This design comes from an exercise in tuning for small area and a short achievable clock period on the open sky130 flow, not from production work.
RTL that was checked went through simulation tests only; none was proved equivalent to the original.
The series may have gaps, and a smaller design here may also do less where the tests do not look.
Only the layout flow was run in runs 11 and 12; the RTL was not checked for function there.
No activity file was given, so power comes from the tool's default toggle rates.

## flow/config.mk

```make
export PLATFORM = sky130hd
export DESIGN_NAME = dcache_hit_path
export DESIGN_NICKNAME = dcache_hit_path
export VERILOG_FILES = /design/flow/design.v
export SDC_FILE = /design/flow/constraint.sdc
export NUM_CORES = 4
export LEC_CHECK = 0
export CAP_MARGIN = 20
export CORE_MARGIN = 2
export CORE_UTILIZATION = 30
export SETUP_SLACK_MARGIN = 0.2
export SLEW_MARGIN = 20
```

## flow/constraint.sdc

```tcl
create_clock -name core_clock -period 6.5 [get_ports {clk}]
set_input_delay 1.3000 -clock core_clock [delete_from_list [all_inputs] [get_ports {clk}]]
set_output_delay 1.3000 -clock core_clock [all_outputs]
set_load 0.01 [all_outputs]
```

## flow/design.v

```verilog
package cache_pkg;
  parameter ADDR_WIDTH      = 40;  
  parameter DATA_WIDTH      = 64;  
  parameter CACHE_SIZE      = 64;  
  parameter CACHE_WAY_N     = 4;
  parameter CACHE_WAY_IDX_W = $clog2(CACHE_WAY_N);
  parameter CACHE_BANK_N    = 8;
  parameter LINE_SIZE       = 512;   
  parameter CACHE_BANK_W    = 64;
  parameter CACHE_SET_N     = CACHE_SIZE*1024/(LINE_SIZE/8)/CACHE_WAY_N;
  parameter BYTE_OFFSET     = $clog2(DATA_WIDTH/8);   
  parameter BANK_OFFSET     = $clog2(CACHE_BANK_N);       
  parameter LINE_OFFSET     = $clog2(LINE_SIZE/8);   
  parameter LINE_ADDR_WIDTH = ADDR_WIDTH-LINE_OFFSET;    
  parameter CACHE_IDX_W     = $clog2(CACHE_SET_N);
  parameter CACHE_TAG_PA_W  = ADDR_WIDTH-LINE_OFFSET-CACHE_IDX_W;
  parameter BANK_LSB        = BYTE_OFFSET;
  parameter BANK_MSB        = BYTE_OFFSET+BANK_OFFSET-1;
  parameter IDX_LSB         = LINE_OFFSET;
  parameter IDX_MSB         = IDX_LSB+CACHE_IDX_W-1;
  parameter TAG_LSB         = IDX_MSB+1;
  parameter TAG_MSB         = ADDR_WIDTH-1;
  typedef struct packed {
    logic   dirty;
    logic   valid;
    logic[CACHE_TAG_PA_W-1:0] addr;
  } cache_tag_t;
  parameter CACHE_TAG_W = CACHE_TAG_PA_W+2;   
  parameter TAG_ECC_W   = 7;                  
  parameter BANK_ECC_W  = 8;                  
  typedef enum logic[1:0] {BYTE, HALFWORD, WORD, DWORD} inst_size_t;
  function automatic logic[63:0] load_data_gen(logic[2:0]  addr_offset,
                                               logic       inst_signed,
                                               logic[1:0]  inst_size,
                                               logic[63:0] data_in);
    logic[63:0] data_gen;
    unique case(inst_size)
      2'd0: begin   
        unique case(addr_offset)
          3'h0: data_gen = {{56{data_in[7]  & inst_signed}}, data_in[7:0]};
          3'h1: data_gen = {{56{data_in[15] & inst_signed}}, data_in[15:8]};
          3'h2: data_gen = {{56{data_in[23] & inst_signed}}, data_in[23:16]};
          3'h3: data_gen = {{56{data_in[31] & inst_signed}}, data_in[31:24]};
          3'h4: data_gen = {{56{data_in[39] & inst_signed}}, data_in[39:32]};
          3'h5: data_gen = {{56{data_in[47] & inst_signed}}, data_in[47:40]};
          3'h6: data_gen = {{56{data_in[55] & inst_signed}}, data_in[55:48]};
          3'h7: data_gen = {{56{data_in[63] & inst_signed}}, data_in[63:56]};
          default: data_gen = 64'b0;
        endcase
      end
      2'd1: begin   
        unique case(addr_offset[2:1])
          2'h0: data_gen = {{48{data_in[15] & inst_signed}}, data_in[15:0]};
          2'h1: data_gen = {{48{data_in[31] & inst_signed}}, data_in[31:16]};
          2'h2: data_gen = {{48{data_in[47] & inst_signed}}, data_in[47:32]};
          2'h3: data_gen = {{48{data_in[63] & inst_signed}}, data_in[63:48]};
          default: data_gen = 64'b0;
        endcase
      end
      2'd2: begin   
        unique case(addr_offset[2])
          1'b0: data_gen = {{32{data_in[31] & inst_signed}}, data_in[31:0]};
          1'b1: data_gen = {{32{data_in[63] & inst_signed}}, data_in[63:32]};
          default: data_gen = 64'b0;
        endcase
      end
      2'd3: begin   
        data_gen = data_in;
      end
      default: data_gen = 64'b0;
    endcase
    load_data_gen = data_gen;
  endfunction
endpackage
module oh_logic_mux #(
  parameter NUM   = 0,
  parameter WIDTH = 0
)(
  input  logic[NUM-1:0]    oh_sel_i,
  input  logic[NUM-1:0][WIDTH-1:0] data_i,
  output logic[WIDTH-1:0]  data_o
);
  logic[WIDTH-1:0][NUM-1:0] matrix;
  generate
    for(genvar i=0; i<WIDTH; i++) begin: g_matrix_i
      for(genvar j=0; j<NUM; j++) begin: g_matrix_j
        assign matrix[i][j] = data_i[j][i];
      end
      assign data_o[i] = |(oh_sel_i & matrix[i]);
    end
  endgenerate
endmodule
module sec_ded_decoder_28(
  input  logic[27:0]  data_i,
  input  logic[6:0]   ecc_i,
  output logic[27:0]  corrected_data_o,
  output logic        single_error_o,
  output logic        double_error_o
);
  logic[5:0]  syndrome;
  logic       parity_bit;
  logic[33:0] error_mask;
  logic[33:0] data_i_plus_parity;
  logic[33:0] dout_plus_parity;
  assign syndrome[0] = ecc_i[0]^data_i[0]^data_i[1]^data_i[3]^data_i[4]^data_i[6]^data_i[8]^data_i[10]^data_i[11]^data_i[13]^data_i[15]^data_i[17]^data_i[19]^data_i[21]^data_i[23]^data_i[25]^data_i[26];
  assign syndrome[1] = ecc_i[1]^data_i[0]^data_i[2]^data_i[3]^data_i[5]^data_i[6]^data_i[9]^data_i[10]^data_i[12]^data_i[13]^data_i[16]^data_i[17]^data_i[20]^data_i[21]^data_i[24]^data_i[25]^data_i[27];
  assign syndrome[2] = ecc_i[2]^data_i[1]^data_i[2]^data_i[3]^data_i[7]^data_i[8]^data_i[9]^data_i[10]^data_i[14]^data_i[15]^data_i[16]^data_i[17]^data_i[22]^data_i[23]^data_i[24]^data_i[25];
  assign syndrome[3] = ecc_i[3]^data_i[4]^data_i[5]^data_i[6]^data_i[7]^data_i[8]^data_i[9]^data_i[10]^data_i[18]^data_i[19]^data_i[20]^data_i[21]^data_i[22]^data_i[23]^data_i[24]^data_i[25];
  assign syndrome[4] = ecc_i[4]^data_i[11]^data_i[12]^data_i[13]^data_i[14]^data_i[15]^data_i[16]^data_i[17]^data_i[18]^data_i[19]^data_i[20]^data_i[21]^data_i[22]^data_i[23]^data_i[24]^data_i[25];
  assign syndrome[5] = ecc_i[5]^data_i[26]^data_i[27];
  assign parity_bit = (^data_i) ^ (^ecc_i);
  assign single_error_o = parity_bit;
  assign double_error_o = ~parity_bit & (syndrome != 0);   
  generate
    for(genvar i=1; i<35; i++) begin: g_error_mask
      assign error_mask[i-1] = (syndrome == i);
    end
  endgenerate
  assign data_i_plus_parity = {data_i[27:26], ecc_i[5], data_i[25:11], ecc_i[4], data_i[10:4], ecc_i[3], data_i[3:1], ecc_i[2], data_i[0], ecc_i[1:0]};
  assign dout_plus_parity = single_error_o ? (error_mask ^ data_i_plus_parity) : data_i_plus_parity;
  assign corrected_data_o = {dout_plus_parity[33:32], dout_plus_parity[30:16], dout_plus_parity[14:8], dout_plus_parity[6:4], dout_plus_parity[2]};
endmodule
module sec_ded_daec_decoder_64(
  input  logic        clk,
  input  logic[63:0]  data_i,
  input  logic[7:0]   ecc_i,
  output logic[63:0]  corrected_data_o,
  output logic        uncorrectable_error_o
);
  logic[7:0]  syndrome;
  logic[7:0]  syndrome_next;
  logic[63:0] data_next;
  logic[63:0] error_mask;
  assign syndrome[0] = ecc_i[0]^data_i[0]^data_i[3]^data_i[5]^data_i[7]^data_i[8]^data_i[9]^data_i[11]^data_i[13]^data_i[14]^data_i[17]^data_i[19]^data_i[22]^data_i[25]^data_i[30]^data_i[32]^data_i[33]^data_i[37]^data_i[40]^data_i[41]^data_i[44]^data_i[48]^data_i[49]^data_i[51]^data_i[56]^data_i[57]^data_i[58];
  assign syndrome[1] = ecc_i[1]^data_i[0]^data_i[2]^data_i[3]^data_i[4]^data_i[7]^data_i[8]^data_i[14]^data_i[16]^data_i[18]^data_i[21]^data_i[24]^data_i[29]^data_i[31]^data_i[32]^data_i[36]^data_i[39]^data_i[40]^data_i[43]^data_i[47]^data_i[48]^data_i[50]^data_i[55]^data_i[56]^data_i[57]^data_i[63];
  assign syndrome[2] = ecc_i[2]^data_i[1]^data_i[2]^data_i[4]^data_i[6]^data_i[8]^data_i[10]^data_i[11]^data_i[12]^data_i[14]^data_i[16]^data_i[17]^data_i[20]^data_i[23]^data_i[28]^data_i[30]^data_i[31]^data_i[35]^data_i[38]^data_i[39]^data_i[42]^data_i[46]^data_i[47]^data_i[49]^data_i[54]^data_i[55]^data_i[56]^data_i[62]^data_i[63];
  assign syndrome[3] = ecc_i[3]^data_i[0]^data_i[1]^data_i[2]^data_i[3]^data_i[5]^data_i[6]^data_i[9]^data_i[11]^data_i[12]^data_i[15]^data_i[16]^data_i[19]^data_i[22]^data_i[24]^data_i[27]^data_i[29]^data_i[30]^data_i[34]^data_i[37]^data_i[38]^data_i[41]^data_i[45]^data_i[46]^data_i[48]^data_i[53]^data_i[54]^data_i[61]^data_i[62]^data_i[63];
  assign syndrome[4] = ecc_i[4]^data_i[0]^data_i[3]^data_i[5]^data_i[6]^data_i[10]^data_i[11]^data_i[12]^data_i[13]^data_i[15]^data_i[16]^data_i[18]^data_i[21]^data_i[23]^data_i[26]^data_i[28]^data_i[29]^data_i[33]^data_i[36]^data_i[37]^data_i[40]^data_i[44]^data_i[45]^data_i[52]^data_i[53]^data_i[55]^data_i[60]^data_i[61]^data_i[62];
  assign syndrome[5] = ecc_i[5]^data_i[0]^data_i[1]^data_i[2]^data_i[4]^data_i[5]^data_i[8]^data_i[9]^data_i[10]^data_i[11]^data_i[12]^data_i[13]^data_i[15]^data_i[16]^data_i[17]^data_i[20]^data_i[22]^data_i[25]^data_i[27]^data_i[28]^data_i[32]^data_i[35]^data_i[36]^data_i[43]^data_i[44]^data_i[47]^data_i[51]^data_i[52]^data_i[54]^data_i[59]^data_i[60]^data_i[61];
  assign syndrome[6] = ecc_i[6]^data_i[1]^data_i[2]^data_i[4]^data_i[6]^data_i[7]^data_i[9]^data_i[10]^data_i[12]^data_i[13]^data_i[14]^data_i[15]^data_i[19]^data_i[21]^data_i[24]^data_i[26]^data_i[27]^data_i[34]^data_i[35]^data_i[39]^data_i[42]^data_i[43]^data_i[46]^data_i[50]^data_i[51]^data_i[53]^data_i[58]^data_i[59]^data_i[60];
  assign syndrome[7] = ecc_i[7]^data_i[1]^data_i[3]^data_i[4]^data_i[5]^data_i[6]^data_i[8]^data_i[9]^data_i[10]^data_i[13]^data_i[14]^data_i[15]^data_i[18]^data_i[20]^data_i[23]^data_i[25]^data_i[26]^data_i[31]^data_i[33]^data_i[34]^data_i[38]^data_i[41]^data_i[42]^data_i[45]^data_i[49]^data_i[50]^data_i[52]^data_i[57]^data_i[58]^data_i[59];
  always_ff @(posedge clk) begin
    syndrome_next <= syndrome;
    data_next     <= data_i;
  end
  always_comb begin
    error_mask = 64'b0;
    uncorrectable_error_o = 1'b0;
    unique case(syndrome_next)
      8'b00111011: error_mask = 64'b0000_0000_0000_0000_0000_0000_0000_0000_0000_0000_0000_0000_0000_0000_0000_0001;
      8'b11101100: error_mask = 64'b0000_0000_0000_0000_0000_0000_0000_0000_0000_0000_0000_0000_0000_0000_0000_0010;
      8'b01101110: error_mask = 64'b0000_0000_0000_0000_0000_0000_0000_0000_0000_0000_0000_0000_0000_0000_0000_0100;
      8'b10011011: error_mask = 64'b0000_0000_0000_0000_0000_0000_0000_0000_0000_0000_0000_0000_0000_0000_0000_1000;
      8'b11100110: error_mask = 64'b0000_0000_0000_0000_0000_0000_0000_0000_0000_0000_0000_0000_0000_0000_0001_0000;
      8'b10111001: error_mask = 64'b0000_0000_0000_0000_0000_0000_0000_0000_0000_0000_0000_0000_0000_0000_0010_0000;
      8'b11011100: error_mask = 64'b0000_0000_0000_0000_0000_0000_0000_0000_0000_0000_0000_0000_0000_0000_0100_0000;
      8'b01000011: error_mask = 64'b0000_0000_0000_0000_0000_0000_0000_0000_0000_0000_0000_0000_0000_0000_1000_0000;
      8'b10100111: error_mask = 64'b0000_0000_0000_0000_0000_0000_0000_0000_0000_0000_0000_0000_0000_0001_0000_0000;
      8'b11101001: error_mask = 64'b0000_0000_0000_0000_0000_0000_0000_0000_0000_0000_0000_0000_0000_0010_0000_0000;
      8'b11110100: error_mask = 64'b0000_0000_0000_0000_0000_0000_0000_0000_0000_0000_0000_0000_0000_0100_0000_0000;
      8'b00111101: error_mask = 64'b0000_0000_0000_0000_0000_0000_0000_0000_0000_0000_0000_0000_0000_1000_0000_0000;
      8'b01111100: error_mask = 64'b0000_0000_0000_0000_0000_0000_0000_0000_0000_0000_0000_0000_0001_0000_0000_0000;
      8'b11110001: error_mask = 64'b0000_0000_0000_0000_0000_0000_0000_0000_0000_0000_0000_0000_0010_0000_0000_0000;
      8'b11000111: error_mask = 64'b0000_0000_0000_0000_0000_0000_0000_0000_0000_0000_0000_0000_0100_0000_0000_0000;
      8'b11111000: error_mask = 64'b0000_0000_0000_0000_0000_0000_0000_0000_0000_0000_0000_0000_1000_0000_0000_0000;
      8'b00111110: error_mask = 64'b0000_0000_0000_0000_0000_0000_0000_0000_0000_0000_0000_0001_0000_0000_0000_0000;
      8'b00100101: error_mask = 64'b0000_0000_0000_0000_0000_0000_0000_0000_0000_0000_0000_0010_0000_0000_0000_0000;
      8'b10010010: error_mask = 64'b0000_0000_0000_0000_0000_0000_0000_0000_0000_0000_0000_0100_0000_0000_0000_0000;
      8'b01001001: error_mask = 64'b0000_0000_0000_0000_0000_0000_0000_0000_0000_0000_0000_1000_0000_0000_0000_0000;
      8'b10100100: error_mask = 64'b0000_0000_0000_0000_0000_0000_0000_0000_0000_0000_0001_0000_0000_0000_0000_0000;
      8'b01010010: error_mask = 64'b0000_0000_0000_0000_0000_0000_0000_0000_0000_0000_0010_0000_0000_0000_0000_0000;
      8'b00101001: error_mask = 64'b0000_0000_0000_0000_0000_0000_0000_0000_0000_0000_0100_0000_0000_0000_0000_0000;
      8'b10010100: error_mask = 64'b0000_0000_0000_0000_0000_0000_0000_0000_0000_0000_1000_0000_0000_0000_0000_0000;
      8'b01001010: error_mask = 64'b0000_0000_0000_0000_0000_0000_0000_0000_0000_0001_0000_0000_0000_0000_0000_0000;
      8'b10100001: error_mask = 64'b0000_0000_0000_0000_0000_0000_0000_0000_0000_0010_0000_0000_0000_0000_0000_0000;
      8'b11010000: error_mask = 64'b0000_0000_0000_0000_0000_0000_0000_0000_0000_0100_0000_0000_0000_0000_0000_0000;
      8'b01101000: error_mask = 64'b0000_0000_0000_0000_0000_0000_0000_0000_0000_1000_0000_0000_0000_0000_0000_0000;
      8'b00110100: error_mask = 64'b0000_0000_0000_0000_0000_0000_0000_0000_0001_0000_0000_0000_0000_0000_0000_0000;
      8'b00011010: error_mask = 64'b0000_0000_0000_0000_0000_0000_0000_0000_0010_0000_0000_0000_0000_0000_0000_0000;
      8'b00001101: error_mask = 64'b0000_0000_0000_0000_0000_0000_0000_0000_0100_0000_0000_0000_0000_0000_0000_0000;
      8'b10000110: error_mask = 64'b0000_0000_0000_0000_0000_0000_0000_0000_1000_0000_0000_0000_0000_0000_0000_0000;
      8'b00100011: error_mask = 64'b0000_0000_0000_0000_0000_0000_0000_0001_0000_0000_0000_0000_0000_0000_0000_0000;
      8'b10010001: error_mask = 64'b0000_0000_0000_0000_0000_0000_0000_0010_0000_0000_0000_0000_0000_0000_0000_0000;
      8'b11001000: error_mask = 64'b0000_0000_0000_0000_0000_0000_0000_0100_0000_0000_0000_0000_0000_0000_0000_0000;
      8'b01100100: error_mask = 64'b0000_0000_0000_0000_0000_0000_0000_1000_0000_0000_0000_0000_0000_0000_0000_0000;
      8'b00110010: error_mask = 64'b0000_0000_0000_0000_0000_0000_0001_0000_0000_0000_0000_0000_0000_0000_0000_0000;
      8'b00011001: error_mask = 64'b0000_0000_0000_0000_0000_0000_0010_0000_0000_0000_0000_0000_0000_0000_0000_0000;
      8'b10001100: error_mask = 64'b0000_0000_0000_0000_0000_0000_0100_0000_0000_0000_0000_0000_0000_0000_0000_0000;
      8'b01000110: error_mask = 64'b0000_0000_0000_0000_0000_0000_1000_0000_0000_0000_0000_0000_0000_0000_0000_0000;
      8'b00010011: error_mask = 64'b0000_0000_0000_0000_0000_0001_0000_0000_0000_0000_0000_0000_0000_0000_0000_0000;
      8'b10001001: error_mask = 64'b0000_0000_0000_0000_0000_0010_0000_0000_0000_0000_0000_0000_0000_0000_0000_0000;
      8'b11000100: error_mask = 64'b0000_0000_0000_0000_0000_0100_0000_0000_0000_0000_0000_0000_0000_0000_0000_0000;
      8'b01100010: error_mask = 64'b0000_0000_0000_0000_0000_1000_0000_0000_0000_0000_0000_0000_0000_0000_0000_0000;
      8'b00110001: error_mask = 64'b0000_0000_0000_0000_0001_0000_0000_0000_0000_0000_0000_0000_0000_0000_0000_0000;
      8'b10011000: error_mask = 64'b0000_0000_0000_0000_0010_0000_0000_0000_0000_0000_0000_0000_0000_0000_0000_0000;
      8'b01001100: error_mask = 64'b0000_0000_0000_0000_0100_0000_0000_0000_0000_0000_0000_0000_0000_0000_0000_0000;
      8'b00100110: error_mask = 64'b0000_0000_0000_0000_1000_0000_0000_0000_0000_0000_0000_0000_0000_0000_0000_0000;
      8'b00001011: error_mask = 64'b0000_0000_0000_0001_0000_0000_0000_0000_0000_0000_0000_0000_0000_0000_0000_0000;
      8'b10000101: error_mask = 64'b0000_0000_0000_0010_0000_0000_0000_0000_0000_0000_0000_0000_0000_0000_0000_0000;
      8'b11000010: error_mask = 64'b0000_0000_0000_0100_0000_0000_0000_0000_0000_0000_0000_0000_0000_0000_0000_0000;
      8'b01100001: error_mask = 64'b0000_0000_0000_1000_0000_0000_0000_0000_0000_0000_0000_0000_0000_0000_0000_0000;
      8'b10110000: error_mask = 64'b0000_0000_0001_0000_0000_0000_0000_0000_0000_0000_0000_0000_0000_0000_0000_0000;
      8'b01011000: error_mask = 64'b0000_0000_0010_0000_0000_0000_0000_0000_0000_0000_0000_0000_0000_0000_0000_0000;
      8'b00101100: error_mask = 64'b0000_0000_0100_0000_0000_0000_0000_0000_0000_0000_0000_0000_0000_0000_0000_0000;
      8'b00010110: error_mask = 64'b0000_0000_1000_0000_0000_0000_0000_0000_0000_0000_0000_0000_0000_0000_0000_0000;
      8'b00000111: error_mask = 64'b0000_0001_0000_0000_0000_0000_0000_0000_0000_0000_0000_0000_0000_0000_0000_0000;
      8'b10000011: error_mask = 64'b0000_0010_0000_0000_0000_0000_0000_0000_0000_0000_0000_0000_0000_0000_0000_0000;
      8'b11000001: error_mask = 64'b0000_0100_0000_0000_0000_0000_0000_0000_0000_0000_0000_0000_0000_0000_0000_0000;
      8'b11100000: error_mask = 64'b0000_1000_0000_0000_0000_0000_0000_0000_0000_0000_0000_0000_0000_0000_0000_0000;
      8'b01110000: error_mask = 64'b0001_0000_0000_0000_0000_0000_0000_0000_0000_0000_0000_0000_0000_0000_0000_0000;
      8'b00111000: error_mask = 64'b0010_0000_0000_0000_0000_0000_0000_0000_0000_0000_0000_0000_0000_0000_0000_0000;
      8'b00011100: error_mask = 64'b0100_0000_0000_0000_0000_0000_0000_0000_0000_0000_0000_0000_0000_0000_0000_0000;
      8'b00001110: error_mask = 64'b1000_0000_0000_0000_0000_0000_0000_0000_0000_0000_0000_0000_0000_0000_0000_0000;
      8'b11010111: error_mask = 64'b0000_0000_0000_0000_0000_0000_0000_0000_0000_0000_0000_0000_0000_0000_0000_0011;
      8'b10000010: error_mask = 64'b0000_0000_0000_0000_0000_0000_0000_0000_0000_0000_0000_0000_0000_0000_0000_0110;
      8'b11110101: error_mask = 64'b0000_0000_0000_0000_0000_0000_0000_0000_0000_0000_0000_0000_0000_0000_0000_1100;
      8'b01111101: error_mask = 64'b0000_0000_0000_0000_0000_0000_0000_0000_0000_0000_0000_0000_0000_0000_0001_1000;
      8'b01011111: error_mask = 64'b0000_0000_0000_0000_0000_0000_0000_0000_0000_0000_0000_0000_0000_0000_0011_0000;
      8'b01100101: error_mask = 64'b0000_0000_0000_0000_0000_0000_0000_0000_0000_0000_0000_0000_0000_0000_0110_0000;
      8'b10011111: error_mask = 64'b0000_0000_0000_0000_0000_0000_0000_0000_0000_0000_0000_0000_0000_0000_1100_0000;
      8'b11100100: error_mask = 64'b0000_0000_0000_0000_0000_0000_0000_0000_0000_0000_0000_0000_0000_0001_1000_0000;
      8'b01001110: error_mask = 64'b0000_0000_0000_0000_0000_0000_0000_0000_0000_0000_0000_0000_0000_0011_0000_0000;
      8'b00011101: error_mask = 64'b0000_0000_0000_0000_0000_0000_0000_0000_0000_0000_0000_0000_0000_0110_0000_0000;
      8'b11001001: error_mask = 64'b0000_0000_0000_0000_0000_0000_0000_0000_0000_0000_0000_0000_0000_1100_0000_0000;
      8'b01000001: error_mask = 64'b0000_0000_0000_0000_0000_0000_0000_0000_0000_0000_0000_0000_0001_1000_0000_0000;
      8'b10001101: error_mask = 64'b0000_0000_0000_0000_0000_0000_0000_0000_0000_0000_0000_0000_0011_0000_0000_0000;
      8'b00110110: error_mask = 64'b0000_0000_0000_0000_0000_0000_0000_0000_0000_0000_0000_0000_0110_0000_0000_0000;
      8'b00111111: error_mask = 64'b0000_0000_0000_0000_0000_0000_0000_0000_0000_0000_0000_0000_1100_0000_0000_0000;
      8'b11000110: error_mask = 64'b0000_0000_0000_0000_0000_0000_0000_0000_0000_0000_0000_0001_1000_0000_0000_0000;
      8'b00011011: error_mask = 64'b0000_0000_0000_0000_0000_0000_0000_0000_0000_0000_0000_0011_0000_0000_0000_0000;
      8'b10110111: error_mask = 64'b0000_0000_0000_0000_0000_0000_0000_0000_0000_0000_0000_0110_0000_0000_0000_0000;
      8'b11011011: error_mask = 64'b0000_0000_0000_0000_0000_0000_0000_0000_0000_0000_0000_1100_0000_0000_0000_0000;
      8'b11101101: error_mask = 64'b0000_0000_0000_0000_0000_0000_0000_0000_0000_0000_0001_1000_0000_0000_0000_0000;
      8'b11110110: error_mask = 64'b0000_0000_0000_0000_0000_0000_0000_0000_0000_0000_0011_0000_0000_0000_0000_0000;
      8'b01111011: error_mask = 64'b0000_0000_0000_0000_0000_0000_0000_0000_0000_0000_0110_0000_0000_0000_0000_0000;
      8'b10111101: error_mask = 64'b0000_0000_0000_0000_0000_0000_0000_0000_0000_0000_1100_0000_0000_0000_0000_0000;
      8'b11011110: error_mask = 64'b0000_0000_0000_0000_0000_0000_0000_0000_0000_0001_1000_0000_0000_0000_0000_0000;
      8'b11101011: error_mask = 64'b0000_0000_0000_0000_0000_0000_0000_0000_0000_0011_0000_0000_0000_0000_0000_0000;
      8'b01110001: error_mask = 64'b0000_0000_0000_0000_0000_0000_0000_0000_0000_0110_0000_0000_0000_0000_0000_0000;
      8'b10111000: error_mask = 64'b0000_0000_0000_0000_0000_0000_0000_0000_0000_1100_0000_0000_0000_0000_0000_0000;
      8'b01011100: error_mask = 64'b0000_0000_0000_0000_0000_0000_0000_0000_0001_1000_0000_0000_0000_0000_0000_0000;
      8'b00101110: error_mask = 64'b0000_0000_0000_0000_0000_0000_0000_0000_0011_0000_0000_0000_0000_0000_0000_0000;
      8'b00010111: error_mask = 64'b0000_0000_0000_0000_0000_0000_0000_0000_0110_0000_0000_0000_0000_0000_0000_0000;
      8'b10001011: error_mask = 64'b0000_0000_0000_0000_0000_0000_0000_0000_1100_0000_0000_0000_0000_0000_0000_0000;
      8'b10100101: error_mask = 64'b0000_0000_0000_0000_0000_0000_0000_0001_1000_0000_0000_0000_0000_0000_0000_0000;
      8'b10110010: error_mask = 64'b0000_0000_0000_0000_0000_0000_0000_0011_0000_0000_0000_0000_0000_0000_0000_0000;
      8'b01011001: error_mask = 64'b0000_0000_0000_0000_0000_0000_0000_0110_0000_0000_0000_0000_0000_0000_0000_0000;
      8'b10101100: error_mask = 64'b0000_0000_0000_0000_0000_0000_0000_1100_0000_0000_0000_0000_0000_0000_0000_0000;
      8'b01010110: error_mask = 64'b0000_0000_0000_0000_0000_0000_0001_1000_0000_0000_0000_0000_0000_0000_0000_0000;
      8'b00101011: error_mask = 64'b0000_0000_0000_0000_0000_0000_0011_0000_0000_0000_0000_0000_0000_0000_0000_0000;
      8'b10010101: error_mask = 64'b0000_0000_0000_0000_0000_0000_0110_0000_0000_0000_0000_0000_0000_0000_0000_0000;
      8'b11001010: error_mask = 64'b0000_0000_0000_0000_0000_0000_1100_0000_0000_0000_0000_0000_0000_0000_0000_0000;
      8'b01010101: error_mask = 64'b0000_0000_0000_0000_0000_0001_1000_0000_0000_0000_0000_0000_0000_0000_0000_0000;
      8'b10011010: error_mask = 64'b0000_0000_0000_0000_0000_0011_0000_0000_0000_0000_0000_0000_0000_0000_0000_0000;
      8'b01001101: error_mask = 64'b0000_0000_0000_0000_0000_0110_0000_0000_0000_0000_0000_0000_0000_0000_0000_0000;
      8'b10100110: error_mask = 64'b0000_0000_0000_0000_0000_1100_0000_0000_0000_0000_0000_0000_0000_0000_0000_0000;
      8'b01010011: error_mask = 64'b0000_0000_0000_0000_0001_1000_0000_0000_0000_0000_0000_0000_0000_0000_0000_0000;
      8'b10101001: error_mask = 64'b0000_0000_0000_0000_0011_0000_0000_0000_0000_0000_0000_0000_0000_0000_0000_0000;
      8'b11010100: error_mask = 64'b0000_0000_0000_0000_0110_0000_0000_0000_0000_0000_0000_0000_0000_0000_0000_0000;
      8'b01101010: error_mask = 64'b0000_0000_0000_0000_1100_0000_0000_0000_0000_0000_0000_0000_0000_0000_0000_0000;
      8'b00101101: error_mask = 64'b0000_0000_0000_0001_1000_0000_0000_0000_0000_0000_0000_0000_0000_0000_0000_0000;
      8'b10001110: error_mask = 64'b0000_0000_0000_0011_0000_0000_0000_0000_0000_0000_0000_0000_0000_0000_0000_0000;
      8'b01000111: error_mask = 64'b0000_0000_0000_0110_0000_0000_0000_0000_0000_0000_0000_0000_0000_0000_0000_0000;
      8'b10100011: error_mask = 64'b0000_0000_0000_1100_0000_0000_0000_0000_0000_0000_0000_0000_0000_0000_0000_0000;
      8'b11010001: error_mask = 64'b0000_0000_0001_1000_0000_0000_0000_0000_0000_0000_0000_0000_0000_0000_0000_0000;
      8'b11101000: error_mask = 64'b0000_0000_0011_0000_0000_0000_0000_0000_0000_0000_0000_0000_0000_0000_0000_0000;
      8'b01110100: error_mask = 64'b0000_0000_0110_0000_0000_0000_0000_0000_0000_0000_0000_0000_0000_0000_0000_0000;
      8'b00111010: error_mask = 64'b0000_0000_1100_0000_0000_0000_0000_0000_0000_0000_0000_0000_0000_0000_0000_0000;
      8'b00010001: error_mask = 64'b0000_0001_1000_0000_0000_0000_0000_0000_0000_0000_0000_0000_0000_0000_0000_0000;
      8'b10000100: error_mask = 64'b0000_0011_0000_0000_0000_0000_0000_0000_0000_0000_0000_0000_0000_0000_0000_0000;
      8'b01000010: error_mask = 64'b0000_0110_0000_0000_0000_0000_0000_0000_0000_0000_0000_0000_0000_0000_0000_0000;
      8'b00100001: error_mask = 64'b0000_1100_0000_0000_0000_0000_0000_0000_0000_0000_0000_0000_0000_0000_0000_0000;
      8'b10010000: error_mask = 64'b0001_1000_0000_0000_0000_0000_0000_0000_0000_0000_0000_0000_0000_0000_0000_0000;
      8'b01001000: error_mask = 64'b0011_0000_0000_0000_0000_0000_0000_0000_0000_0000_0000_0000_0000_0000_0000_0000;
      8'b00100100: error_mask = 64'b0110_0000_0000_0000_0000_0000_0000_0000_0000_0000_0000_0000_0000_0000_0000_0000;
      8'b00010010: error_mask = 64'b1100_0000_0000_0000_0000_0000_0000_0000_0000_0000_0000_0000_0000_0000_0000_0000;
      default: begin
        error_mask = 64'b0;
        uncorrectable_error_o = (syndrome_next == 8'b0) ? 1'b0 : 1'b1;
      end
    endcase
  end
  assign corrected_data_o = data_next ^ error_mask;
endmodule
import cache_pkg::*;
module dcache_hit_path(
    input  logic                              clk,
    input  logic [CACHE_TAG_PA_W-1:0]         req_tag_i,       
    input  logic [BYTE_OFFSET-1:0]            req_offset_i,    
    input  logic [1:0]                        req_size_i,      
    input  logic                              req_signed_i,
    input  logic [CACHE_WAY_N*CACHE_TAG_W-1:0]  tag_i,
    input  logic [CACHE_WAY_N*TAG_ECC_W-1:0]    tag_ecc_i,
    input  logic [CACHE_WAY_N*CACHE_BANK_W-1:0] data_i,
    input  logic [CACHE_WAY_N*BANK_ECC_W-1:0]   data_ecc_i,
    output logic                              hit_o,
    output logic [CACHE_WAY_N-1:0]            hit_way_o,
    output logic [CACHE_WAY_N-1:0]            way_valid_o,
    output logic [CACHE_WAY_N-1:0]            way_dirty_o,
    output logic [CACHE_TAG_W-1:0]            hit_tag_o,
    output logic [CACHE_WAY_N-1:0]            tag_single_err_o,
    output logic [CACHE_WAY_N-1:0]            tag_double_err_o,
    output logic [CACHE_WAY_N-1:0]            data_uncorr_err_o,
    output logic [DATA_WIDTH-1:0]             load_data_o
);
  logic [CACHE_WAY_N-1:0][CACHE_TAG_W-1:0] tag_rd;
  logic [CACHE_WAY_N-1:0][TAG_ECC_W-1:0]    tag_ecc_rd;
  logic [CACHE_WAY_N-1:0][CACHE_BANK_W-1:0] data_rd;
  logic [CACHE_WAY_N-1:0][BANK_ECC_W-1:0]   data_ecc_rd;
  logic [CACHE_WAY_N-1:0][CACHE_TAG_W-1:0] corrected_tag;   
  logic [CACHE_WAY_N-1:0][CACHE_BANK_W-1:0] corrected_data;
  logic [CACHE_WAY_N-1:0]  tag_single_error;
  logic [CACHE_WAY_N-1:0]  tag_double_error;
  logic [CACHE_WAY_N-1:0]  data_uncorrectable_error;
  logic [CACHE_WAY_N-1:0]  tag_match;
  logic [CACHE_WAY_N-1:0]  cache_line_valid;
  logic [CACHE_WAY_N-1:0]  cache_line_dirty;
  logic [CACHE_WAY_N-1:0]  cache_hit_way_tc0;
  logic                    cache_hit_tc0;
  logic [CACHE_TAG_W-1:0]  cache_hit_tag;
  logic [CACHE_BANK_W-1:0] cache_hit_data;
  logic [CACHE_WAY_N-1:0]  cache_hit_way_r;
  logic                    cache_hit_r;
  logic [CACHE_WAY_N-1:0]  cache_line_valid_r;
  logic [CACHE_WAY_N-1:0]  cache_line_dirty_r;
  logic [CACHE_TAG_W-1:0]  cache_hit_tag_r;
  logic [CACHE_WAY_N-1:0]  tag_single_error_r;
  logic [CACHE_WAY_N-1:0]  tag_double_error_r;
  logic [BYTE_OFFSET-1:0]  req_offset_r;
  logic [1:0]              req_size_r;
  logic                    req_signed_r;
  generate
    for(genvar i=0; i<CACHE_WAY_N; i++) begin: g_unpack
      assign tag_rd[i]      = tag_i[i*CACHE_TAG_W +: CACHE_TAG_W];
      assign tag_ecc_rd[i]  = tag_ecc_i[i*TAG_ECC_W +: TAG_ECC_W];
      assign data_rd[i]     = data_i[i*CACHE_BANK_W +: CACHE_BANK_W];
      assign data_ecc_rd[i] = data_ecc_i[i*BANK_ECC_W +: BANK_ECC_W];
    end
  endgenerate
  generate
    for(genvar i=0; i<CACHE_WAY_N; i++) begin: g_tag_ecc_decoder
     sec_ded_decoder_28 u_tag_ecc_decoder(
            .data_i           (tag_rd[i]),
            .ecc_i            (tag_ecc_rd[i]),
            .corrected_data_o (corrected_tag[i]),
            .single_error_o   (tag_single_error[i]),
            .double_error_o   (tag_double_error[i])
     );
    end
  endgenerate
  generate
      for(genvar i= 0;i<CACHE_WAY_N;i++) begin:g_hit
        assign tag_match[i] = (corrected_tag[i][CACHE_TAG_PA_W-1:0] == req_tag_i);
        assign cache_line_valid[i] = corrected_tag[i][CACHE_TAG_PA_W];
        assign cache_line_dirty[i] = corrected_tag[i][CACHE_TAG_PA_W+1];
      end
  endgenerate
  assign cache_hit_way_tc0 = tag_match & cache_line_valid;
  assign cache_hit_tc0 = |cache_hit_way_tc0;
  oh_logic_mux #(
    .NUM(CACHE_WAY_N),
    .WIDTH(CACHE_TAG_W)
  ) tag_hit_oh_logic_mux(
    .oh_sel_i(cache_hit_way_tc0),
    .data_i(corrected_tag),
    .data_o(cache_hit_tag)
  );
  always_ff @(posedge clk) begin
    cache_hit_way_r    <= cache_hit_way_tc0;
    cache_hit_r        <= cache_hit_tc0;
    cache_line_dirty_r <= cache_line_dirty;
    cache_hit_tag_r    <= cache_hit_tag;
    cache_line_valid_r <= cache_line_valid;
    tag_single_error_r <= tag_single_error;
    tag_double_error_r <= tag_double_error;
    req_offset_r       <= req_offset_i;
    req_size_r         <= req_size_i;
    req_signed_r       <= req_signed_i;
  end
  generate
    for(genvar i=0; i<CACHE_WAY_N; i++) begin: g_data_ecc_decoder
     sec_ded_daec_decoder_64 u_data_ecc_decoder(
            .clk                   (clk),
            .data_i                (data_rd[i]),
            .ecc_i                 (data_ecc_rd[i]),
            .corrected_data_o      (corrected_data[i]),
            .uncorrectable_error_o (data_uncorrectable_error[i])
     );
    end
  endgenerate
  oh_logic_mux #(
    .NUM(CACHE_WAY_N),
    .WIDTH(CACHE_BANK_W)
  ) data_oh_logic_mux(
    .oh_sel_i(cache_hit_way_r),
    .data_i(corrected_data),
    .data_o(cache_hit_data)
  );
  assign load_data_o = cache_pkg::load_data_gen(req_offset_r,
                                     req_signed_r,
                                     req_size_r,
                                     cache_hit_data);
  assign hit_o             = cache_hit_r;
  assign hit_way_o         = cache_hit_way_r;
  assign way_valid_o       = cache_line_valid_r;
  assign way_dirty_o       = cache_line_dirty_r;
  assign hit_tag_o         = cache_hit_tag_r;
  assign tag_single_err_o  = tag_single_error_r;
  assign tag_double_err_o  = tag_double_error_r;
  assign data_uncorr_err_o = data_uncorrectable_error;
endmodule
```

## flow/run.sh

```bash
#!/bin/bash
# synth_recipe.tcl (not shown) runs the flow's synth.tcl, then flattens the netlist and writes it again
# the make line also repeats each setting of config.mk as NAME=value (left out here)
make -C /OpenROAD-flow-scripts/flow DESIGN_CONFIG=/design/flow/config.mk WORK_HOME=/design/flow/orfs CLKGATE_MAP_FILE= SYNTH_SCRIPT=/design/flow/synth_recipe.tcl finish
```

Figure 1. Wires after detailed routing (run 1).
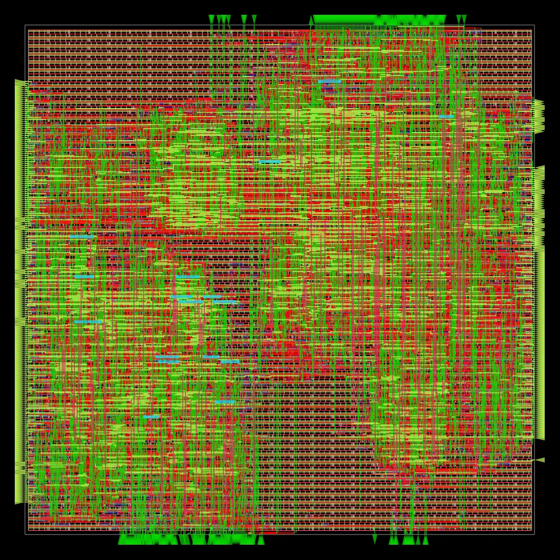
met3 routed wirelength: 24800 um
total routing usage reported by global routing: 33.4%
met2 WL: 87900 um
wire length per cell after detailed routing: 32.5 um

Figure 2. The metal 1 layer (run 1).
(2 px per um) Supply wires on this layer in gray.
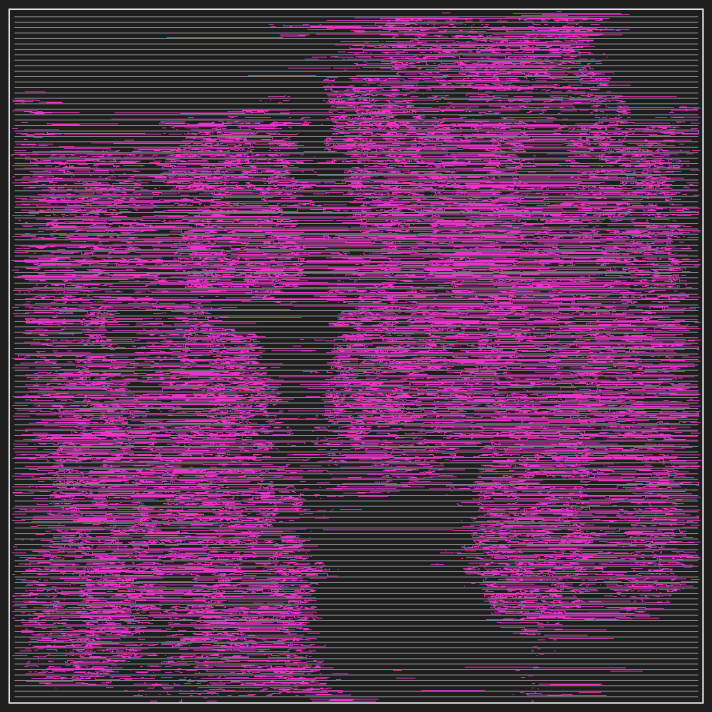
longest straight run = 132 um
wire length on this layer = 86.3 mm

Figure 3. PDN straps and rails (run 1).
(1.5 px per um) Pins as bars on the die edge.
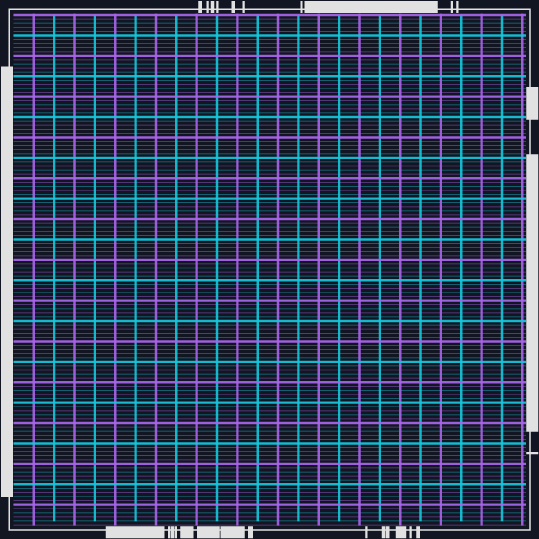
VSS -> purple
VDD -> cyan
met4 straps = 25
signal pins = 578
met1 rails = 126
met5 straps = 25

==> out/summary.json, run 1 <==
{
  "n_fill_cell": {"value": 12000},
  "post_synthesis_cell_type_with_the_largest_combined_area": {"value": "sky130_fd_sc_hd__xnor2_1"},
  "cts-htree-levels": {"value": 2},
  "finalSetupViolations": {"value": 0},
  "met2_usage": {"value": 49.5, "unit": "%"},
  "buffers_excl_clock": {"value": 858},
  "layout.cells.largest_class": {"value": "multi-input gates"},
  "worstHoldEndpoint": {"value": "req_size_r[1]"},
  "synth_simple_gate_area_share": {"value": 22.5, "unit": "%"},
  "critical_path_startpoint_category": {"value": "flop"},
  "critical_path.top_delay_family": {"value": "simple AND/OR/NAND/NOR gates"},
  "ys.flop_type": {"value": "sky130_fd_sc_hd__dfxtp_1"},
  "largestPowerGroup": {"value": "combinational cells"},
  "gpl.final_weighted_congestion": {"value": 1.06},
  "worst_path_max_delay_cell": {"value": "sky130_fd_sc_hd__nor3_1"},
  "dr.max_layer_used": {"value": "met5"},
  "combinational_power": {"value": 0.00945, "unit": "W"},
  "power.share.switching": {"value": 49.7, "unit": "%"},
  "final.signal_inverter_count": {"value": 54},
  "use_met1": {"value": 44.8, "unit": "%"},
  "fp.coreArea": {"value": 0.116, "unit": "sq mm"},
  "rsz_0062_raised_after_global_routing": {"value": "yes"},
  "synth.top_cells.by_area": {"value": "sky130_fd_sc_hd__xnor2_1 23%, sky130_fd_sc_hd__dfxtp_1 20%, sky130_fd_sc_hd__nor2_1 5.0%"},
  "finalNonFillerCells": {"value": 6477},
  "status": {"value": "finished clean"},
  "groute.layer.met3.usage": {"value": 9.40, "unit": "%"},
  "reg_top3": {"value": "g_data_ecc_decoder.u_data_ecc_decoder.data_next x256, g_data_ecc_decoder.u_data_ecc_decoder.syndrome_next x32, cache_hit_tag_r x28"},
  "seq-cell-share": {"value": 15.3, "unit": "%"},
  "clock_tree_area_fraction": {"value": 3.40, "unit": "%"},
  "floorplan.io_pins": {"value": 578},
  "vias_after_detailed_routing": {"value": 38200},
  "number_of_global_route_vias_before_repair": {"value": 36100},
  "maxCapViolCount": {"value": 0},
  "async_reset_ff_share": {"value": 0, "unit": "%"},
  "synthToLayoutAreaGrowth": {"value": 28.7, "unit": "%"},
  "tritoncts.num_buffers": {"value": 45},
  "buf_share": {"value": 17.7, "unit": "%"},
  "register_bit_count_reported_by_yosys": {"value": 343},
  "clk_transition_reported_paths": {"value": 0.06, "unit": "ns"},
  "p_int": {"value": 0.00749, "unit": "W"},
  "tritoncts": {"value": "built"},
  "mappedNetlistNets": {"value": 4849},
  "cp.buffers_inverters": {"value": 2},
  "synth_top_family_by_area": {"value": "XOR/XNOR gates"},
  "multi_input_area_share": {"value": 59.0, "unit": "%"},
  "layout.cells.most_common_list": {"value": "917 x sky130_fd_sc_hd__xnor2_1, 545 x sky130_fd_sc_hd__clkdlybuf4s50_1, 468 x sky130_fd_sc_hd__nor2_1"},
  "largest_register": {"value": "g_data_ecc_decoder.u_data_ecc_decoder.data_next"},
  "global_route.peak_usage_layer": {"value": "met2"},
  "cts-resized-gates": {"value": 30},
  "detail_route.drc_violations": {"value": 0},
  "post-route-period-util": {"value": 96.1, "unit": "%"},
  "critical_path_class": {"value": "flop to primary output"},
  "total_power": {"value": 0.0149, "unit": "W"},
  "initial_core_util": {"value": 30.2, "unit": "%"},
  "multiInputGateArea": {"value": 0.0266, "unit": "sq mm"},
  "vdd_ir_drop_max": {"value": 0.279, "unit": "mV"},
  "cts_root_buffer": {"value": "sky130_fd_sc_hd__clkbuf_16"},
  "cp.required": {"value": 5.20, "unit": "ns"},
  "clkSinkCount": {"value": 343},
  "n_clock_buffer": {"value": 54}
}
Figure 4. Clock distribution (run 1).
(1 px per um)
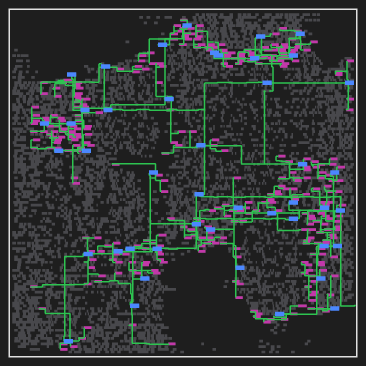

## Run 2: files that changed since run 1, shown whole
==> flow/design.v <==
package cache_pkg;
  parameter ADDR_WIDTH      = 40;  
  parameter DATA_WIDTH      = 64;  
  parameter CACHE_SIZE      = 64;  
  parameter CACHE_WAY_N     = 4;
  parameter CACHE_WAY_IDX_W = $clog2(CACHE_WAY_N);
  parameter CACHE_BANK_N    = 8;
  parameter LINE_SIZE       = 512;   
  parameter CACHE_BANK_W    = 64;
  parameter CACHE_SET_N     = CACHE_SIZE*1024/(LINE_SIZE/8)/CACHE_WAY_N;
  parameter BYTE_OFFSET     = $clog2(DATA_WIDTH/8);   
  parameter BANK_OFFSET     = $clog2(CACHE_BANK_N);       
  parameter LINE_OFFSET     = $clog2(LINE_SIZE/8);   
  parameter LINE_ADDR_WIDTH = ADDR_WIDTH-LINE_OFFSET;    
  parameter CACHE_IDX_W     = $clog2(CACHE_SET_N);
  parameter CACHE_TAG_PA_W  = ADDR_WIDTH-LINE_OFFSET-CACHE_IDX_W;
  parameter BANK_LSB        = BYTE_OFFSET;
  parameter BANK_MSB        = BYTE_OFFSET+BANK_OFFSET-1;
  parameter IDX_LSB         = LINE_OFFSET;
  parameter IDX_MSB         = IDX_LSB+CACHE_IDX_W-1;
  parameter TAG_LSB         = IDX_MSB+1;
  parameter TAG_MSB         = ADDR_WIDTH-1;
  typedef struct packed {
    logic   dirty;
    logic   valid;
    logic[CACHE_TAG_PA_W-1:0] addr;
  } cache_tag_t;
  parameter CACHE_TAG_W = CACHE_TAG_PA_W+2;   
  parameter TAG_ECC_W   = 7;                  
  parameter BANK_ECC_W  = 8;                  
  localparam logic [511:0] COL = {
    8'h0e, 8'h1c, 8'h38, 8'h70, 8'he0, 8'hc1, 8'h83, 8'h07,
    8'h16, 8'h2c, 8'h58, 8'hb0, 8'h61, 8'hc2, 8'h85, 8'h0b,
    8'h26, 8'h4c, 8'h98, 8'h31, 8'h62, 8'hc4, 8'h89, 8'h13,
    8'h46, 8'h8c, 8'h19, 8'h32, 8'h64, 8'hc8, 8'h91, 8'h23,
    8'h86, 8'h0d, 8'h1a, 8'h34, 8'h68, 8'hd0, 8'ha1, 8'h4a,
    8'h94, 8'h29, 8'h52, 8'ha4, 8'h49, 8'h92, 8'h25, 8'h3e,
    8'hf8, 8'hc7, 8'hf1, 8'h7c, 8'h3d, 8'hf4, 8'he9, 8'ha7,
    8'h43, 8'hdc, 8'hb9, 8'he6, 8'h9b, 8'h6e, 8'hec, 8'h3b};
  localparam logic [255:0] CORRECTABLE =
    256'h01723b51589307d6238512fa8d377a7c38134536936c77ceed567a7a3ece6881;
  typedef enum logic[1:0] {BYTE, HALFWORD, WORD, DWORD} inst_size_t;
  function automatic logic[63:0] load_data_gen(logic[2:0]  addr_offset,
                                               logic       inst_signed,
                                               logic[1:0]  inst_size,
                                               logic[63:0] data_in);
    logic[63:0] data_gen;
    unique case(inst_size)
      2'd0: begin   
        unique case(addr_offset)
          3'h0: data_gen = {{56{data_in[7]  & inst_signed}}, data_in[7:0]};
          3'h1: data_gen = {{56{data_in[15] & inst_signed}}, data_in[15:8]};
          3'h2: data_gen = {{56{data_in[23] & inst_signed}}, data_in[23:16]};
          3'h3: data_gen = {{56{data_in[31] & inst_signed}}, data_in[31:24]};
          3'h4: data_gen = {{56{data_in[39] & inst_signed}}, data_in[39:32]};
          3'h5: data_gen = {{56{data_in[47] & inst_signed}}, data_in[47:40]};
          3'h6: data_gen = {{56{data_in[55] & inst_signed}}, data_in[55:48]};
          3'h7: data_gen = {{56{data_in[63] & inst_signed}}, data_in[63:56]};
          default: data_gen = 64'b0;
        endcase
      end
      2'd1: begin   
        unique case(addr_offset[2:1])
          2'h0: data_gen = {{48{data_in[15] & inst_signed}}, data_in[15:0]};
          2'h1: data_gen = {{48{data_in[31] & inst_signed}}, data_in[31:16]};
          2'h2: data_gen = {{48{data_in[47] & inst_signed}}, data_in[47:32]};
          2'h3: data_gen = {{48{data_in[63] & inst_signed}}, data_in[63:48]};
          default: data_gen = 64'b0;
        endcase
      end
      2'd2: begin   
        unique case(addr_offset[2])
          1'b0: data_gen = {{32{data_in[31] & inst_signed}}, data_in[31:0]};
          1'b1: data_gen = {{32{data_in[63] & inst_signed}}, data_in[63:32]};
          default: data_gen = 64'b0;
        endcase
      end
      2'd3: begin   
        data_gen = data_in;
      end
      default: data_gen = 64'b0;
    endcase
    load_data_gen = data_gen;
  endfunction
endpackage
module oh_logic_mux #(
  parameter NUM   = 0,
  parameter WIDTH = 0
)(
  input  logic[NUM-1:0]    oh_sel_i,
  input  logic[NUM-1:0][WIDTH-1:0] data_i,
  output logic[WIDTH-1:0]  data_o
);
  logic[WIDTH-1:0][NUM-1:0] matrix;
  generate
    for(genvar i=0; i<WIDTH; i++) begin: g_matrix_i
      for(genvar j=0; j<NUM; j++) begin: g_matrix_j
        assign matrix[i][j] = data_i[j][i];
      end
      assign data_o[i] = |(oh_sel_i & matrix[i]);
    end
  endgenerate
endmodule
module sec_ded_decoder_28(
  input  logic[27:0]  data_i,
  input  logic[6:0]   ecc_i,
  input  logic[25:0]  req_tag_i,
  output logic        match_o,       
  output logic        valid_o,       
  output logic        dirty_o,       
  output logic        single_error_o,
  output logic        double_error_o
);
  logic[5:0]  syndrome;
  logic       parity_bit;
  logic[33:0] error_mask;
  logic[33:0] data_i_plus_parity;
  logic[33:0] dout_plus_parity;
  logic[27:0] corrected;
  assign syndrome[0] = ecc_i[0]^data_i[0]^data_i[1]^data_i[3]^data_i[4]^data_i[6]^data_i[8]^data_i[10]^data_i[11]^data_i[13]^data_i[15]^data_i[17]^data_i[19]^data_i[21]^data_i[23]^data_i[25]^data_i[26];
  assign syndrome[1] = ecc_i[1]^data_i[0]^data_i[2]^data_i[3]^data_i[5]^data_i[6]^data_i[9]^data_i[10]^data_i[12]^data_i[13]^data_i[16]^data_i[17]^data_i[20]^data_i[21]^data_i[24]^data_i[25]^data_i[27];
  assign syndrome[2] = ecc_i[2]^data_i[1]^data_i[2]^data_i[3]^data_i[7]^data_i[8]^data_i[9]^data_i[10]^data_i[14]^data_i[15]^data_i[16]^data_i[17]^data_i[22]^data_i[23]^data_i[24]^data_i[25];
  assign syndrome[3] = ecc_i[3]^data_i[4]^data_i[5]^data_i[6]^data_i[7]^data_i[8]^data_i[9]^data_i[10]^data_i[18]^data_i[19]^data_i[20]^data_i[21]^data_i[22]^data_i[23]^data_i[24]^data_i[25];
  assign syndrome[4] = ecc_i[4]^data_i[11]^data_i[12]^data_i[13]^data_i[14]^data_i[15]^data_i[16]^data_i[17]^data_i[18]^data_i[19]^data_i[20]^data_i[21]^data_i[22]^data_i[23]^data_i[24]^data_i[25];
  assign syndrome[5] = ecc_i[5]^data_i[26]^data_i[27];
  assign parity_bit = (^data_i) ^ (^ecc_i);
  assign single_error_o = parity_bit;
  assign double_error_o = ~parity_bit & (syndrome != 0);
  generate
    for(genvar i=1; i<35; i++) begin: g_error_mask
      assign error_mask[i-1] = (syndrome == i);
    end
  endgenerate
  assign data_i_plus_parity = {data_i[27:26], ecc_i[5], data_i[25:11], ecc_i[4], data_i[10:4], ecc_i[3], data_i[3:1], ecc_i[2], data_i[0], ecc_i[1:0]};
  assign dout_plus_parity = parity_bit ? (error_mask ^ data_i_plus_parity) : data_i_plus_parity;
  assign corrected = {dout_plus_parity[33:32], dout_plus_parity[30:16], dout_plus_parity[14:8], dout_plus_parity[6:4], dout_plus_parity[2]};
  assign match_o = (corrected[25:0] == req_tag_i);
  assign valid_o = corrected[26];
  assign dirty_o = corrected[27];
endmodule
module sec_ded_daec_decoder_64(
  input  logic[63:0]  data_i,
  input  logic[7:0]   ecc_i,
  output logic[7:0]   syndrome_o,
  output logic        uncorrectable_error_o
);
  logic[7:0]  syndrome;
  assign syndrome[0] = ecc_i[0]^data_i[0]^data_i[3]^data_i[5]^data_i[7]^data_i[8]^data_i[9]^data_i[11]^data_i[13]^data_i[14]^data_i[17]^data_i[19]^data_i[22]^data_i[25]^data_i[30]^data_i[32]^data_i[33]^data_i[37]^data_i[40]^data_i[41]^data_i[44]^data_i[48]^data_i[49]^data_i[51]^data_i[56]^data_i[57]^data_i[58];
  assign syndrome[1] = ecc_i[1]^data_i[0]^data_i[2]^data_i[3]^data_i[4]^data_i[7]^data_i[8]^data_i[14]^data_i[16]^data_i[18]^data_i[21]^data_i[24]^data_i[29]^data_i[31]^data_i[32]^data_i[36]^data_i[39]^data_i[40]^data_i[43]^data_i[47]^data_i[48]^data_i[50]^data_i[55]^data_i[56]^data_i[57]^data_i[63];
  assign syndrome[2] = ecc_i[2]^data_i[1]^data_i[2]^data_i[4]^data_i[6]^data_i[8]^data_i[10]^data_i[11]^data_i[12]^data_i[14]^data_i[16]^data_i[17]^data_i[20]^data_i[23]^data_i[28]^data_i[30]^data_i[31]^data_i[35]^data_i[38]^data_i[39]^data_i[42]^data_i[46]^data_i[47]^data_i[49]^data_i[54]^data_i[55]^data_i[56]^data_i[62]^data_i[63];
  assign syndrome[3] = ecc_i[3]^data_i[0]^data_i[1]^data_i[2]^data_i[3]^data_i[5]^data_i[6]^data_i[9]^data_i[11]^data_i[12]^data_i[15]^data_i[16]^data_i[19]^data_i[22]^data_i[24]^data_i[27]^data_i[29]^data_i[30]^data_i[34]^data_i[37]^data_i[38]^data_i[41]^data_i[45]^data_i[46]^data_i[48]^data_i[53]^data_i[54]^data_i[61]^data_i[62]^data_i[63];
  assign syndrome[4] = ecc_i[4]^data_i[0]^data_i[3]^data_i[5]^data_i[6]^data_i[10]^data_i[11]^data_i[12]^data_i[13]^data_i[15]^data_i[16]^data_i[18]^data_i[21]^data_i[23]^data_i[26]^data_i[28]^data_i[29]^data_i[33]^data_i[36]^data_i[37]^data_i[40]^data_i[44]^data_i[45]^data_i[52]^data_i[53]^data_i[55]^data_i[60]^data_i[61]^data_i[62];
  assign syndrome[5] = ecc_i[5]^data_i[0]^data_i[1]^data_i[2]^data_i[4]^data_i[5]^data_i[8]^data_i[9]^data_i[10]^data_i[11]^data_i[12]^data_i[13]^data_i[15]^data_i[16]^data_i[17]^data_i[20]^data_i[22]^data_i[25]^data_i[27]^data_i[28]^data_i[32]^data_i[35]^data_i[36]^data_i[43]^data_i[44]^data_i[47]^data_i[51]^data_i[52]^data_i[54]^data_i[59]^data_i[60]^data_i[61];
  assign syndrome[6] = ecc_i[6]^data_i[1]^data_i[2]^data_i[4]^data_i[6]^data_i[7]^data_i[9]^data_i[10]^data_i[12]^data_i[13]^data_i[14]^data_i[15]^data_i[19]^data_i[21]^data_i[24]^data_i[26]^data_i[27]^data_i[34]^data_i[35]^data_i[39]^data_i[42]^data_i[43]^data_i[46]^data_i[50]^data_i[51]^data_i[53]^data_i[58]^data_i[59]^data_i[60];
  assign syndrome[7] = ecc_i[7]^data_i[1]^data_i[3]^data_i[4]^data_i[5]^data_i[6]^data_i[8]^data_i[9]^data_i[10]^data_i[13]^data_i[14]^data_i[15]^data_i[18]^data_i[20]^data_i[23]^data_i[25]^data_i[26]^data_i[31]^data_i[33]^data_i[34]^data_i[38]^data_i[41]^data_i[42]^data_i[45]^data_i[49]^data_i[50]^data_i[52]^data_i[57]^data_i[58]^data_i[59];
  assign syndrome_o = syndrome;
  assign uncorrectable_error_o = ~cache_pkg::CORRECTABLE[syndrome];
endmodule
module daec_correct_64(
  input  logic[63:0]  data_i,
  input  logic[7:0]   syndrome_i,
  output logic[63:0]  corrected_data_o
);
  logic[63:0] error_mask;
  generate
    for(genvar k=0; k<64; k++) begin: g_mask
      if (k == 0) begin: g_lo
        assign error_mask[k] = (syndrome_i == cache_pkg::COL[(k)*8 +: 8]) |
                               (syndrome_i == (cache_pkg::COL[(k)*8 +: 8] ^ cache_pkg::COL[(k+1)*8 +: 8]));
      end else if (k == 63) begin: g_hi
        assign error_mask[k] = (syndrome_i == cache_pkg::COL[(k)*8 +: 8]) |
                               (syndrome_i == (cache_pkg::COL[(k-1)*8 +: 8] ^ cache_pkg::COL[(k)*8 +: 8]));
      end else begin: g_mid
        assign error_mask[k] = (syndrome_i == cache_pkg::COL[(k)*8 +: 8]) |
                               (syndrome_i == (cache_pkg::COL[(k)*8 +: 8] ^ cache_pkg::COL[(k+1)*8 +: 8])) |
                               (syndrome_i == (cache_pkg::COL[(k-1)*8 +: 8] ^ cache_pkg::COL[(k)*8 +: 8]));
      end
    end
  endgenerate
  assign corrected_data_o = data_i ^ error_mask;
endmodule
import cache_pkg::*;
module dcache_hit_path(
    input  logic                              clk,
    input  logic [CACHE_TAG_PA_W-1:0]         req_tag_i,       
    input  logic [BYTE_OFFSET-1:0]            req_offset_i,    
    input  logic [1:0]                        req_size_i,      
    input  logic                              req_signed_i,
    input  logic [CACHE_WAY_N*CACHE_TAG_W-1:0]  tag_i,
    input  logic [CACHE_WAY_N*TAG_ECC_W-1:0]    tag_ecc_i,
    input  logic [CACHE_WAY_N*CACHE_BANK_W-1:0] data_i,
    input  logic [CACHE_WAY_N*BANK_ECC_W-1:0]   data_ecc_i,
    output logic                              hit_o,
    output logic [CACHE_WAY_N-1:0]            hit_way_o,
    output logic [CACHE_WAY_N-1:0]            way_valid_o,
    output logic [CACHE_WAY_N-1:0]            way_dirty_o,
    output logic [CACHE_TAG_W-1:0]            hit_tag_o,
    output logic [CACHE_WAY_N-1:0]            tag_single_err_o,
    output logic [CACHE_WAY_N-1:0]            tag_double_err_o,
    output logic [CACHE_WAY_N-1:0]            data_uncorr_err_o,
    output logic [DATA_WIDTH-1:0]             load_data_o
);
  logic [CACHE_WAY_N-1:0][CACHE_BANK_W-1:0] data_rd;
  logic [CACHE_WAY_N-1:0][BANK_ECC_W-1:0]   data_syndrome;
  logic [CACHE_WAY_N-1:0]  tag_match;
  logic [CACHE_WAY_N-1:0]  cache_line_valid;
  logic [CACHE_WAY_N-1:0]  cache_line_dirty;
  logic [CACHE_WAY_N-1:0]  tag_single_error;
  logic [CACHE_WAY_N-1:0]  tag_double_error;
  logic [CACHE_WAY_N-1:0]  data_uncorrectable_error;
  logic [CACHE_WAY_N-1:0]  cache_hit_way_tc0;
  logic [CACHE_BANK_W-1:0] hit_data_raw;
  logic [BANK_ECC_W-1:0]   hit_data_syndrome;
  logic [CACHE_BANK_W-1:0] cache_hit_data;
  logic [DATA_WIDTH-1:0]   load_data;
  logic [CACHE_WAY_N-1:0]    cache_hit_way_r;
  logic [CACHE_WAY_N-1:0]    cache_line_valid_r;
  logic [CACHE_WAY_N-1:0]    cache_line_dirty_r;
  logic [CACHE_WAY_N-1:0]    tag_single_error_r;
  logic [CACHE_WAY_N-1:0]    tag_double_error_r;
  logic [CACHE_WAY_N-1:0]    data_uncorrectable_error_r;
  logic [CACHE_TAG_PA_W-1:0] req_tag_r;
  logic [DATA_WIDTH-1:0]     load_data_r;
  assign data_rd = data_i;
  generate
    for(genvar i=0; i<CACHE_WAY_N; i++) begin: g_way
      sec_ded_decoder_28 u_tag_ecc_decoder(
        .data_i         (tag_i[i*CACHE_TAG_W +: CACHE_TAG_W]),
        .ecc_i          (tag_ecc_i[i*TAG_ECC_W +: TAG_ECC_W]),
        .req_tag_i      (req_tag_i),
        .match_o        (tag_match[i]),
        .valid_o        (cache_line_valid[i]),
        .dirty_o        (cache_line_dirty[i]),
        .single_error_o (tag_single_error[i]),
        .double_error_o (tag_double_error[i])
      );
      sec_ded_daec_decoder_64 u_data_ecc_decoder(
        .data_i                (data_rd[i]),
        .ecc_i                 (data_ecc_i[i*BANK_ECC_W +: BANK_ECC_W]),
        .syndrome_o            (data_syndrome[i]),
        .uncorrectable_error_o (data_uncorrectable_error[i])
      );
    end
  endgenerate
  assign cache_hit_way_tc0 = tag_match & cache_line_valid;
  oh_logic_mux #(
    .NUM(CACHE_WAY_N),
    .WIDTH(CACHE_BANK_W)
  ) data_oh_logic_mux(
    .oh_sel_i(cache_hit_way_tc0),
    .data_i(data_rd),
    .data_o(hit_data_raw)
  );
  oh_logic_mux #(
    .NUM(CACHE_WAY_N),
    .WIDTH(BANK_ECC_W)
  ) syndrome_oh_logic_mux(
    .oh_sel_i(cache_hit_way_tc0),
    .data_i(data_syndrome),
    .data_o(hit_data_syndrome)
  );
  daec_correct_64 u_data_correct(
    .data_i           (hit_data_raw),
    .syndrome_i       (hit_data_syndrome),
    .corrected_data_o (cache_hit_data)
  );
  assign load_data = cache_pkg::load_data_gen(req_offset_i,
                                              req_signed_i,
                                              req_size_i,
                                              cache_hit_data);
  always_ff @(posedge clk) begin
    cache_hit_way_r            <= cache_hit_way_tc0;
    cache_line_valid_r         <= cache_line_valid;
    cache_line_dirty_r         <= cache_line_dirty;
    tag_single_error_r         <= tag_single_error;
    tag_double_error_r         <= tag_double_error;
    data_uncorrectable_error_r <= data_uncorrectable_error;
    req_tag_r                  <= req_tag_i;
    load_data_r                <= load_data;
  end
  assign hit_o             = |cache_hit_way_r;
  assign hit_way_o         = cache_hit_way_r;
  assign way_valid_o       = cache_line_valid_r;
  assign way_dirty_o       = cache_line_dirty_r;
  assign hit_tag_o         = {|(cache_hit_way_r & cache_line_dirty_r), hit_o,
                              req_tag_r & {CACHE_TAG_PA_W{hit_o}}};
  assign tag_single_err_o  = tag_single_error_r;
  assign tag_double_err_o  = tag_double_error_r;
  assign data_uncorr_err_o = data_uncorrectable_error_r;
  assign load_data_o       = load_data_r;
endmodule
Figure 5. Clock distribution (run 2).
(1.5 px per um)
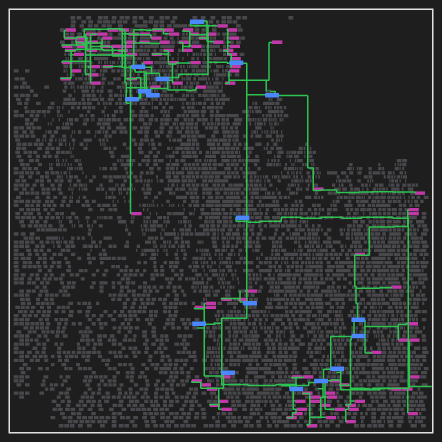
clock drivers -> blue  # count 17
clock wires -> green  # length 2810 um
flip-flops -> magenta  # count 114
routed clock nets = 18

Figure 6. Cell classes on the final placement (run 2).
(1.5 px per um) Fill, decap, tap and diode cells in gray.
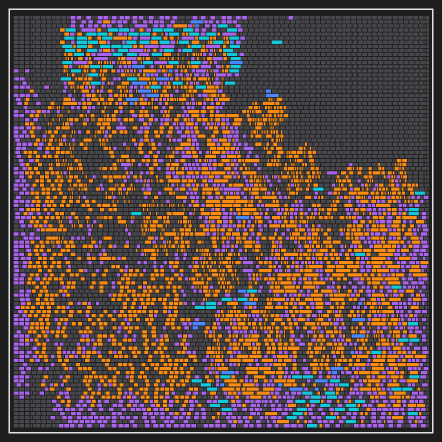
clock drivers and dummy loads -> blue  # cells 32, share of their area 1.5%
flops -> cyan  # cells 114, share of their area 5.8%
combinational and other logic -> orange  # cells 2626, share of their area 58%
other buffers and delay cells -> purple  # cells 1546, share of their area 35%

==> run 2 against run 1 <==
Now fails the layout checks on setup timing. Sequential power shrank 71%. Critical endpoint is now load_data_r[49]. First-iteration DRC count shrank 37%. Clock power shrank 61%. Die area shrank 34%. Routed wire length shrank 34%. Final cell count shrank 17%. Synthesized area shrank 34%. Worst hold slack gained 0.10 ns. Worst setup slack lost 0.84 ns. Flip-flop and latch count shrank 229. Non-clock buffer count grew 688. Highest routed layer is now met4.
==> out/summary.json, run 2 <==
{
  "vias_after_detailed_routing": {"value": 29600, "change": "was 38200"},
  "grt.total_usage": {"value": 33.2, "unit": "%", "change": "was 33.4%"},
  "met2_usage": {"value": 56.6, "unit": "%", "change": "was 49.5%"},
  "tritoncts.num_buffers": {"value": 17, "change": "was 45"},
  "synth.top_cells.by_area": {"value": "sky130_fd_sc_hd__xnor2_1 27%, sky130_fd_sc_hd__dfxtp_1 9.9%, sky130_fd_sc_hd__xor2_1 8.4%", "change": "was sky130_fd_sc_hd__xnor2_1 23%, sky130_fd_sc_hd__dfxtp_1 20%, sky130_fd_sc_hd__nor2_1 5.0%"},
  "vdd_ir_drop_max": {"value": 0.340, "unit": "mV", "change": "was 0.279 mV"},
  "async_reset_ff_share": {"value": 0, "unit": "%", "change": "unchanged"},
  "synth_top_area_share": {"value": 27.3, "unit": "%", "change": "was 22.9%"},
  "mappedNetlistNets": {"value": 3395, "change": "was 4849"},
  "layout.cells.largest_class": {"value": "multi-input gates", "change": "unchanged"},
  "power.share.switching": {"value": 51.1, "unit": "%", "change": "was 49.7%"},
  "cp.required": {"value": 6.82, "unit": "ns", "change": "was 5.20 ns"},
  "detail_route.wl_per_cell": {"value": 25.8, "unit": "um", "change": "was 32.5 um"},
  "p_int": {"value": 0.00722, "unit": "W", "change": "was 0.00749 W"},
  "cts-htree-levels": {"value": 4, "change": "was 2"},
  "clkSinkCount": {"value": 114, "change": "was 343"},
  "worstHoldEndpoint": {"value": "cache_line_dirty_r[3]", "change": "was req_size_r[1]"},
  "floorplan.io_pins": {"value": 578, "change": "unchanged"},
  "route.met2.wl": {"value": 65300, "unit": "um", "change": "was 87900 um"},
  "fp.coreArea": {"value": 0.0761, "unit": "sq mm", "change": "was 0.116 sq mm"},
  "rsz_0062_raised_after_global_routing": {"value": "yes", "change": "unchanged"},
  "detail_route.drc_violations": {"value": 0, "change": "unchanged"},
  "seq-cell-share": {"value": 5.63, "unit": "%", "change": "was 15.3%"},
  "n_clock_buffer": {"value": 17, "change": "was 54"},
  "multi_input_area_share": {"value": 55.2, "unit": "%", "change": "was 59.0%"},
  "synth_simple_gate_area_share": {"value": 18.1, "unit": "%", "change": "was 22.5%"},
  "critical_path_startpoint_category": {"value": "primary input", "change": "was flop"},
  "worst_hold_slack": {"value": 1.19, "unit": "ns", "change": "was 1.08 ns"},
  "finalSetupViolations": {"value": 64, "change": "was 0"},
  "combinational_power": {"value": 0.0129, "unit": "W", "change": "was 0.00945 W"},
  "power.share.combinational": {"value": 87.5, "unit": "%", "change": "was 63.5%"},
  "grt.overflow.total": {"value": 0, "change": "unchanged"},
  "n_fill_cell": {"value": 7023, "change": "was 12000"},
  "reg_top3": {"value": "load_data_r x64, req_tag_r x26", "change": "was g_data_ecc_decoder.u_data_ecc_decoder.data_next x256, g_data_ecc_decoder.u_data_ecc_decoder.syndrome_next x32, cache_hit_tag_r x28"},
  "synth_top_family_by_area": {"value": "XOR/XNOR gates", "change": "unchanged"},
  "clk_transition_reported_paths": {"value": 0.08, "unit": "ns", "change": "was 0.06 ns"},
  "buf_share": {"value": 34.0, "unit": "%", "change": "was 17.7%"},
  "synth.yosys.warnings": {"value": 1, "change": "was 2"},
  "post_synthesis_cell_type_with_the_largest_combined_area": {"value": "sky130_fd_sc_hd__xnor2_1", "change": "unchanged"},
  "final.signal_inverter_count": {"value": 54, "change": "unchanged"},
  "worst_path_max_delay_cell": {"value": "sky130_fd_sc_hd__or4b_4", "change": "was sky130_fd_sc_hd__nor3_1"},
  "dr_wl_met3": {"value": 10800, "unit": "um", "change": "was 24800 um"},
  "maxCapViolCount": {"value": 0, "change": "unchanged"},
  "gpl.final_weighted_congestion": {"value": 1.06, "change": "about the same"},
  "register_bit_count_reported_by_yosys": {"value": 114, "change": "was 343"},
  "num_antenna_cells": {"value": 10, "change": "was 6"},
  "buffers_excl_clock": {"value": 1546, "change": "was 858"},
  "groute.layer.met3.usage": {"value": 4.53, "unit": "%", "change": "was 9.40%"},
  "tritoncts": {"value": "built", "change": "unchanged"},
  "synthToLayoutAreaGrowth": {"value": 75.9, "unit": "%", "change": "was 28.7%"},
  "critical_path_class": {"value": "primary input to flop", "change": "was flop to primary output"},
  "multiInputGateArea": {"value": 0.0224, "unit": "sq mm", "change": "was 0.0266 sq mm"},
  "initial_core_util": {"value": 30.3, "unit": "%", "change": "was 30.2%"},
  "ys.flop_type": {"value": "sky130_fd_sc_hd__dfxtp_1", "change": "unchanged"},
  "use_met1": {"value": 39.8, "unit": "%", "change": "was 44.8%"},
  "drtAntennaViolNets": {"value": 0, "change": "unchanged"},
  "dr.max_layer_used": {"value": "met4", "change": "was met5"},
  "layout_setup_ws": {"value": -0.589, "unit": "ns", "change": "was 0.253 ns"},
  "cts_root_buffer": {"value": "sky130_fd_sc_hd__clkbuf_16", "change": "unchanged"},
  "global_route.peak_usage_layer": {"value": "met2", "change": "unchanged"},
  "post-route-period-util": {"value": 109, "unit": "%", "change": "was 96.1%"},
  "total_power": {"value": 0.0148, "unit": "W", "change": "was 0.0149 W"},
  "total_instance_count_after_detailed_placement": {"value": 5127, "change": "was 6380"},
  "cp.buffers_inverters": {"value": 7, "change": "was 2"},
  "layout.cells.most_common_list": {"value": "880 x sky130_fd_sc_hd__buf_4, 645 x sky130_fd_sc_hd__xnor2_1, 478 x sky130_fd_sc_hd__clkdlybuf4s50_1", "change": "was 917 x sky130_fd_sc_hd__xnor2_1, 545 x sky130_fd_sc_hd__clkdlybuf4s50_1, 468 x sky130_fd_sc_hd__nor2_1"},
  "largest_register": {"value": "load_data_r", "change": "was g_data_ecc_decoder.u_data_ecc_decoder.data_next"},
  "violations": {"value": "setup timing"},
  "status": {"value": "failed layout checks", "change": "was finished clean"},
  "number_of_global_route_vias_before_repair": {"value": 28500, "change": "was 36100"},
  "largestPowerGroup": {"value": "combinational cells", "change": "unchanged"},
  "fp.dieH": {"value": 281, "unit": "um", "change": "was 346 um"},
  "finalNonFillerCells": {"value": 5358, "change": "was 6477"}
}
Figure 7. PDN straps and rails (run 2).
(1.5 px per um) Pins as bars on the die edge.
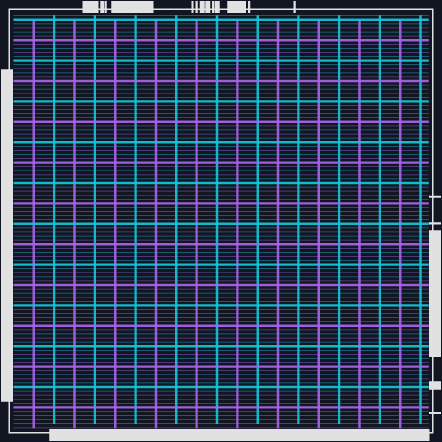
VSS -> purple
VDD -> cyan
met5 straps = 20
rows = 101

Figure 8. The metal 1 layer (run 2).
(2 px per um) Supply wires on this layer in gray.
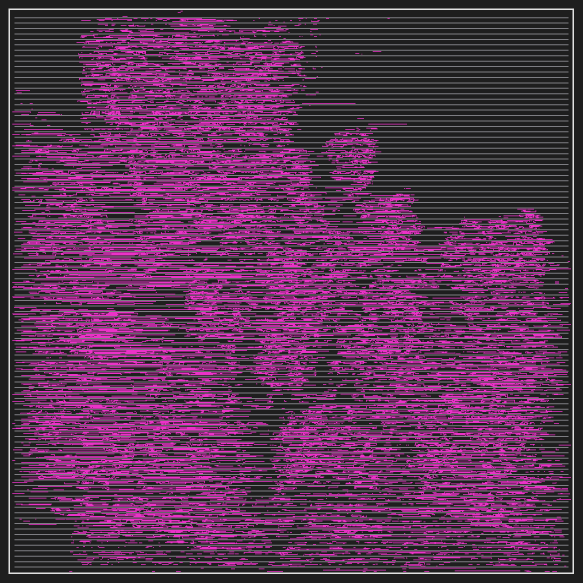

==> inputs of run 3 (changes only) <==
--- a/flow/design.v
+++ b/flow/design.v
@@ -101,22 +101,37 @@
     end
   endgenerate
 endmodule
+module tag_req_syndrome(
+  input  logic[25:0]  req_tag_i,
+  output logic[5:0]   syndrome_o
+);
+  assign syndrome_o[0] = req_tag_i[0]^req_tag_i[1]^req_tag_i[3]^req_tag_i[4]^req_tag_i[6]^req_tag_i[8]^req_tag_i[10]^req_tag_i[11]^req_tag_i[13]^req_tag_i[15]^req_tag_i[17]^req_tag_i[19]^req_tag_i[21]^req_tag_i[23]^req_tag_i[25];
+  assign syndrome_o[1] = req_tag_i[0]^req_tag_i[2]^req_tag_i[3]^req_tag_i[5]^req_tag_i[6]^req_tag_i[9]^req_tag_i[10]^req_tag_i[12]^req_tag_i[13]^req_tag_i[16]^req_tag_i[17]^req_tag_i[20]^req_tag_i[21]^req_tag_i[24]^req_tag_i[25];
+  assign syndrome_o[2] = req_tag_i[1]^req_tag_i[2]^req_tag_i[3]^req_tag_i[7]^req_tag_i[8]^req_tag_i[9]^req_tag_i[10]^req_tag_i[14]^req_tag_i[15]^req_tag_i[16]^req_tag_i[17]^req_tag_i[22]^req_tag_i[23]^req_tag_i[24]^req_tag_i[25];
+  assign syndrome_o[3] = req_tag_i[4]^req_tag_i[5]^req_tag_i[6]^req_tag_i[7]^req_tag_i[8]^req_tag_i[9]^req_tag_i[10]^req_tag_i[18]^req_tag_i[19]^req_tag_i[20]^req_tag_i[21]^req_tag_i[22]^req_tag_i[23]^req_tag_i[24]^req_tag_i[25];
+  assign syndrome_o[4] = req_tag_i[11]^req_tag_i[12]^req_tag_i[13]^req_tag_i[14]^req_tag_i[15]^req_tag_i[16]^req_tag_i[17]^req_tag_i[18]^req_tag_i[19]^req_tag_i[20]^req_tag_i[21]^req_tag_i[22]^req_tag_i[23]^req_tag_i[24]^req_tag_i[25];
+  assign syndrome_o[5] = 1'b0;
+endmodule
 module sec_ded_decoder_28(
   input  logic[27:0]  data_i,
   input  logic[6:0]   ecc_i,
   input  logic[25:0]  req_tag_i,
-  output logic        match_o,       
-  output logic        valid_o,       
-  output logic        dirty_o,       
+  input  logic[5:0]   req_syndrome_i,   
+  output logic        hit_o,           
+  output logic        valid_o,         
+  output logic        dirty_o,         
   output logic        single_error_o,
   output logic        double_error_o
 );
   logic[5:0]  syndrome;
+  logic[5:0]  sigma;
   logic       parity_bit;
-  logic[33:0] error_mask;
-  logic[33:0] data_i_plus_parity;
-  logic[33:0] dout_plus_parity;
-  logic[27:0] corrected;
+  logic[25:0] diff;
+  logic       diff_zero;
+  logic       diff_one;
+  logic       sigma_flips_addr;
+  logic       hit_parity_ok;
+  logic       hit_parity_fail;
   assign syndrome[0] = ecc_i[0]^data_i[0]^data_i[1]^data_i[3]^data_i[4]^data_i[6]^data_i[8]^data_i[10]^data_i[11]^data_i[13]^data_i[15]^data_i[17]^data_i[19]^data_i[21]^data_i[23]^data_i[25]^data_i[26];
   assign syndrome[1] = ecc_i[1]^data_i[0]^data_i[2]^data_i[3]^data_i[5]^data_i[6]^data_i[9]^data_i[10]^data_i[12]^data_i[13]^data_i[16]^data_i[17]^data_i[20]^data_i[21]^data_i[24]^data_i[25]^data_i[27];
   assign syndrome[2] = ecc_i[2]^data_i[1]^data_i[2]^data_i[3]^data_i[7]^data_i[8]^data_i[9]^data_i[10]^data_i[14]^data_i[15]^data_i[16]^data_i[17]^data_i[22]^data_i[23]^data_i[24]^data_i[25];
@@ -126,17 +141,66 @@
   assign parity_bit = (^data_i) ^ (^ecc_i);
   assign single_error_o = parity_bit;
   assign double_error_o = ~parity_bit & (syndrome != 0);
-  generate
-    for(genvar i=1; i<35; i++) begin: g_error_mask
-      assign error_mask[i-1] = (syndrome == i);
+  assign valid_o = data_i[26] ^ (parity_bit & (syndrome == 6'd33));
+  assign dirty_o = data_i[27] ^ (parity_bit & (syndrome == 6'd34));
+  assign sigma[0] = req_syndrome_i[0] ^ ecc_i[0] ^ data_i[26];
+  assign sigma[1] = req_syndrome_i[1] ^ ecc_i[1] ^ data_i[27];
+  assign sigma[2] = req_syndrome_i[2] ^ ecc_i[2];
+  assign sigma[3] = req_syndrome_i[3] ^ ecc_i[3];
+  assign sigma[4] = req_syndrome_i[4] ^ ecc_i[4];
+  assign sigma[5] = req_syndrome_i[5] ^ ecc_i[5] ^ data_i[26] ^ data_i[27];
+  assign sigma_flips_addr = (sigma[5] == 1'b0) & (sigma[4:0] != 5'd0) &
+                            (sigma[4:0] != 5'd1) & (sigma[4:0] != 5'd2) &
+                            (sigma[4:0] != 5'd4) & (sigma[4:0] != 5'd8) &
+                            (sigma[4:0] != 5'd16);
+  assign diff = data_i[25:0] ^ req_tag_i;
+  one_hot_26 u_one_hot(
+    .d_i    (diff),
+    .zero_o (diff_zero),
+    .one_o  (diff_one)
+  );
+  assign hit_parity_ok   = diff_zero & data_i[26];
+  assign hit_parity_fail = (diff_zero & ~sigma_flips_addr & (data_i[26] ^ (sigma == 6'd33))) |
+                           (diff_one & (sigma == 6'd0) & data_i[26]);
+  assign hit_o = parity_bit ? hit_parity_fail : hit_parity_ok;
+endmodule
+module one_hot_26(
+  input  logic[25:0]  d_i,
+  output logic        zero_o,
+  output logic        one_o
+);
+  logic[12:0] any2, two2;
+  logic[6:0]  any4, two4;
+  logic[3:0]  any8, two8;
+  logic[1:0]  any16, two16;
+  for (genvar i=0; i<13; i++) begin: g2
+    assign any2[i] = d_i[2*i] | d_i[2*i+1];
+    assign two2[i] = d_i[2*i] & d_i[2*i+1];
+  end
+  for (genvar i=0; i<7; i++) begin: g4
+    if (2*i+1 < 13) begin: g_pair
+      assign any4[i] = any2[2*i] | any2[2*i+1];
+      assign two4[i] = two2[2*i] | two2[2*i+1] | (any2[2*i] & any2[2*i+1]);
+    end else begin: g_single
+      assign any4[i] = any2[2*i];
+      assign two4[i] = two2[2*i];
     end
-  endgenerate
-  assign data_i_plus_parity = {data_i[27:26], ecc_i[5], data_i[25:11], ecc_i[4], data_i[10:4], ecc_i[3], data_i[3:1], ecc_i[2], data_i[0], ecc_i[1:0]};
-  assign dout_plus_parity = parity_bit ? (error_mask ^ data_i_plus_parity) : data_i_plus_parity;
-  assign corrected = {dout_plus_parity[33:32], dout_plus_parity[30:16], dout_plus_parity[14:8], dout_plus_parity[6:4], dout_plus_parity[2]};
-  assign match_o = (corrected[25:0] == req_tag_i);
-  assign valid_o = corrected[26];
-  assign dirty_o = corrected[27];
+  end
+  for (genvar i=0; i<4; i++) begin: g8
+    if (2*i+1 < 7) begin: g_pair
+      assign any8[i] = any4[2*i] | any4[2*i+1];
+      assign two8[i] = two4[2*i] | two4[2*i+1] | (any4[2*i] & any4[2*i+1]);
+    end else begin: g_single
+      assign any8[i] = any4[2*i];
+      assign two8[i] = two4[2*i];
+    end
+  end
+  for (genvar i=0; i<2; i++) begin: g16
+    assign any16[i] = any8[2*i] | any8[2*i+1];
+    assign two16[i] = two8[2*i] | two8[2*i+1] | (any8[2*i] & any8[2*i+1]);
+  end
+  assign zero_o = ~(any16[0] | any16[1]);
+  assign one_o  = (any16[0] ^ any16[1]) & ~two16[0] & ~two16[1];
 endmodule
 module sec_ded_daec_decoder_64(
   input  logic[63:0]  data_i,
@@ -202,7 +266,7 @@
 );
   logic [CACHE_WAY_N-1:0][CACHE_BANK_W-1:0] data_rd;
   logic [CACHE_WAY_N-1:0][BANK_ECC_W-1:0]   data_syndrome;
-  logic [CACHE_WAY_N-1:0]  tag_match;
+  logic [5:0]              req_tag_syndrome;
   logic [CACHE_WAY_N-1:0]  cache_line_valid;
   logic [CACHE_WAY_N-1:0]  cache_line_dirty;
   logic [CACHE_WAY_N-1:0]  tag_single_error;
@@ -220,15 +284,24 @@
   logic [CACHE_WAY_N-1:0]    tag_double_error_r;
   logic [CACHE_WAY_N-1:0]    data_uncorrectable_error_r;
   logic [CACHE_TAG_PA_W-1:0] req_tag_r;
-  logic [DATA_WIDTH-1:0]     load_data_r;
+  logic [CACHE_BANK_W-1:0]   hit_data_raw_r;
+  logic [BANK_ECC_W-1:0]     hit_data_syndrome_r;
+  logic [BYTE_OFFSET-1:0]    req_offset_r;
+  logic [1:0]                req_size_r;
+  logic                      req_signed_r;
   assign data_rd = data_i;
+  tag_req_syndrome u_req_syndrome(
+    .req_tag_i  (req_tag_i),
+    .syndrome_o (req_tag_syndrome)
+  );
   generate
     for(genvar i=0; i<CACHE_WAY_N; i++) begin: g_way
       sec_ded_decoder_28 u_tag_ecc_decoder(
         .data_i         (tag_i[i*CACHE_TAG_W +: CACHE_TAG_W]),
         .ecc_i          (tag_ecc_i[i*TAG_ECC_W +: TAG_ECC_W]),
         .req_tag_i      (req_tag_i),
-        .match_o        (tag_match[i]),
+        .req_syndrome_i (req_tag_syndrome),
+        .hit_o          (cache_hit_way_tc0[i]),
         .valid_o        (cache_line_valid[i]),
         .dirty_o        (cache_line_dirty[i]),
         .single_error_o (tag_single_error[i]),
@@ -242,7 +315,6 @@
       );
     end
   endgenerate
-  assign cache_hit_way_tc0 = tag_match & cache_line_valid;
   oh_logic_mux #(
     .NUM(CACHE_WAY_N),
     .WIDTH(CACHE_BANK_W)
@@ -259,15 +331,6 @@
     .data_i(data_syndrome),
     .data_o(hit_data_syndrome)
   );
-  daec_correct_64 u_data_correct(
-    .data_i           (hit_data_raw),
-    .syndrome_i       (hit_data_syndrome),
-    .corrected_data_o (cache_hit_data)
-  );
-  assign load_data = cache_pkg::load_data_gen(req_offset_i,
-                                              req_signed_i,
-                                              req_size_i,
-                                              cache_hit_data);
   always_ff @(posedge clk) begin
     cache_hit_way_r            <= cache_hit_way_tc0;
     cache_line_valid_r         <= cache_line_valid;
@@ -276,8 +339,21 @@
     tag_double_error_r         <= tag_double_error;
     data_uncorrectable_error_r <= data_uncorrectable_error;
     req_tag_r                  <= req_tag_i;
-    load_data_r                <= load_data;
+    hit_data_raw_r             <= hit_data_raw;
+    hit_data_syndrome_r        <= hit_data_syndrome;
+    req_offset_r               <= req_offset_i;
+    req_size_r                 <= req_size_i;
+    req_signed_r               <= req_signed_i;
   end
+  daec_correct_64 u_data_correct(
+    .data_i           (hit_data_raw_r),
+    .syndrome_i       (hit_data_syndrome_r),
+    .corrected_data_o (cache_hit_data)
+  );
+  assign load_data = cache_pkg::load_data_gen(req_offset_r,
+                                              req_signed_r,
+                                              req_size_r,
+                                              cache_hit_data);
   assign hit_o             = |cache_hit_way_r;
   assign hit_way_o         = cache_hit_way_r;
   assign way_valid_o       = cache_line_valid_r;
@@ -287,5 +363,5 @@
   assign tag_single_err_o  = tag_single_error_r;
   assign tag_double_err_o  = tag_double_error_r;
   assign data_uncorr_err_o = data_uncorrectable_error_r;
-  assign load_data_o       = load_data_r;
+  assign load_data_o       = load_data;
 endmodule
Figure 9. The metal 1 layer (run 3).
(2 px per um) Supply wires on this layer in gray.
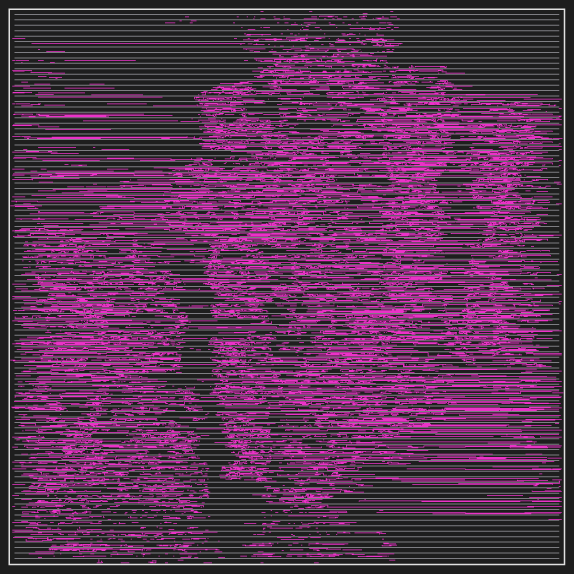
share of all routed wire = 39%
nets with wire on the layer = 3354

Figure 10. PDN straps and rails (run 3).
(1.5 px per um) Pins as bars on the die edge.
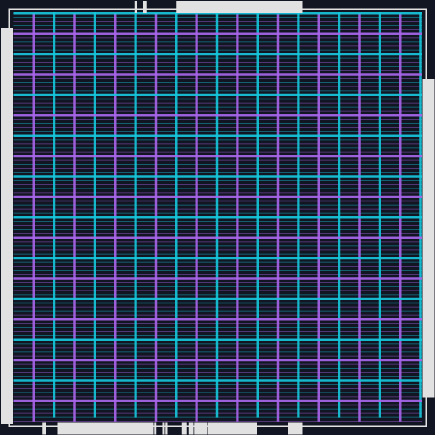
VDD -> cyan
VSS -> purple
signal pins = 578
rows = 100

Figure 11. Clock distribution (run 3).
(1.5 px per um)
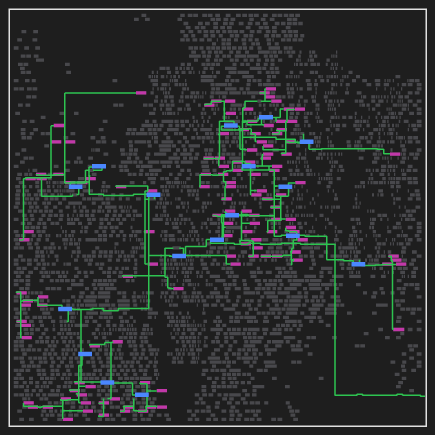
clock drivers -> blue  # count 17
clock wires -> green  # length 2590 um
flip-flops -> magenta  # count 128
routed clock nets = 18

==> run 3 against run 2 <==
Non-clock buffer count is 901 lower. Synthesized cell count is 6.8% lower. The run now finishes clean. Utilization is 13 points lower.
==> out/summary.json, run 3 <==
{
  "cts_root_buffer": {"value": "sky130_fd_sc_hd__clkbuf_16", "change": "unchanged"},
  "detail_route.drc_violations": {"value": 0, "change": "unchanged"},
  "maxCapViolCount": {"value": 0, "change": "unchanged"},
  "combinational_power": {"value": 0.0101, "unit": "W", "change": "was 0.0129 W"},
  "cp.buffers_inverters": {"value": 1, "change": "was 7"},
  "vias_after_detailed_routing": {"value": 23600, "change": "was 29600"},
  "layout_setup_ws": {"value": 0.572, "unit": "ns", "change": "was -0.589 ns"},
  "largest_register": {"value": "hit_data_raw_r", "change": "was load_data_r"},
  "worstHoldEndpoint": {"value": "req_offset_r[2]", "change": "was cache_line_dirty_r[3]"},
  "seq-cell-share": {"value": 8.59, "unit": "%", "change": "was 5.63%"},
  "multiInputGateArea": {"value": 0.0189, "unit": "sq mm", "change": "was 0.0224 sq mm"},
  "n_fill_cell": {"value": 7632, "change": "was 7023"},
  "reg_top3": {"value": "hit_data_raw_r x64, req_tag_r x26, hit_data_syndrome_r x8", "change": "was load_data_r x64, req_tag_r x26"},
  "final.signal_inverter_count": {"value": 46, "change": "was 54"},
  "clk_transition_reported_paths": {"value": 0.07, "unit": "ns", "change": "was 0.08 ns"},
  "critical_path_class": {"value": "flop to primary output", "change": "was primary input to flop"},
  "vdd_ir_drop_max": {"value": 0.410, "unit": "mV", "change": "was 0.340 mV"},
  "route.met2.wl": {"value": 58000, "unit": "um", "change": "was 65300 um"},
  "ys.flop_type": {"value": "sky130_fd_sc_hd__dfxtp_1", "change": "unchanged"},
  "routedLengthMet1": {"value": 48900, "unit": "um", "change": "was 52700 um"},
  "num_antenna_cells": {"value": 6, "change": "was 10"},
  "clkSinkCount": {"value": 128, "change": "was 114"},
  "post-route-period-util": {"value": 91.2, "unit": "%", "change": "was 109%"},
  "rsz_0062_raised_after_global_routing": {"value": "no", "change": "was yes"},
  "synthToLayoutAreaGrowth": {"value": 33.6, "unit": "%", "change": "was 75.9%"},
  "finalSetupViolations": {"value": 0, "change": "was 64"},
  "synth.top_cells.by_area": {"value": "sky130_fd_sc_hd__xnor2_1 27%, sky130_fd_sc_hd__dfxtp_1 11%, sky130_fd_sc_hd__xnor3_1 9.6%", "change": "was sky130_fd_sc_hd__xnor2_1 27%, sky130_fd_sc_hd__dfxtp_1 9.9%, sky130_fd_sc_hd__xor2_1 8.4%"},
  "total_power": {"value": 0.0123, "unit": "W", "change": "was 0.0148 W"},
  "worst_path_max_delay_cell": {"value": "sky130_fd_sc_hd__or4b_2", "change": "was sky130_fd_sc_hd__or4b_4"},
  "yosys.area_share.xor_xnor": {"value": 46.3, "unit": "%", "change": "was 42.8%"},
  "switching_power_total": {"value": 0.00672, "unit": "W", "change": "was 0.00756 W"},
  "dr_wl_met3": {"value": 12500, "unit": "um", "change": "was 10800 um"},
  "buf_share": {"value": 21.3, "unit": "%", "change": "was 34.0%"},
  "dr.max_layer_used": {"value": "met5", "change": "was met4"},
  "detail_route.wl_per_cell": {"value": 30.3, "unit": "um", "change": "was 25.8 um"},
  "pre_cts_ws": {"value": 0.506, "unit": "ns", "change": "was -1.25 ns"},
  "synth_top_area_share": {"value": 27.4, "unit": "%", "change": "was 27.3%"},
  "buffers_excl_clock": {"value": 645, "change": "was 1546"},
  "critical_path.top_delay_family": {"value": "simple AND/OR/NAND/NOR gates", "change": "unchanged"},
  "total_instance_count_after_detailed_placement": {"value": 4160, "change": "was 5127"},
  "mappedNetlistNets": {"value": 3189, "change": "was 3395"},
  "global_route.peak_usage_layer": {"value": "met2", "change": "unchanged"},
  "async_reset_ff_share": {"value": 0, "unit": "%", "change": "unchanged"},
  "synth_top_family_by_area": {"value": "XOR/XNOR gates", "change": "unchanged"},
  "cts-htree-levels": {"value": 4, "change": "unchanged"},
  "critical_path_startpoint_category": {"value": "flop", "change": "was primary input"},
  "drtAntennaViolNets": {"value": 0, "change": "unchanged"},
  "p_int": {"value": 0.00559, "unit": "W", "change": "was 0.00722 W"},
  "tritoncts": {"value": "built", "change": "unchanged"},
  "synth.yosys.warnings": {"value": 1, "change": "unchanged"},
  "cp.required": {"value": 5.20, "unit": "ns", "change": "was 6.82 ns"},
  "multi_input_area_share": {"value": 63.3, "unit": "%", "change": "was 55.2%"},
  "clock_tree.buffer_depth": {"value": 2, "change": "unchanged"},
  "met2_usage": {"value": 52.5, "unit": "%", "change": "was 56.6%"},
  "finalNonFillerCells": {"value": 4198, "change": "was 5358"},
  "largestPowerGroup": {"value": "combinational cells", "change": "unchanged"},
  "cts-resized-gates": {"value": 0, "change": "was 251"},
  "grt.overflow.total": {"value": 0, "change": "unchanged"},
  "power.share.switching": {"value": 54.6, "unit": "%", "change": "was 51.1%"},
  "worst_hold_slack": {"value": 1.27, "unit": "ns", "change": "was 1.19 ns"},
  "gpl.final_weighted_congestion": {"value": 1.02, "change": "was 1.06"},
  "layout.cells.most_common_list": {"value": "700 x sky130_fd_sc_hd__xnor2_1, 577 x sky130_fd_sc_hd__clkdlybuf4s50_1, 214 x sky130_fd_sc_hd__nand2_1", "change": "was 880 x sky130_fd_sc_hd__buf_4, 645 x sky130_fd_sc_hd__xnor2_1, 478 x sky130_fd_sc_hd__clkdlybuf4s50_1"},
  "postSynthCellCount": {"value": 2708, "change": "was 2906"},
  "status": {"value": "finished clean", "change": "was failed layout checks"},
  "floorplan.io_pins": {"value": 578, "change": "unchanged"},
  "grt.total_usage": {"value": 32.2, "unit": "%", "change": "was 33.2%"},
  "fp.coreArea": {"value": 0.0741, "unit": "sq mm", "change": "was 0.0761 sq mm"},
  "synth_simple_gate_area_share": {"value": 18.0, "unit": "%", "change": "was 18.1%"},
  "tritoncts.num_buffers": {"value": 17, "change": "unchanged"},
  "n_clock_buffer": {"value": 17, "change": "unchanged"},
  "fp.dieH": {"value": 277, "unit": "um", "change": "was 281 um"},
  "number_of_global_route_vias_before_repair": {"value": 22900, "change": "was 28500"},
  "clock_tree_area_fraction": {"value": 2.15, "unit": "%", "change": "was 1.45%"},
  "layout.cells.largest_class": {"value": "multi-input gates", "change": "unchanged"},
  "register_bit_count_reported_by_yosys": {"value": 128, "change": "was 114"},
  "post_synthesis_cell_type_with_the_largest_combined_area": {"value": "sky130_fd_sc_hd__xnor2_1", "change": "unchanged"},
  "drt_pre_antenna_iters": {"value": 6, "change": "was 9"},
  "power.share.combinational": {"value": 82.5, "unit": "%", "change": "was 87.5%"},
  "use_met1": {"value": 38.7, "unit": "%", "change": "was 39.8%"}
}
Figure 12. Cell classes on the final placement (run 3).
(1.5 px per um) Fill, decap, tap and diode cells in gray.
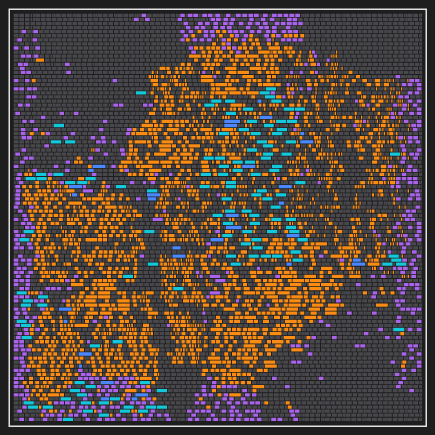

==> inputs of run 4 (changes only) <==
--- a/flow/config.mk
+++ b/flow/config.mk
@@ -7,6 +7,6 @@
 export LEC_CHECK = 0
 export CAP_MARGIN = 20
 export CORE_MARGIN = 2
-export CORE_UTILIZATION = 30
-export SETUP_SLACK_MARGIN = 0.2
+export CORE_UTILIZATION = 50
+export SETUP_SLACK_MARGIN = 1.5
 export SLEW_MARGIN = 20
Figure 13. Cell classes on the final placement (run 4).
(2 px per um) Fill, decap, tap and diode cells in gray.
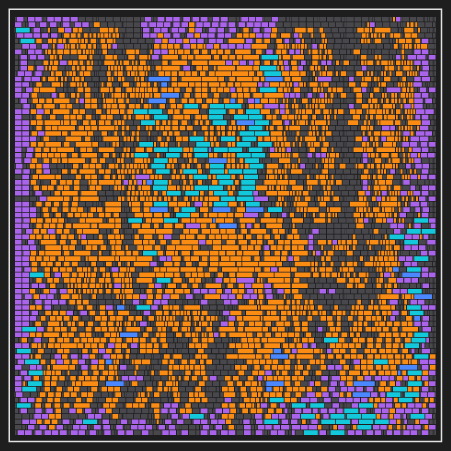
combinational and other logic -> orange  # cells 2422, share of their area 66%
clock drivers and dummy loads -> blue  # cells 32, share of their area 2.0%
other buffers and delay cells -> purple  # cells 679, share of their area 23%
flops -> cyan  # cells 128, share of their area 8.8%

Figure 14. Clock distribution (run 4).
(1.5 px per um)
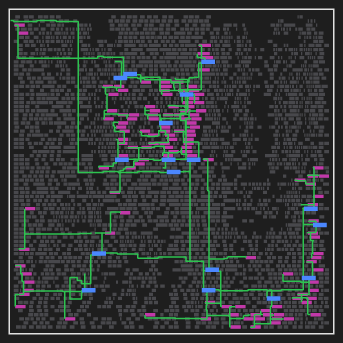
flip-flops -> magenta  # count 128
clock drivers -> blue  # count 17
clock wires -> green  # length 2330 um
routed clock nets = 18

==> run 4 against run 3 <==
Still clean on timing, DRC and antenna. Sequential share of layout area hardly changed. Sequential power hardly changed. First-iteration DRC count is 87% higher. Non-clock buffer count is 34 higher. Worst setup slack better by 0.86 ns. Critical path depth is 1 higher. Routed wire length is 8.7% lower. Maximum frequency is 17% higher. Global-route usage is 15 points higher. Clock power is 6% lower. Critical path type is now primary input to flop. Critical endpoint is now hit_data_syndrome_r[5]. Largest cell class unchanged. Highest routed layer unchanged.
==> out/summary.json, run 4 <==
{
  "fp.dieH": {"value": 215, "unit": "um", "change": "was 277 um"},
  "reg_top3": {"value": "hit_data_raw_r x64, req_tag_r x26, hit_data_syndrome_r x8", "change": "unchanged"},
  "drv_slew": {"value": 0, "change": "unchanged"},
  "multi_input_area_share": {"value": 64.0, "unit": "%", "change": "was 63.3%"},
  "layout_setup_ws": {"value": 1.43, "unit": "ns", "change": "was 0.572 ns"},
  "mappedNetlistNets": {"value": 3189, "change": "unchanged"},
  "synthToLayoutAreaGrowth": {"value": 35.3, "unit": "%", "change": "was 33.6%"},
  "vdd_ir_drop_max": {"value": 0.446, "unit": "mV", "change": "was 0.410 mV"},
  "total_instance_count_after_detailed_placement": {"value": 3767, "change": "was 4160"},
  "worst_endpoint_data_arrival_time": {"value": 5.35, "unit": "ns", "change": "was 4.63 ns"},
  "drt_pre_antenna_iters": {"value": 14, "change": "was 6"},
  "layout.cells.most_common_list": {"value": "678 x sky130_fd_sc_hd__xnor2_1, 531 x sky130_fd_sc_hd__clkdlybuf4s50_1, 207 x sky130_fd_sc_hd__nand2_1", "change": "was 700 x sky130_fd_sc_hd__xnor2_1, 577 x sky130_fd_sc_hd__clkdlybuf4s50_1, 214 x sky130_fd_sc_hd__nand2_1"},
  "synth-edff-count": {"value": 0, "change": "unchanged"},
  "worst-path-max-fanout": {"value": 36, "change": "was 16"},
  "cts-htree-levels": {"value": 4, "change": "unchanged"},
  "rsz_0062_raised_after_global_routing": {"value": "yes", "change": "was no"},
  "post_synth_fa_ha_maj_area_fraction": {"value": 1.35, "unit": "%", "change": "unchanged"},
  "initial_core_util": {"value": 50.6, "unit": "%", "change": "was 30.2%"},
  "dr_wl_met3": {"value": 18700, "unit": "um", "change": "was 12500 um"},
  "grt.total_usage": {"value": 47.2, "unit": "%", "change": "was 32.2%"},
  "largestPowerGroup": {"value": "combinational cells", "change": "unchanged"},
  "post_synthesis_cell_type_with_the_largest_combined_area": {"value": "sky130_fd_sc_hd__xnor2_1", "change": "unchanged"},
  "buffers_excl_clock": {"value": 679, "change": "was 645"},
  "cp.required": {"value": 6.78, "unit": "ns", "change": "was 5.20 ns"},
  "synth.yosys.warnings": {"value": 1, "change": "unchanged"},
  "multiInputGateArea": {"value": 0.0193, "unit": "sq mm", "change": "was 0.0189 sq mm"},
  "holdPathStages": {"value": 1, "change": "unchanged"},
  "clkSinkCount": {"value": 128, "change": "unchanged"},
  "fp.coreArea": {"value": 0.0441, "unit": "sq mm", "change": "was 0.0741 sq mm"},
  "clk_transition_reported_paths": {"value": 0.06, "unit": "ns", "change": "was 0.07 ns"},
  "ys.flop_type": {"value": "sky130_fd_sc_hd__dfxtp_1", "change": "unchanged"},
  "total_power": {"value": 0.0126, "unit": "W", "change": "was 0.0123 W"},
  "cts-resized-gates": {"value": 54, "change": "was 0"},
  "power.share.switching": {"value": 54.9, "unit": "%", "change": "was 54.6%"},
  "n_fill_cell": {"value": 3588, "change": "was 7632"},
  "nNetsFinal": {"value": 3729, "change": "was 3691"},
  "pin_count_of_the_biggest_net_entering_global_routing": {"value": 73, "change": "was 63"},
  "pre_cts_ws": {"value": 0.531, "unit": "ns", "change": "was 0.506 ns"},
  "combinational_power": {"value": 0.0105, "unit": "W", "change": "was 0.0101 W"},
  "switching_power_total": {"value": 0.00692, "unit": "W", "change": "was 0.00672 W"},
  "layout.comb_gates.multi_input": {"value": 2375, "change": "was 2372"},
  "worstHoldEndpoint": {"value": "req_tag_r[18]", "change": "was req_offset_r[2]"},
  "worst_path_max_delay_cell": {"value": "sky130_fd_sc_hd__dlygate4sd2_1", "change": "was sky130_fd_sc_hd__or4b_2"},
  "final_design_area_no_fill": {"value": 0.0302, "unit": "sq mm", "change": "was 0.0299 sq mm"},
  "postPlaceCellArea": {"value": 0.0286, "unit": "sq mm", "change": "was 0.0292 sq mm"},
  "finalNonFillerCells": {"value": 3879, "change": "was 4198"},
  "post-route-period-util": {"value": 77.9, "unit": "%", "change": "was 91.2%"},
  "detail_route.drc_violations": {"value": 0, "change": "unchanged"},
  "relSlewSlack": {"value": 27.7, "unit": "%", "change": "was 31.0%"},
  "seq-cell-share": {"value": 8.57, "unit": "%", "change": "was 8.59%"},
  "met2_usage": {"value": 69.1, "unit": "%", "change": "was 52.5%"},
  "final_layout_size_suffix_gt1_share": {"value": 10.7, "unit": "%", "change": "was 7.17%"},
  "critical_path.top_delay_family": {"value": "XOR/XNOR gates", "change": "was simple AND/OR/NAND/NOR gates"},
  "p_int": {"value": 0.00569, "unit": "W", "change": "was 0.00559 W"},
  "yosys-mux-area-fraction": {"value": 3.02, "unit": "%", "change": "unchanged"},
  "largest_register": {"value": "hit_data_raw_r", "change": "unchanged"},
  "cp.buffers_inverters": {"value": 2, "change": "was 1"},
  "clock_tree.buffer_depth": {"value": 2, "change": "unchanged"},
  "sequential_cell_area": {"value": 0.00259, "unit": "sq mm", "change": "was 0.00256 sq mm"},
  "grt.overflow.total": {"value": 0, "change": "unchanged"},
  "global_route.peak_usage_layer": {"value": "met2", "change": "unchanged"},
  "tritoncts": {"value": "built", "change": "unchanged"},
  "timing_hold_violations_final": {"value": 0, "change": "unchanged"},
  "async_reset_ff_share": {"value": 0, "unit": "%", "change": "unchanged"},
  "tritoncts.num_buffers": {"value": 17, "change": "unchanged"},
  "yosys.area_share.xor_xnor": {"value": 46.3, "unit": "%", "change": "unchanged"},
  "synth.top_cells.by_area": {"value": "sky130_fd_sc_hd__xnor2_1 27%, sky130_fd_sc_hd__dfxtp_1 11%, sky130_fd_sc_hd__xnor3_1 9.6%", "change": "unchanged"},
  "crit_start": {"value": "req_tag_i[21]", "change": "was hit_data_syndrome_r[2]"},
  "layout.cells.largest_class": {"value": "multi-input gates", "change": "unchanged"},
  "use_met1": {"value": 58.7, "unit": "%", "change": "was 38.7%"},
  "num_rows": {"value": 77, "change": "was 100"},
  "critical_path_class": {"value": "primary input to flop", "change": "was flop to primary output"},
  "postSynthCellCount": {"value": 2708, "change": "unchanged"},
  "synth-compound-area-share": {"value": 15.7, "unit": "%", "change": "unchanged"},
  "critical_path_startpoint_category": {"value": "primary input", "change": "was flop"},
  "floorplan.io_pins": {"value": 578, "change": "unchanged"},
  "worst_hold_slack": {"value": 1.15, "unit": "ns", "change": "was 1.27 ns"},
  "number_of_global_route_vias_before_repair": {"value": 23800, "change": "was 22900"},
  "gpl.final_weighted_congestion": {"value": 1.14, "change": "was 1.02"},
  "cts_root_buffer": {"value": "sky130_fd_sc_hd__clkbuf_16", "change": "unchanged"},
  "buf_share": {"value": 22.2, "unit": "%", "change": "was 21.3%"},
  "synth_top_area_share": {"value": 27.4, "unit": "%", "change": "unchanged"},
  "synth_area": {"value": 0.0223, "unit": "sq mm", "change": "unchanged"},
  "power_density": {"value": 417, "unit": "mW/mm^2", "change": "was 412 mW/mm^2"},
  "p_leak": {"value": 11.9, "unit": "nW", "change": "was 11.0 nW"},
  "number_of_flip_flops_under_the_largest_register_name": {"value": 64, "change": "unchanged"},
  "path_common_cell": {"value": "sky130_fd_sc_hd__xnor3_1"},
  "power.share.combinational": {"value": 83.3, "unit": "%", "change": "was 82.5%"},
  "synthTopCellsByCount": {"value": "700 x sky130_fd_sc_hd__xnor2_1, 214 x sky130_fd_sc_hd__nand2_1, 189 x sky130_fd_sc_hd__nor2_1, 178 x sky130_fd_sc_hd__xor2_1, 151 x sky130_fd_sc_hd__nand3_1", "change": "unchanged"},
  "num_antenna_cells": {"value": 26, "change": "was 6"},
  "drtAntennaViolNets": {"value": 0, "change": "unchanged"},
  "final.signal_inverter_count": {"value": 47, "change": "was 46"},
  "finalSetupViolations": {"value": 0, "change": "unchanged"},
  "cts_setup_buffers": {"value": 27, "change": "was 0"},
  "status": {"value": "finished clean", "change": "unchanged"},
  "n_clock_buffer": {"value": 19, "change": "was 17"},
  "synth_area_per_cell": {"value": 8.25, "unit": "sq um", "change": "unchanged"},
  "maxCapViolCount": {"value": 0, "change": "unchanged"},
  "clock_tree_area_fraction": {"value": 1.95, "unit": "%", "change": "was 2.15%"},
  "synth_simple_gate_area_share": {"value": 18.0, "unit": "%", "change": "unchanged"},
  "register_bit_count_reported_by_yosys": {"value": 128, "change": "unchanged"},
  "synth_top_family_by_area": {"value": "XOR/XNOR gates", "change": "unchanged"},
  "groute.layer.met3.usage": {"value": 18.4, "unit": "%", "change": "was 8.88%"},
  "first_iter_violations": {"value": 5035, "change": "was 2698"}
}
Figure 15. Wires after detailed routing (run 4).
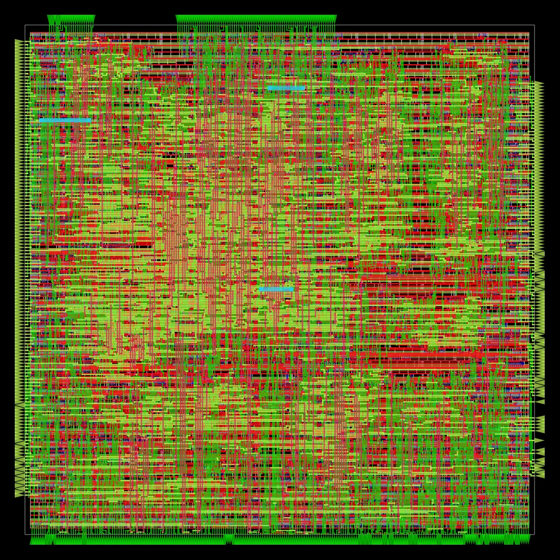
wire length per cell after detailed routing: 29.9 um
post-route met1 wirelength: 40800 um
met2 WL: 47600 um
highest layer used for signal routing: met5
vias after detailed routing: 25700

Figure 16. The metal 1 layer (run 4).
(3 px per um) Supply wires on this layer in gray.
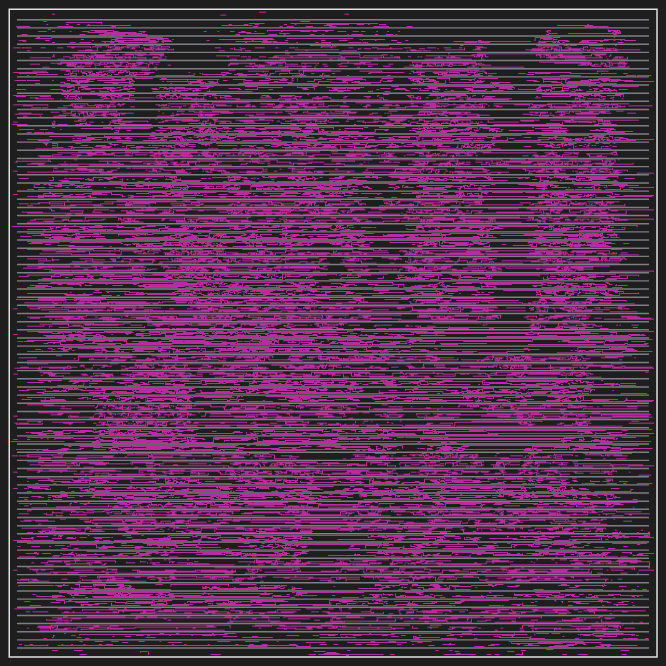

==> inputs of run 5 (changes only) <==
==> flow/flow/run.sh (new file) <==
#!/bin/bash
# The standard layout, with plain buffers on the ports instead of the
# delay-cell buffers that buffer_ports picks by default.
set -euo pipefail
bash standard.sh \
  "BUFFER_PORTS_ARGS=-buffer_cell sky130_fd_sc_hd__buf_1" \
  finish > standard_make.log 2>&1
==> flow/standard.sh (new file) <==
#!/bin/bash
# synth_recipe.tcl (not shown) runs the flow's synth.tcl, then flattens the netlist and writes it again
# the make line also repeats each setting of config.mk as NAME=value (left out here)
make -C /OpenROAD-flow-scripts/flow DESIGN_CONFIG=/design/flow/config.mk WORK_HOME=/design/flow/orfs CLKGATE_MAP_FILE= SYNTH_SCRIPT=/design/flow/synth_recipe.tcl "${@:-finish}"
removed: flow/run.sh
Figure 17. The metal 1 layer (run 5).
(3 px per um) Supply wires on this layer in gray.
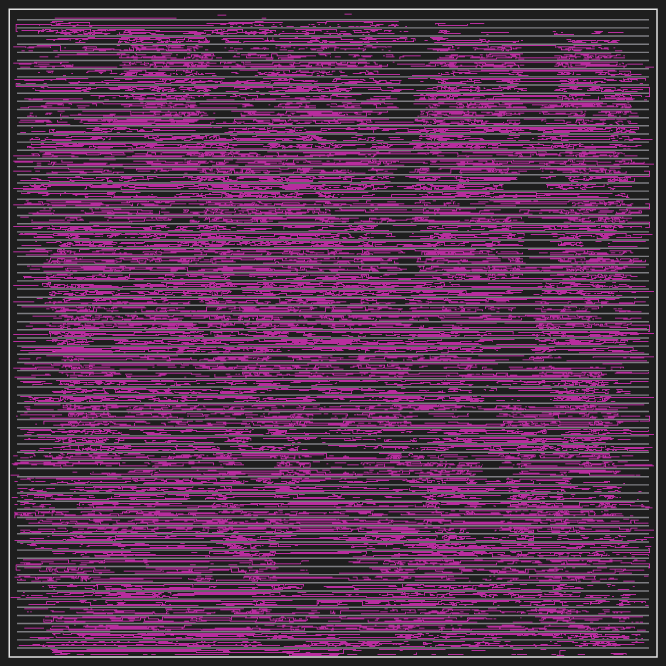
main direction = horizontal
longest straight run = 78.2 um

Figure 18. Clock distribution (run 5).
(1.5 px per um)
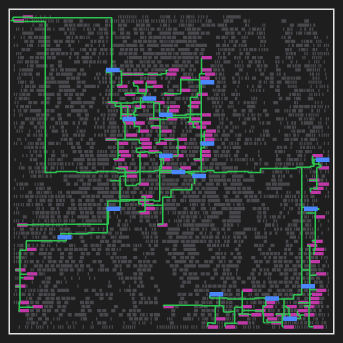
clock wires -> green  # length 2280 um
clock drivers -> blue  # count 17
flip-flops -> magenta  # count 128
routed clock nets = 18
flops lie = all over the die

==> run 5 against run 4 <==
Global-route usage up 1.1 points. Maximum frequency up 0.82%. First-iteration DRC count down 13%. Flip-flop and latch count unchanged. Final area down 14%. Synthesized area unchanged. Largest cell class unchanged. Largest power group unchanged.
==> out/summary.json, run 5 <==
{
  "sequential_cell_area": {"value": 0.00258, "unit": "sq mm", "change": "was 0.00259 sq mm"},
  "yosys-mux-area-fraction": {"value": 3.02, "unit": "%", "change": "unchanged"},
  "power_density": {"value": 474, "unit": "mW/mm^2", "change": "was 417 mW/mm^2"},
  "clock_tree_area_fraction": {"value": 2.40, "unit": "%", "change": "was 1.95%"},
  "power.share.switching": {"value": 57.2, "unit": "%", "change": "was 54.9%"},
  "synth_area_per_cell": {"value": 8.25, "unit": "sq um", "change": "unchanged"},
  "floorplan.io_pins": {"value": 578, "change": "unchanged"},
  "clkSinkCount": {"value": 128, "change": "unchanged"},
  "p_int": {"value": 0.00526, "unit": "W", "change": "was 0.00569 W"},
  "gpl.final_weighted_congestion": {"value": 1.14, "change": "about the same"},
  "layout_setup_ws": {"value": 1.47, "unit": "ns", "change": "was 1.43 ns"},
  "synth_top_family_by_area": {"value": "XOR/XNOR gates", "change": "unchanged"},
  "fp.coreArea": {"value": 0.0441, "unit": "sq mm", "change": "unchanged"},
  "total_instance_count_after_detailed_placement": {"value": 3764, "change": "was 3767"},
  "p_leak": {"value": 9.51, "unit": "nW", "change": "was 11.9 nW"},
  "timing_hold_violations_final": {"value": 0, "change": "unchanged"},
  "holdPathStages": {"value": 1, "change": "unchanged"},
  "nNetsFinal": {"value": 3694, "change": "was 3729"},
  "vdd_ir_drop_max": {"value": 0.341, "unit": "mV", "change": "was 0.446 mV"},
  "total_power": {"value": 0.0123, "unit": "W", "change": "was 0.0126 W"},
  "yosys.area_share.xor_xnor": {"value": 46.3, "unit": "%", "change": "unchanged"},
  "ys.flop_type": {"value": "sky130_fd_sc_hd__dfxtp_1", "change": "unchanged"},
  "relSlewSlack": {"value": 22.9, "unit": "%", "change": "was 27.7%"},
  "cts_root_buffer": {"value": "sky130_fd_sc_hd__clkbuf_16", "change": "unchanged"},
  "worst-path-max-fanout": {"value": 16, "change": "was 36"},
  "reg_top3": {"value": "hit_data_raw_r x64, req_tag_r x26, hit_data_syndrome_r x8", "change": "unchanged"},
  "num_rows": {"value": 77, "change": "unchanged"},
  "final_design_area_no_fill": {"value": 0.0259, "unit": "sq mm", "change": "was 0.0302 sq mm"},
  "finalNonFillerCells": {"value": 3844, "change": "was 3879"},
  "met2_usage": {"value": 71.0, "unit": "%", "change": "was 69.1%"},
  "postSynthCellCount": {"value": 2708, "change": "unchanged"},
  "crit_start": {"value": "data_i[132]", "change": "was req_tag_i[21]"},
  "largest_register": {"value": "hit_data_raw_r", "change": "unchanged"},
  "buffers_excl_clock": {"value": 648, "change": "was 679"},
  "postPlaceCellArea": {"value": 0.0249, "unit": "sq mm", "change": "was 0.0286 sq mm"},
  "final.signal_inverter_count": {"value": 46, "change": "was 47"},
  "synth-compound-area-share": {"value": 15.7, "unit": "%", "change": "unchanged"},
  "critical_path_class": {"value": "primary input to flop", "change": "unchanged"},
  "layout.cells.largest_class": {"value": "multi-input gates", "change": "unchanged"},
  "path_common_cell": {"value": "sky130_fd_sc_hd__xnor3_1", "change": "unchanged"},
  "drtAntennaViolNets": {"value": 0, "change": "unchanged"},
  "mappedNetlistNets": {"value": 3189, "change": "unchanged"},
  "buf_share": {"value": 10.6, "unit": "%", "change": "was 22.2%"},
  "layout.cells.most_common_list": {"value": "697 x sky130_fd_sc_hd__xnor2_1, 577 x sky130_fd_sc_hd__buf_1, 212 x sky130_fd_sc_hd__nand2_1", "change": "was 678 x sky130_fd_sc_hd__xnor2_1, 531 x sky130_fd_sc_hd__clkdlybuf4s50_1, 207 x sky130_fd_sc_hd__nand2_1"},
  "synthTopCellsByCount": {"value": "700 x sky130_fd_sc_hd__xnor2_1, 214 x sky130_fd_sc_hd__nand2_1, 189 x sky130_fd_sc_hd__nor2_1, 178 x sky130_fd_sc_hd__xor2_1, 151 x sky130_fd_sc_hd__nand3_1", "change": "unchanged"},
  "grt.overflow.total": {"value": 0, "change": "unchanged"},
  "routedLengthMet1": {"value": 42800, "unit": "um", "change": "was 40800 um"},
  "critical_path_startpoint_category": {"value": "primary input", "change": "unchanged"},
  "pin_count_of_the_biggest_net_entering_global_routing": {"value": 63, "change": "was 73"},
  "synth_area": {"value": 0.0223, "unit": "sq mm", "change": "unchanged"},
  "achievable-frequency": {"value": 199, "unit": "MHz", "change": "was 197 MHz"},
  "post-route-period-util": {"value": 77.3, "unit": "%", "change": "was 77.9%"},
  "post_synthesis_cell_type_with_the_largest_combined_area": {"value": "sky130_fd_sc_hd__xnor2_1", "change": "unchanged"},
  "tritoncts": {"value": "built", "change": "unchanged"},
  "async_reset_ff_share": {"value": 0, "unit": "%", "change": "unchanged"},
  "status": {"value": "finished clean", "change": "unchanged"},
  "clk_transition_reported_paths": {"value": 0.06, "unit": "ns", "change": "about the same"},
  "final_layout_size_suffix_gt1_share": {"value": 7.78, "unit": "%", "change": "was 10.7%"},
  "detail_route.drc_violations": {"value": 0, "change": "unchanged"},
  "synth.top_cells.by_area": {"value": "sky130_fd_sc_hd__xnor2_1 27%, sky130_fd_sc_hd__dfxtp_1 11%, sky130_fd_sc_hd__xnor3_1 9.6%", "change": "unchanged"},
  "layout.comb_gates.multi_input": {"value": 2372, "change": "was 2375"},
  "switching_power_total": {"value": 0.00702, "unit": "W", "change": "was 0.00692 W"},
  "worst_endpoint_data_arrival_time": {"value": 5.42, "unit": "ns", "change": "was 5.35 ns"},
  "cts-resized-gates": {"value": 16, "change": "was 54"},
  "detail_route.wl_per_cell": {"value": 30.3, "unit": "um", "change": "was 29.9 um"},
  "tritoncts.num_buffers": {"value": 17, "change": "unchanged"},
  "groute.layer.met3.usage": {"value": 16.3, "unit": "%", "change": "was 18.4%"},
  "cts-htree-levels": {"value": 4, "change": "unchanged"},
  "worstHoldEndpoint": {"value": "req_size_r[1]", "change": "was req_tag_r[18]"},
  "grt.total_usage": {"value": 48.3, "unit": "%", "change": "was 47.2%"},
  "n_clock_buffer": {"value": 18, "change": "was 19"},
  "drt_pre_antenna_iters": {"value": 9, "change": "was 14"},
  "global_route.peak_usage_layer": {"value": "met2", "change": "unchanged"},
  "power.share.combinational": {"value": 82.4, "unit": "%", "change": "was 83.3%"},
  "route.met2.wl": {"value": 47900, "unit": "um", "change": "was 47600 um"},
  "synth.yosys.warnings": {"value": 1, "change": "unchanged"},
  "largestPowerGroup": {"value": "combinational cells", "change": "unchanged"},
  "fp.dieH": {"value": 215, "unit": "um", "change": "unchanged"},
  "cp.buffers_inverters": {"value": 1, "change": "was 2"},
  "post_synth_fa_ha_maj_area_fraction": {"value": 1.35, "unit": "%", "change": "unchanged"},
  "dr_wl_met3": {"value": 17300, "unit": "um", "change": "was 18700 um"},
  "vias_after_detailed_routing": {"value": 25000, "change": "was 25700"},
  "multiInputGateArea": {"value": 0.0190, "unit": "sq mm", "change": "was 0.0193 sq mm"},
  "worst_hold_slack": {"value": 0.923, "unit": "ns", "change": "was 1.15 ns"},
  "use_met1": {"value": 60.8, "unit": "%", "change": "was 58.7%"},
  "pre_cts_ws": {"value": 1.20, "unit": "ns", "change": "was 0.531 ns"},
  "num_antenna_cells": {"value": 26, "change": "unchanged"},
  "synth-edff-count": {"value": 0, "change": "unchanged"},
  "synthToLayoutAreaGrowth": {"value": 16.0, "unit": "%", "change": "was 35.3%"},
  "clock_tree.buffer_depth": {"value": 2, "change": "unchanged"},
  "initial_core_util": {"value": 50.6, "unit": "%", "change": "unchanged"},
  "first_iter_violations": {"value": 4374, "change": "was 5035"}
}
Figure 19. PDN straps and rails (run 5).
(2 px per um) Pins as bars on the die edge.
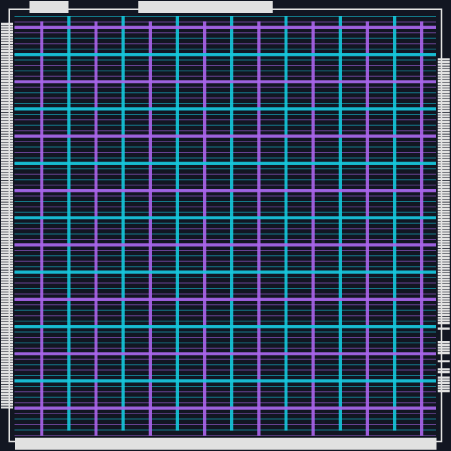
VSS -> purple
VDD -> cyan
met1 rails = 78
rows = 77
met5 straps = 15
signal pins = 578

Figure 20. Wires after detailed routing (run 5).
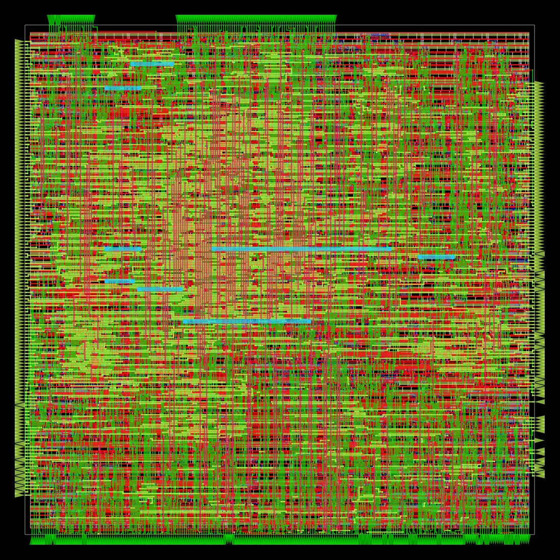

==> inputs of run 6 (changes only) <==
==> flow/flow/run.sh (replaced) <==
#!/bin/bash
# The standard layout, with plain buffers on the ports instead of the
# delay-cell buffers that buffer_ports picks by default, and a power-recovery
# pass that downsizes gates off the critical paths.
set -euo pipefail
bash standard.sh \
  "BUFFER_PORTS_ARGS=-buffer_cell sky130_fd_sc_hd__buf_1" \
  RECOVER_POWER=100 \
  finish > standard_make.log 2>&1
Figure 21. Wires after detailed routing (run 6).
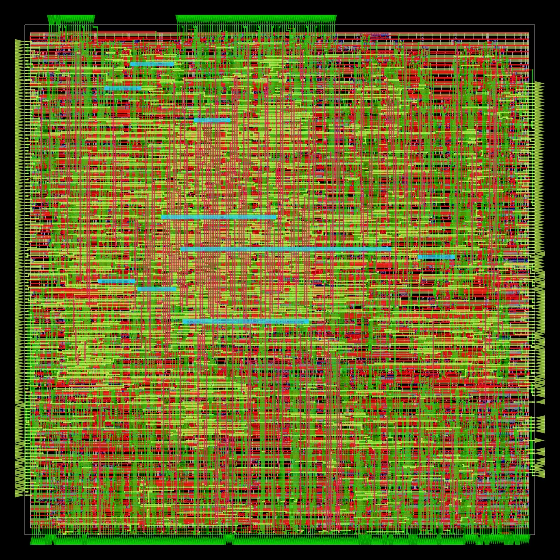
post-route met1 wirelength: 42900 um
met3 routed wirelength: 17000 um
wire length per cell after detailed routing: 30.2 um
sum of routed wire length over all layers: 116000 um

Figure 22. The metal 1 layer (run 6).
(3 px per um) Supply wires on this layer in gray.
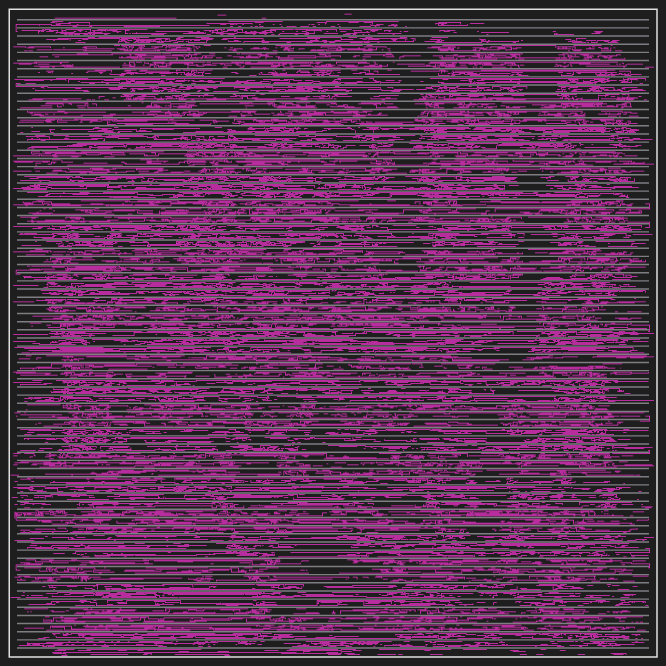
share of all routed wire = 37%
nets with wire on the layer = 3352
longest straight run = 77.7 um
wire length on this layer = 42.9 mm
main direction = horizontal

==> run 6 against run 5 <==
Now fails the layout checks on capacitance limit, slew limit. Sequential share of layout area is 0.098 points higher. Total power shrank 0.70%. Clock power is essentially flat. Synthesized cell count did not move. Global-route usage is the same. Non-clock buffer count unchanged. Die area stayed put. Maximum frequency is 11% lower. Largest cell class unchanged.
==> out/summary.json, run 6 <==
{
  "clock_tree.buffer_depth": {"value": 2, "change": "unchanged"},
  "floorplan.io_pins": {"value": 578, "change": "unchanged"},
  "violations": {"value": "capacitance limit, slew limit"},
  "layout_setup_ws": {"value": 0.824, "unit": "ns", "change": "was 1.47 ns"},
  "mappedNetlistNets": {"value": 3189, "change": "unchanged"},
  "detail_route.drc_violations": {"value": 0, "change": "unchanged"},
  "critical_path_class": {"value": "primary input to flop", "change": "unchanged"},
  "switching_power_total": {"value": 0.00696, "unit": "W", "change": "was 0.00702 W"},
  "route.met2.wl": {"value": 47700, "unit": "um", "change": "was 47900 um"},
  "sequential_cell_area": {"value": 0.00258, "unit": "sq mm", "change": "about the same"},
  "pre_cts_ws": {"value": 1.20, "unit": "ns", "change": "unchanged"},
  "p_int": {"value": 0.00523, "unit": "W", "change": "was 0.00526 W"},
  "grt.overflow.total": {"value": 0, "change": "unchanged"},
  "critical_path.top_delay_family": {"value": "XOR/XNOR gates", "change": "unchanged"},
  "drtAntennaViolNets": {"value": 0, "change": "unchanged"},
  "drv_slew": {"value": 17, "change": "was 0"},
  "final_design_area_no_fill": {"value": 0.0257, "unit": "sq mm", "change": "was 0.0259 sq mm"},
  "buffers_excl_clock": {"value": 648, "change": "unchanged"},
  "synth.top_cells.by_area": {"value": "sky130_fd_sc_hd__xnor2_1 27%, sky130_fd_sc_hd__dfxtp_1 11%, sky130_fd_sc_hd__xnor3_1 9.6%", "change": "unchanged"},
  "maxCapViolCount": {"value": 1, "change": "was 0"},
  "crit_start": {"value": "tag_i[26]", "change": "was data_i[132]"},
  "total_power": {"value": 0.0122, "unit": "W", "change": "was 0.0123 W"},
  "finalSetupViolations": {"value": 0, "change": "unchanged"},
  "layout.cells.most_common_list": {"value": "700 x sky130_fd_sc_hd__xnor2_1, 550 x sky130_fd_sc_hd__buf_1, 212 x sky130_fd_sc_hd__nand2_1", "change": "was 697 x sky130_fd_sc_hd__xnor2_1, 577 x sky130_fd_sc_hd__buf_1, 212 x sky130_fd_sc_hd__nand2_1"},
  "cts_setup_buffers": {"value": 14, "change": "unchanged"},
  "use_met1": {"value": 60.8, "unit": "%", "change": "unchanged"},
  "final.signal_inverter_count": {"value": 46, "change": "unchanged"},
  "worstHoldEndpoint": {"value": "req_size_r[1]", "change": "unchanged"},
  "n_fill_cell": {"value": 4198, "change": "was 4150"},
  "nNetsFinal": {"value": 3694, "change": "unchanged"},
  "power.share.switching": {"value": 57.1, "unit": "%", "change": "was 57.2%"},
  "grt.total_usage": {"value": 48.3, "unit": "%", "change": "unchanged"},
  "reg_top3": {"value": "hit_data_raw_r x64, req_tag_r x26, hit_data_syndrome_r x8", "change": "unchanged"},
  "gpl.final_weighted_congestion": {"value": 1.14, "change": "unchanged"},
  "final_layout_size_suffix_gt1_share": {"value": 6.14, "unit": "%", "change": "was 7.78%"},
  "synth.yosys.warnings": {"value": 1, "change": "unchanged"},
  "synth-edff-count": {"value": 0, "change": "unchanged"},
  "vdd_ir_drop_max": {"value": 0.336, "unit": "mV", "change": "was 0.341 mV"},
  "largest_register": {"value": "hit_data_raw_r", "change": "unchanged"},
  "combinational_power": {"value": 0.0100, "unit": "W", "change": "was 0.0101 W"},
  "synth-compound-area-share": {"value": 15.7, "unit": "%", "change": "unchanged"},
  "status": {"value": "failed layout checks", "change": "was finished clean"},
  "cp.required": {"value": 6.90, "unit": "ns", "change": "about the same"},
  "worst_path_max_delay_cell": {"value": "sky130_fd_sc_hd__clkbuf_2", "change": "was sky130_fd_sc_hd__xnor2_2"},
  "worst_hold_slack": {"value": 0.924, "unit": "ns", "change": "was 0.923 ns"},
  "postSynthCellCount": {"value": 2708, "change": "unchanged"},
  "post_synth_fa_ha_maj_area_fraction": {"value": 1.35, "unit": "%", "change": "unchanged"},
  "clkSinkCount": {"value": 128, "change": "unchanged"},
  "worst-path-max-fanout": {"value": 62, "change": "was 16"},
  "multi_input_area_share": {"value": 73.1, "unit": "%", "change": "was 73.3%"},
  "vias_after_detailed_routing": {"value": 24900, "change": "was 25000"},
  "rsz_0062_raised_after_global_routing": {"value": "yes", "change": "unchanged"},
  "cp.buffers_inverters": {"value": 2, "change": "was 1"},
  "p_leak": {"value": 9.43, "unit": "nW", "change": "was 9.51 nW"},
  "timing_hold_violations_final": {"value": 0, "change": "unchanged"}
}
Figure 23. Cell classes on the final placement (run 6).
(2 px per um) Fill, decap, tap and diode cells in gray.
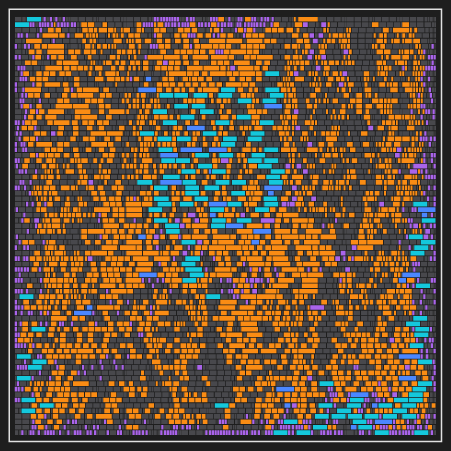
other buffers and delay cells -> purple  # cells 648, share of their area 11%
combinational and other logic -> orange  # cells 2418, share of their area 76%
flops -> cyan  # cells 128, share of their area 10%
clock drivers and dummy loads -> blue  # cells 32, share of their area 2.5%

Figure 24. Clock distribution (run 6).
(1.5 px per um)
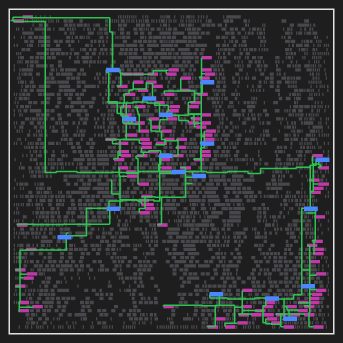

==> inputs of run 7 (changes only) <==
==> flow/flow/run.sh (replaced) <==
#!/bin/bash
# The standard layout with two changes:
#  - plain buffers on the ports instead of the delay-cell buffers that
#    buffer_ports picks by default;
#  - the three-input XOR/XNOR cells are kept out of synthesis, so that the
#    parity trees map onto faster and smaller two-input XOR/XNOR cells.
set -euo pipefail
DU="$(make -s -C "$FLOW_HOME" DESIGN_CONFIG="$PWD/config.mk" WORK_HOME="$PWD/orfs" print-DONT_USE_CELLS 2>/dev/null | sed -n 's/^DONT_USE_CELLS: //p')"
test -n "$DU"
for c in xnor3_1 xnor3_2 xnor3_4 xor3_1 xor3_2 xor3_4; do DU="$DU sky130_fd_sc_hd__$c"; done
bash standard.sh \
  "DONT_USE_CELLS=$DU" \
  "BUFFER_PORTS_ARGS=-buffer_cell sky130_fd_sc_hd__buf_1" \
  finish > standard_make.log 2>&1
Figure 25. Clock distribution (run 7).
(2 px per um)
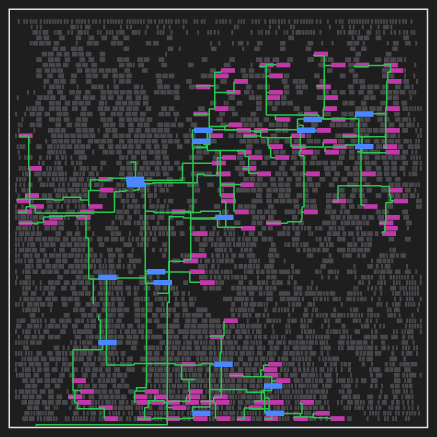
clock drivers -> blue  # count 17
clock wires -> green  # length 2460 um
flip-flops -> magenta  # count 128
flops lie = all over the die

Figure 26. Wires after detailed routing (run 7).
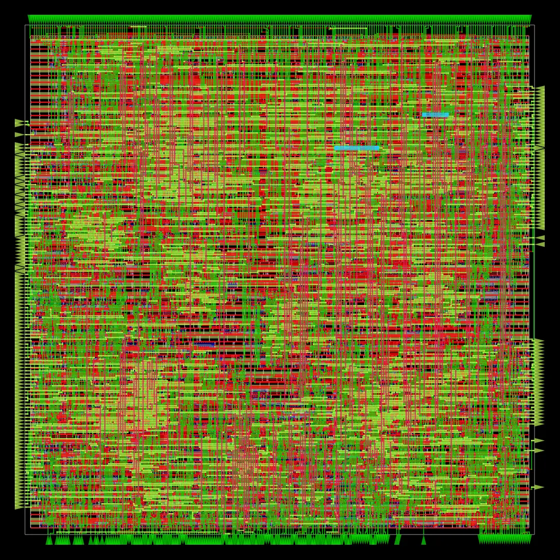
post-route met1 wirelength: 40900 um
vias after detailed routing: 24300
sum of routed wire length over all layers: 111000 um
met2 WL: 45900 um
total routing usage reported by global routing: 48.7%

==> run 7 against run 6 <==
Non-clock buffer count decreased by 17. Clock power decreased by 9.5%. Now clean on timing, DRC and antenna. Final area decreased by 5.1%. Largest cell class unchanged. Via count decreased by 2.5%. Final cell count decreased by 2.9%. Critical path depth decreased by 2.
==> out/summary.json, run 7 <==
{
  "buffers_excl_clock": {"value": 631, "change": "was 648"},
  "maxCapViolCount": {"value": 0, "change": "was 1"},
  "detail_route.drc_violations": {"value": 0, "change": "unchanged"},
  "post_synth_fa_ha_maj_area_fraction": {"value": 1.49, "unit": "%", "change": "was 1.35%"},
  "p_leak": {"value": 8.18, "unit": "nW", "change": "was 9.43 nW"},
  "critical_path_class": {"value": "flop to primary output", "change": "was primary input to flop"},
  "pre_cts_ws": {"value": 0.939, "unit": "ns", "change": "was 1.20 ns"},
  "groute.layer.met3.usage": {"value": 14.5, "unit": "%", "change": "was 16.3%"},
  "postPlaceCellArea": {"value": 0.0235, "unit": "sq mm", "change": "was 0.0249 sq mm"},
  "clkSinkCount": {"value": 128, "change": "unchanged"},
  "timing_hold_violations_final": {"value": 0, "change": "unchanged"},
  "drt_pre_antenna_iters": {"value": 9, "change": "was 12"},
  "synth_top_family_by_area": {"value": "XOR/XNOR gates", "change": "unchanged"},
  "synthToLayoutAreaGrowth": {"value": 16.5, "unit": "%", "change": "was 14.8%"},
  "status": {"value": "finished clean", "change": "was failed layout checks"},
  "cts-htree-levels": {"value": 4, "change": "unchanged"},
  "cts-resized-gates": {"value": 13, "change": "was 16"},
  "worst-path-max-fanout": {"value": 10, "change": "was 62"},
  "synth_simple_gate_area_share": {"value": 15.1, "unit": "%", "change": "was 18.0%"},
  "layout.comb_gates.multi_input": {"value": 2366, "change": "was 2372"},
  "num_antenna_cells": {"value": 2, "change": "was 25"},
  "worst_hold_slack": {"value": 0.935, "unit": "ns", "change": "was 0.924 ns"},
  "final_layout_size_suffix_gt1_share": {"value": 6.26, "unit": "%", "change": "was 6.14%"},
  "synth_area_per_cell": {"value": 7.80, "unit": "sq um", "change": "was 8.25 sq um"},
  "switching_power_total": {"value": 0.00649, "unit": "W", "change": "was 0.00696 W"},
  "rsz_0062_raised_after_global_routing": {"value": "yes", "change": "unchanged"},
  "tritoncts.num_buffers": {"value": 17, "change": "unchanged"},
  "p_int": {"value": 0.00498, "unit": "W", "change": "was 0.00523 W"},
  "cts_setup_buffers": {"value": 1, "change": "was 14"},
  "post-route-period-util": {"value": 76.7, "unit": "%", "change": "was 87.3%"},
  "finalNonFillerCells": {"value": 3731, "change": "was 3843"},
  "dr_wl_met3": {"value": 15300, "unit": "um", "change": "was 17000 um"},
  "buf_share": {"value": 10.8, "unit": "%", "change": "was 10.6%"},
  "fp.coreArea": {"value": 0.0410, "unit": "sq mm", "change": "was 0.0441 sq mm"},
  "n_fill_cell": {"value": 3814, "change": "was 4198"},
  "critical_path.top_delay_family": {"value": "simple AND/OR/NAND/NOR gates", "change": "was XOR/XNOR gates"},
  "largestPowerGroup": {"value": "combinational cells", "change": "unchanged"},
  "number_of_global_route_vias_before_repair": {"value": 22800, "change": "was 23300"},
  "register_bit_count_reported_by_yosys": {"value": 128, "change": "unchanged"},
  "crit_start": {"value": "hit_data_syndrome_r[5]", "change": "was tag_i[26]"},
  "gpl.final_weighted_congestion": {"value": 1.10, "change": "was 1.14"},
  "mappedNetlistNets": {"value": 3160, "change": "was 3189"},
  "worst_path_max_delay_cell": {"value": "sky130_fd_sc_hd__nand4bb_1", "change": "was sky130_fd_sc_hd__clkbuf_2"},
  "cp.required": {"value": 5.20, "unit": "ns", "change": "was 6.90 ns"},
  "dr.max_layer_used": {"value": "met5", "change": "unchanged"},
  "postSynthCellCount": {"value": 2679, "change": "was 2708"},
  "tritoncts": {"value": "built", "change": "unchanged"},
  "seq-cell-share": {"value": 10.6, "unit": "%", "change": "was 10.0%"},
  "floorplan.io_pins": {"value": 578, "change": "unchanged"},
  "initial_core_util": {"value": 50.9, "unit": "%", "change": "was 50.6%"},
  "fp.dieH": {"value": 208, "unit": "um", "change": "was 215 um"},
  "yosys-mux-area-fraction": {"value": 2.77, "unit": "%", "change": "was 3.02%"},
  "layout_setup_ws": {"value": 1.51, "unit": "ns", "change": "was 0.824 ns"},
  "layout.cells.largest_class": {"value": "multi-input gates", "change": "unchanged"},
  "worst_endpoint_data_arrival_time": {"value": 3.69, "unit": "ns", "change": "was 6.07 ns"},
  "clock_tree_area_fraction": {"value": 2.25, "unit": "%", "change": "was 2.43%"},
  "drtAntennaViolNets": {"value": 0, "change": "unchanged"},
  "global_route.peak_usage_layer": {"value": "met2", "change": "unchanged"},
  "reg_top3": {"value": "hit_data_raw_r x64, req_tag_r x26, hit_data_syndrome_r x8", "change": "unchanged"},
  "synth_top_area_share": {"value": 36.3, "unit": "%", "change": "was 27.4%"},
  "multiInputGateArea": {"value": 0.0178, "unit": "sq mm", "change": "was 0.0188 sq mm"}
}
Figure 27. Cell classes on the final placement (run 7).
(2 px per um) Fill, decap, tap and diode cells in gray.
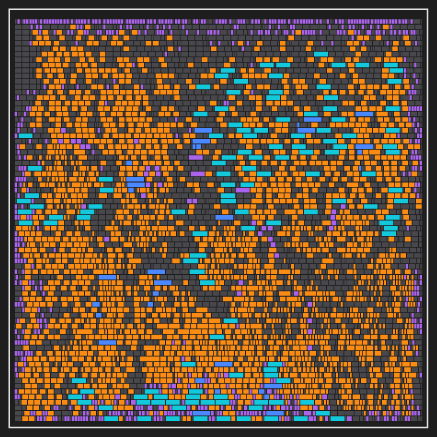
clock drivers and dummy loads -> blue  # cells 32, share of their area 2.3%
other buffers and delay cells -> purple  # cells 631, share of their area 11%
combinational and other logic -> orange  # cells 2406, share of their area 76%
flops -> cyan  # cells 128, share of their area 11%

Figure 28. PDN straps and rails (run 7).
(2 px per um) Pins as bars on the die edge.
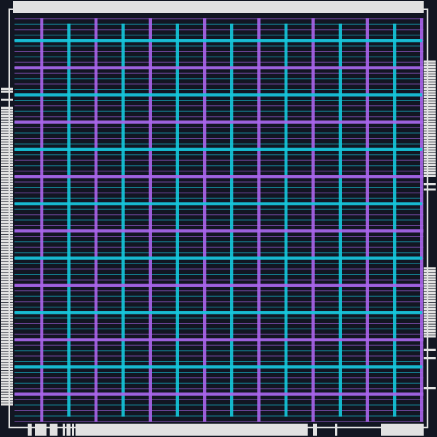

==> inputs of run 8 (changes only) <==
--- a/flow/design.v
+++ b/flow/design.v
@@ -40,6 +40,53 @@
   localparam logic [255:0] CORRECTABLE =
     256'h01723b51589307d6238512fa8d377a7c38134536936c77ceed567a7a3ece6881;
   typedef enum logic[1:0] {BYTE, HALFWORD, WORD, DWORD} inst_size_t;
+  parameter LOAD_ALIGN_W = 26;
+  function automatic logic[LOAD_ALIGN_W-1:0] load_align_gen(logic[2:0]  addr_offset,
+                                                 logic       inst_signed,
+                                                 logic[1:0]  inst_size);
+    logic[LOAD_ALIGN_W-1:0] a;
+    logic[2:0]   first;   
+    logic[2:0]   last;    
+    first = (inst_size == 2'd0) ? addr_offset :
+            (inst_size == 2'd1) ? {addr_offset[2:1], 1'b0} :
+            (inst_size == 2'd2) ? {addr_offset[2], 2'b0} : 3'd0;
+    last  = first | ((inst_size == 2'd0) ? 3'd0 :
+                     (inst_size == 2'd1) ? 3'd1 :
+                     (inst_size == 2'd2) ? 3'd3 : 3'd7);
+    for (int i=0; i<8; i++) begin
+      a[i] = (first == i);
+      a[18+i]  = inst_signed & (inst_size != 2'd3) & (last == i);
+    end
+    for (int i=0; i<4; i++) begin
+      a[8+i] = (inst_size != 2'd0) & (first == 2*i);
+    end
+    a[12] = inst_size[1] & (first == 3'd0);
+    a[13] = inst_size[1] & (first == 3'd4);
+    a[14]    = (inst_size == 2'd3);
+    a[15]     = (inst_size == 2'd0);
+    a[16]    = ~inst_size[1];
+    a[17]    = (inst_size != 2'd3);
+    load_align_gen = a;
+  endfunction
+  function automatic logic[63:0] load_align_apply(logic[LOAD_ALIGN_W-1:0] a, logic[63:0] d);
+    logic       ext;
+    logic[7:0]  b0, b1;
+    logic[15:0] b23;
+    ext = 1'b0;
+    b0  = 8'b0;
+    b1  = 8'b0;
+    for (int i=0; i<8; i++) begin
+      ext = ext | (a[18+i] & d[8*i+7]);
+      b0  = b0 | ({8{a[i]}} & d[8*i +: 8]);
+    end
+    for (int i=0; i<4; i++) begin
+      b1 = b1 | ({8{a[8+i]}} & d[16*i+8 +: 8]);
+    end
+    b1  = b1 | {8{a[15] & ext}};
+    b23 = ({16{a[12]}} & d[31:16]) | ({16{a[13]}} & d[63:48]) |
+          {16{a[16] & ext}};
+    load_align_apply = {({32{a[14]}} & d[63:32]) | {32{a[17] & ext}}, b23, b1, b0};
+  endfunction
   function automatic logic[63:0] load_data_gen(logic[2:0]  addr_offset,
                                                logic       inst_signed,
                                                logic[1:0]  inst_size,
@@ -286,9 +333,8 @@
   logic [CACHE_TAG_PA_W-1:0] req_tag_r;
   logic [CACHE_BANK_W-1:0]   hit_data_raw_r;
   logic [BANK_ECC_W-1:0]     hit_data_syndrome_r;
-  logic [BYTE_OFFSET-1:0]    req_offset_r;
-  logic [1:0]                req_size_r;
-  logic                      req_signed_r;
+  logic [LOAD_ALIGN_W-1:0]   load_align;
+  logic [LOAD_ALIGN_W-1:0]   load_align_r;
   assign data_rd = data_i;
   tag_req_syndrome u_req_syndrome(
     .req_tag_i  (req_tag_i),
@@ -341,19 +387,15 @@
     req_tag_r                  <= req_tag_i;
     hit_data_raw_r             <= hit_data_raw;
     hit_data_syndrome_r        <= hit_data_syndrome;
-    req_offset_r               <= req_offset_i;
-    req_size_r                 <= req_size_i;
-    req_signed_r               <= req_signed_i;
+    load_align_r               <= load_align;
   end
   daec_correct_64 u_data_correct(
     .data_i           (hit_data_raw_r),
     .syndrome_i       (hit_data_syndrome_r),
     .corrected_data_o (cache_hit_data)
   );
-  assign load_data = cache_pkg::load_data_gen(req_offset_r,
-                                              req_signed_r,
-                                              req_size_r,
-                                              cache_hit_data);
+  assign load_align = cache_pkg::load_align_gen(req_offset_i, req_signed_i, req_size_i);
+  assign load_data  = cache_pkg::load_align_apply(load_align_r, cache_hit_data);
   assign hit_o             = |cache_hit_way_r;
   assign hit_way_o         = cache_hit_way_r;
   assign way_valid_o       = cache_line_valid_r;
Figure 29. PDN straps and rails (run 8).
(2 px per um) Pins as bars on the die edge.
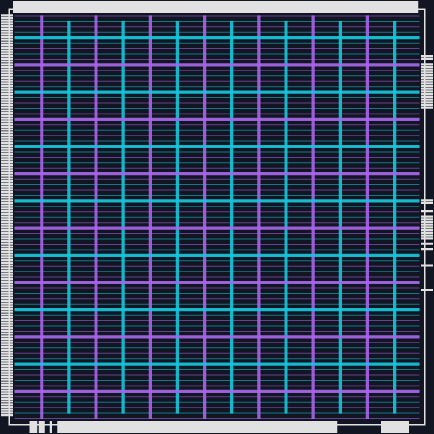
VSS -> purple
VDD -> cyan
signal pins = 578
met4 straps = 14
met5 straps = 14
rows = 74
met1 rails = 75

Figure 30. Clock distribution (run 8).
(2 px per um)
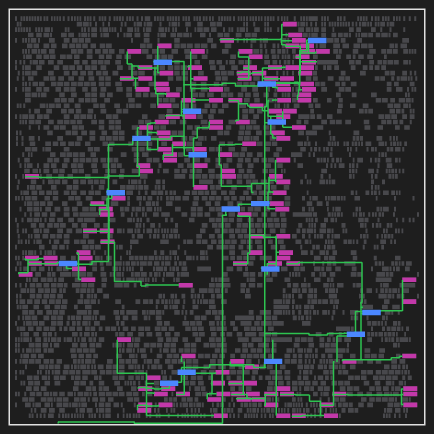
clock drivers -> blue  # count 17
flip-flops -> magenta  # count 148
clock wires -> green  # length 2380 um
routed clock nets = 18

Figure 31. The metal 1 layer (run 8).
(3 px per um) Supply wires on this layer in gray.
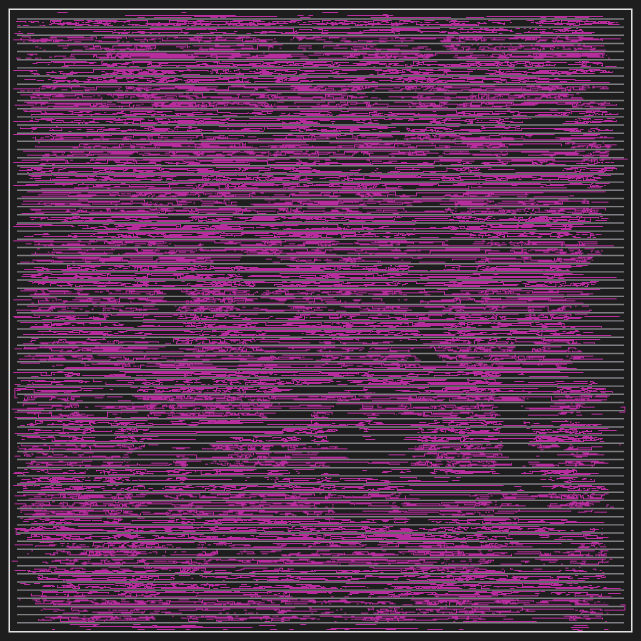
longest straight run = 104 um
main direction = horizontal
wire length on this layer = 40.0 mm

==> run 8 against run 7 <==
Final area fell by 0.66%. Utilization barely moved. Critical path type unchanged. Via count fell by 4.8%. First-iteration DRC count fell by 13%. Routed wire length fell by 6.0%. Synthesized area fell by 1.4%. Count of clock-buffer cells in the layout fell by 3.
==> out/summary.json, run 8 <==
{
  "clkSinkCount": {"value": 148, "change": "was 128"},
  "cts-resized-gates": {"value": 4, "change": "was 13"},
  "total_power": {"value": 0.0140, "unit": "W", "change": "was 0.0115 W"},
  "dr.max_layer_used": {"value": "met5", "change": "unchanged"},
  "synth-compound-area-share": {"value": 19.5, "unit": "%", "change": "was 18.0%"},
  "power.share.combinational": {"value": 81.1, "unit": "%", "change": "was 82.0%"},
  "p_leak": {"value": 8.08, "unit": "nW", "change": "was 8.18 nW"},
  "timing_hold_violations_final": {"value": 0, "change": "unchanged"},
  "fp.coreArea": {"value": 0.0407, "unit": "sq mm", "change": "was 0.0410 sq mm"},
  "finalSetupViolations": {"value": 0, "change": "unchanged"},
  "switching_power_total": {"value": 0.00775, "unit": "W", "change": "was 0.00649 W"},
  "layout_setup_ws": {"value": 1.56, "unit": "ns", "change": "was 1.51 ns"},
  "achievable-frequency": {"value": 202, "unit": "MHz", "change": "was 200 MHz"},
  "gpl.final_weighted_congestion": {"value": 1.18, "change": "was 1.10"},
  "worstHoldEndpoint": {"value": "req_tag_r[6]", "change": "was req_size_r[1]"},
  "first_iter_violations": {"value": 3465, "change": "was 3968"},
  "use_met1": {"value": 61.8, "unit": "%", "change": "was 62.5%"},
  "critical_path_startpoint_category": {"value": "flop", "change": "unchanged"},
  "postPlaceCellArea": {"value": 0.0233, "unit": "sq mm", "change": "was 0.0235 sq mm"},
  "synth_area_per_cell": {"value": 8.08, "unit": "sq um", "change": "was 7.80 sq um"},
  "detail_route.drc_violations": {"value": 0, "change": "unchanged"},
  "layout.cells.largest_class": {"value": "multi-input gates", "change": "unchanged"},
  "power_density": {"value": 578, "unit": "mW/mm^2", "change": "was 471 mW/mm^2"},
  "finalNonFillerCells": {"value": 3635, "change": "was 3731"},
  "worst_endpoint_data_arrival_time": {"value": 3.64, "unit": "ns", "change": "was 3.69 ns"},
  "final_layout_size_suffix_gt1_share": {"value": 5.43, "unit": "%", "change": "was 6.26%"},
  "status": {"value": "finished clean", "change": "unchanged"},
  "largestPowerGroup": {"value": "combinational cells", "change": "unchanged"},
  "total_instance_count_after_detailed_placement": {"value": 3587, "change": "was 3689"},
  "rsz_0062_raised_after_global_routing": {"value": "no", "change": "was yes"},
  "totalWireLength": {"value": 104000, "unit": "um", "change": "was 111000 um"},
  "met2_usage": {"value": 66.9, "unit": "%", "change": "was 71.8%"},
  "nNetsFinal": {"value": 3560, "change": "was 3665"},
  "post-route-period-util": {"value": 76.0, "unit": "%", "change": "was 76.7%"},
  "relSlewSlack": {"value": 25.6, "unit": "%", "change": "was 26.6%"},
  "combinational_power": {"value": 0.0113, "unit": "W", "change": "was 0.00940 W"},
  "synth.top_cells.by_area": {"value": "sky130_fd_sc_hd__xnor2_1 38%, sky130_fd_sc_hd__dfxtp_1 14%, sky130_fd_sc_hd__xor2_1 8.2%", "change": "was sky130_fd_sc_hd__xnor2_1 36%, sky130_fd_sc_hd__dfxtp_1 12%, sky130_fd_sc_hd__xor2_1 9.2%"},
  "post_synth_fa_ha_maj_area_fraction": {"value": 1.41, "unit": "%", "change": "was 1.49%"},
  "grt.total_usage": {"value": 46.7, "unit": "%", "change": "was 48.7%"},
  "routedLengthMet1": {"value": 40000, "unit": "um", "change": "was 40900 um"},
  "reg_top3": {"value": "hit_data_raw_r x64, load_align_r x26, req_tag_r x26", "change": "was hit_data_raw_r x64, req_tag_r x26, hit_data_syndrome_r x8"},
  "cts-htree-levels": {"value": 4, "change": "unchanged"},
  "synthToLayoutAreaGrowth": {"value": 17.4, "unit": "%", "change": "was 16.5%"},
  "post_synthesis_cell_type_with_the_largest_combined_area": {"value": "sky130_fd_sc_hd__xnor2_1", "change": "unchanged"},
  "async_reset_ff_share": {"value": 0, "unit": "%", "change": "unchanged"},
  "detail_route.wl_per_cell": {"value": 28.6, "unit": "um", "change": "was 29.6 um"},
  "synth_simple_gate_area_share": {"value": 13.2, "unit": "%", "change": "was 15.1%"},
  "dr_wl_met3": {"value": 14700, "unit": "um", "change": "was 15300 um"},
  "synth.yosys.warnings": {"value": 1, "change": "unchanged"},
  "global_route.peak_usage_layer": {"value": "met2", "change": "unchanged"},
  "n_fill_cell": {"value": 3823, "change": "was 3814"},
  "multiInputGateArea": {"value": 0.0171, "unit": "sq mm", "change": "was 0.0178 sq mm"},
  "layout.cells.most_common_list": {"value": "887 x sky130_fd_sc_hd__xnor2_1, 571 x sky130_fd_sc_hd__buf_1, 226 x sky130_fd_sc_hd__nor2_1", "change": "was 856 x sky130_fd_sc_hd__xnor2_1, 563 x sky130_fd_sc_hd__buf_1, 221 x sky130_fd_sc_hd__nand2_1"},
  "ys.flop_type": {"value": "sky130_fd_sc_hd__dfxtp_1", "change": "unchanged"},
  "n_clock_buffer": {"value": 17, "change": "was 20"},
  "number_of_flip_flops_under_the_largest_register_name": {"value": 64, "change": "unchanged"},
  "critical_path.top_delay_family": {"value": "simple AND/OR/NAND/NOR gates", "change": "unchanged"},
  "mappedNetlistNets": {"value": 3032, "change": "was 3160"},
  "clock_tree.buffer_depth": {"value": 2, "change": "unchanged"},
  "groute.layer.met3.usage": {"value": 15.6, "unit": "%", "change": "was 14.5%"},
  "layout.comb_gates.multi_input": {"value": 2240, "change": "was 2366"},
  "drtAntennaViolNets": {"value": 0, "change": "unchanged"},
  "tritoncts": {"value": "built", "change": "unchanged"},
  "worst_hold_slack": {"value": 1.12, "unit": "ns", "change": "was 0.935 ns"},
  "sequential_cell_area": {"value": 0.00296, "unit": "sq mm", "change": "was 0.00257 sq mm"},
  "crit_start": {"value": "hit_data_syndrome_r[1]", "change": "was hit_data_syndrome_r[5]"},
  "p_int": {"value": 0.00622, "unit": "W", "change": "was 0.00498 W"},
  "critical_path_class": {"value": "flop to primary output", "change": "unchanged"},
  "vdd_ir_drop_max": {"value": 0.448, "unit": "mV", "change": "was 0.449 mV"},
  "yosys-mux-area-fraction": {"value": 0.893, "unit": "%", "change": "was 2.77%"},
  "buffers_excl_clock": {"value": 640, "change": "was 631"},
  "register_bit_count_reported_by_yosys": {"value": 148, "change": "was 128"},
  "cp.required": {"value": 5.20, "unit": "ns", "change": "about the same"},
  "fp.dieH": {"value": 207, "unit": "um", "change": "was 208 um"},
  "buf_share": {"value": 11.2, "unit": "%", "change": "was 10.8%"}
}
Figure 32. Cell classes on the final placement (run 8).
(2 px per um) Fill, decap, tap and diode cells in gray.
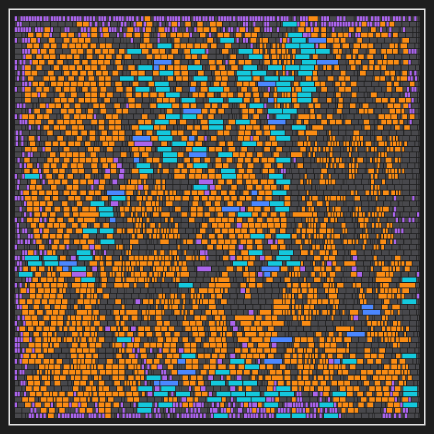

==> inputs of run 9 (changes only) <==
--- a/flow/config.mk
+++ b/flow/config.mk
@@ -8,5 +8,6 @@
 export CAP_MARGIN = 20
 export CORE_MARGIN = 2
 export CORE_UTILIZATION = 50
-export SETUP_SLACK_MARGIN = 1.5
+export SETUP_SLACK_MARGIN = 2.2
 export SLEW_MARGIN = 20
+export TNS_END_PERCENT = 10
Figure 33. Cell classes on the final placement (run 9).
(2 px per um) Fill, decap, tap and diode cells in gray.
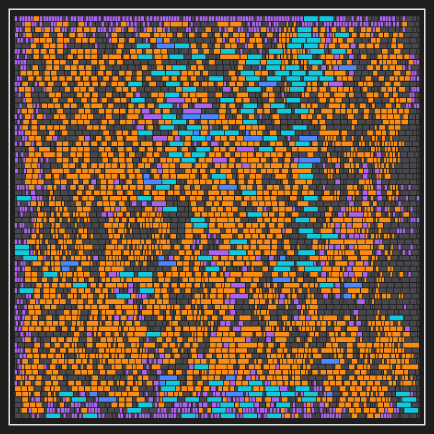
flops -> cyan  # cells 148, share of their area 12%
combinational and other logic -> orange  # cells 2277, share of their area 72%
other buffers and delay cells -> purple  # cells 726, share of their area 14%
clock drivers and dummy loads -> blue  # cells 32, share of their area 2.3%

Figure 34. Wires after detailed routing (run 9).
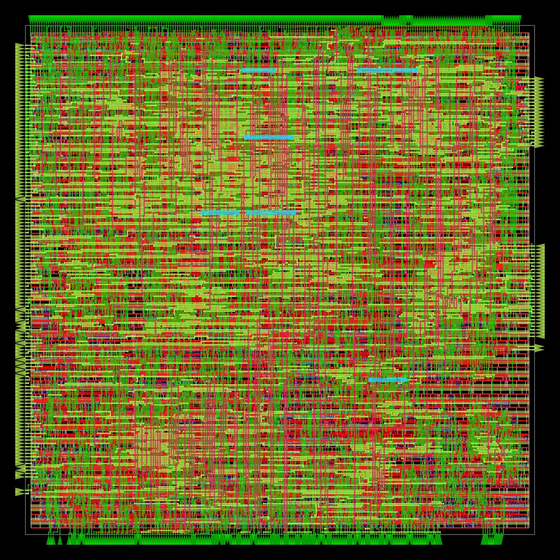
post-route met1 wirelength: 40900 um
vias after detailed routing: 24400

==> run 9 against run 8 <==
Still clean. Sequential power barely moved. Global-route usage rose by 2.1 points. Routed wire length rose by 7.4%. Clock power barely moved. First-iteration DRC count rose by 14%. Largest cell class unchanged. Largest power group unchanged.
==> out/summary.json, run 9 <==
{
  "cts_root_buffer": {"value": "sky130_fd_sc_hd__clkbuf_16", "change": "unchanged"},
  "synth_simple_gate_area_share": {"value": 13.2, "unit": "%", "change": "unchanged"},
  "grt.total_usage": {"value": 48.8, "unit": "%", "change": "was 46.7%"},
  "finalNonFillerCells": {"value": 3735, "change": "was 3635"},
  "layout.cells.largest_class": {"value": "multi-input gates", "change": "unchanged"},
  "dr.max_layer_used": {"value": "met5", "change": "unchanged"},
  "number_of_flip_flops_under_the_largest_register_name": {"value": 64, "change": "unchanged"},
  "relSlewSlack": {"value": 29.9, "unit": "%", "change": "was 25.6%"},
  "combinational_power": {"value": 0.0125, "unit": "W", "change": "was 0.0113 W"},
  "clock_tree_area_fraction": {"value": 2.22, "unit": "%", "change": "was 2.51%"},
  "worst_endpoint_data_arrival_time": {"value": 3.06, "unit": "ns", "change": "was 3.64 ns"},
  "total_instance_count_after_detailed_placement": {"value": 3583, "change": "was 3587"},
  "groute.layer.met3.usage": {"value": 18.3, "unit": "%", "change": "was 15.6%"},
  "critical_path_startpoint_category": {"value": "flop", "change": "unchanged"},
  "mappedNetlistNets": {"value": 3032, "change": "unchanged"},
  "worst_hold_slack": {"value": 0.980, "unit": "ns", "change": "was 1.12 ns"},
  "post-route-period-util": {"value": 67.1, "unit": "%", "change": "was 76.0%"},
  "first_iter_violations": {"value": 3956, "change": "was 3465"},
  "synth_area": {"value": 0.0206, "unit": "sq mm", "change": "unchanged"},
  "postPlaceCellArea": {"value": 0.0233, "unit": "sq mm", "change": "about the same"},
  "final.signal_inverter_count": {"value": 32, "change": "unchanged"},
  "totalWireLength": {"value": 112000, "unit": "um", "change": "was 104000 um"},
  "switching_power_total": {"value": 0.00834, "unit": "W", "change": "was 0.00775 W"},
  "worst-path-max-fanout": {"value": 9, "change": "was 32"},
  "drt_pre_antenna_iters": {"value": 9, "change": "was 7"},
  "layout.comb_gates.multi_input": {"value": 2245, "change": "was 2240"},
  "grt.overflow.total": {"value": 0, "change": "unchanged"},
  "fp.dieH": {"value": 207, "unit": "um", "change": "unchanged"},
  "synth_top_area_share": {"value": 38.1, "unit": "%", "change": "unchanged"},
  "p_leak": {"value": 9.17, "unit": "nW", "change": "was 8.08 nW"},
  "clkSinkCount": {"value": 148, "change": "unchanged"},
  "clock_tree.buffer_depth": {"value": 2, "change": "unchanged"},
  "floorplan.io_pins": {"value": 578, "change": "unchanged"},
  "cts_setup_buffers": {"value": 12, "change": "was 0"},
  "power.share.switching": {"value": 54.9, "unit": "%", "change": "was 55.5%"},
  "seq-cell-share": {"value": 11.4, "unit": "%", "change": "was 12.3%"},
  "cts-resized-gates": {"value": 132, "change": "was 4"},
  "drv_slew": {"value": 0, "change": "unchanged"},
  "largestPowerGroup": {"value": "combinational cells", "change": "unchanged"},
  "slowest_delay": {"value": 0.52, "unit": "ns", "change": "was 0.51 ns"},
  "layout_setup_ws": {"value": 2.14, "unit": "ns", "change": "was 1.56 ns"},
  "pre_cts_ws": {"value": 0.796, "unit": "ns", "change": "was 1.02 ns"},
  "largest_register": {"value": "hit_data_raw_r", "change": "unchanged"},
  "number_of_global_route_vias_before_repair": {"value": 22200, "change": "was 21600"},
  "gpl.final_weighted_congestion": {"value": 1.16, "change": "was 1.18"},
  "yosys.area_share.xor_xnor": {"value": 47.2, "unit": "%", "change": "unchanged"},
  "vdd_ir_drop_max": {"value": 0.596, "unit": "mV", "change": "was 0.448 mV"},
  "synth-compound-area-share": {"value": 19.5, "unit": "%", "change": "unchanged"},
  "cp.buffers_inverters": {"value": 2, "change": "unchanged"},
  "tritoncts": {"value": "built", "change": "unchanged"},
  "synth-edff-count": {"value": 0, "change": "unchanged"},
  "clk_transition_reported_paths": {"value": 0.07, "unit": "ns", "change": "about the same"},
  "post_synthesis_cell_type_with_the_largest_combined_area": {"value": "sky130_fd_sc_hd__xnor2_1", "change": "unchanged"},
  "register_bit_count_reported_by_yosys": {"value": 148, "change": "unchanged"},
  "met2_usage": {"value": 69.7, "unit": "%", "change": "was 66.9%"},
  "drtAntennaViolNets": {"value": 0, "change": "unchanged"},
  "buf_share": {"value": 13.7, "unit": "%", "change": "was 11.2%"},
  "maxCapViolCount": {"value": 0, "change": "unchanged"},
  "status": {"value": "finished clean", "change": "unchanged"},
  "sequential_cell_area": {"value": 0.00299, "unit": "sq mm", "change": "was 0.00296 sq mm"},
  "tritoncts.num_buffers": {"value": 17, "change": "unchanged"},
  "num_antenna_cells": {"value": 20, "change": "was 11"},
  "n_fill_cell": {"value": 3697, "change": "was 3823"},
  "worstHoldEndpoint": {"value": "req_tag_r[11]", "change": "was req_tag_r[6]"},
  "power_density": {"value": 580, "unit": "mW/mm^2", "change": "was 578 mW/mm^2"},
  "yosys-mux-area-fraction": {"value": 0.893, "unit": "%", "change": "unchanged"},
  "cp.required": {"value": 5.20, "unit": "ns", "change": "about the same"},
  "crit_start": {"value": "hit_data_syndrome_r[3]", "change": "was hit_data_syndrome_r[1]"},
  "layout.cells.most_common_list": {"value": "837 x sky130_fd_sc_hd__xnor2_1, 531 x sky130_fd_sc_hd__buf_1, 211 x sky130_fd_sc_hd__nor2_1", "change": "was 887 x sky130_fd_sc_hd__xnor2_1, 571 x sky130_fd_sc_hd__buf_1, 226 x sky130_fd_sc_hd__nor2_1"},
  "multiInputGateArea": {"value": 0.0182, "unit": "sq mm", "change": "was 0.0171 sq mm"},
  "fp.coreArea": {"value": 0.0407, "unit": "sq mm", "change": "unchanged"},
  "reg_top3": {"value": "hit_data_raw_r x64, load_align_r x26, req_tag_r x26", "change": "unchanged"},
  "postSynthCellCount": {"value": 2551, "change": "unchanged"},
  "worst_path_max_delay_cell": {"value": "sky130_fd_sc_hd__nor3_1", "change": "was sky130_fd_sc_hd__dfxtp_1"},
  "holdPathStages": {"value": 1, "change": "unchanged"},
  "synth.yosys.warnings": {"value": 1, "change": "unchanged"},
  "async_reset_ff_share": {"value": 0, "unit": "%", "change": "unchanged"},
  "post_synth_fa_ha_maj_area_fraction": {"value": 1.41, "unit": "%", "change": "unchanged"},
  "initial_core_util": {"value": 50.6, "unit": "%", "change": "unchanged"},
  "num_rows": {"value": 74, "change": "unchanged"},
  "synth_area_per_cell": {"value": 8.08, "unit": "sq um", "change": "unchanged"},
  "achievable-frequency": {"value": 229, "unit": "MHz", "change": "was 202 MHz"},
  "synth.top_cells.by_area": {"value": "sky130_fd_sc_hd__xnor2_1 38%, sky130_fd_sc_hd__dfxtp_1 14%, sky130_fd_sc_hd__xor2_1 8.2%", "change": "unchanged"},
  "ys.flop_type": {"value": "sky130_fd_sc_hd__dfxtp_1", "change": "unchanged"},
  "critical_path_class": {"value": "flop to primary output", "change": "unchanged"},
  "multi_input_area_share": {"value": 69.4, "unit": "%", "change": "was 70.7%"},
  "n_clock_buffer": {"value": 19, "change": "was 17"},
  "synthToLayoutAreaGrowth": {"value": 27.1, "unit": "%", "change": "was 17.4%"},
  "finalSetupViolations": {"value": 0, "change": "unchanged"},
  "critical_path.top_delay_family": {"value": "simple AND/OR/NAND/NOR gates", "change": "unchanged"},
  "numPortBuffers": {"value": 577, "change": "unchanged"},
  "final_layout_size_suffix_gt1_share": {"value": 13.4, "unit": "%", "change": "was 5.43%"},
  "rsz_0062_raised_after_global_routing": {"value": "yes", "change": "was no"},
  "route.met2.wl": {"value": 45800, "unit": "um", "change": "was 43200 um"},
  "cts-htree-levels": {"value": 4, "change": "unchanged"},
  "total_power": {"value": 0.0152, "unit": "W", "change": "was 0.0140 W"},
  "nNetsFinal": {"value": 3651, "change": "was 3560"},
  "synth_top_family_by_area": {"value": "XOR/XNOR gates", "change": "unchanged"},
  "buffers_excl_clock": {"value": 726, "change": "was 640"},
  "power.share.combinational": {"value": 82.5, "unit": "%", "change": "was 81.1%"},
  "timing_hold_violations_final": {"value": 0, "change": "unchanged"},
  "use_met1": {"value": 63.2, "unit": "%", "change": "was 61.8%"},
  "dr_wl_met3": {"value": 17100, "unit": "um", "change": "was 14700 um"},
  "detail_route.wl_per_cell": {"value": 29.9, "unit": "um", "change": "was 28.6 um"},
  "p_int": {"value": 0.00685, "unit": "W", "change": "was 0.00622 W"},
  "detail_route.drc_violations": {"value": 0, "change": "unchanged"},
  "final_design_area_no_fill": {"value": 0.0262, "unit": "sq mm", "change": "was 0.0242 sq mm"},
  "global_route.peak_usage_layer": {"value": "met2", "change": "unchanged"}
}
Figure 35. Clock distribution (run 9).
(2 px per um)
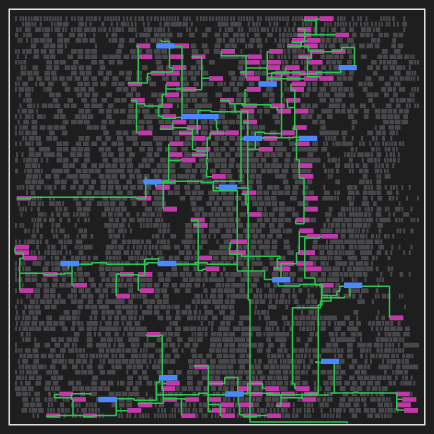
clock drivers -> blue  # count 17
clock wires -> green  # length 2580 um
flip-flops -> magenta  # count 148
routed clock nets = 18

Figure 36. PDN straps and rails (run 9).
(2 px per um) Pins as bars on the die edge.
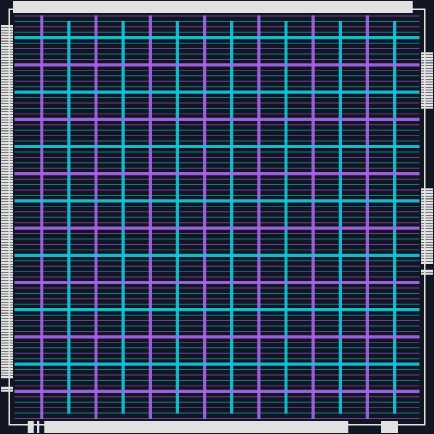

==> inputs of run 10 (changes only) <==
--- a/flow/config.mk
+++ b/flow/config.mk
@@ -7,7 +7,7 @@
 export LEC_CHECK = 0
 export CAP_MARGIN = 20
 export CORE_MARGIN = 2
-export CORE_UTILIZATION = 50
+export CORE_UTILIZATION = 58
 export SETUP_SLACK_MARGIN = 2.2
 export SLEW_MARGIN = 20
 export TNS_END_PERCENT = 10
Figure 37. PDN straps and rails (run 10).
(2 px per um) Pins as bars on the die edge.
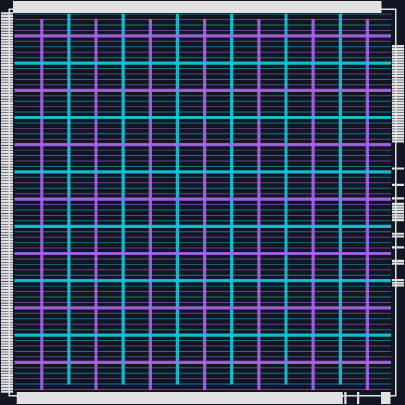
VDD -> cyan
VSS -> purple
met1 rails = 70
rows = 69
signal pins = 578
met4 straps = 13

Figure 38. The metal 1 layer (run 10).
(3 px per um) Supply wires on this layer in gray.
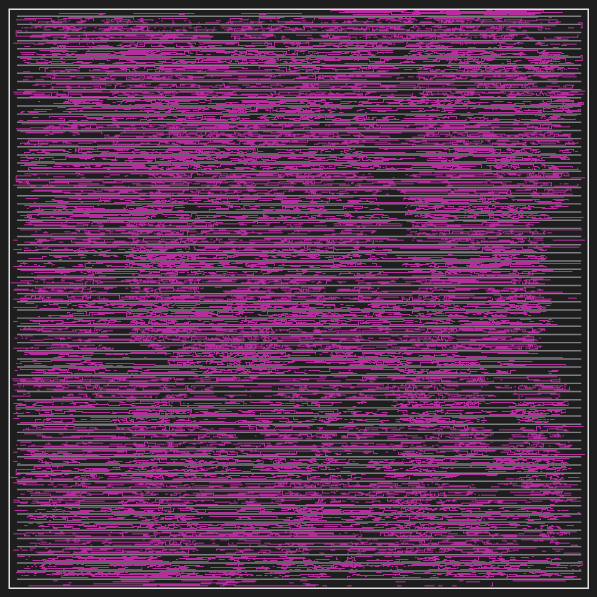
longest straight run = 68.1 um
wire length on this layer = 36.8 mm
share of all routed wire = 34%
main direction = horizontal

Figure 39. Wires after detailed routing (run 10).
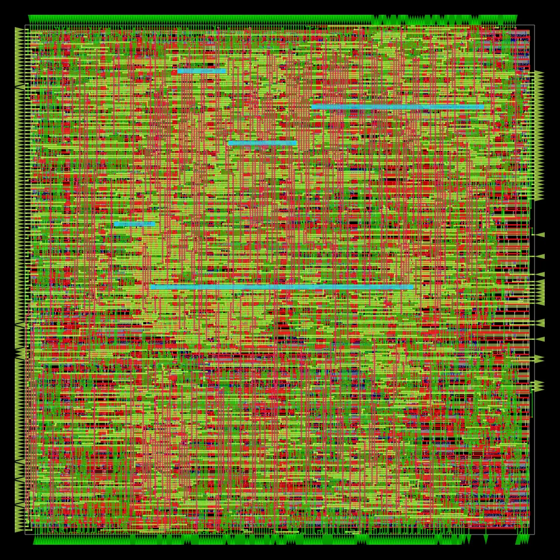
vias after detailed routing: 24700
sum of routed wire length over all layers: 107000 um
post-route met1 wirelength: 36800 um
met3 routed wirelength: 18200 um

==> run 10 against run 9 <==
Global-route usage increased by 4.6 points. Die area decreased by 14%. Worst setup slack got worse by 0.30 ns. Via count increased by 1.1%. Synthesized area unchanged. Total power decreased by 3.4%. Still clean. Critical path type is now primary input to flop. Final area decreased by 3.5%. Synthesized cell count unchanged. Combinational power decreased by 4%.
==> out/summary.json, run 10 <==
{
  "cts-resized-gates": {"value": 106, "change": "was 132"},
  "rsz_0062_raised_after_global_routing": {"value": "yes", "change": "unchanged"},
  "total_instance_count_after_detailed_placement": {"value": 3497, "change": "was 3583"},
  "maxCapViolCount": {"value": 0, "change": "unchanged"},
  "layout.comb_gates.multi_input": {"value": 2242, "change": "was 2245"},
  "relSlewSlack": {"value": 23.4, "unit": "%", "change": "was 29.9%"},
  "clock_tree.buffer_depth": {"value": 2, "change": "unchanged"},
  "synth_top_family_by_area": {"value": "XOR/XNOR gates", "change": "unchanged"},
  "synth_top_area_share": {"value": 38.1, "unit": "%", "change": "unchanged"},
  "timing_hold_violations_final": {"value": 0, "change": "unchanged"},
  "detail_route.drc_violations": {"value": 0, "change": "unchanged"},
  "drt_pre_antenna_iters": {"value": 9, "change": "unchanged"},
  "cp.required": {"value": 6.85, "unit": "ns", "change": "was 5.20 ns"},
  "synth.top_cells.by_area": {"value": "sky130_fd_sc_hd__xnor2_1 38%, sky130_fd_sc_hd__dfxtp_1 14%, sky130_fd_sc_hd__xor2_1 8.2%", "change": "unchanged"},
  "p_leak": {"value": 8.65, "unit": "nW", "change": "was 9.17 nW"},
  "buffers_excl_clock": {"value": 670, "change": "was 726"},
  "worstHoldEndpoint": {"value": "req_tag_r[11]", "change": "unchanged"},
  "async_reset_ff_share": {"value": 0, "unit": "%", "change": "unchanged"},
  "synth_area_per_cell": {"value": 8.08, "unit": "sq um", "change": "unchanged"},
  "tritoncts": {"value": "built", "change": "unchanged"},
  "postSynthCellCount": {"value": 2551, "change": "unchanged"},
  "sequential_cell_area": {"value": 0.00299, "unit": "sq mm", "change": "about the same"},
  "drtAntennaViolNets": {"value": 0, "change": "unchanged"},
  "final_design_area_no_fill": {"value": 0.0253, "unit": "sq mm", "change": "was 0.0262 sq mm"},
  "groute.layer.met3.usage": {"value": 20.4, "unit": "%", "change": "was 18.3%"},
  "postPlaceCellArea": {"value": 0.0231, "unit": "sq mm", "change": "was 0.0233 sq mm"},
  "combinational_power": {"value": 0.0120, "unit": "W", "change": "was 0.0125 W"},
  "worst_endpoint_data_arrival_time": {"value": 5.02, "unit": "ns", "change": "was 3.06 ns"},
  "grt.overflow.total": {"value": 0, "change": "unchanged"},
  "cp.buffers_inverters": {"value": 3, "change": "was 2"},
  "largestPowerGroup": {"value": "combinational cells", "change": "unchanged"},
  "multiInputGateArea": {"value": 0.0178, "unit": "sq mm", "change": "was 0.0182 sq mm"},
  "yosys.area_share.xor_xnor": {"value": 47.2, "unit": "%", "change": "unchanged"},
  "status": {"value": "finished clean", "change": "unchanged"},
  "holdPathStages": {"value": 1, "change": "unchanged"},
  "num_rows": {"value": 69, "change": "was 74"},
  "number_of_flip_flops_under_the_largest_register_name": {"value": 64, "change": "unchanged"},
  "seq-cell-share": {"value": 11.8, "unit": "%", "change": "was 11.4%"},
  "synth_simple_gate_area_share": {"value": 13.2, "unit": "%", "change": "unchanged"},
  "synthTopCellsByCount": {"value": "896 x sky130_fd_sc_hd__xnor2_1, 227 x sky130_fd_sc_hd__nor2_1, 192 x sky130_fd_sc_hd__xor2_1, 148 x sky130_fd_sc_hd__dfxtp_1, 105 x sky130_fd_sc_hd__nand2_1", "change": "unchanged"},
  "worst_path_max_delay_cell": {"value": "sky130_fd_sc_hd__xnor2_1", "change": "was sky130_fd_sc_hd__nor3_1"},
  "crit_start": {"value": "data_i[208]", "change": "was hit_data_syndrome_r[3]"},
  "slowest_delay": {"value": 0.68, "unit": "ns", "change": "was 0.52 ns"},
  "critical_path_class": {"value": "primary input to flop", "change": "was flop to primary output"},
  "n_clock_buffer": {"value": 18, "change": "was 19"},
  "power_density": {"value": 580, "unit": "mW/mm^2", "change": "about the same"},
  "cts_setup_buffers": {"value": 19, "change": "was 12"},
  "critical_path.top_delay_family": {"value": "XOR/XNOR gates", "change": "was simple AND/OR/NAND/NOR gates"},
  "power.share.switching": {"value": 55.9, "unit": "%", "change": "was 54.9%"},
  "drv_slew": {"value": 0, "change": "unchanged"},
  "finalSetupViolations": {"value": 0, "change": "unchanged"},
  "post_synthesis_cell_type_with_the_largest_combined_area": {"value": "sky130_fd_sc_hd__xnor2_1", "change": "unchanged"},
  "fp.coreArea": {"value": 0.0353, "unit": "sq mm", "change": "was 0.0407 sq mm"},
  "n_fill_cell": {"value": 2830, "change": "was 3697"},
  "num_antenna_cells": {"value": 19, "change": "was 20"},
  "largest_register": {"value": "hit_data_raw_r", "change": "unchanged"},
  "use_met1": {"value": 67.2, "unit": "%", "change": "was 63.2%"},
  "worst-path-max-fanout": {"value": 13, "change": "was 9"},
  "cts_root_buffer": {"value": "sky130_fd_sc_hd__clkbuf_16", "change": "unchanged"},
  "mappedNetlistNets": {"value": 3032, "change": "unchanged"},
  "numPortBuffers": {"value": 577, "change": "unchanged"},
  "p_int": {"value": 0.00648, "unit": "W", "change": "was 0.00685 W"},
  "finalNonFillerCells": {"value": 3604, "change": "was 3735"},
  "post_synth_fa_ha_maj_area_fraction": {"value": 1.41, "unit": "%", "change": "unchanged"},
  "layout.cells.largest_class": {"value": "multi-input gates", "change": "unchanged"},
  "synth.yosys.warnings": {"value": 1, "change": "unchanged"},
  "global_route.peak_usage_layer": {"value": "met2", "change": "unchanged"},
  "register_bit_count_reported_by_yosys": {"value": 148, "change": "unchanged"},
  "clk_transition_reported_paths": {"value": 0.08, "unit": "ns", "change": "was 0.07 ns"},
  "tritoncts.num_buffers": {"value": 17, "change": "unchanged"},
  "synth_area": {"value": 0.0206, "unit": "sq mm", "change": "unchanged"},
  "critical_path_startpoint_category": {"value": "primary input", "change": "was flop"},
  "clkSinkCount": {"value": 148, "change": "unchanged"},
  "route.met2.wl": {"value": 42500, "unit": "um", "change": "was 45800 um"},
  "nNetsFinal": {"value": 3592, "change": "was 3651"},
  "achievable-frequency": {"value": 214, "unit": "MHz", "change": "was 229 MHz"},
  "switching_power_total": {"value": 0.00820, "unit": "W", "change": "was 0.00834 W"},
  "final.signal_inverter_count": {"value": 32, "change": "unchanged"},
  "ys.flop_type": {"value": "sky130_fd_sc_hd__dfxtp_1", "change": "unchanged"}
}
Figure 40. Cell classes on the final placement (run 10).
(2 px per um) Fill, decap, tap and diode cells in gray.
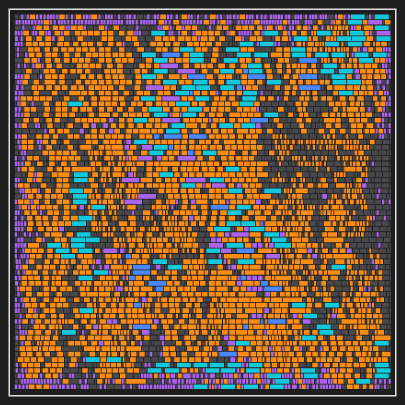

==> inputs of run 11 (changes only) <==
--- a/flow/design.v
+++ b/flow/design.v
@@ -216,38 +216,25 @@
   output logic        zero_o,
   output logic        one_o
 );
-  logic[12:0] any2, two2;
+  logic[27:0] d;
   logic[6:0]  any4, two4;
-  logic[3:0]  any8, two8;
-  logic[1:0]  any16, two16;
-  for (genvar i=0; i<13; i++) begin: g2
-    assign any2[i] = d_i[2*i] | d_i[2*i+1];
-    assign two2[i] = d_i[2*i] & d_i[2*i+1];
+  logic       two_groups;
+  assign d = {2'b00, d_i};
+  for (genvar g=0; g<7; g++) begin: g_group
+    logic a, b, c, e;
+    assign {e, c, b, a} = d[4*g +: 4];
+    assign any4[g] = a | b | c | e;
+    assign two4[g] = (a & b) | (c & e) | ((a | b) & (c | e));
   end
-  for (genvar i=0; i<7; i++) begin: g4
-    if (2*i+1 < 13) begin: g_pair
-      assign any4[i] = any2[2*i] | any2[2*i+1];
-      assign two4[i] = two2[2*i] | two2[2*i+1] | (any2[2*i] & any2[2*i+1]);
-    end else begin: g_single
-      assign any4[i] = any2[2*i];
-      assign two4[i] = two2[2*i];
-    end
-  end
-  for (genvar i=0; i<4; i++) begin: g8
-    if (2*i+1 < 7) begin: g_pair
-      assign any8[i] = any4[2*i] | any4[2*i+1];
-      assign two8[i] = two4[2*i] | two4[2*i+1] | (any4[2*i] & any4[2*i+1]);
-    end else begin: g_single
-      assign any8[i] = any4[2*i];
-      assign two8[i] = two4[2*i];
-    end
-  end
-  for (genvar i=0; i<2; i++) begin: g16
-    assign any16[i] = any8[2*i] | any8[2*i+1];
-    assign two16[i] = two8[2*i] | two8[2*i+1] | (any8[2*i] & any8[2*i+1]);
-  end
-  assign zero_o = ~(any16[0] | any16[1]);
-  assign one_o  = (any16[0] ^ any16[1]) & ~two16[0] & ~two16[1];
+  logic any_lo, any_hi, two_lo, two_hi;
+  assign any_lo = any4[0] | any4[1] | any4[2];
+  assign any_hi = any4[3] | any4[4] | any4[5] | any4[6];
+  assign two_lo = (any4[0] & any4[1]) | (any4[2] & (any4[0] | any4[1]));
+  assign two_hi = (any4[3] & any4[4]) | (any4[5] & any4[6]) |
+                  ((any4[3] | any4[4]) & (any4[5] | any4[6]));
+  assign two_groups = two_lo | two_hi | (any_lo & any_hi);
+  assign zero_o = ~|any4;
+  assign one_o  = |any4 & ~|two4 & ~two_groups;
 endmodule
 module sec_ded_daec_decoder_64(
   input  logic[63:0]  data_i,
==> flow/flow/run.sh (replaced) <==
#!/bin/bash
# The standard layout with two changes:
#  - plain buffers on the ports instead of the delay-cell buffers that
#    buffer_ports picks by default;
#  - the three-input XOR/XNOR cells and the four-input OR cells are kept out
#    of synthesis: the parity trees then map onto faster and smaller
#    two-input XOR/XNOR cells, and the wide ORs onto faster NAND/NOR forms.
set -euo pipefail
DU="$(make -s -C "$FLOW_HOME" DESIGN_CONFIG="$PWD/config.mk" WORK_HOME="$PWD/orfs" print-DONT_USE_CELLS 2>/dev/null | sed -n 's/^DONT_USE_CELLS: //p')"
test -n "$DU"
for c in xnor3_1 xnor3_2 xnor3_4 xor3_1 xor3_2 xor3_4 \
         or4_1 or4_2 or4_4 or4b_1 or4b_2 or4b_4 or4bb_1 or4bb_2 or4bb_4; do
  DU="$DU sky130_fd_sc_hd__$c"
done
bash standard.sh \
  "DONT_USE_CELLS=$DU" \
  "BUFFER_PORTS_ARGS=-buffer_cell sky130_fd_sc_hd__buf_1" \
  finish > standard_make.log 2>&1
--- a/flow/config.mk
+++ b/flow/config.mk
@@ -7,7 +7,7 @@
 export LEC_CHECK = 0
 export CAP_MARGIN = 20
 export CORE_MARGIN = 2
-export CORE_UTILIZATION = 58
-export SETUP_SLACK_MARGIN = 2.2
+export CORE_UTILIZATION = 50
+export SETUP_SLACK_MARGIN = 1.9
 export SLEW_MARGIN = 20
 export TNS_END_PERCENT = 10
Figure 41. Cell classes on the final placement (run 11).
(2 px per um) Fill, decap, tap and diode cells in gray.
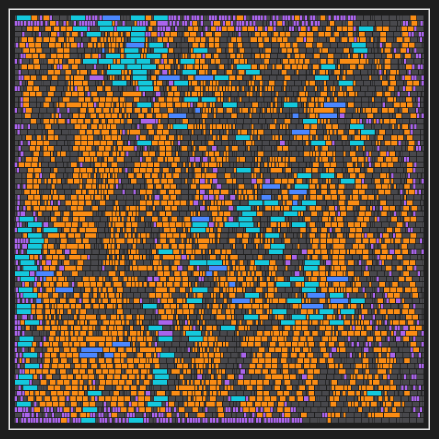
other buffers and delay cells -> purple  # cells 645, share of their area 11%
flops -> cyan  # cells 148, share of their area 12%
clock drivers and dummy loads -> blue  # cells 32, share of their area 2.7%
combinational and other logic -> orange  # cells 2479, share of their area 73%

Figure 42. PDN straps and rails (run 11).
(2 px per um) Pins as bars on the die edge.
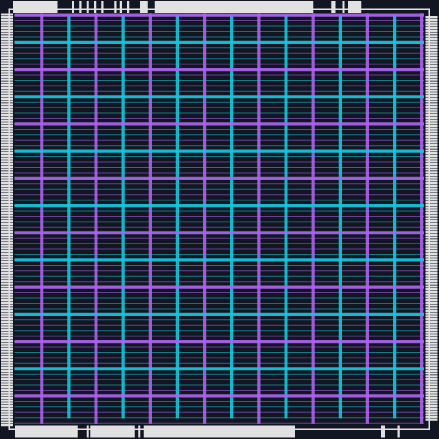
VDD -> cyan
VSS -> purple
met1 rails = 76
rows = 75
signal pins = 578
met4 straps = 15

Figure 43. Clock distribution (run 11).
(2 px per um)
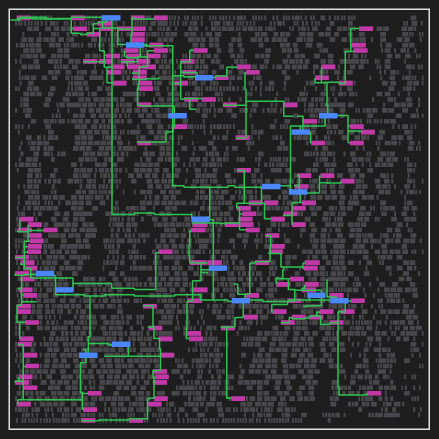
clock drivers -> blue  # count 17
flip-flops -> magenta  # count 148
clock wires -> green  # length 2450 um
flops lie = all over the die

==> run 11 against run 10 <==
Final area down 2.3%. Non-clock buffer count down 25. Critical path type unchanged. Still clean on timing, DRC and antenna. First-iteration DRC count down 42%. Critical path depth unchanged. Final cell count up 6.9%. Largest power group unchanged. Synthesized area up 2.3%. Critical endpoint is now hit_data_raw_r[24].
==> out/summary.json, run 11 <==
{
  "synth.yosys.warnings": {"value": 1, "change": "unchanged"},
  "worst_path_max_delay_cell": {"value": "sky130_fd_sc_hd__xnor2_2", "change": "was sky130_fd_sc_hd__xnor2_1"},
  "fp.dieH": {"value": 209, "unit": "um", "change": "was 192 um"},
  "nNetsFinal": {"value": 3768, "change": "was 3592"},
  "worstHoldEndpoint": {"value": "req_tag_r[23]", "change": "was req_tag_r[11]"},
  "worst_endpoint_data_arrival_time": {"value": 5.07, "unit": "ns", "change": "was 5.02 ns"},
  "synth-compound-area-share": {"value": 15.9, "unit": "%", "change": "was 19.5%"},
  "p_int": {"value": 0.00499, "unit": "W", "change": "was 0.00648 W"},
  "critical_path.top_delay_family": {"value": "XOR/XNOR gates", "change": "unchanged"},
  "register_bit_count_reported_by_yosys": {"value": 148, "change": "unchanged"},
  "synth_area_per_cell": {"value": 7.66, "unit": "sq um", "change": "was 8.08 sq um"},
  "use_met1": {"value": 51.9, "unit": "%", "change": "was 67.2%"},
  "yosys-mux-area-fraction": {"value": 1.04, "unit": "%", "change": "was 0.893%"},
  "number_of_flip_flops_under_the_largest_register_name": {"value": 64, "change": "unchanged"},
  "final.signal_inverter_count": {"value": 101, "change": "was 32"},
  "combinational_power": {"value": 0.00852, "unit": "W", "change": "was 0.0120 W"},
  "critical_path_startpoint_category": {"value": "primary input", "change": "unchanged"},
  "vias_after_detailed_routing": {"value": 23600, "change": "was 24700"},
  "path_common_cell": {"value": "sky130_fd_sc_hd__xnor2_1", "change": "unchanged"},
  "synth_top_area_share": {"value": 35.7, "unit": "%", "change": "was 38.1%"},
  "cts-resized-gates": {"value": 29, "change": "was 106"},
  "detail_route.drc_violations": {"value": 0, "change": "unchanged"},
  "layout.comb_gates.multi_input": {"value": 2378, "change": "was 2242"},
  "clock_tree_area_fraction": {"value": 2.67, "unit": "%", "change": "was 2.27%"},
  "sequential_cell_area": {"value": 0.00298, "unit": "sq mm", "change": "was 0.00299 sq mm"},
  "finalNonFillerCells": {"value": 3851, "change": "was 3604"},
  "postPlaceCellArea": {"value": 0.0238, "unit": "sq mm", "change": "was 0.0231 sq mm"},
  "routedLengthMet1": {"value": 36600, "unit": "um", "change": "was 36800 um"},
  "tritoncts": {"value": "built", "change": "unchanged"},
  "cts-htree-levels": {"value": 4, "change": "unchanged"},
  "layout.cells.most_common_list": {"value": "856 x sky130_fd_sc_hd__xnor2_1, 574 x sky130_fd_sc_hd__buf_1, 413 x sky130_fd_sc_hd__nand2_1", "change": "was 856 x sky130_fd_sc_hd__xnor2_1, 545 x sky130_fd_sc_hd__buf_1, 223 x sky130_fd_sc_hd__nor2_1"},
  "maxCapViolCount": {"value": 0, "change": "unchanged"},
  "synth.top_cells.by_area": {"value": "sky130_fd_sc_hd__xnor2_1 36%, sky130_fd_sc_hd__dfxtp_1 14%, sky130_fd_sc_hd__xor2_1 9.1%", "change": "was sky130_fd_sc_hd__xnor2_1 38%, sky130_fd_sc_hd__dfxtp_1 14%, sky130_fd_sc_hd__xor2_1 8.2%"},
  "seq-cell-share": {"value": 12.1, "unit": "%", "change": "was 11.8%"},
  "final_design_area_no_fill": {"value": 0.0247, "unit": "sq mm", "change": "was 0.0253 sq mm"},
  "reg_top3": {"value": "hit_data_raw_r x64, load_align_r x26, req_tag_r x26", "change": "unchanged"},
  "floorplan.io_pins": {"value": 578, "change": "unchanged"},
  "layout.cells.largest_class": {"value": "multi-input gates", "change": "unchanged"},
  "totalWireLength": {"value": 108000, "unit": "um", "change": "was 107000 um"},
  "finalSetupViolations": {"value": 0, "change": "unchanged"},
  "route.met2.wl": {"value": 47000, "unit": "um", "change": "was 42500 um"},
  "ys.flop_type": {"value": "sky130_fd_sc_hd__dfxtp_1", "change": "unchanged"},
  "layout_setup_ws": {"value": 1.82, "unit": "ns", "change": "was 1.83 ns"},
  "grt.overflow.total": {"value": 0, "change": "unchanged"},
  "synth_cell_type_count": {"value": 80, "change": "was 73"},
  "synth-edff-count": {"value": 0, "change": "unchanged"},
  "cp.required": {"value": 6.89, "unit": "ns", "change": "was 6.85 ns"},
  "buf_share": {"value": 11.1, "unit": "%", "change": "was 12.7%"},
  "worst_hold_slack": {"value": 1.10, "unit": "ns", "change": "was 1.04 ns"},
  "vdd_ir_drop_max": {"value": 0.274, "unit": "mV", "change": "was 0.652 mV"},
  "clkSinkCount": {"value": 148, "change": "unchanged"},
  "p_leak": {"value": 8.89, "unit": "nW", "change": "was 8.65 nW"},
  "holdPathStages": {"value": 1, "change": "unchanged"},
  "rsz_0062_raised_after_global_routing": {"value": "yes", "change": "unchanged"},
  "synth_simple_gate_area_share": {"value": 16.9, "unit": "%", "change": "was 13.2%"},
  "multi_input_area_share": {"value": 69.8, "unit": "%", "change": "was 70.2%"},
  "timing_hold_violations_final": {"value": 0, "change": "unchanged"},
  "num_antenna_cells": {"value": 8, "change": "was 19"},
  "largest_register": {"value": "hit_data_raw_r", "change": "unchanged"},
  "drv_slew": {"value": 0, "change": "unchanged"},
  "buffers_excl_clock": {"value": 645, "change": "was 670"},
  "numPortBuffers": {"value": 577, "change": "unchanged"},
  "critical_path_class": {"value": "primary input to flop", "change": "unchanged"},
  "slowest_delay": {"value": 0.49, "unit": "ns", "change": "was 0.68 ns"},
  "p_seq": {"value": 0.00103, "unit": "W", "change": "was 0.00161 W"},
  "total_power": {"value": 0.0107, "unit": "W", "change": "was 0.0147 W"},
  "status": {"value": "finished clean", "change": "unchanged"},
  "async_reset_ff_share": {"value": 0, "unit": "%", "change": "unchanged"},
  "global_route.peak_usage_layer": {"value": "met2", "change": "unchanged"},
  "crit_start": {"value": "req_tag_i[14]", "change": "was data_i[208]"},
  "num_rows": {"value": 75, "change": "was 69"},
  "first_iter_violations": {"value": 3007, "change": "was 5174"},
  "pin_count_of_the_biggest_net_entering_global_routing": {"value": 74, "change": "unchanged"},
  "tritoncts.num_buffers": {"value": 17, "change": "unchanged"},
  "drtAntennaViolNets": {"value": 0, "change": "unchanged"},
  "groute.layer.met3.usage": {"value": 15.8, "unit": "%", "change": "was 20.4%"},
  "worst-path-max-fanout": {"value": 73, "change": "was 13"},
  "multiInputGateArea": {"value": 0.0172, "unit": "sq mm", "change": "was 0.0178 sq mm"},
  "power.share.switching": {"value": 53.4, "unit": "%", "change": "was 55.9%"},
  "yosys.area_share.xor_xnor": {"value": 45.7, "unit": "%", "change": "was 47.2%"},
  "gpl.final_weighted_congestion": {"value": 1.12, "change": "was 1.18"},
  "synth_area": {"value": 0.0211, "unit": "sq mm", "change": "was 0.0206 sq mm"},
  "n_clock_buffer": {"value": 21, "change": "was 18"},
  "total_instance_count_after_detailed_placement": {"value": 3801, "change": "was 3497"},
  "relSlewSlack": {"value": 26.6, "unit": "%", "change": "was 23.4%"},
  "met2_usage": {"value": 75.1, "unit": "%", "change": "was 76.1%"},
  "post_synthesis_cell_type_with_the_largest_combined_area": {"value": "sky130_fd_sc_hd__xnor2_1", "change": "unchanged"},
  "number_of_global_route_vias_before_repair": {"value": 22900, "change": "was 22300"},
  "postSynthCellCount": {"value": 2752, "change": "was 2551"},
  "dr.max_layer_used": {"value": "met5", "change": "unchanged"},
  "post_synth_fa_ha_maj_area_fraction": {"value": 1.34, "unit": "%", "change": "was 1.41%"},
  "cp.buffers_inverters": {"value": 2, "change": "was 3"},
  "fp.coreArea": {"value": 0.0418, "unit": "sq mm", "change": "was 0.0353 sq mm"},
  "grt.total_usage": {"value": 47.6, "unit": "%", "change": "was 53.5%"},
  "power.share.combinational": {"value": 79.6, "unit": "%", "change": "was 82.0%"},
  "largestPowerGroup": {"value": "combinational cells", "change": "unchanged"},
  "post-route-period-util": {"value": 72.0, "unit": "%", "change": "was 71.8%"},
  "final_layout_size_suffix_gt1_share": {"value": 5.36, "unit": "%", "change": "was 9.96%"},
  "synthTopCellsByCount": {"value": "859 x sky130_fd_sc_hd__xnor2_1, 414 x sky130_fd_sc_hd__nand2_1, 219 x sky130_fd_sc_hd__xor2_1, 148 x sky130_fd_sc_hd__dfxtp_1, 114 x sky130_fd_sc_hd__nor2_1", "change": "was 896 x sky130_fd_sc_hd__xnor2_1, 227 x sky130_fd_sc_hd__nor2_1, 192 x sky130_fd_sc_hd__xor2_1, 148 x sky130_fd_sc_hd__dfxtp_1, 105 x sky130_fd_sc_hd__nand2_1"},
  "drt_pre_antenna_iters": {"value": 7, "change": "was 9"},
  "synth_top_family_by_area": {"value": "XOR/XNOR gates", "change": "unchanged"},
  "cts_setup_buffers": {"value": 5, "change": "was 19"}
}
Figure 44. The metal 1 layer (run 11).
(3 px per um) Supply wires on this layer in gray.
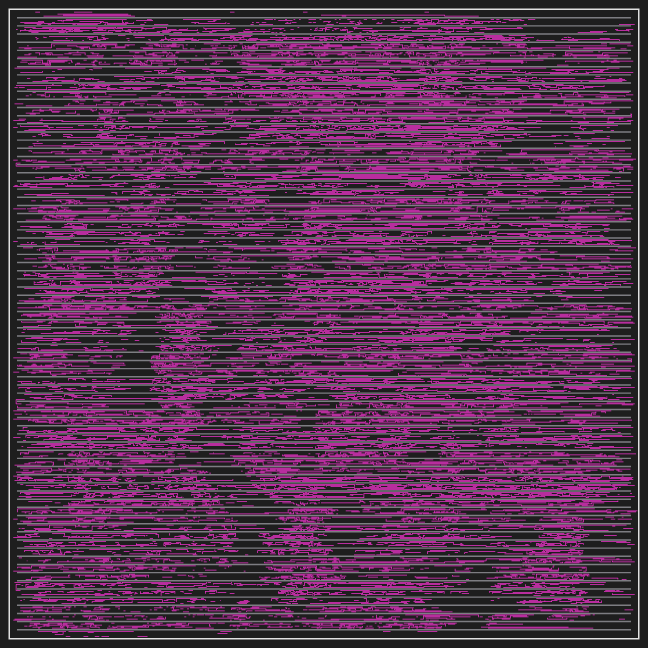

==> inputs of run 12 (changes only) <==
--- a/flow/config.mk
+++ b/flow/config.mk
@@ -8,6 +8,6 @@
 export CAP_MARGIN = 20
 export CORE_MARGIN = 2
 export CORE_UTILIZATION = 50
-export SETUP_SLACK_MARGIN = 1.9
+export SETUP_SLACK_MARGIN = 2.4
 export SLEW_MARGIN = 20
 export TNS_END_PERCENT = 10
Figure 45. The metal 1 layer (run 12).
(3 px per um) Supply wires on this layer in gray.
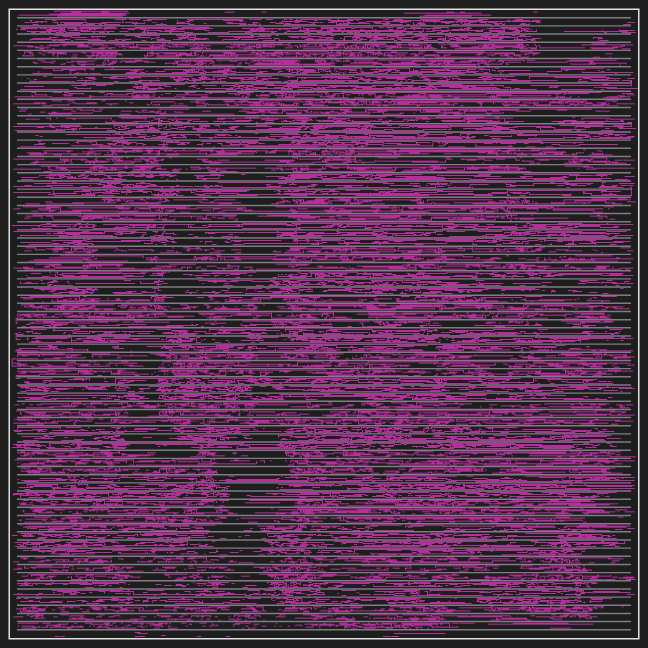
wire length on this layer = 38.9 mm
nets with wire on the layer = 3524
share of all routed wire = 34%
longest straight run = 79.1 um
main direction = horizontal

Figure 46. Cell classes on the final placement (run 12).
(2 px per um) Fill, decap, tap and diode cells in gray.
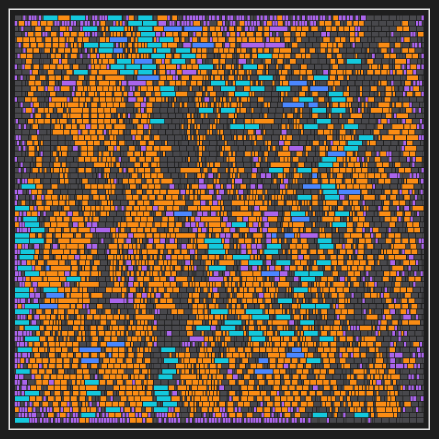
combinational and other logic -> orange  # cells 2480, share of their area 71%
other buffers and delay cells -> purple  # cells 751, share of their area 15%
flops -> cyan  # cells 148, share of their area 12%
clock drivers and dummy loads -> blue  # cells 31, share of their area 2.6%

==> run 12 against run 11 <==
Highest routed layer unchanged. Largest cell class unchanged. Clock power hardly changed. Flip-flop and latch count unchanged. Final cell count increased by 2.8%. Worst setup slack better by 0.26 ns.
==> out/summary.json, run 12 <==
{
  "holdPathStages": {"value": 1, "change": "unchanged"},
  "finalNonFillerCells": {"value": 3960, "change": "was 3851"},
  "global_route.peak_usage_layer": {"value": "met2", "change": "unchanged"},
  "route.met2.wl": {"value": 49100, "unit": "um", "change": "was 47000 um"},
  "tritoncts.num_buffers": {"value": 17, "change": "unchanged"},
  "synth.yosys.warnings": {"value": 1, "change": "unchanged"},
  "grt.overflow.total": {"value": 0, "change": "unchanged"},
  "numPortBuffers": {"value": 577, "change": "unchanged"},
  "switching_power_total": {"value": 0.00610, "unit": "W", "change": "was 0.00572 W"},
  "worst_endpoint_data_arrival_time": {"value": 3.12, "unit": "ns", "change": "was 5.07 ns"},
  "dr.max_layer_used": {"value": "met5", "change": "unchanged"},
  "yosys-mux-area-fraction": {"value": 1.04, "unit": "%", "change": "unchanged"},
  "groute.layer.met3.usage": {"value": 15.2, "unit": "%", "change": "was 15.8%"},
  "cp.buffers_inverters": {"value": 3, "change": "was 2"},
  "seq-cell-share": {"value": 11.2, "unit": "%", "change": "was 12.1%"},
  "num_rows": {"value": 75, "change": "unchanged"},
  "critical_path.top_delay_family": {"value": "simple AND/OR/NAND/NOR gates", "change": "was XOR/XNOR gates"},
  "async_reset_ff_share": {"value": 0, "unit": "%", "change": "unchanged"},
  "fp.coreArea": {"value": 0.0418, "unit": "sq mm", "change": "unchanged"},
  "critical_path_class": {"value": "flop to primary output", "change": "was primary input to flop"},
  "post_synth_fa_ha_maj_area_fraction": {"value": 1.34, "unit": "%", "change": "unchanged"},
  "cts-resized-gates": {"value": 108, "change": "was 29"},
  "synth-compound-area-share": {"value": 15.9, "unit": "%", "change": "unchanged"},
  "final.signal_inverter_count": {"value": 101, "change": "unchanged"},
  "drt_pre_antenna_iters": {"value": 9, "change": "was 7"},
  "layout.cells.largest_class": {"value": "multi-input gates", "change": "unchanged"},
  "pre_cts_ws": {"value": 1.20, "unit": "ns", "change": "was 1.47 ns"},
  "p_leak": {"value": 10.1, "unit": "nW", "change": "was 8.89 nW"},
  "worstHoldEndpoint": {"value": "req_tag_r[16]", "change": "was req_tag_r[23]"},
  "cts_setup_buffers": {"value": 30, "change": "was 5"},
  "total_power": {"value": 0.0116, "unit": "W", "change": "was 0.0107 W"},
  "initial_core_util": {"value": 50.5, "unit": "%", "change": "unchanged"},
  "detail_route.drc_violations": {"value": 0, "change": "unchanged"},
  "multiInputGateArea": {"value": 0.0181, "unit": "sq mm", "change": "was 0.0172 sq mm"},
  "layout_setup_ws": {"value": 2.08, "unit": "ns", "change": "was 1.82 ns"},
  "vias_after_detailed_routing": {"value": 24800, "change": "was 23600"},
  "post_synthesis_cell_type_with_the_largest_combined_area": {"value": "sky130_fd_sc_hd__xnor2_1", "change": "unchanged"},
  "status": {"value": "finished clean", "change": "unchanged"},
  "clkSinkCount": {"value": 148, "change": "unchanged"},
  "layout.comb_gates.multi_input": {"value": 2379, "change": "was 2378"},
  "buffers_excl_clock": {"value": 751, "change": "was 645"},
  "num_antenna_cells": {"value": 11, "change": "was 8"},
  "finalSetupViolations": {"value": 0, "change": "unchanged"},
  "gpl.final_weighted_congestion": {"value": 1.09, "change": "was 1.12"},
  "synth.top_cells.by_area": {"value": "sky130_fd_sc_hd__xnor2_1 36%, sky130_fd_sc_hd__dfxtp_1 14%, sky130_fd_sc_hd__xor2_1 9.1%", "change": "unchanged"},
  "n_fill_cell": {"value": 3694, "change": "was 4062"},
  "n_clock_buffer": {"value": 23, "change": "was 21"},
  "dr_wl_met3": {"value": 15000, "unit": "um", "change": "was 13500 um"},
  "synth_top_family_by_area": {"value": "XOR/XNOR gates", "change": "unchanged"},
  "synth_top_area_share": {"value": 35.7, "unit": "%", "change": "unchanged"},
  "final_layout_size_suffix_gt1_share": {"value": 13.2, "unit": "%", "change": "was 5.36%"},
  "power.share.combinational": {"value": 81.1, "unit": "%", "change": "was 79.6%"},
  "reg_top3": {"value": "hit_data_raw_r x64, load_align_r x26, req_tag_r x26", "change": "unchanged"},
  "synthTopCellsByCount": {"value": "859 x sky130_fd_sc_hd__xnor2_1, 414 x sky130_fd_sc_hd__nand2_1, 219 x sky130_fd_sc_hd__xor2_1, 148 x sky130_fd_sc_hd__dfxtp_1, 114 x sky130_fd_sc_hd__nor2_1", "change": "unchanged"},
  "synth_area": {"value": 0.0211, "unit": "sq mm", "change": "unchanged"},
  "multi_input_area_share": {"value": 67.8, "unit": "%", "change": "was 69.8%"},
  "slowest_delay": {"value": 0.36, "unit": "ns", "change": "was 0.49 ns"},
  "nNetsFinal": {"value": 3875, "change": "was 3768"},
  "largest_register": {"value": "hit_data_raw_r", "change": "unchanged"},
  "fp.dieH": {"value": 209, "unit": "um", "change": "unchanged"},
  "worst_hold_slack": {"value": 1.09, "unit": "ns", "change": "was 1.10 ns"},
  "clock_tree_area_fraction": {"value": 2.51, "unit": "%", "change": "was 2.67%"},
  "drtAntennaViolNets": {"value": 0, "change": "unchanged"},
  "achievable-frequency": {"value": 226, "unit": "MHz", "change": "was 214 MHz"},
  "detail_route.wl_per_cell": {"value": 29.2, "unit": "um", "change": "was 28.1 um"},
  "power.share.switching": {"value": 52.6, "unit": "%", "change": "was 53.4%"},
  "floorplan.io_pins": {"value": 578, "change": "unchanged"},
  "sequential_cell_area": {"value": 0.00299, "unit": "sq mm", "change": "was 0.00298 sq mm"},
  "largestPowerGroup": {"value": "combinational cells", "change": "unchanged"},
  "maxCapViolCount": {"value": 0, "change": "unchanged"},
  "worst_path_max_delay_cell": {"value": "sky130_fd_sc_hd__dfxtp_4", "change": "was sky130_fd_sc_hd__xnor2_2"},
  "final_design_area_no_fill": {"value": 0.0266, "unit": "sq mm", "change": "was 0.0247 sq mm"},
  "timing_hold_violations_final": {"value": 0, "change": "unchanged"},
  "critical_path_startpoint_category": {"value": "flop", "change": "was primary input"},
  "layout.cells.most_common_list": {"value": "804 x sky130_fd_sc_hd__xnor2_1, 510 x sky130_fd_sc_hd__buf_1, 404 x sky130_fd_sc_hd__nand2_1", "change": "was 856 x sky130_fd_sc_hd__xnor2_1, 574 x sky130_fd_sc_hd__buf_1, 413 x sky130_fd_sc_hd__nand2_1"},
  "tritoncts": {"value": "built", "change": "unchanged"},
  "register_bit_count_reported_by_yosys": {"value": 148, "change": "unchanged"},
  "p_int": {"value": 0.00551, "unit": "W", "change": "was 0.00499 W"},
  "combinational_power": {"value": 0.00941, "unit": "W", "change": "was 0.00852 W"},
  "synth_simple_gate_area_share": {"value": 16.9, "unit": "%", "change": "unchanged"}
}
Figure 47. Clock distribution (run 12).
(2 px per um)
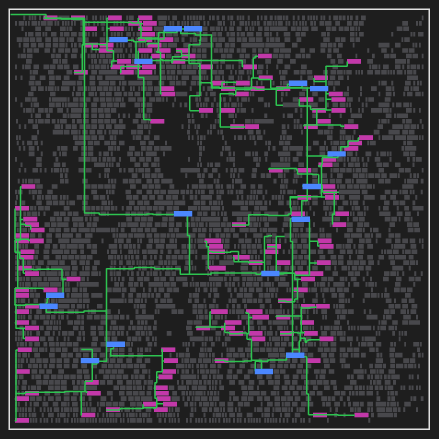
flip-flops -> magenta  # count 148
clock drivers -> blue  # count 17
clock wires -> green  # length 2470 um
routed clock nets = 18
flops lie = all over the die

separate check: timing with driven ports:
Ports are ideal in the flow. The routed layouts listed here were re-timed in OpenROAD. Step 1: set_driving_cell puts a clkbuf_16 on clk and a buf_2 on each other input, an assumption about the parent block. Step 2 adds t to the input delays and takes it off the output delays; t is the mean of the earliest and latest rising clock arrival at the registers after step 1. Input paths then give back, and output paths get back, about the clock's delay inside the block. Three values: no drivers, after step 1, after step 2; two values: the first two.
| run | shift t [ns] | setup WS [ns] | hold slack, ns | latest minus earliest clock arrival (ns) | worst register clock-pin slew, ns |
|---|---|---|---|---|---|
| run 1 | 0.726 | 0.253 / 0.178 / 0.191 | 1.082 / 1.037 / 1.763 | 0.034 / 0.034 | 0.07 / 0.07 |
| run 2 | 0.548 | -0.589 / -0.586 / -1.134 | 1.186 / 1.139 / 1.687 | 0.030 / 0.031 | 0.09 / 0.09 |
| run 3 | 0.548 | 0.572 / 0.509 / 0.311 | 1.266 / 1.239 / 1.787 | 0.017 / 0.017 | 0.08 / 0.08 |
| run 4 | 0.548 | 1.433 / 1.395 / 0.922 | 1.152 / 1.114 / 1.662 | 0.015 / 0.016 | 0.07 / 0.07 |
| run 5 | 0.542 | 1.475 / 1.425 / 0.970 | 0.923 / 0.883 / 1.425 | 0.016 / 0.016 | 0.08 / 0.08 |
| run 6 | 0.540 | 0.824 / 0.793 / 0.318 | 0.924 / 0.885 / 1.425 | 0.018 / 0.019 | 0.08 / 0.08 |
| run 7 | 0.516 | 1.512 / 1.454 / 1.186 | 0.935 / 0.901 / 1.416 | 0.015 / 0.015 | 0.07 / 0.07 |
| run 8 | 0.528 | 1.561 / 1.506 / 1.112 | 1.118 / 1.086 / 1.614 | 0.014 / 0.013 | 0.08 / 0.08 |
| run 9 | 0.550 | 2.136 / 2.081 / 1.629 | 0.980 / 0.971 / 1.522 | 0.017 / 0.017 | 0.08 / 0.08 |
| run 10 | 0.524 | 1.832 / 1.795 / 1.271 | 1.038 / 1.001 / 1.525 | 0.013 / 0.012 | 0.08 / 0.08 |
| run 11 | 0.530 | 1.822 / 1.825 / 1.327 | 1.103 / 1.059 / 1.588 | 0.014 / 0.015 | 0.07 / 0.07 |
| run 12 | 0.532 | 2.080 / 2.020 / 1.646 | 1.094 / 1.058 / 1.590 | 0.011 / 0.011 | 0.07 / 0.07 |
The setup slack of run 10, which loses most, moves by -0.037 ns with the drivers and by -0.561 ns with both steps.
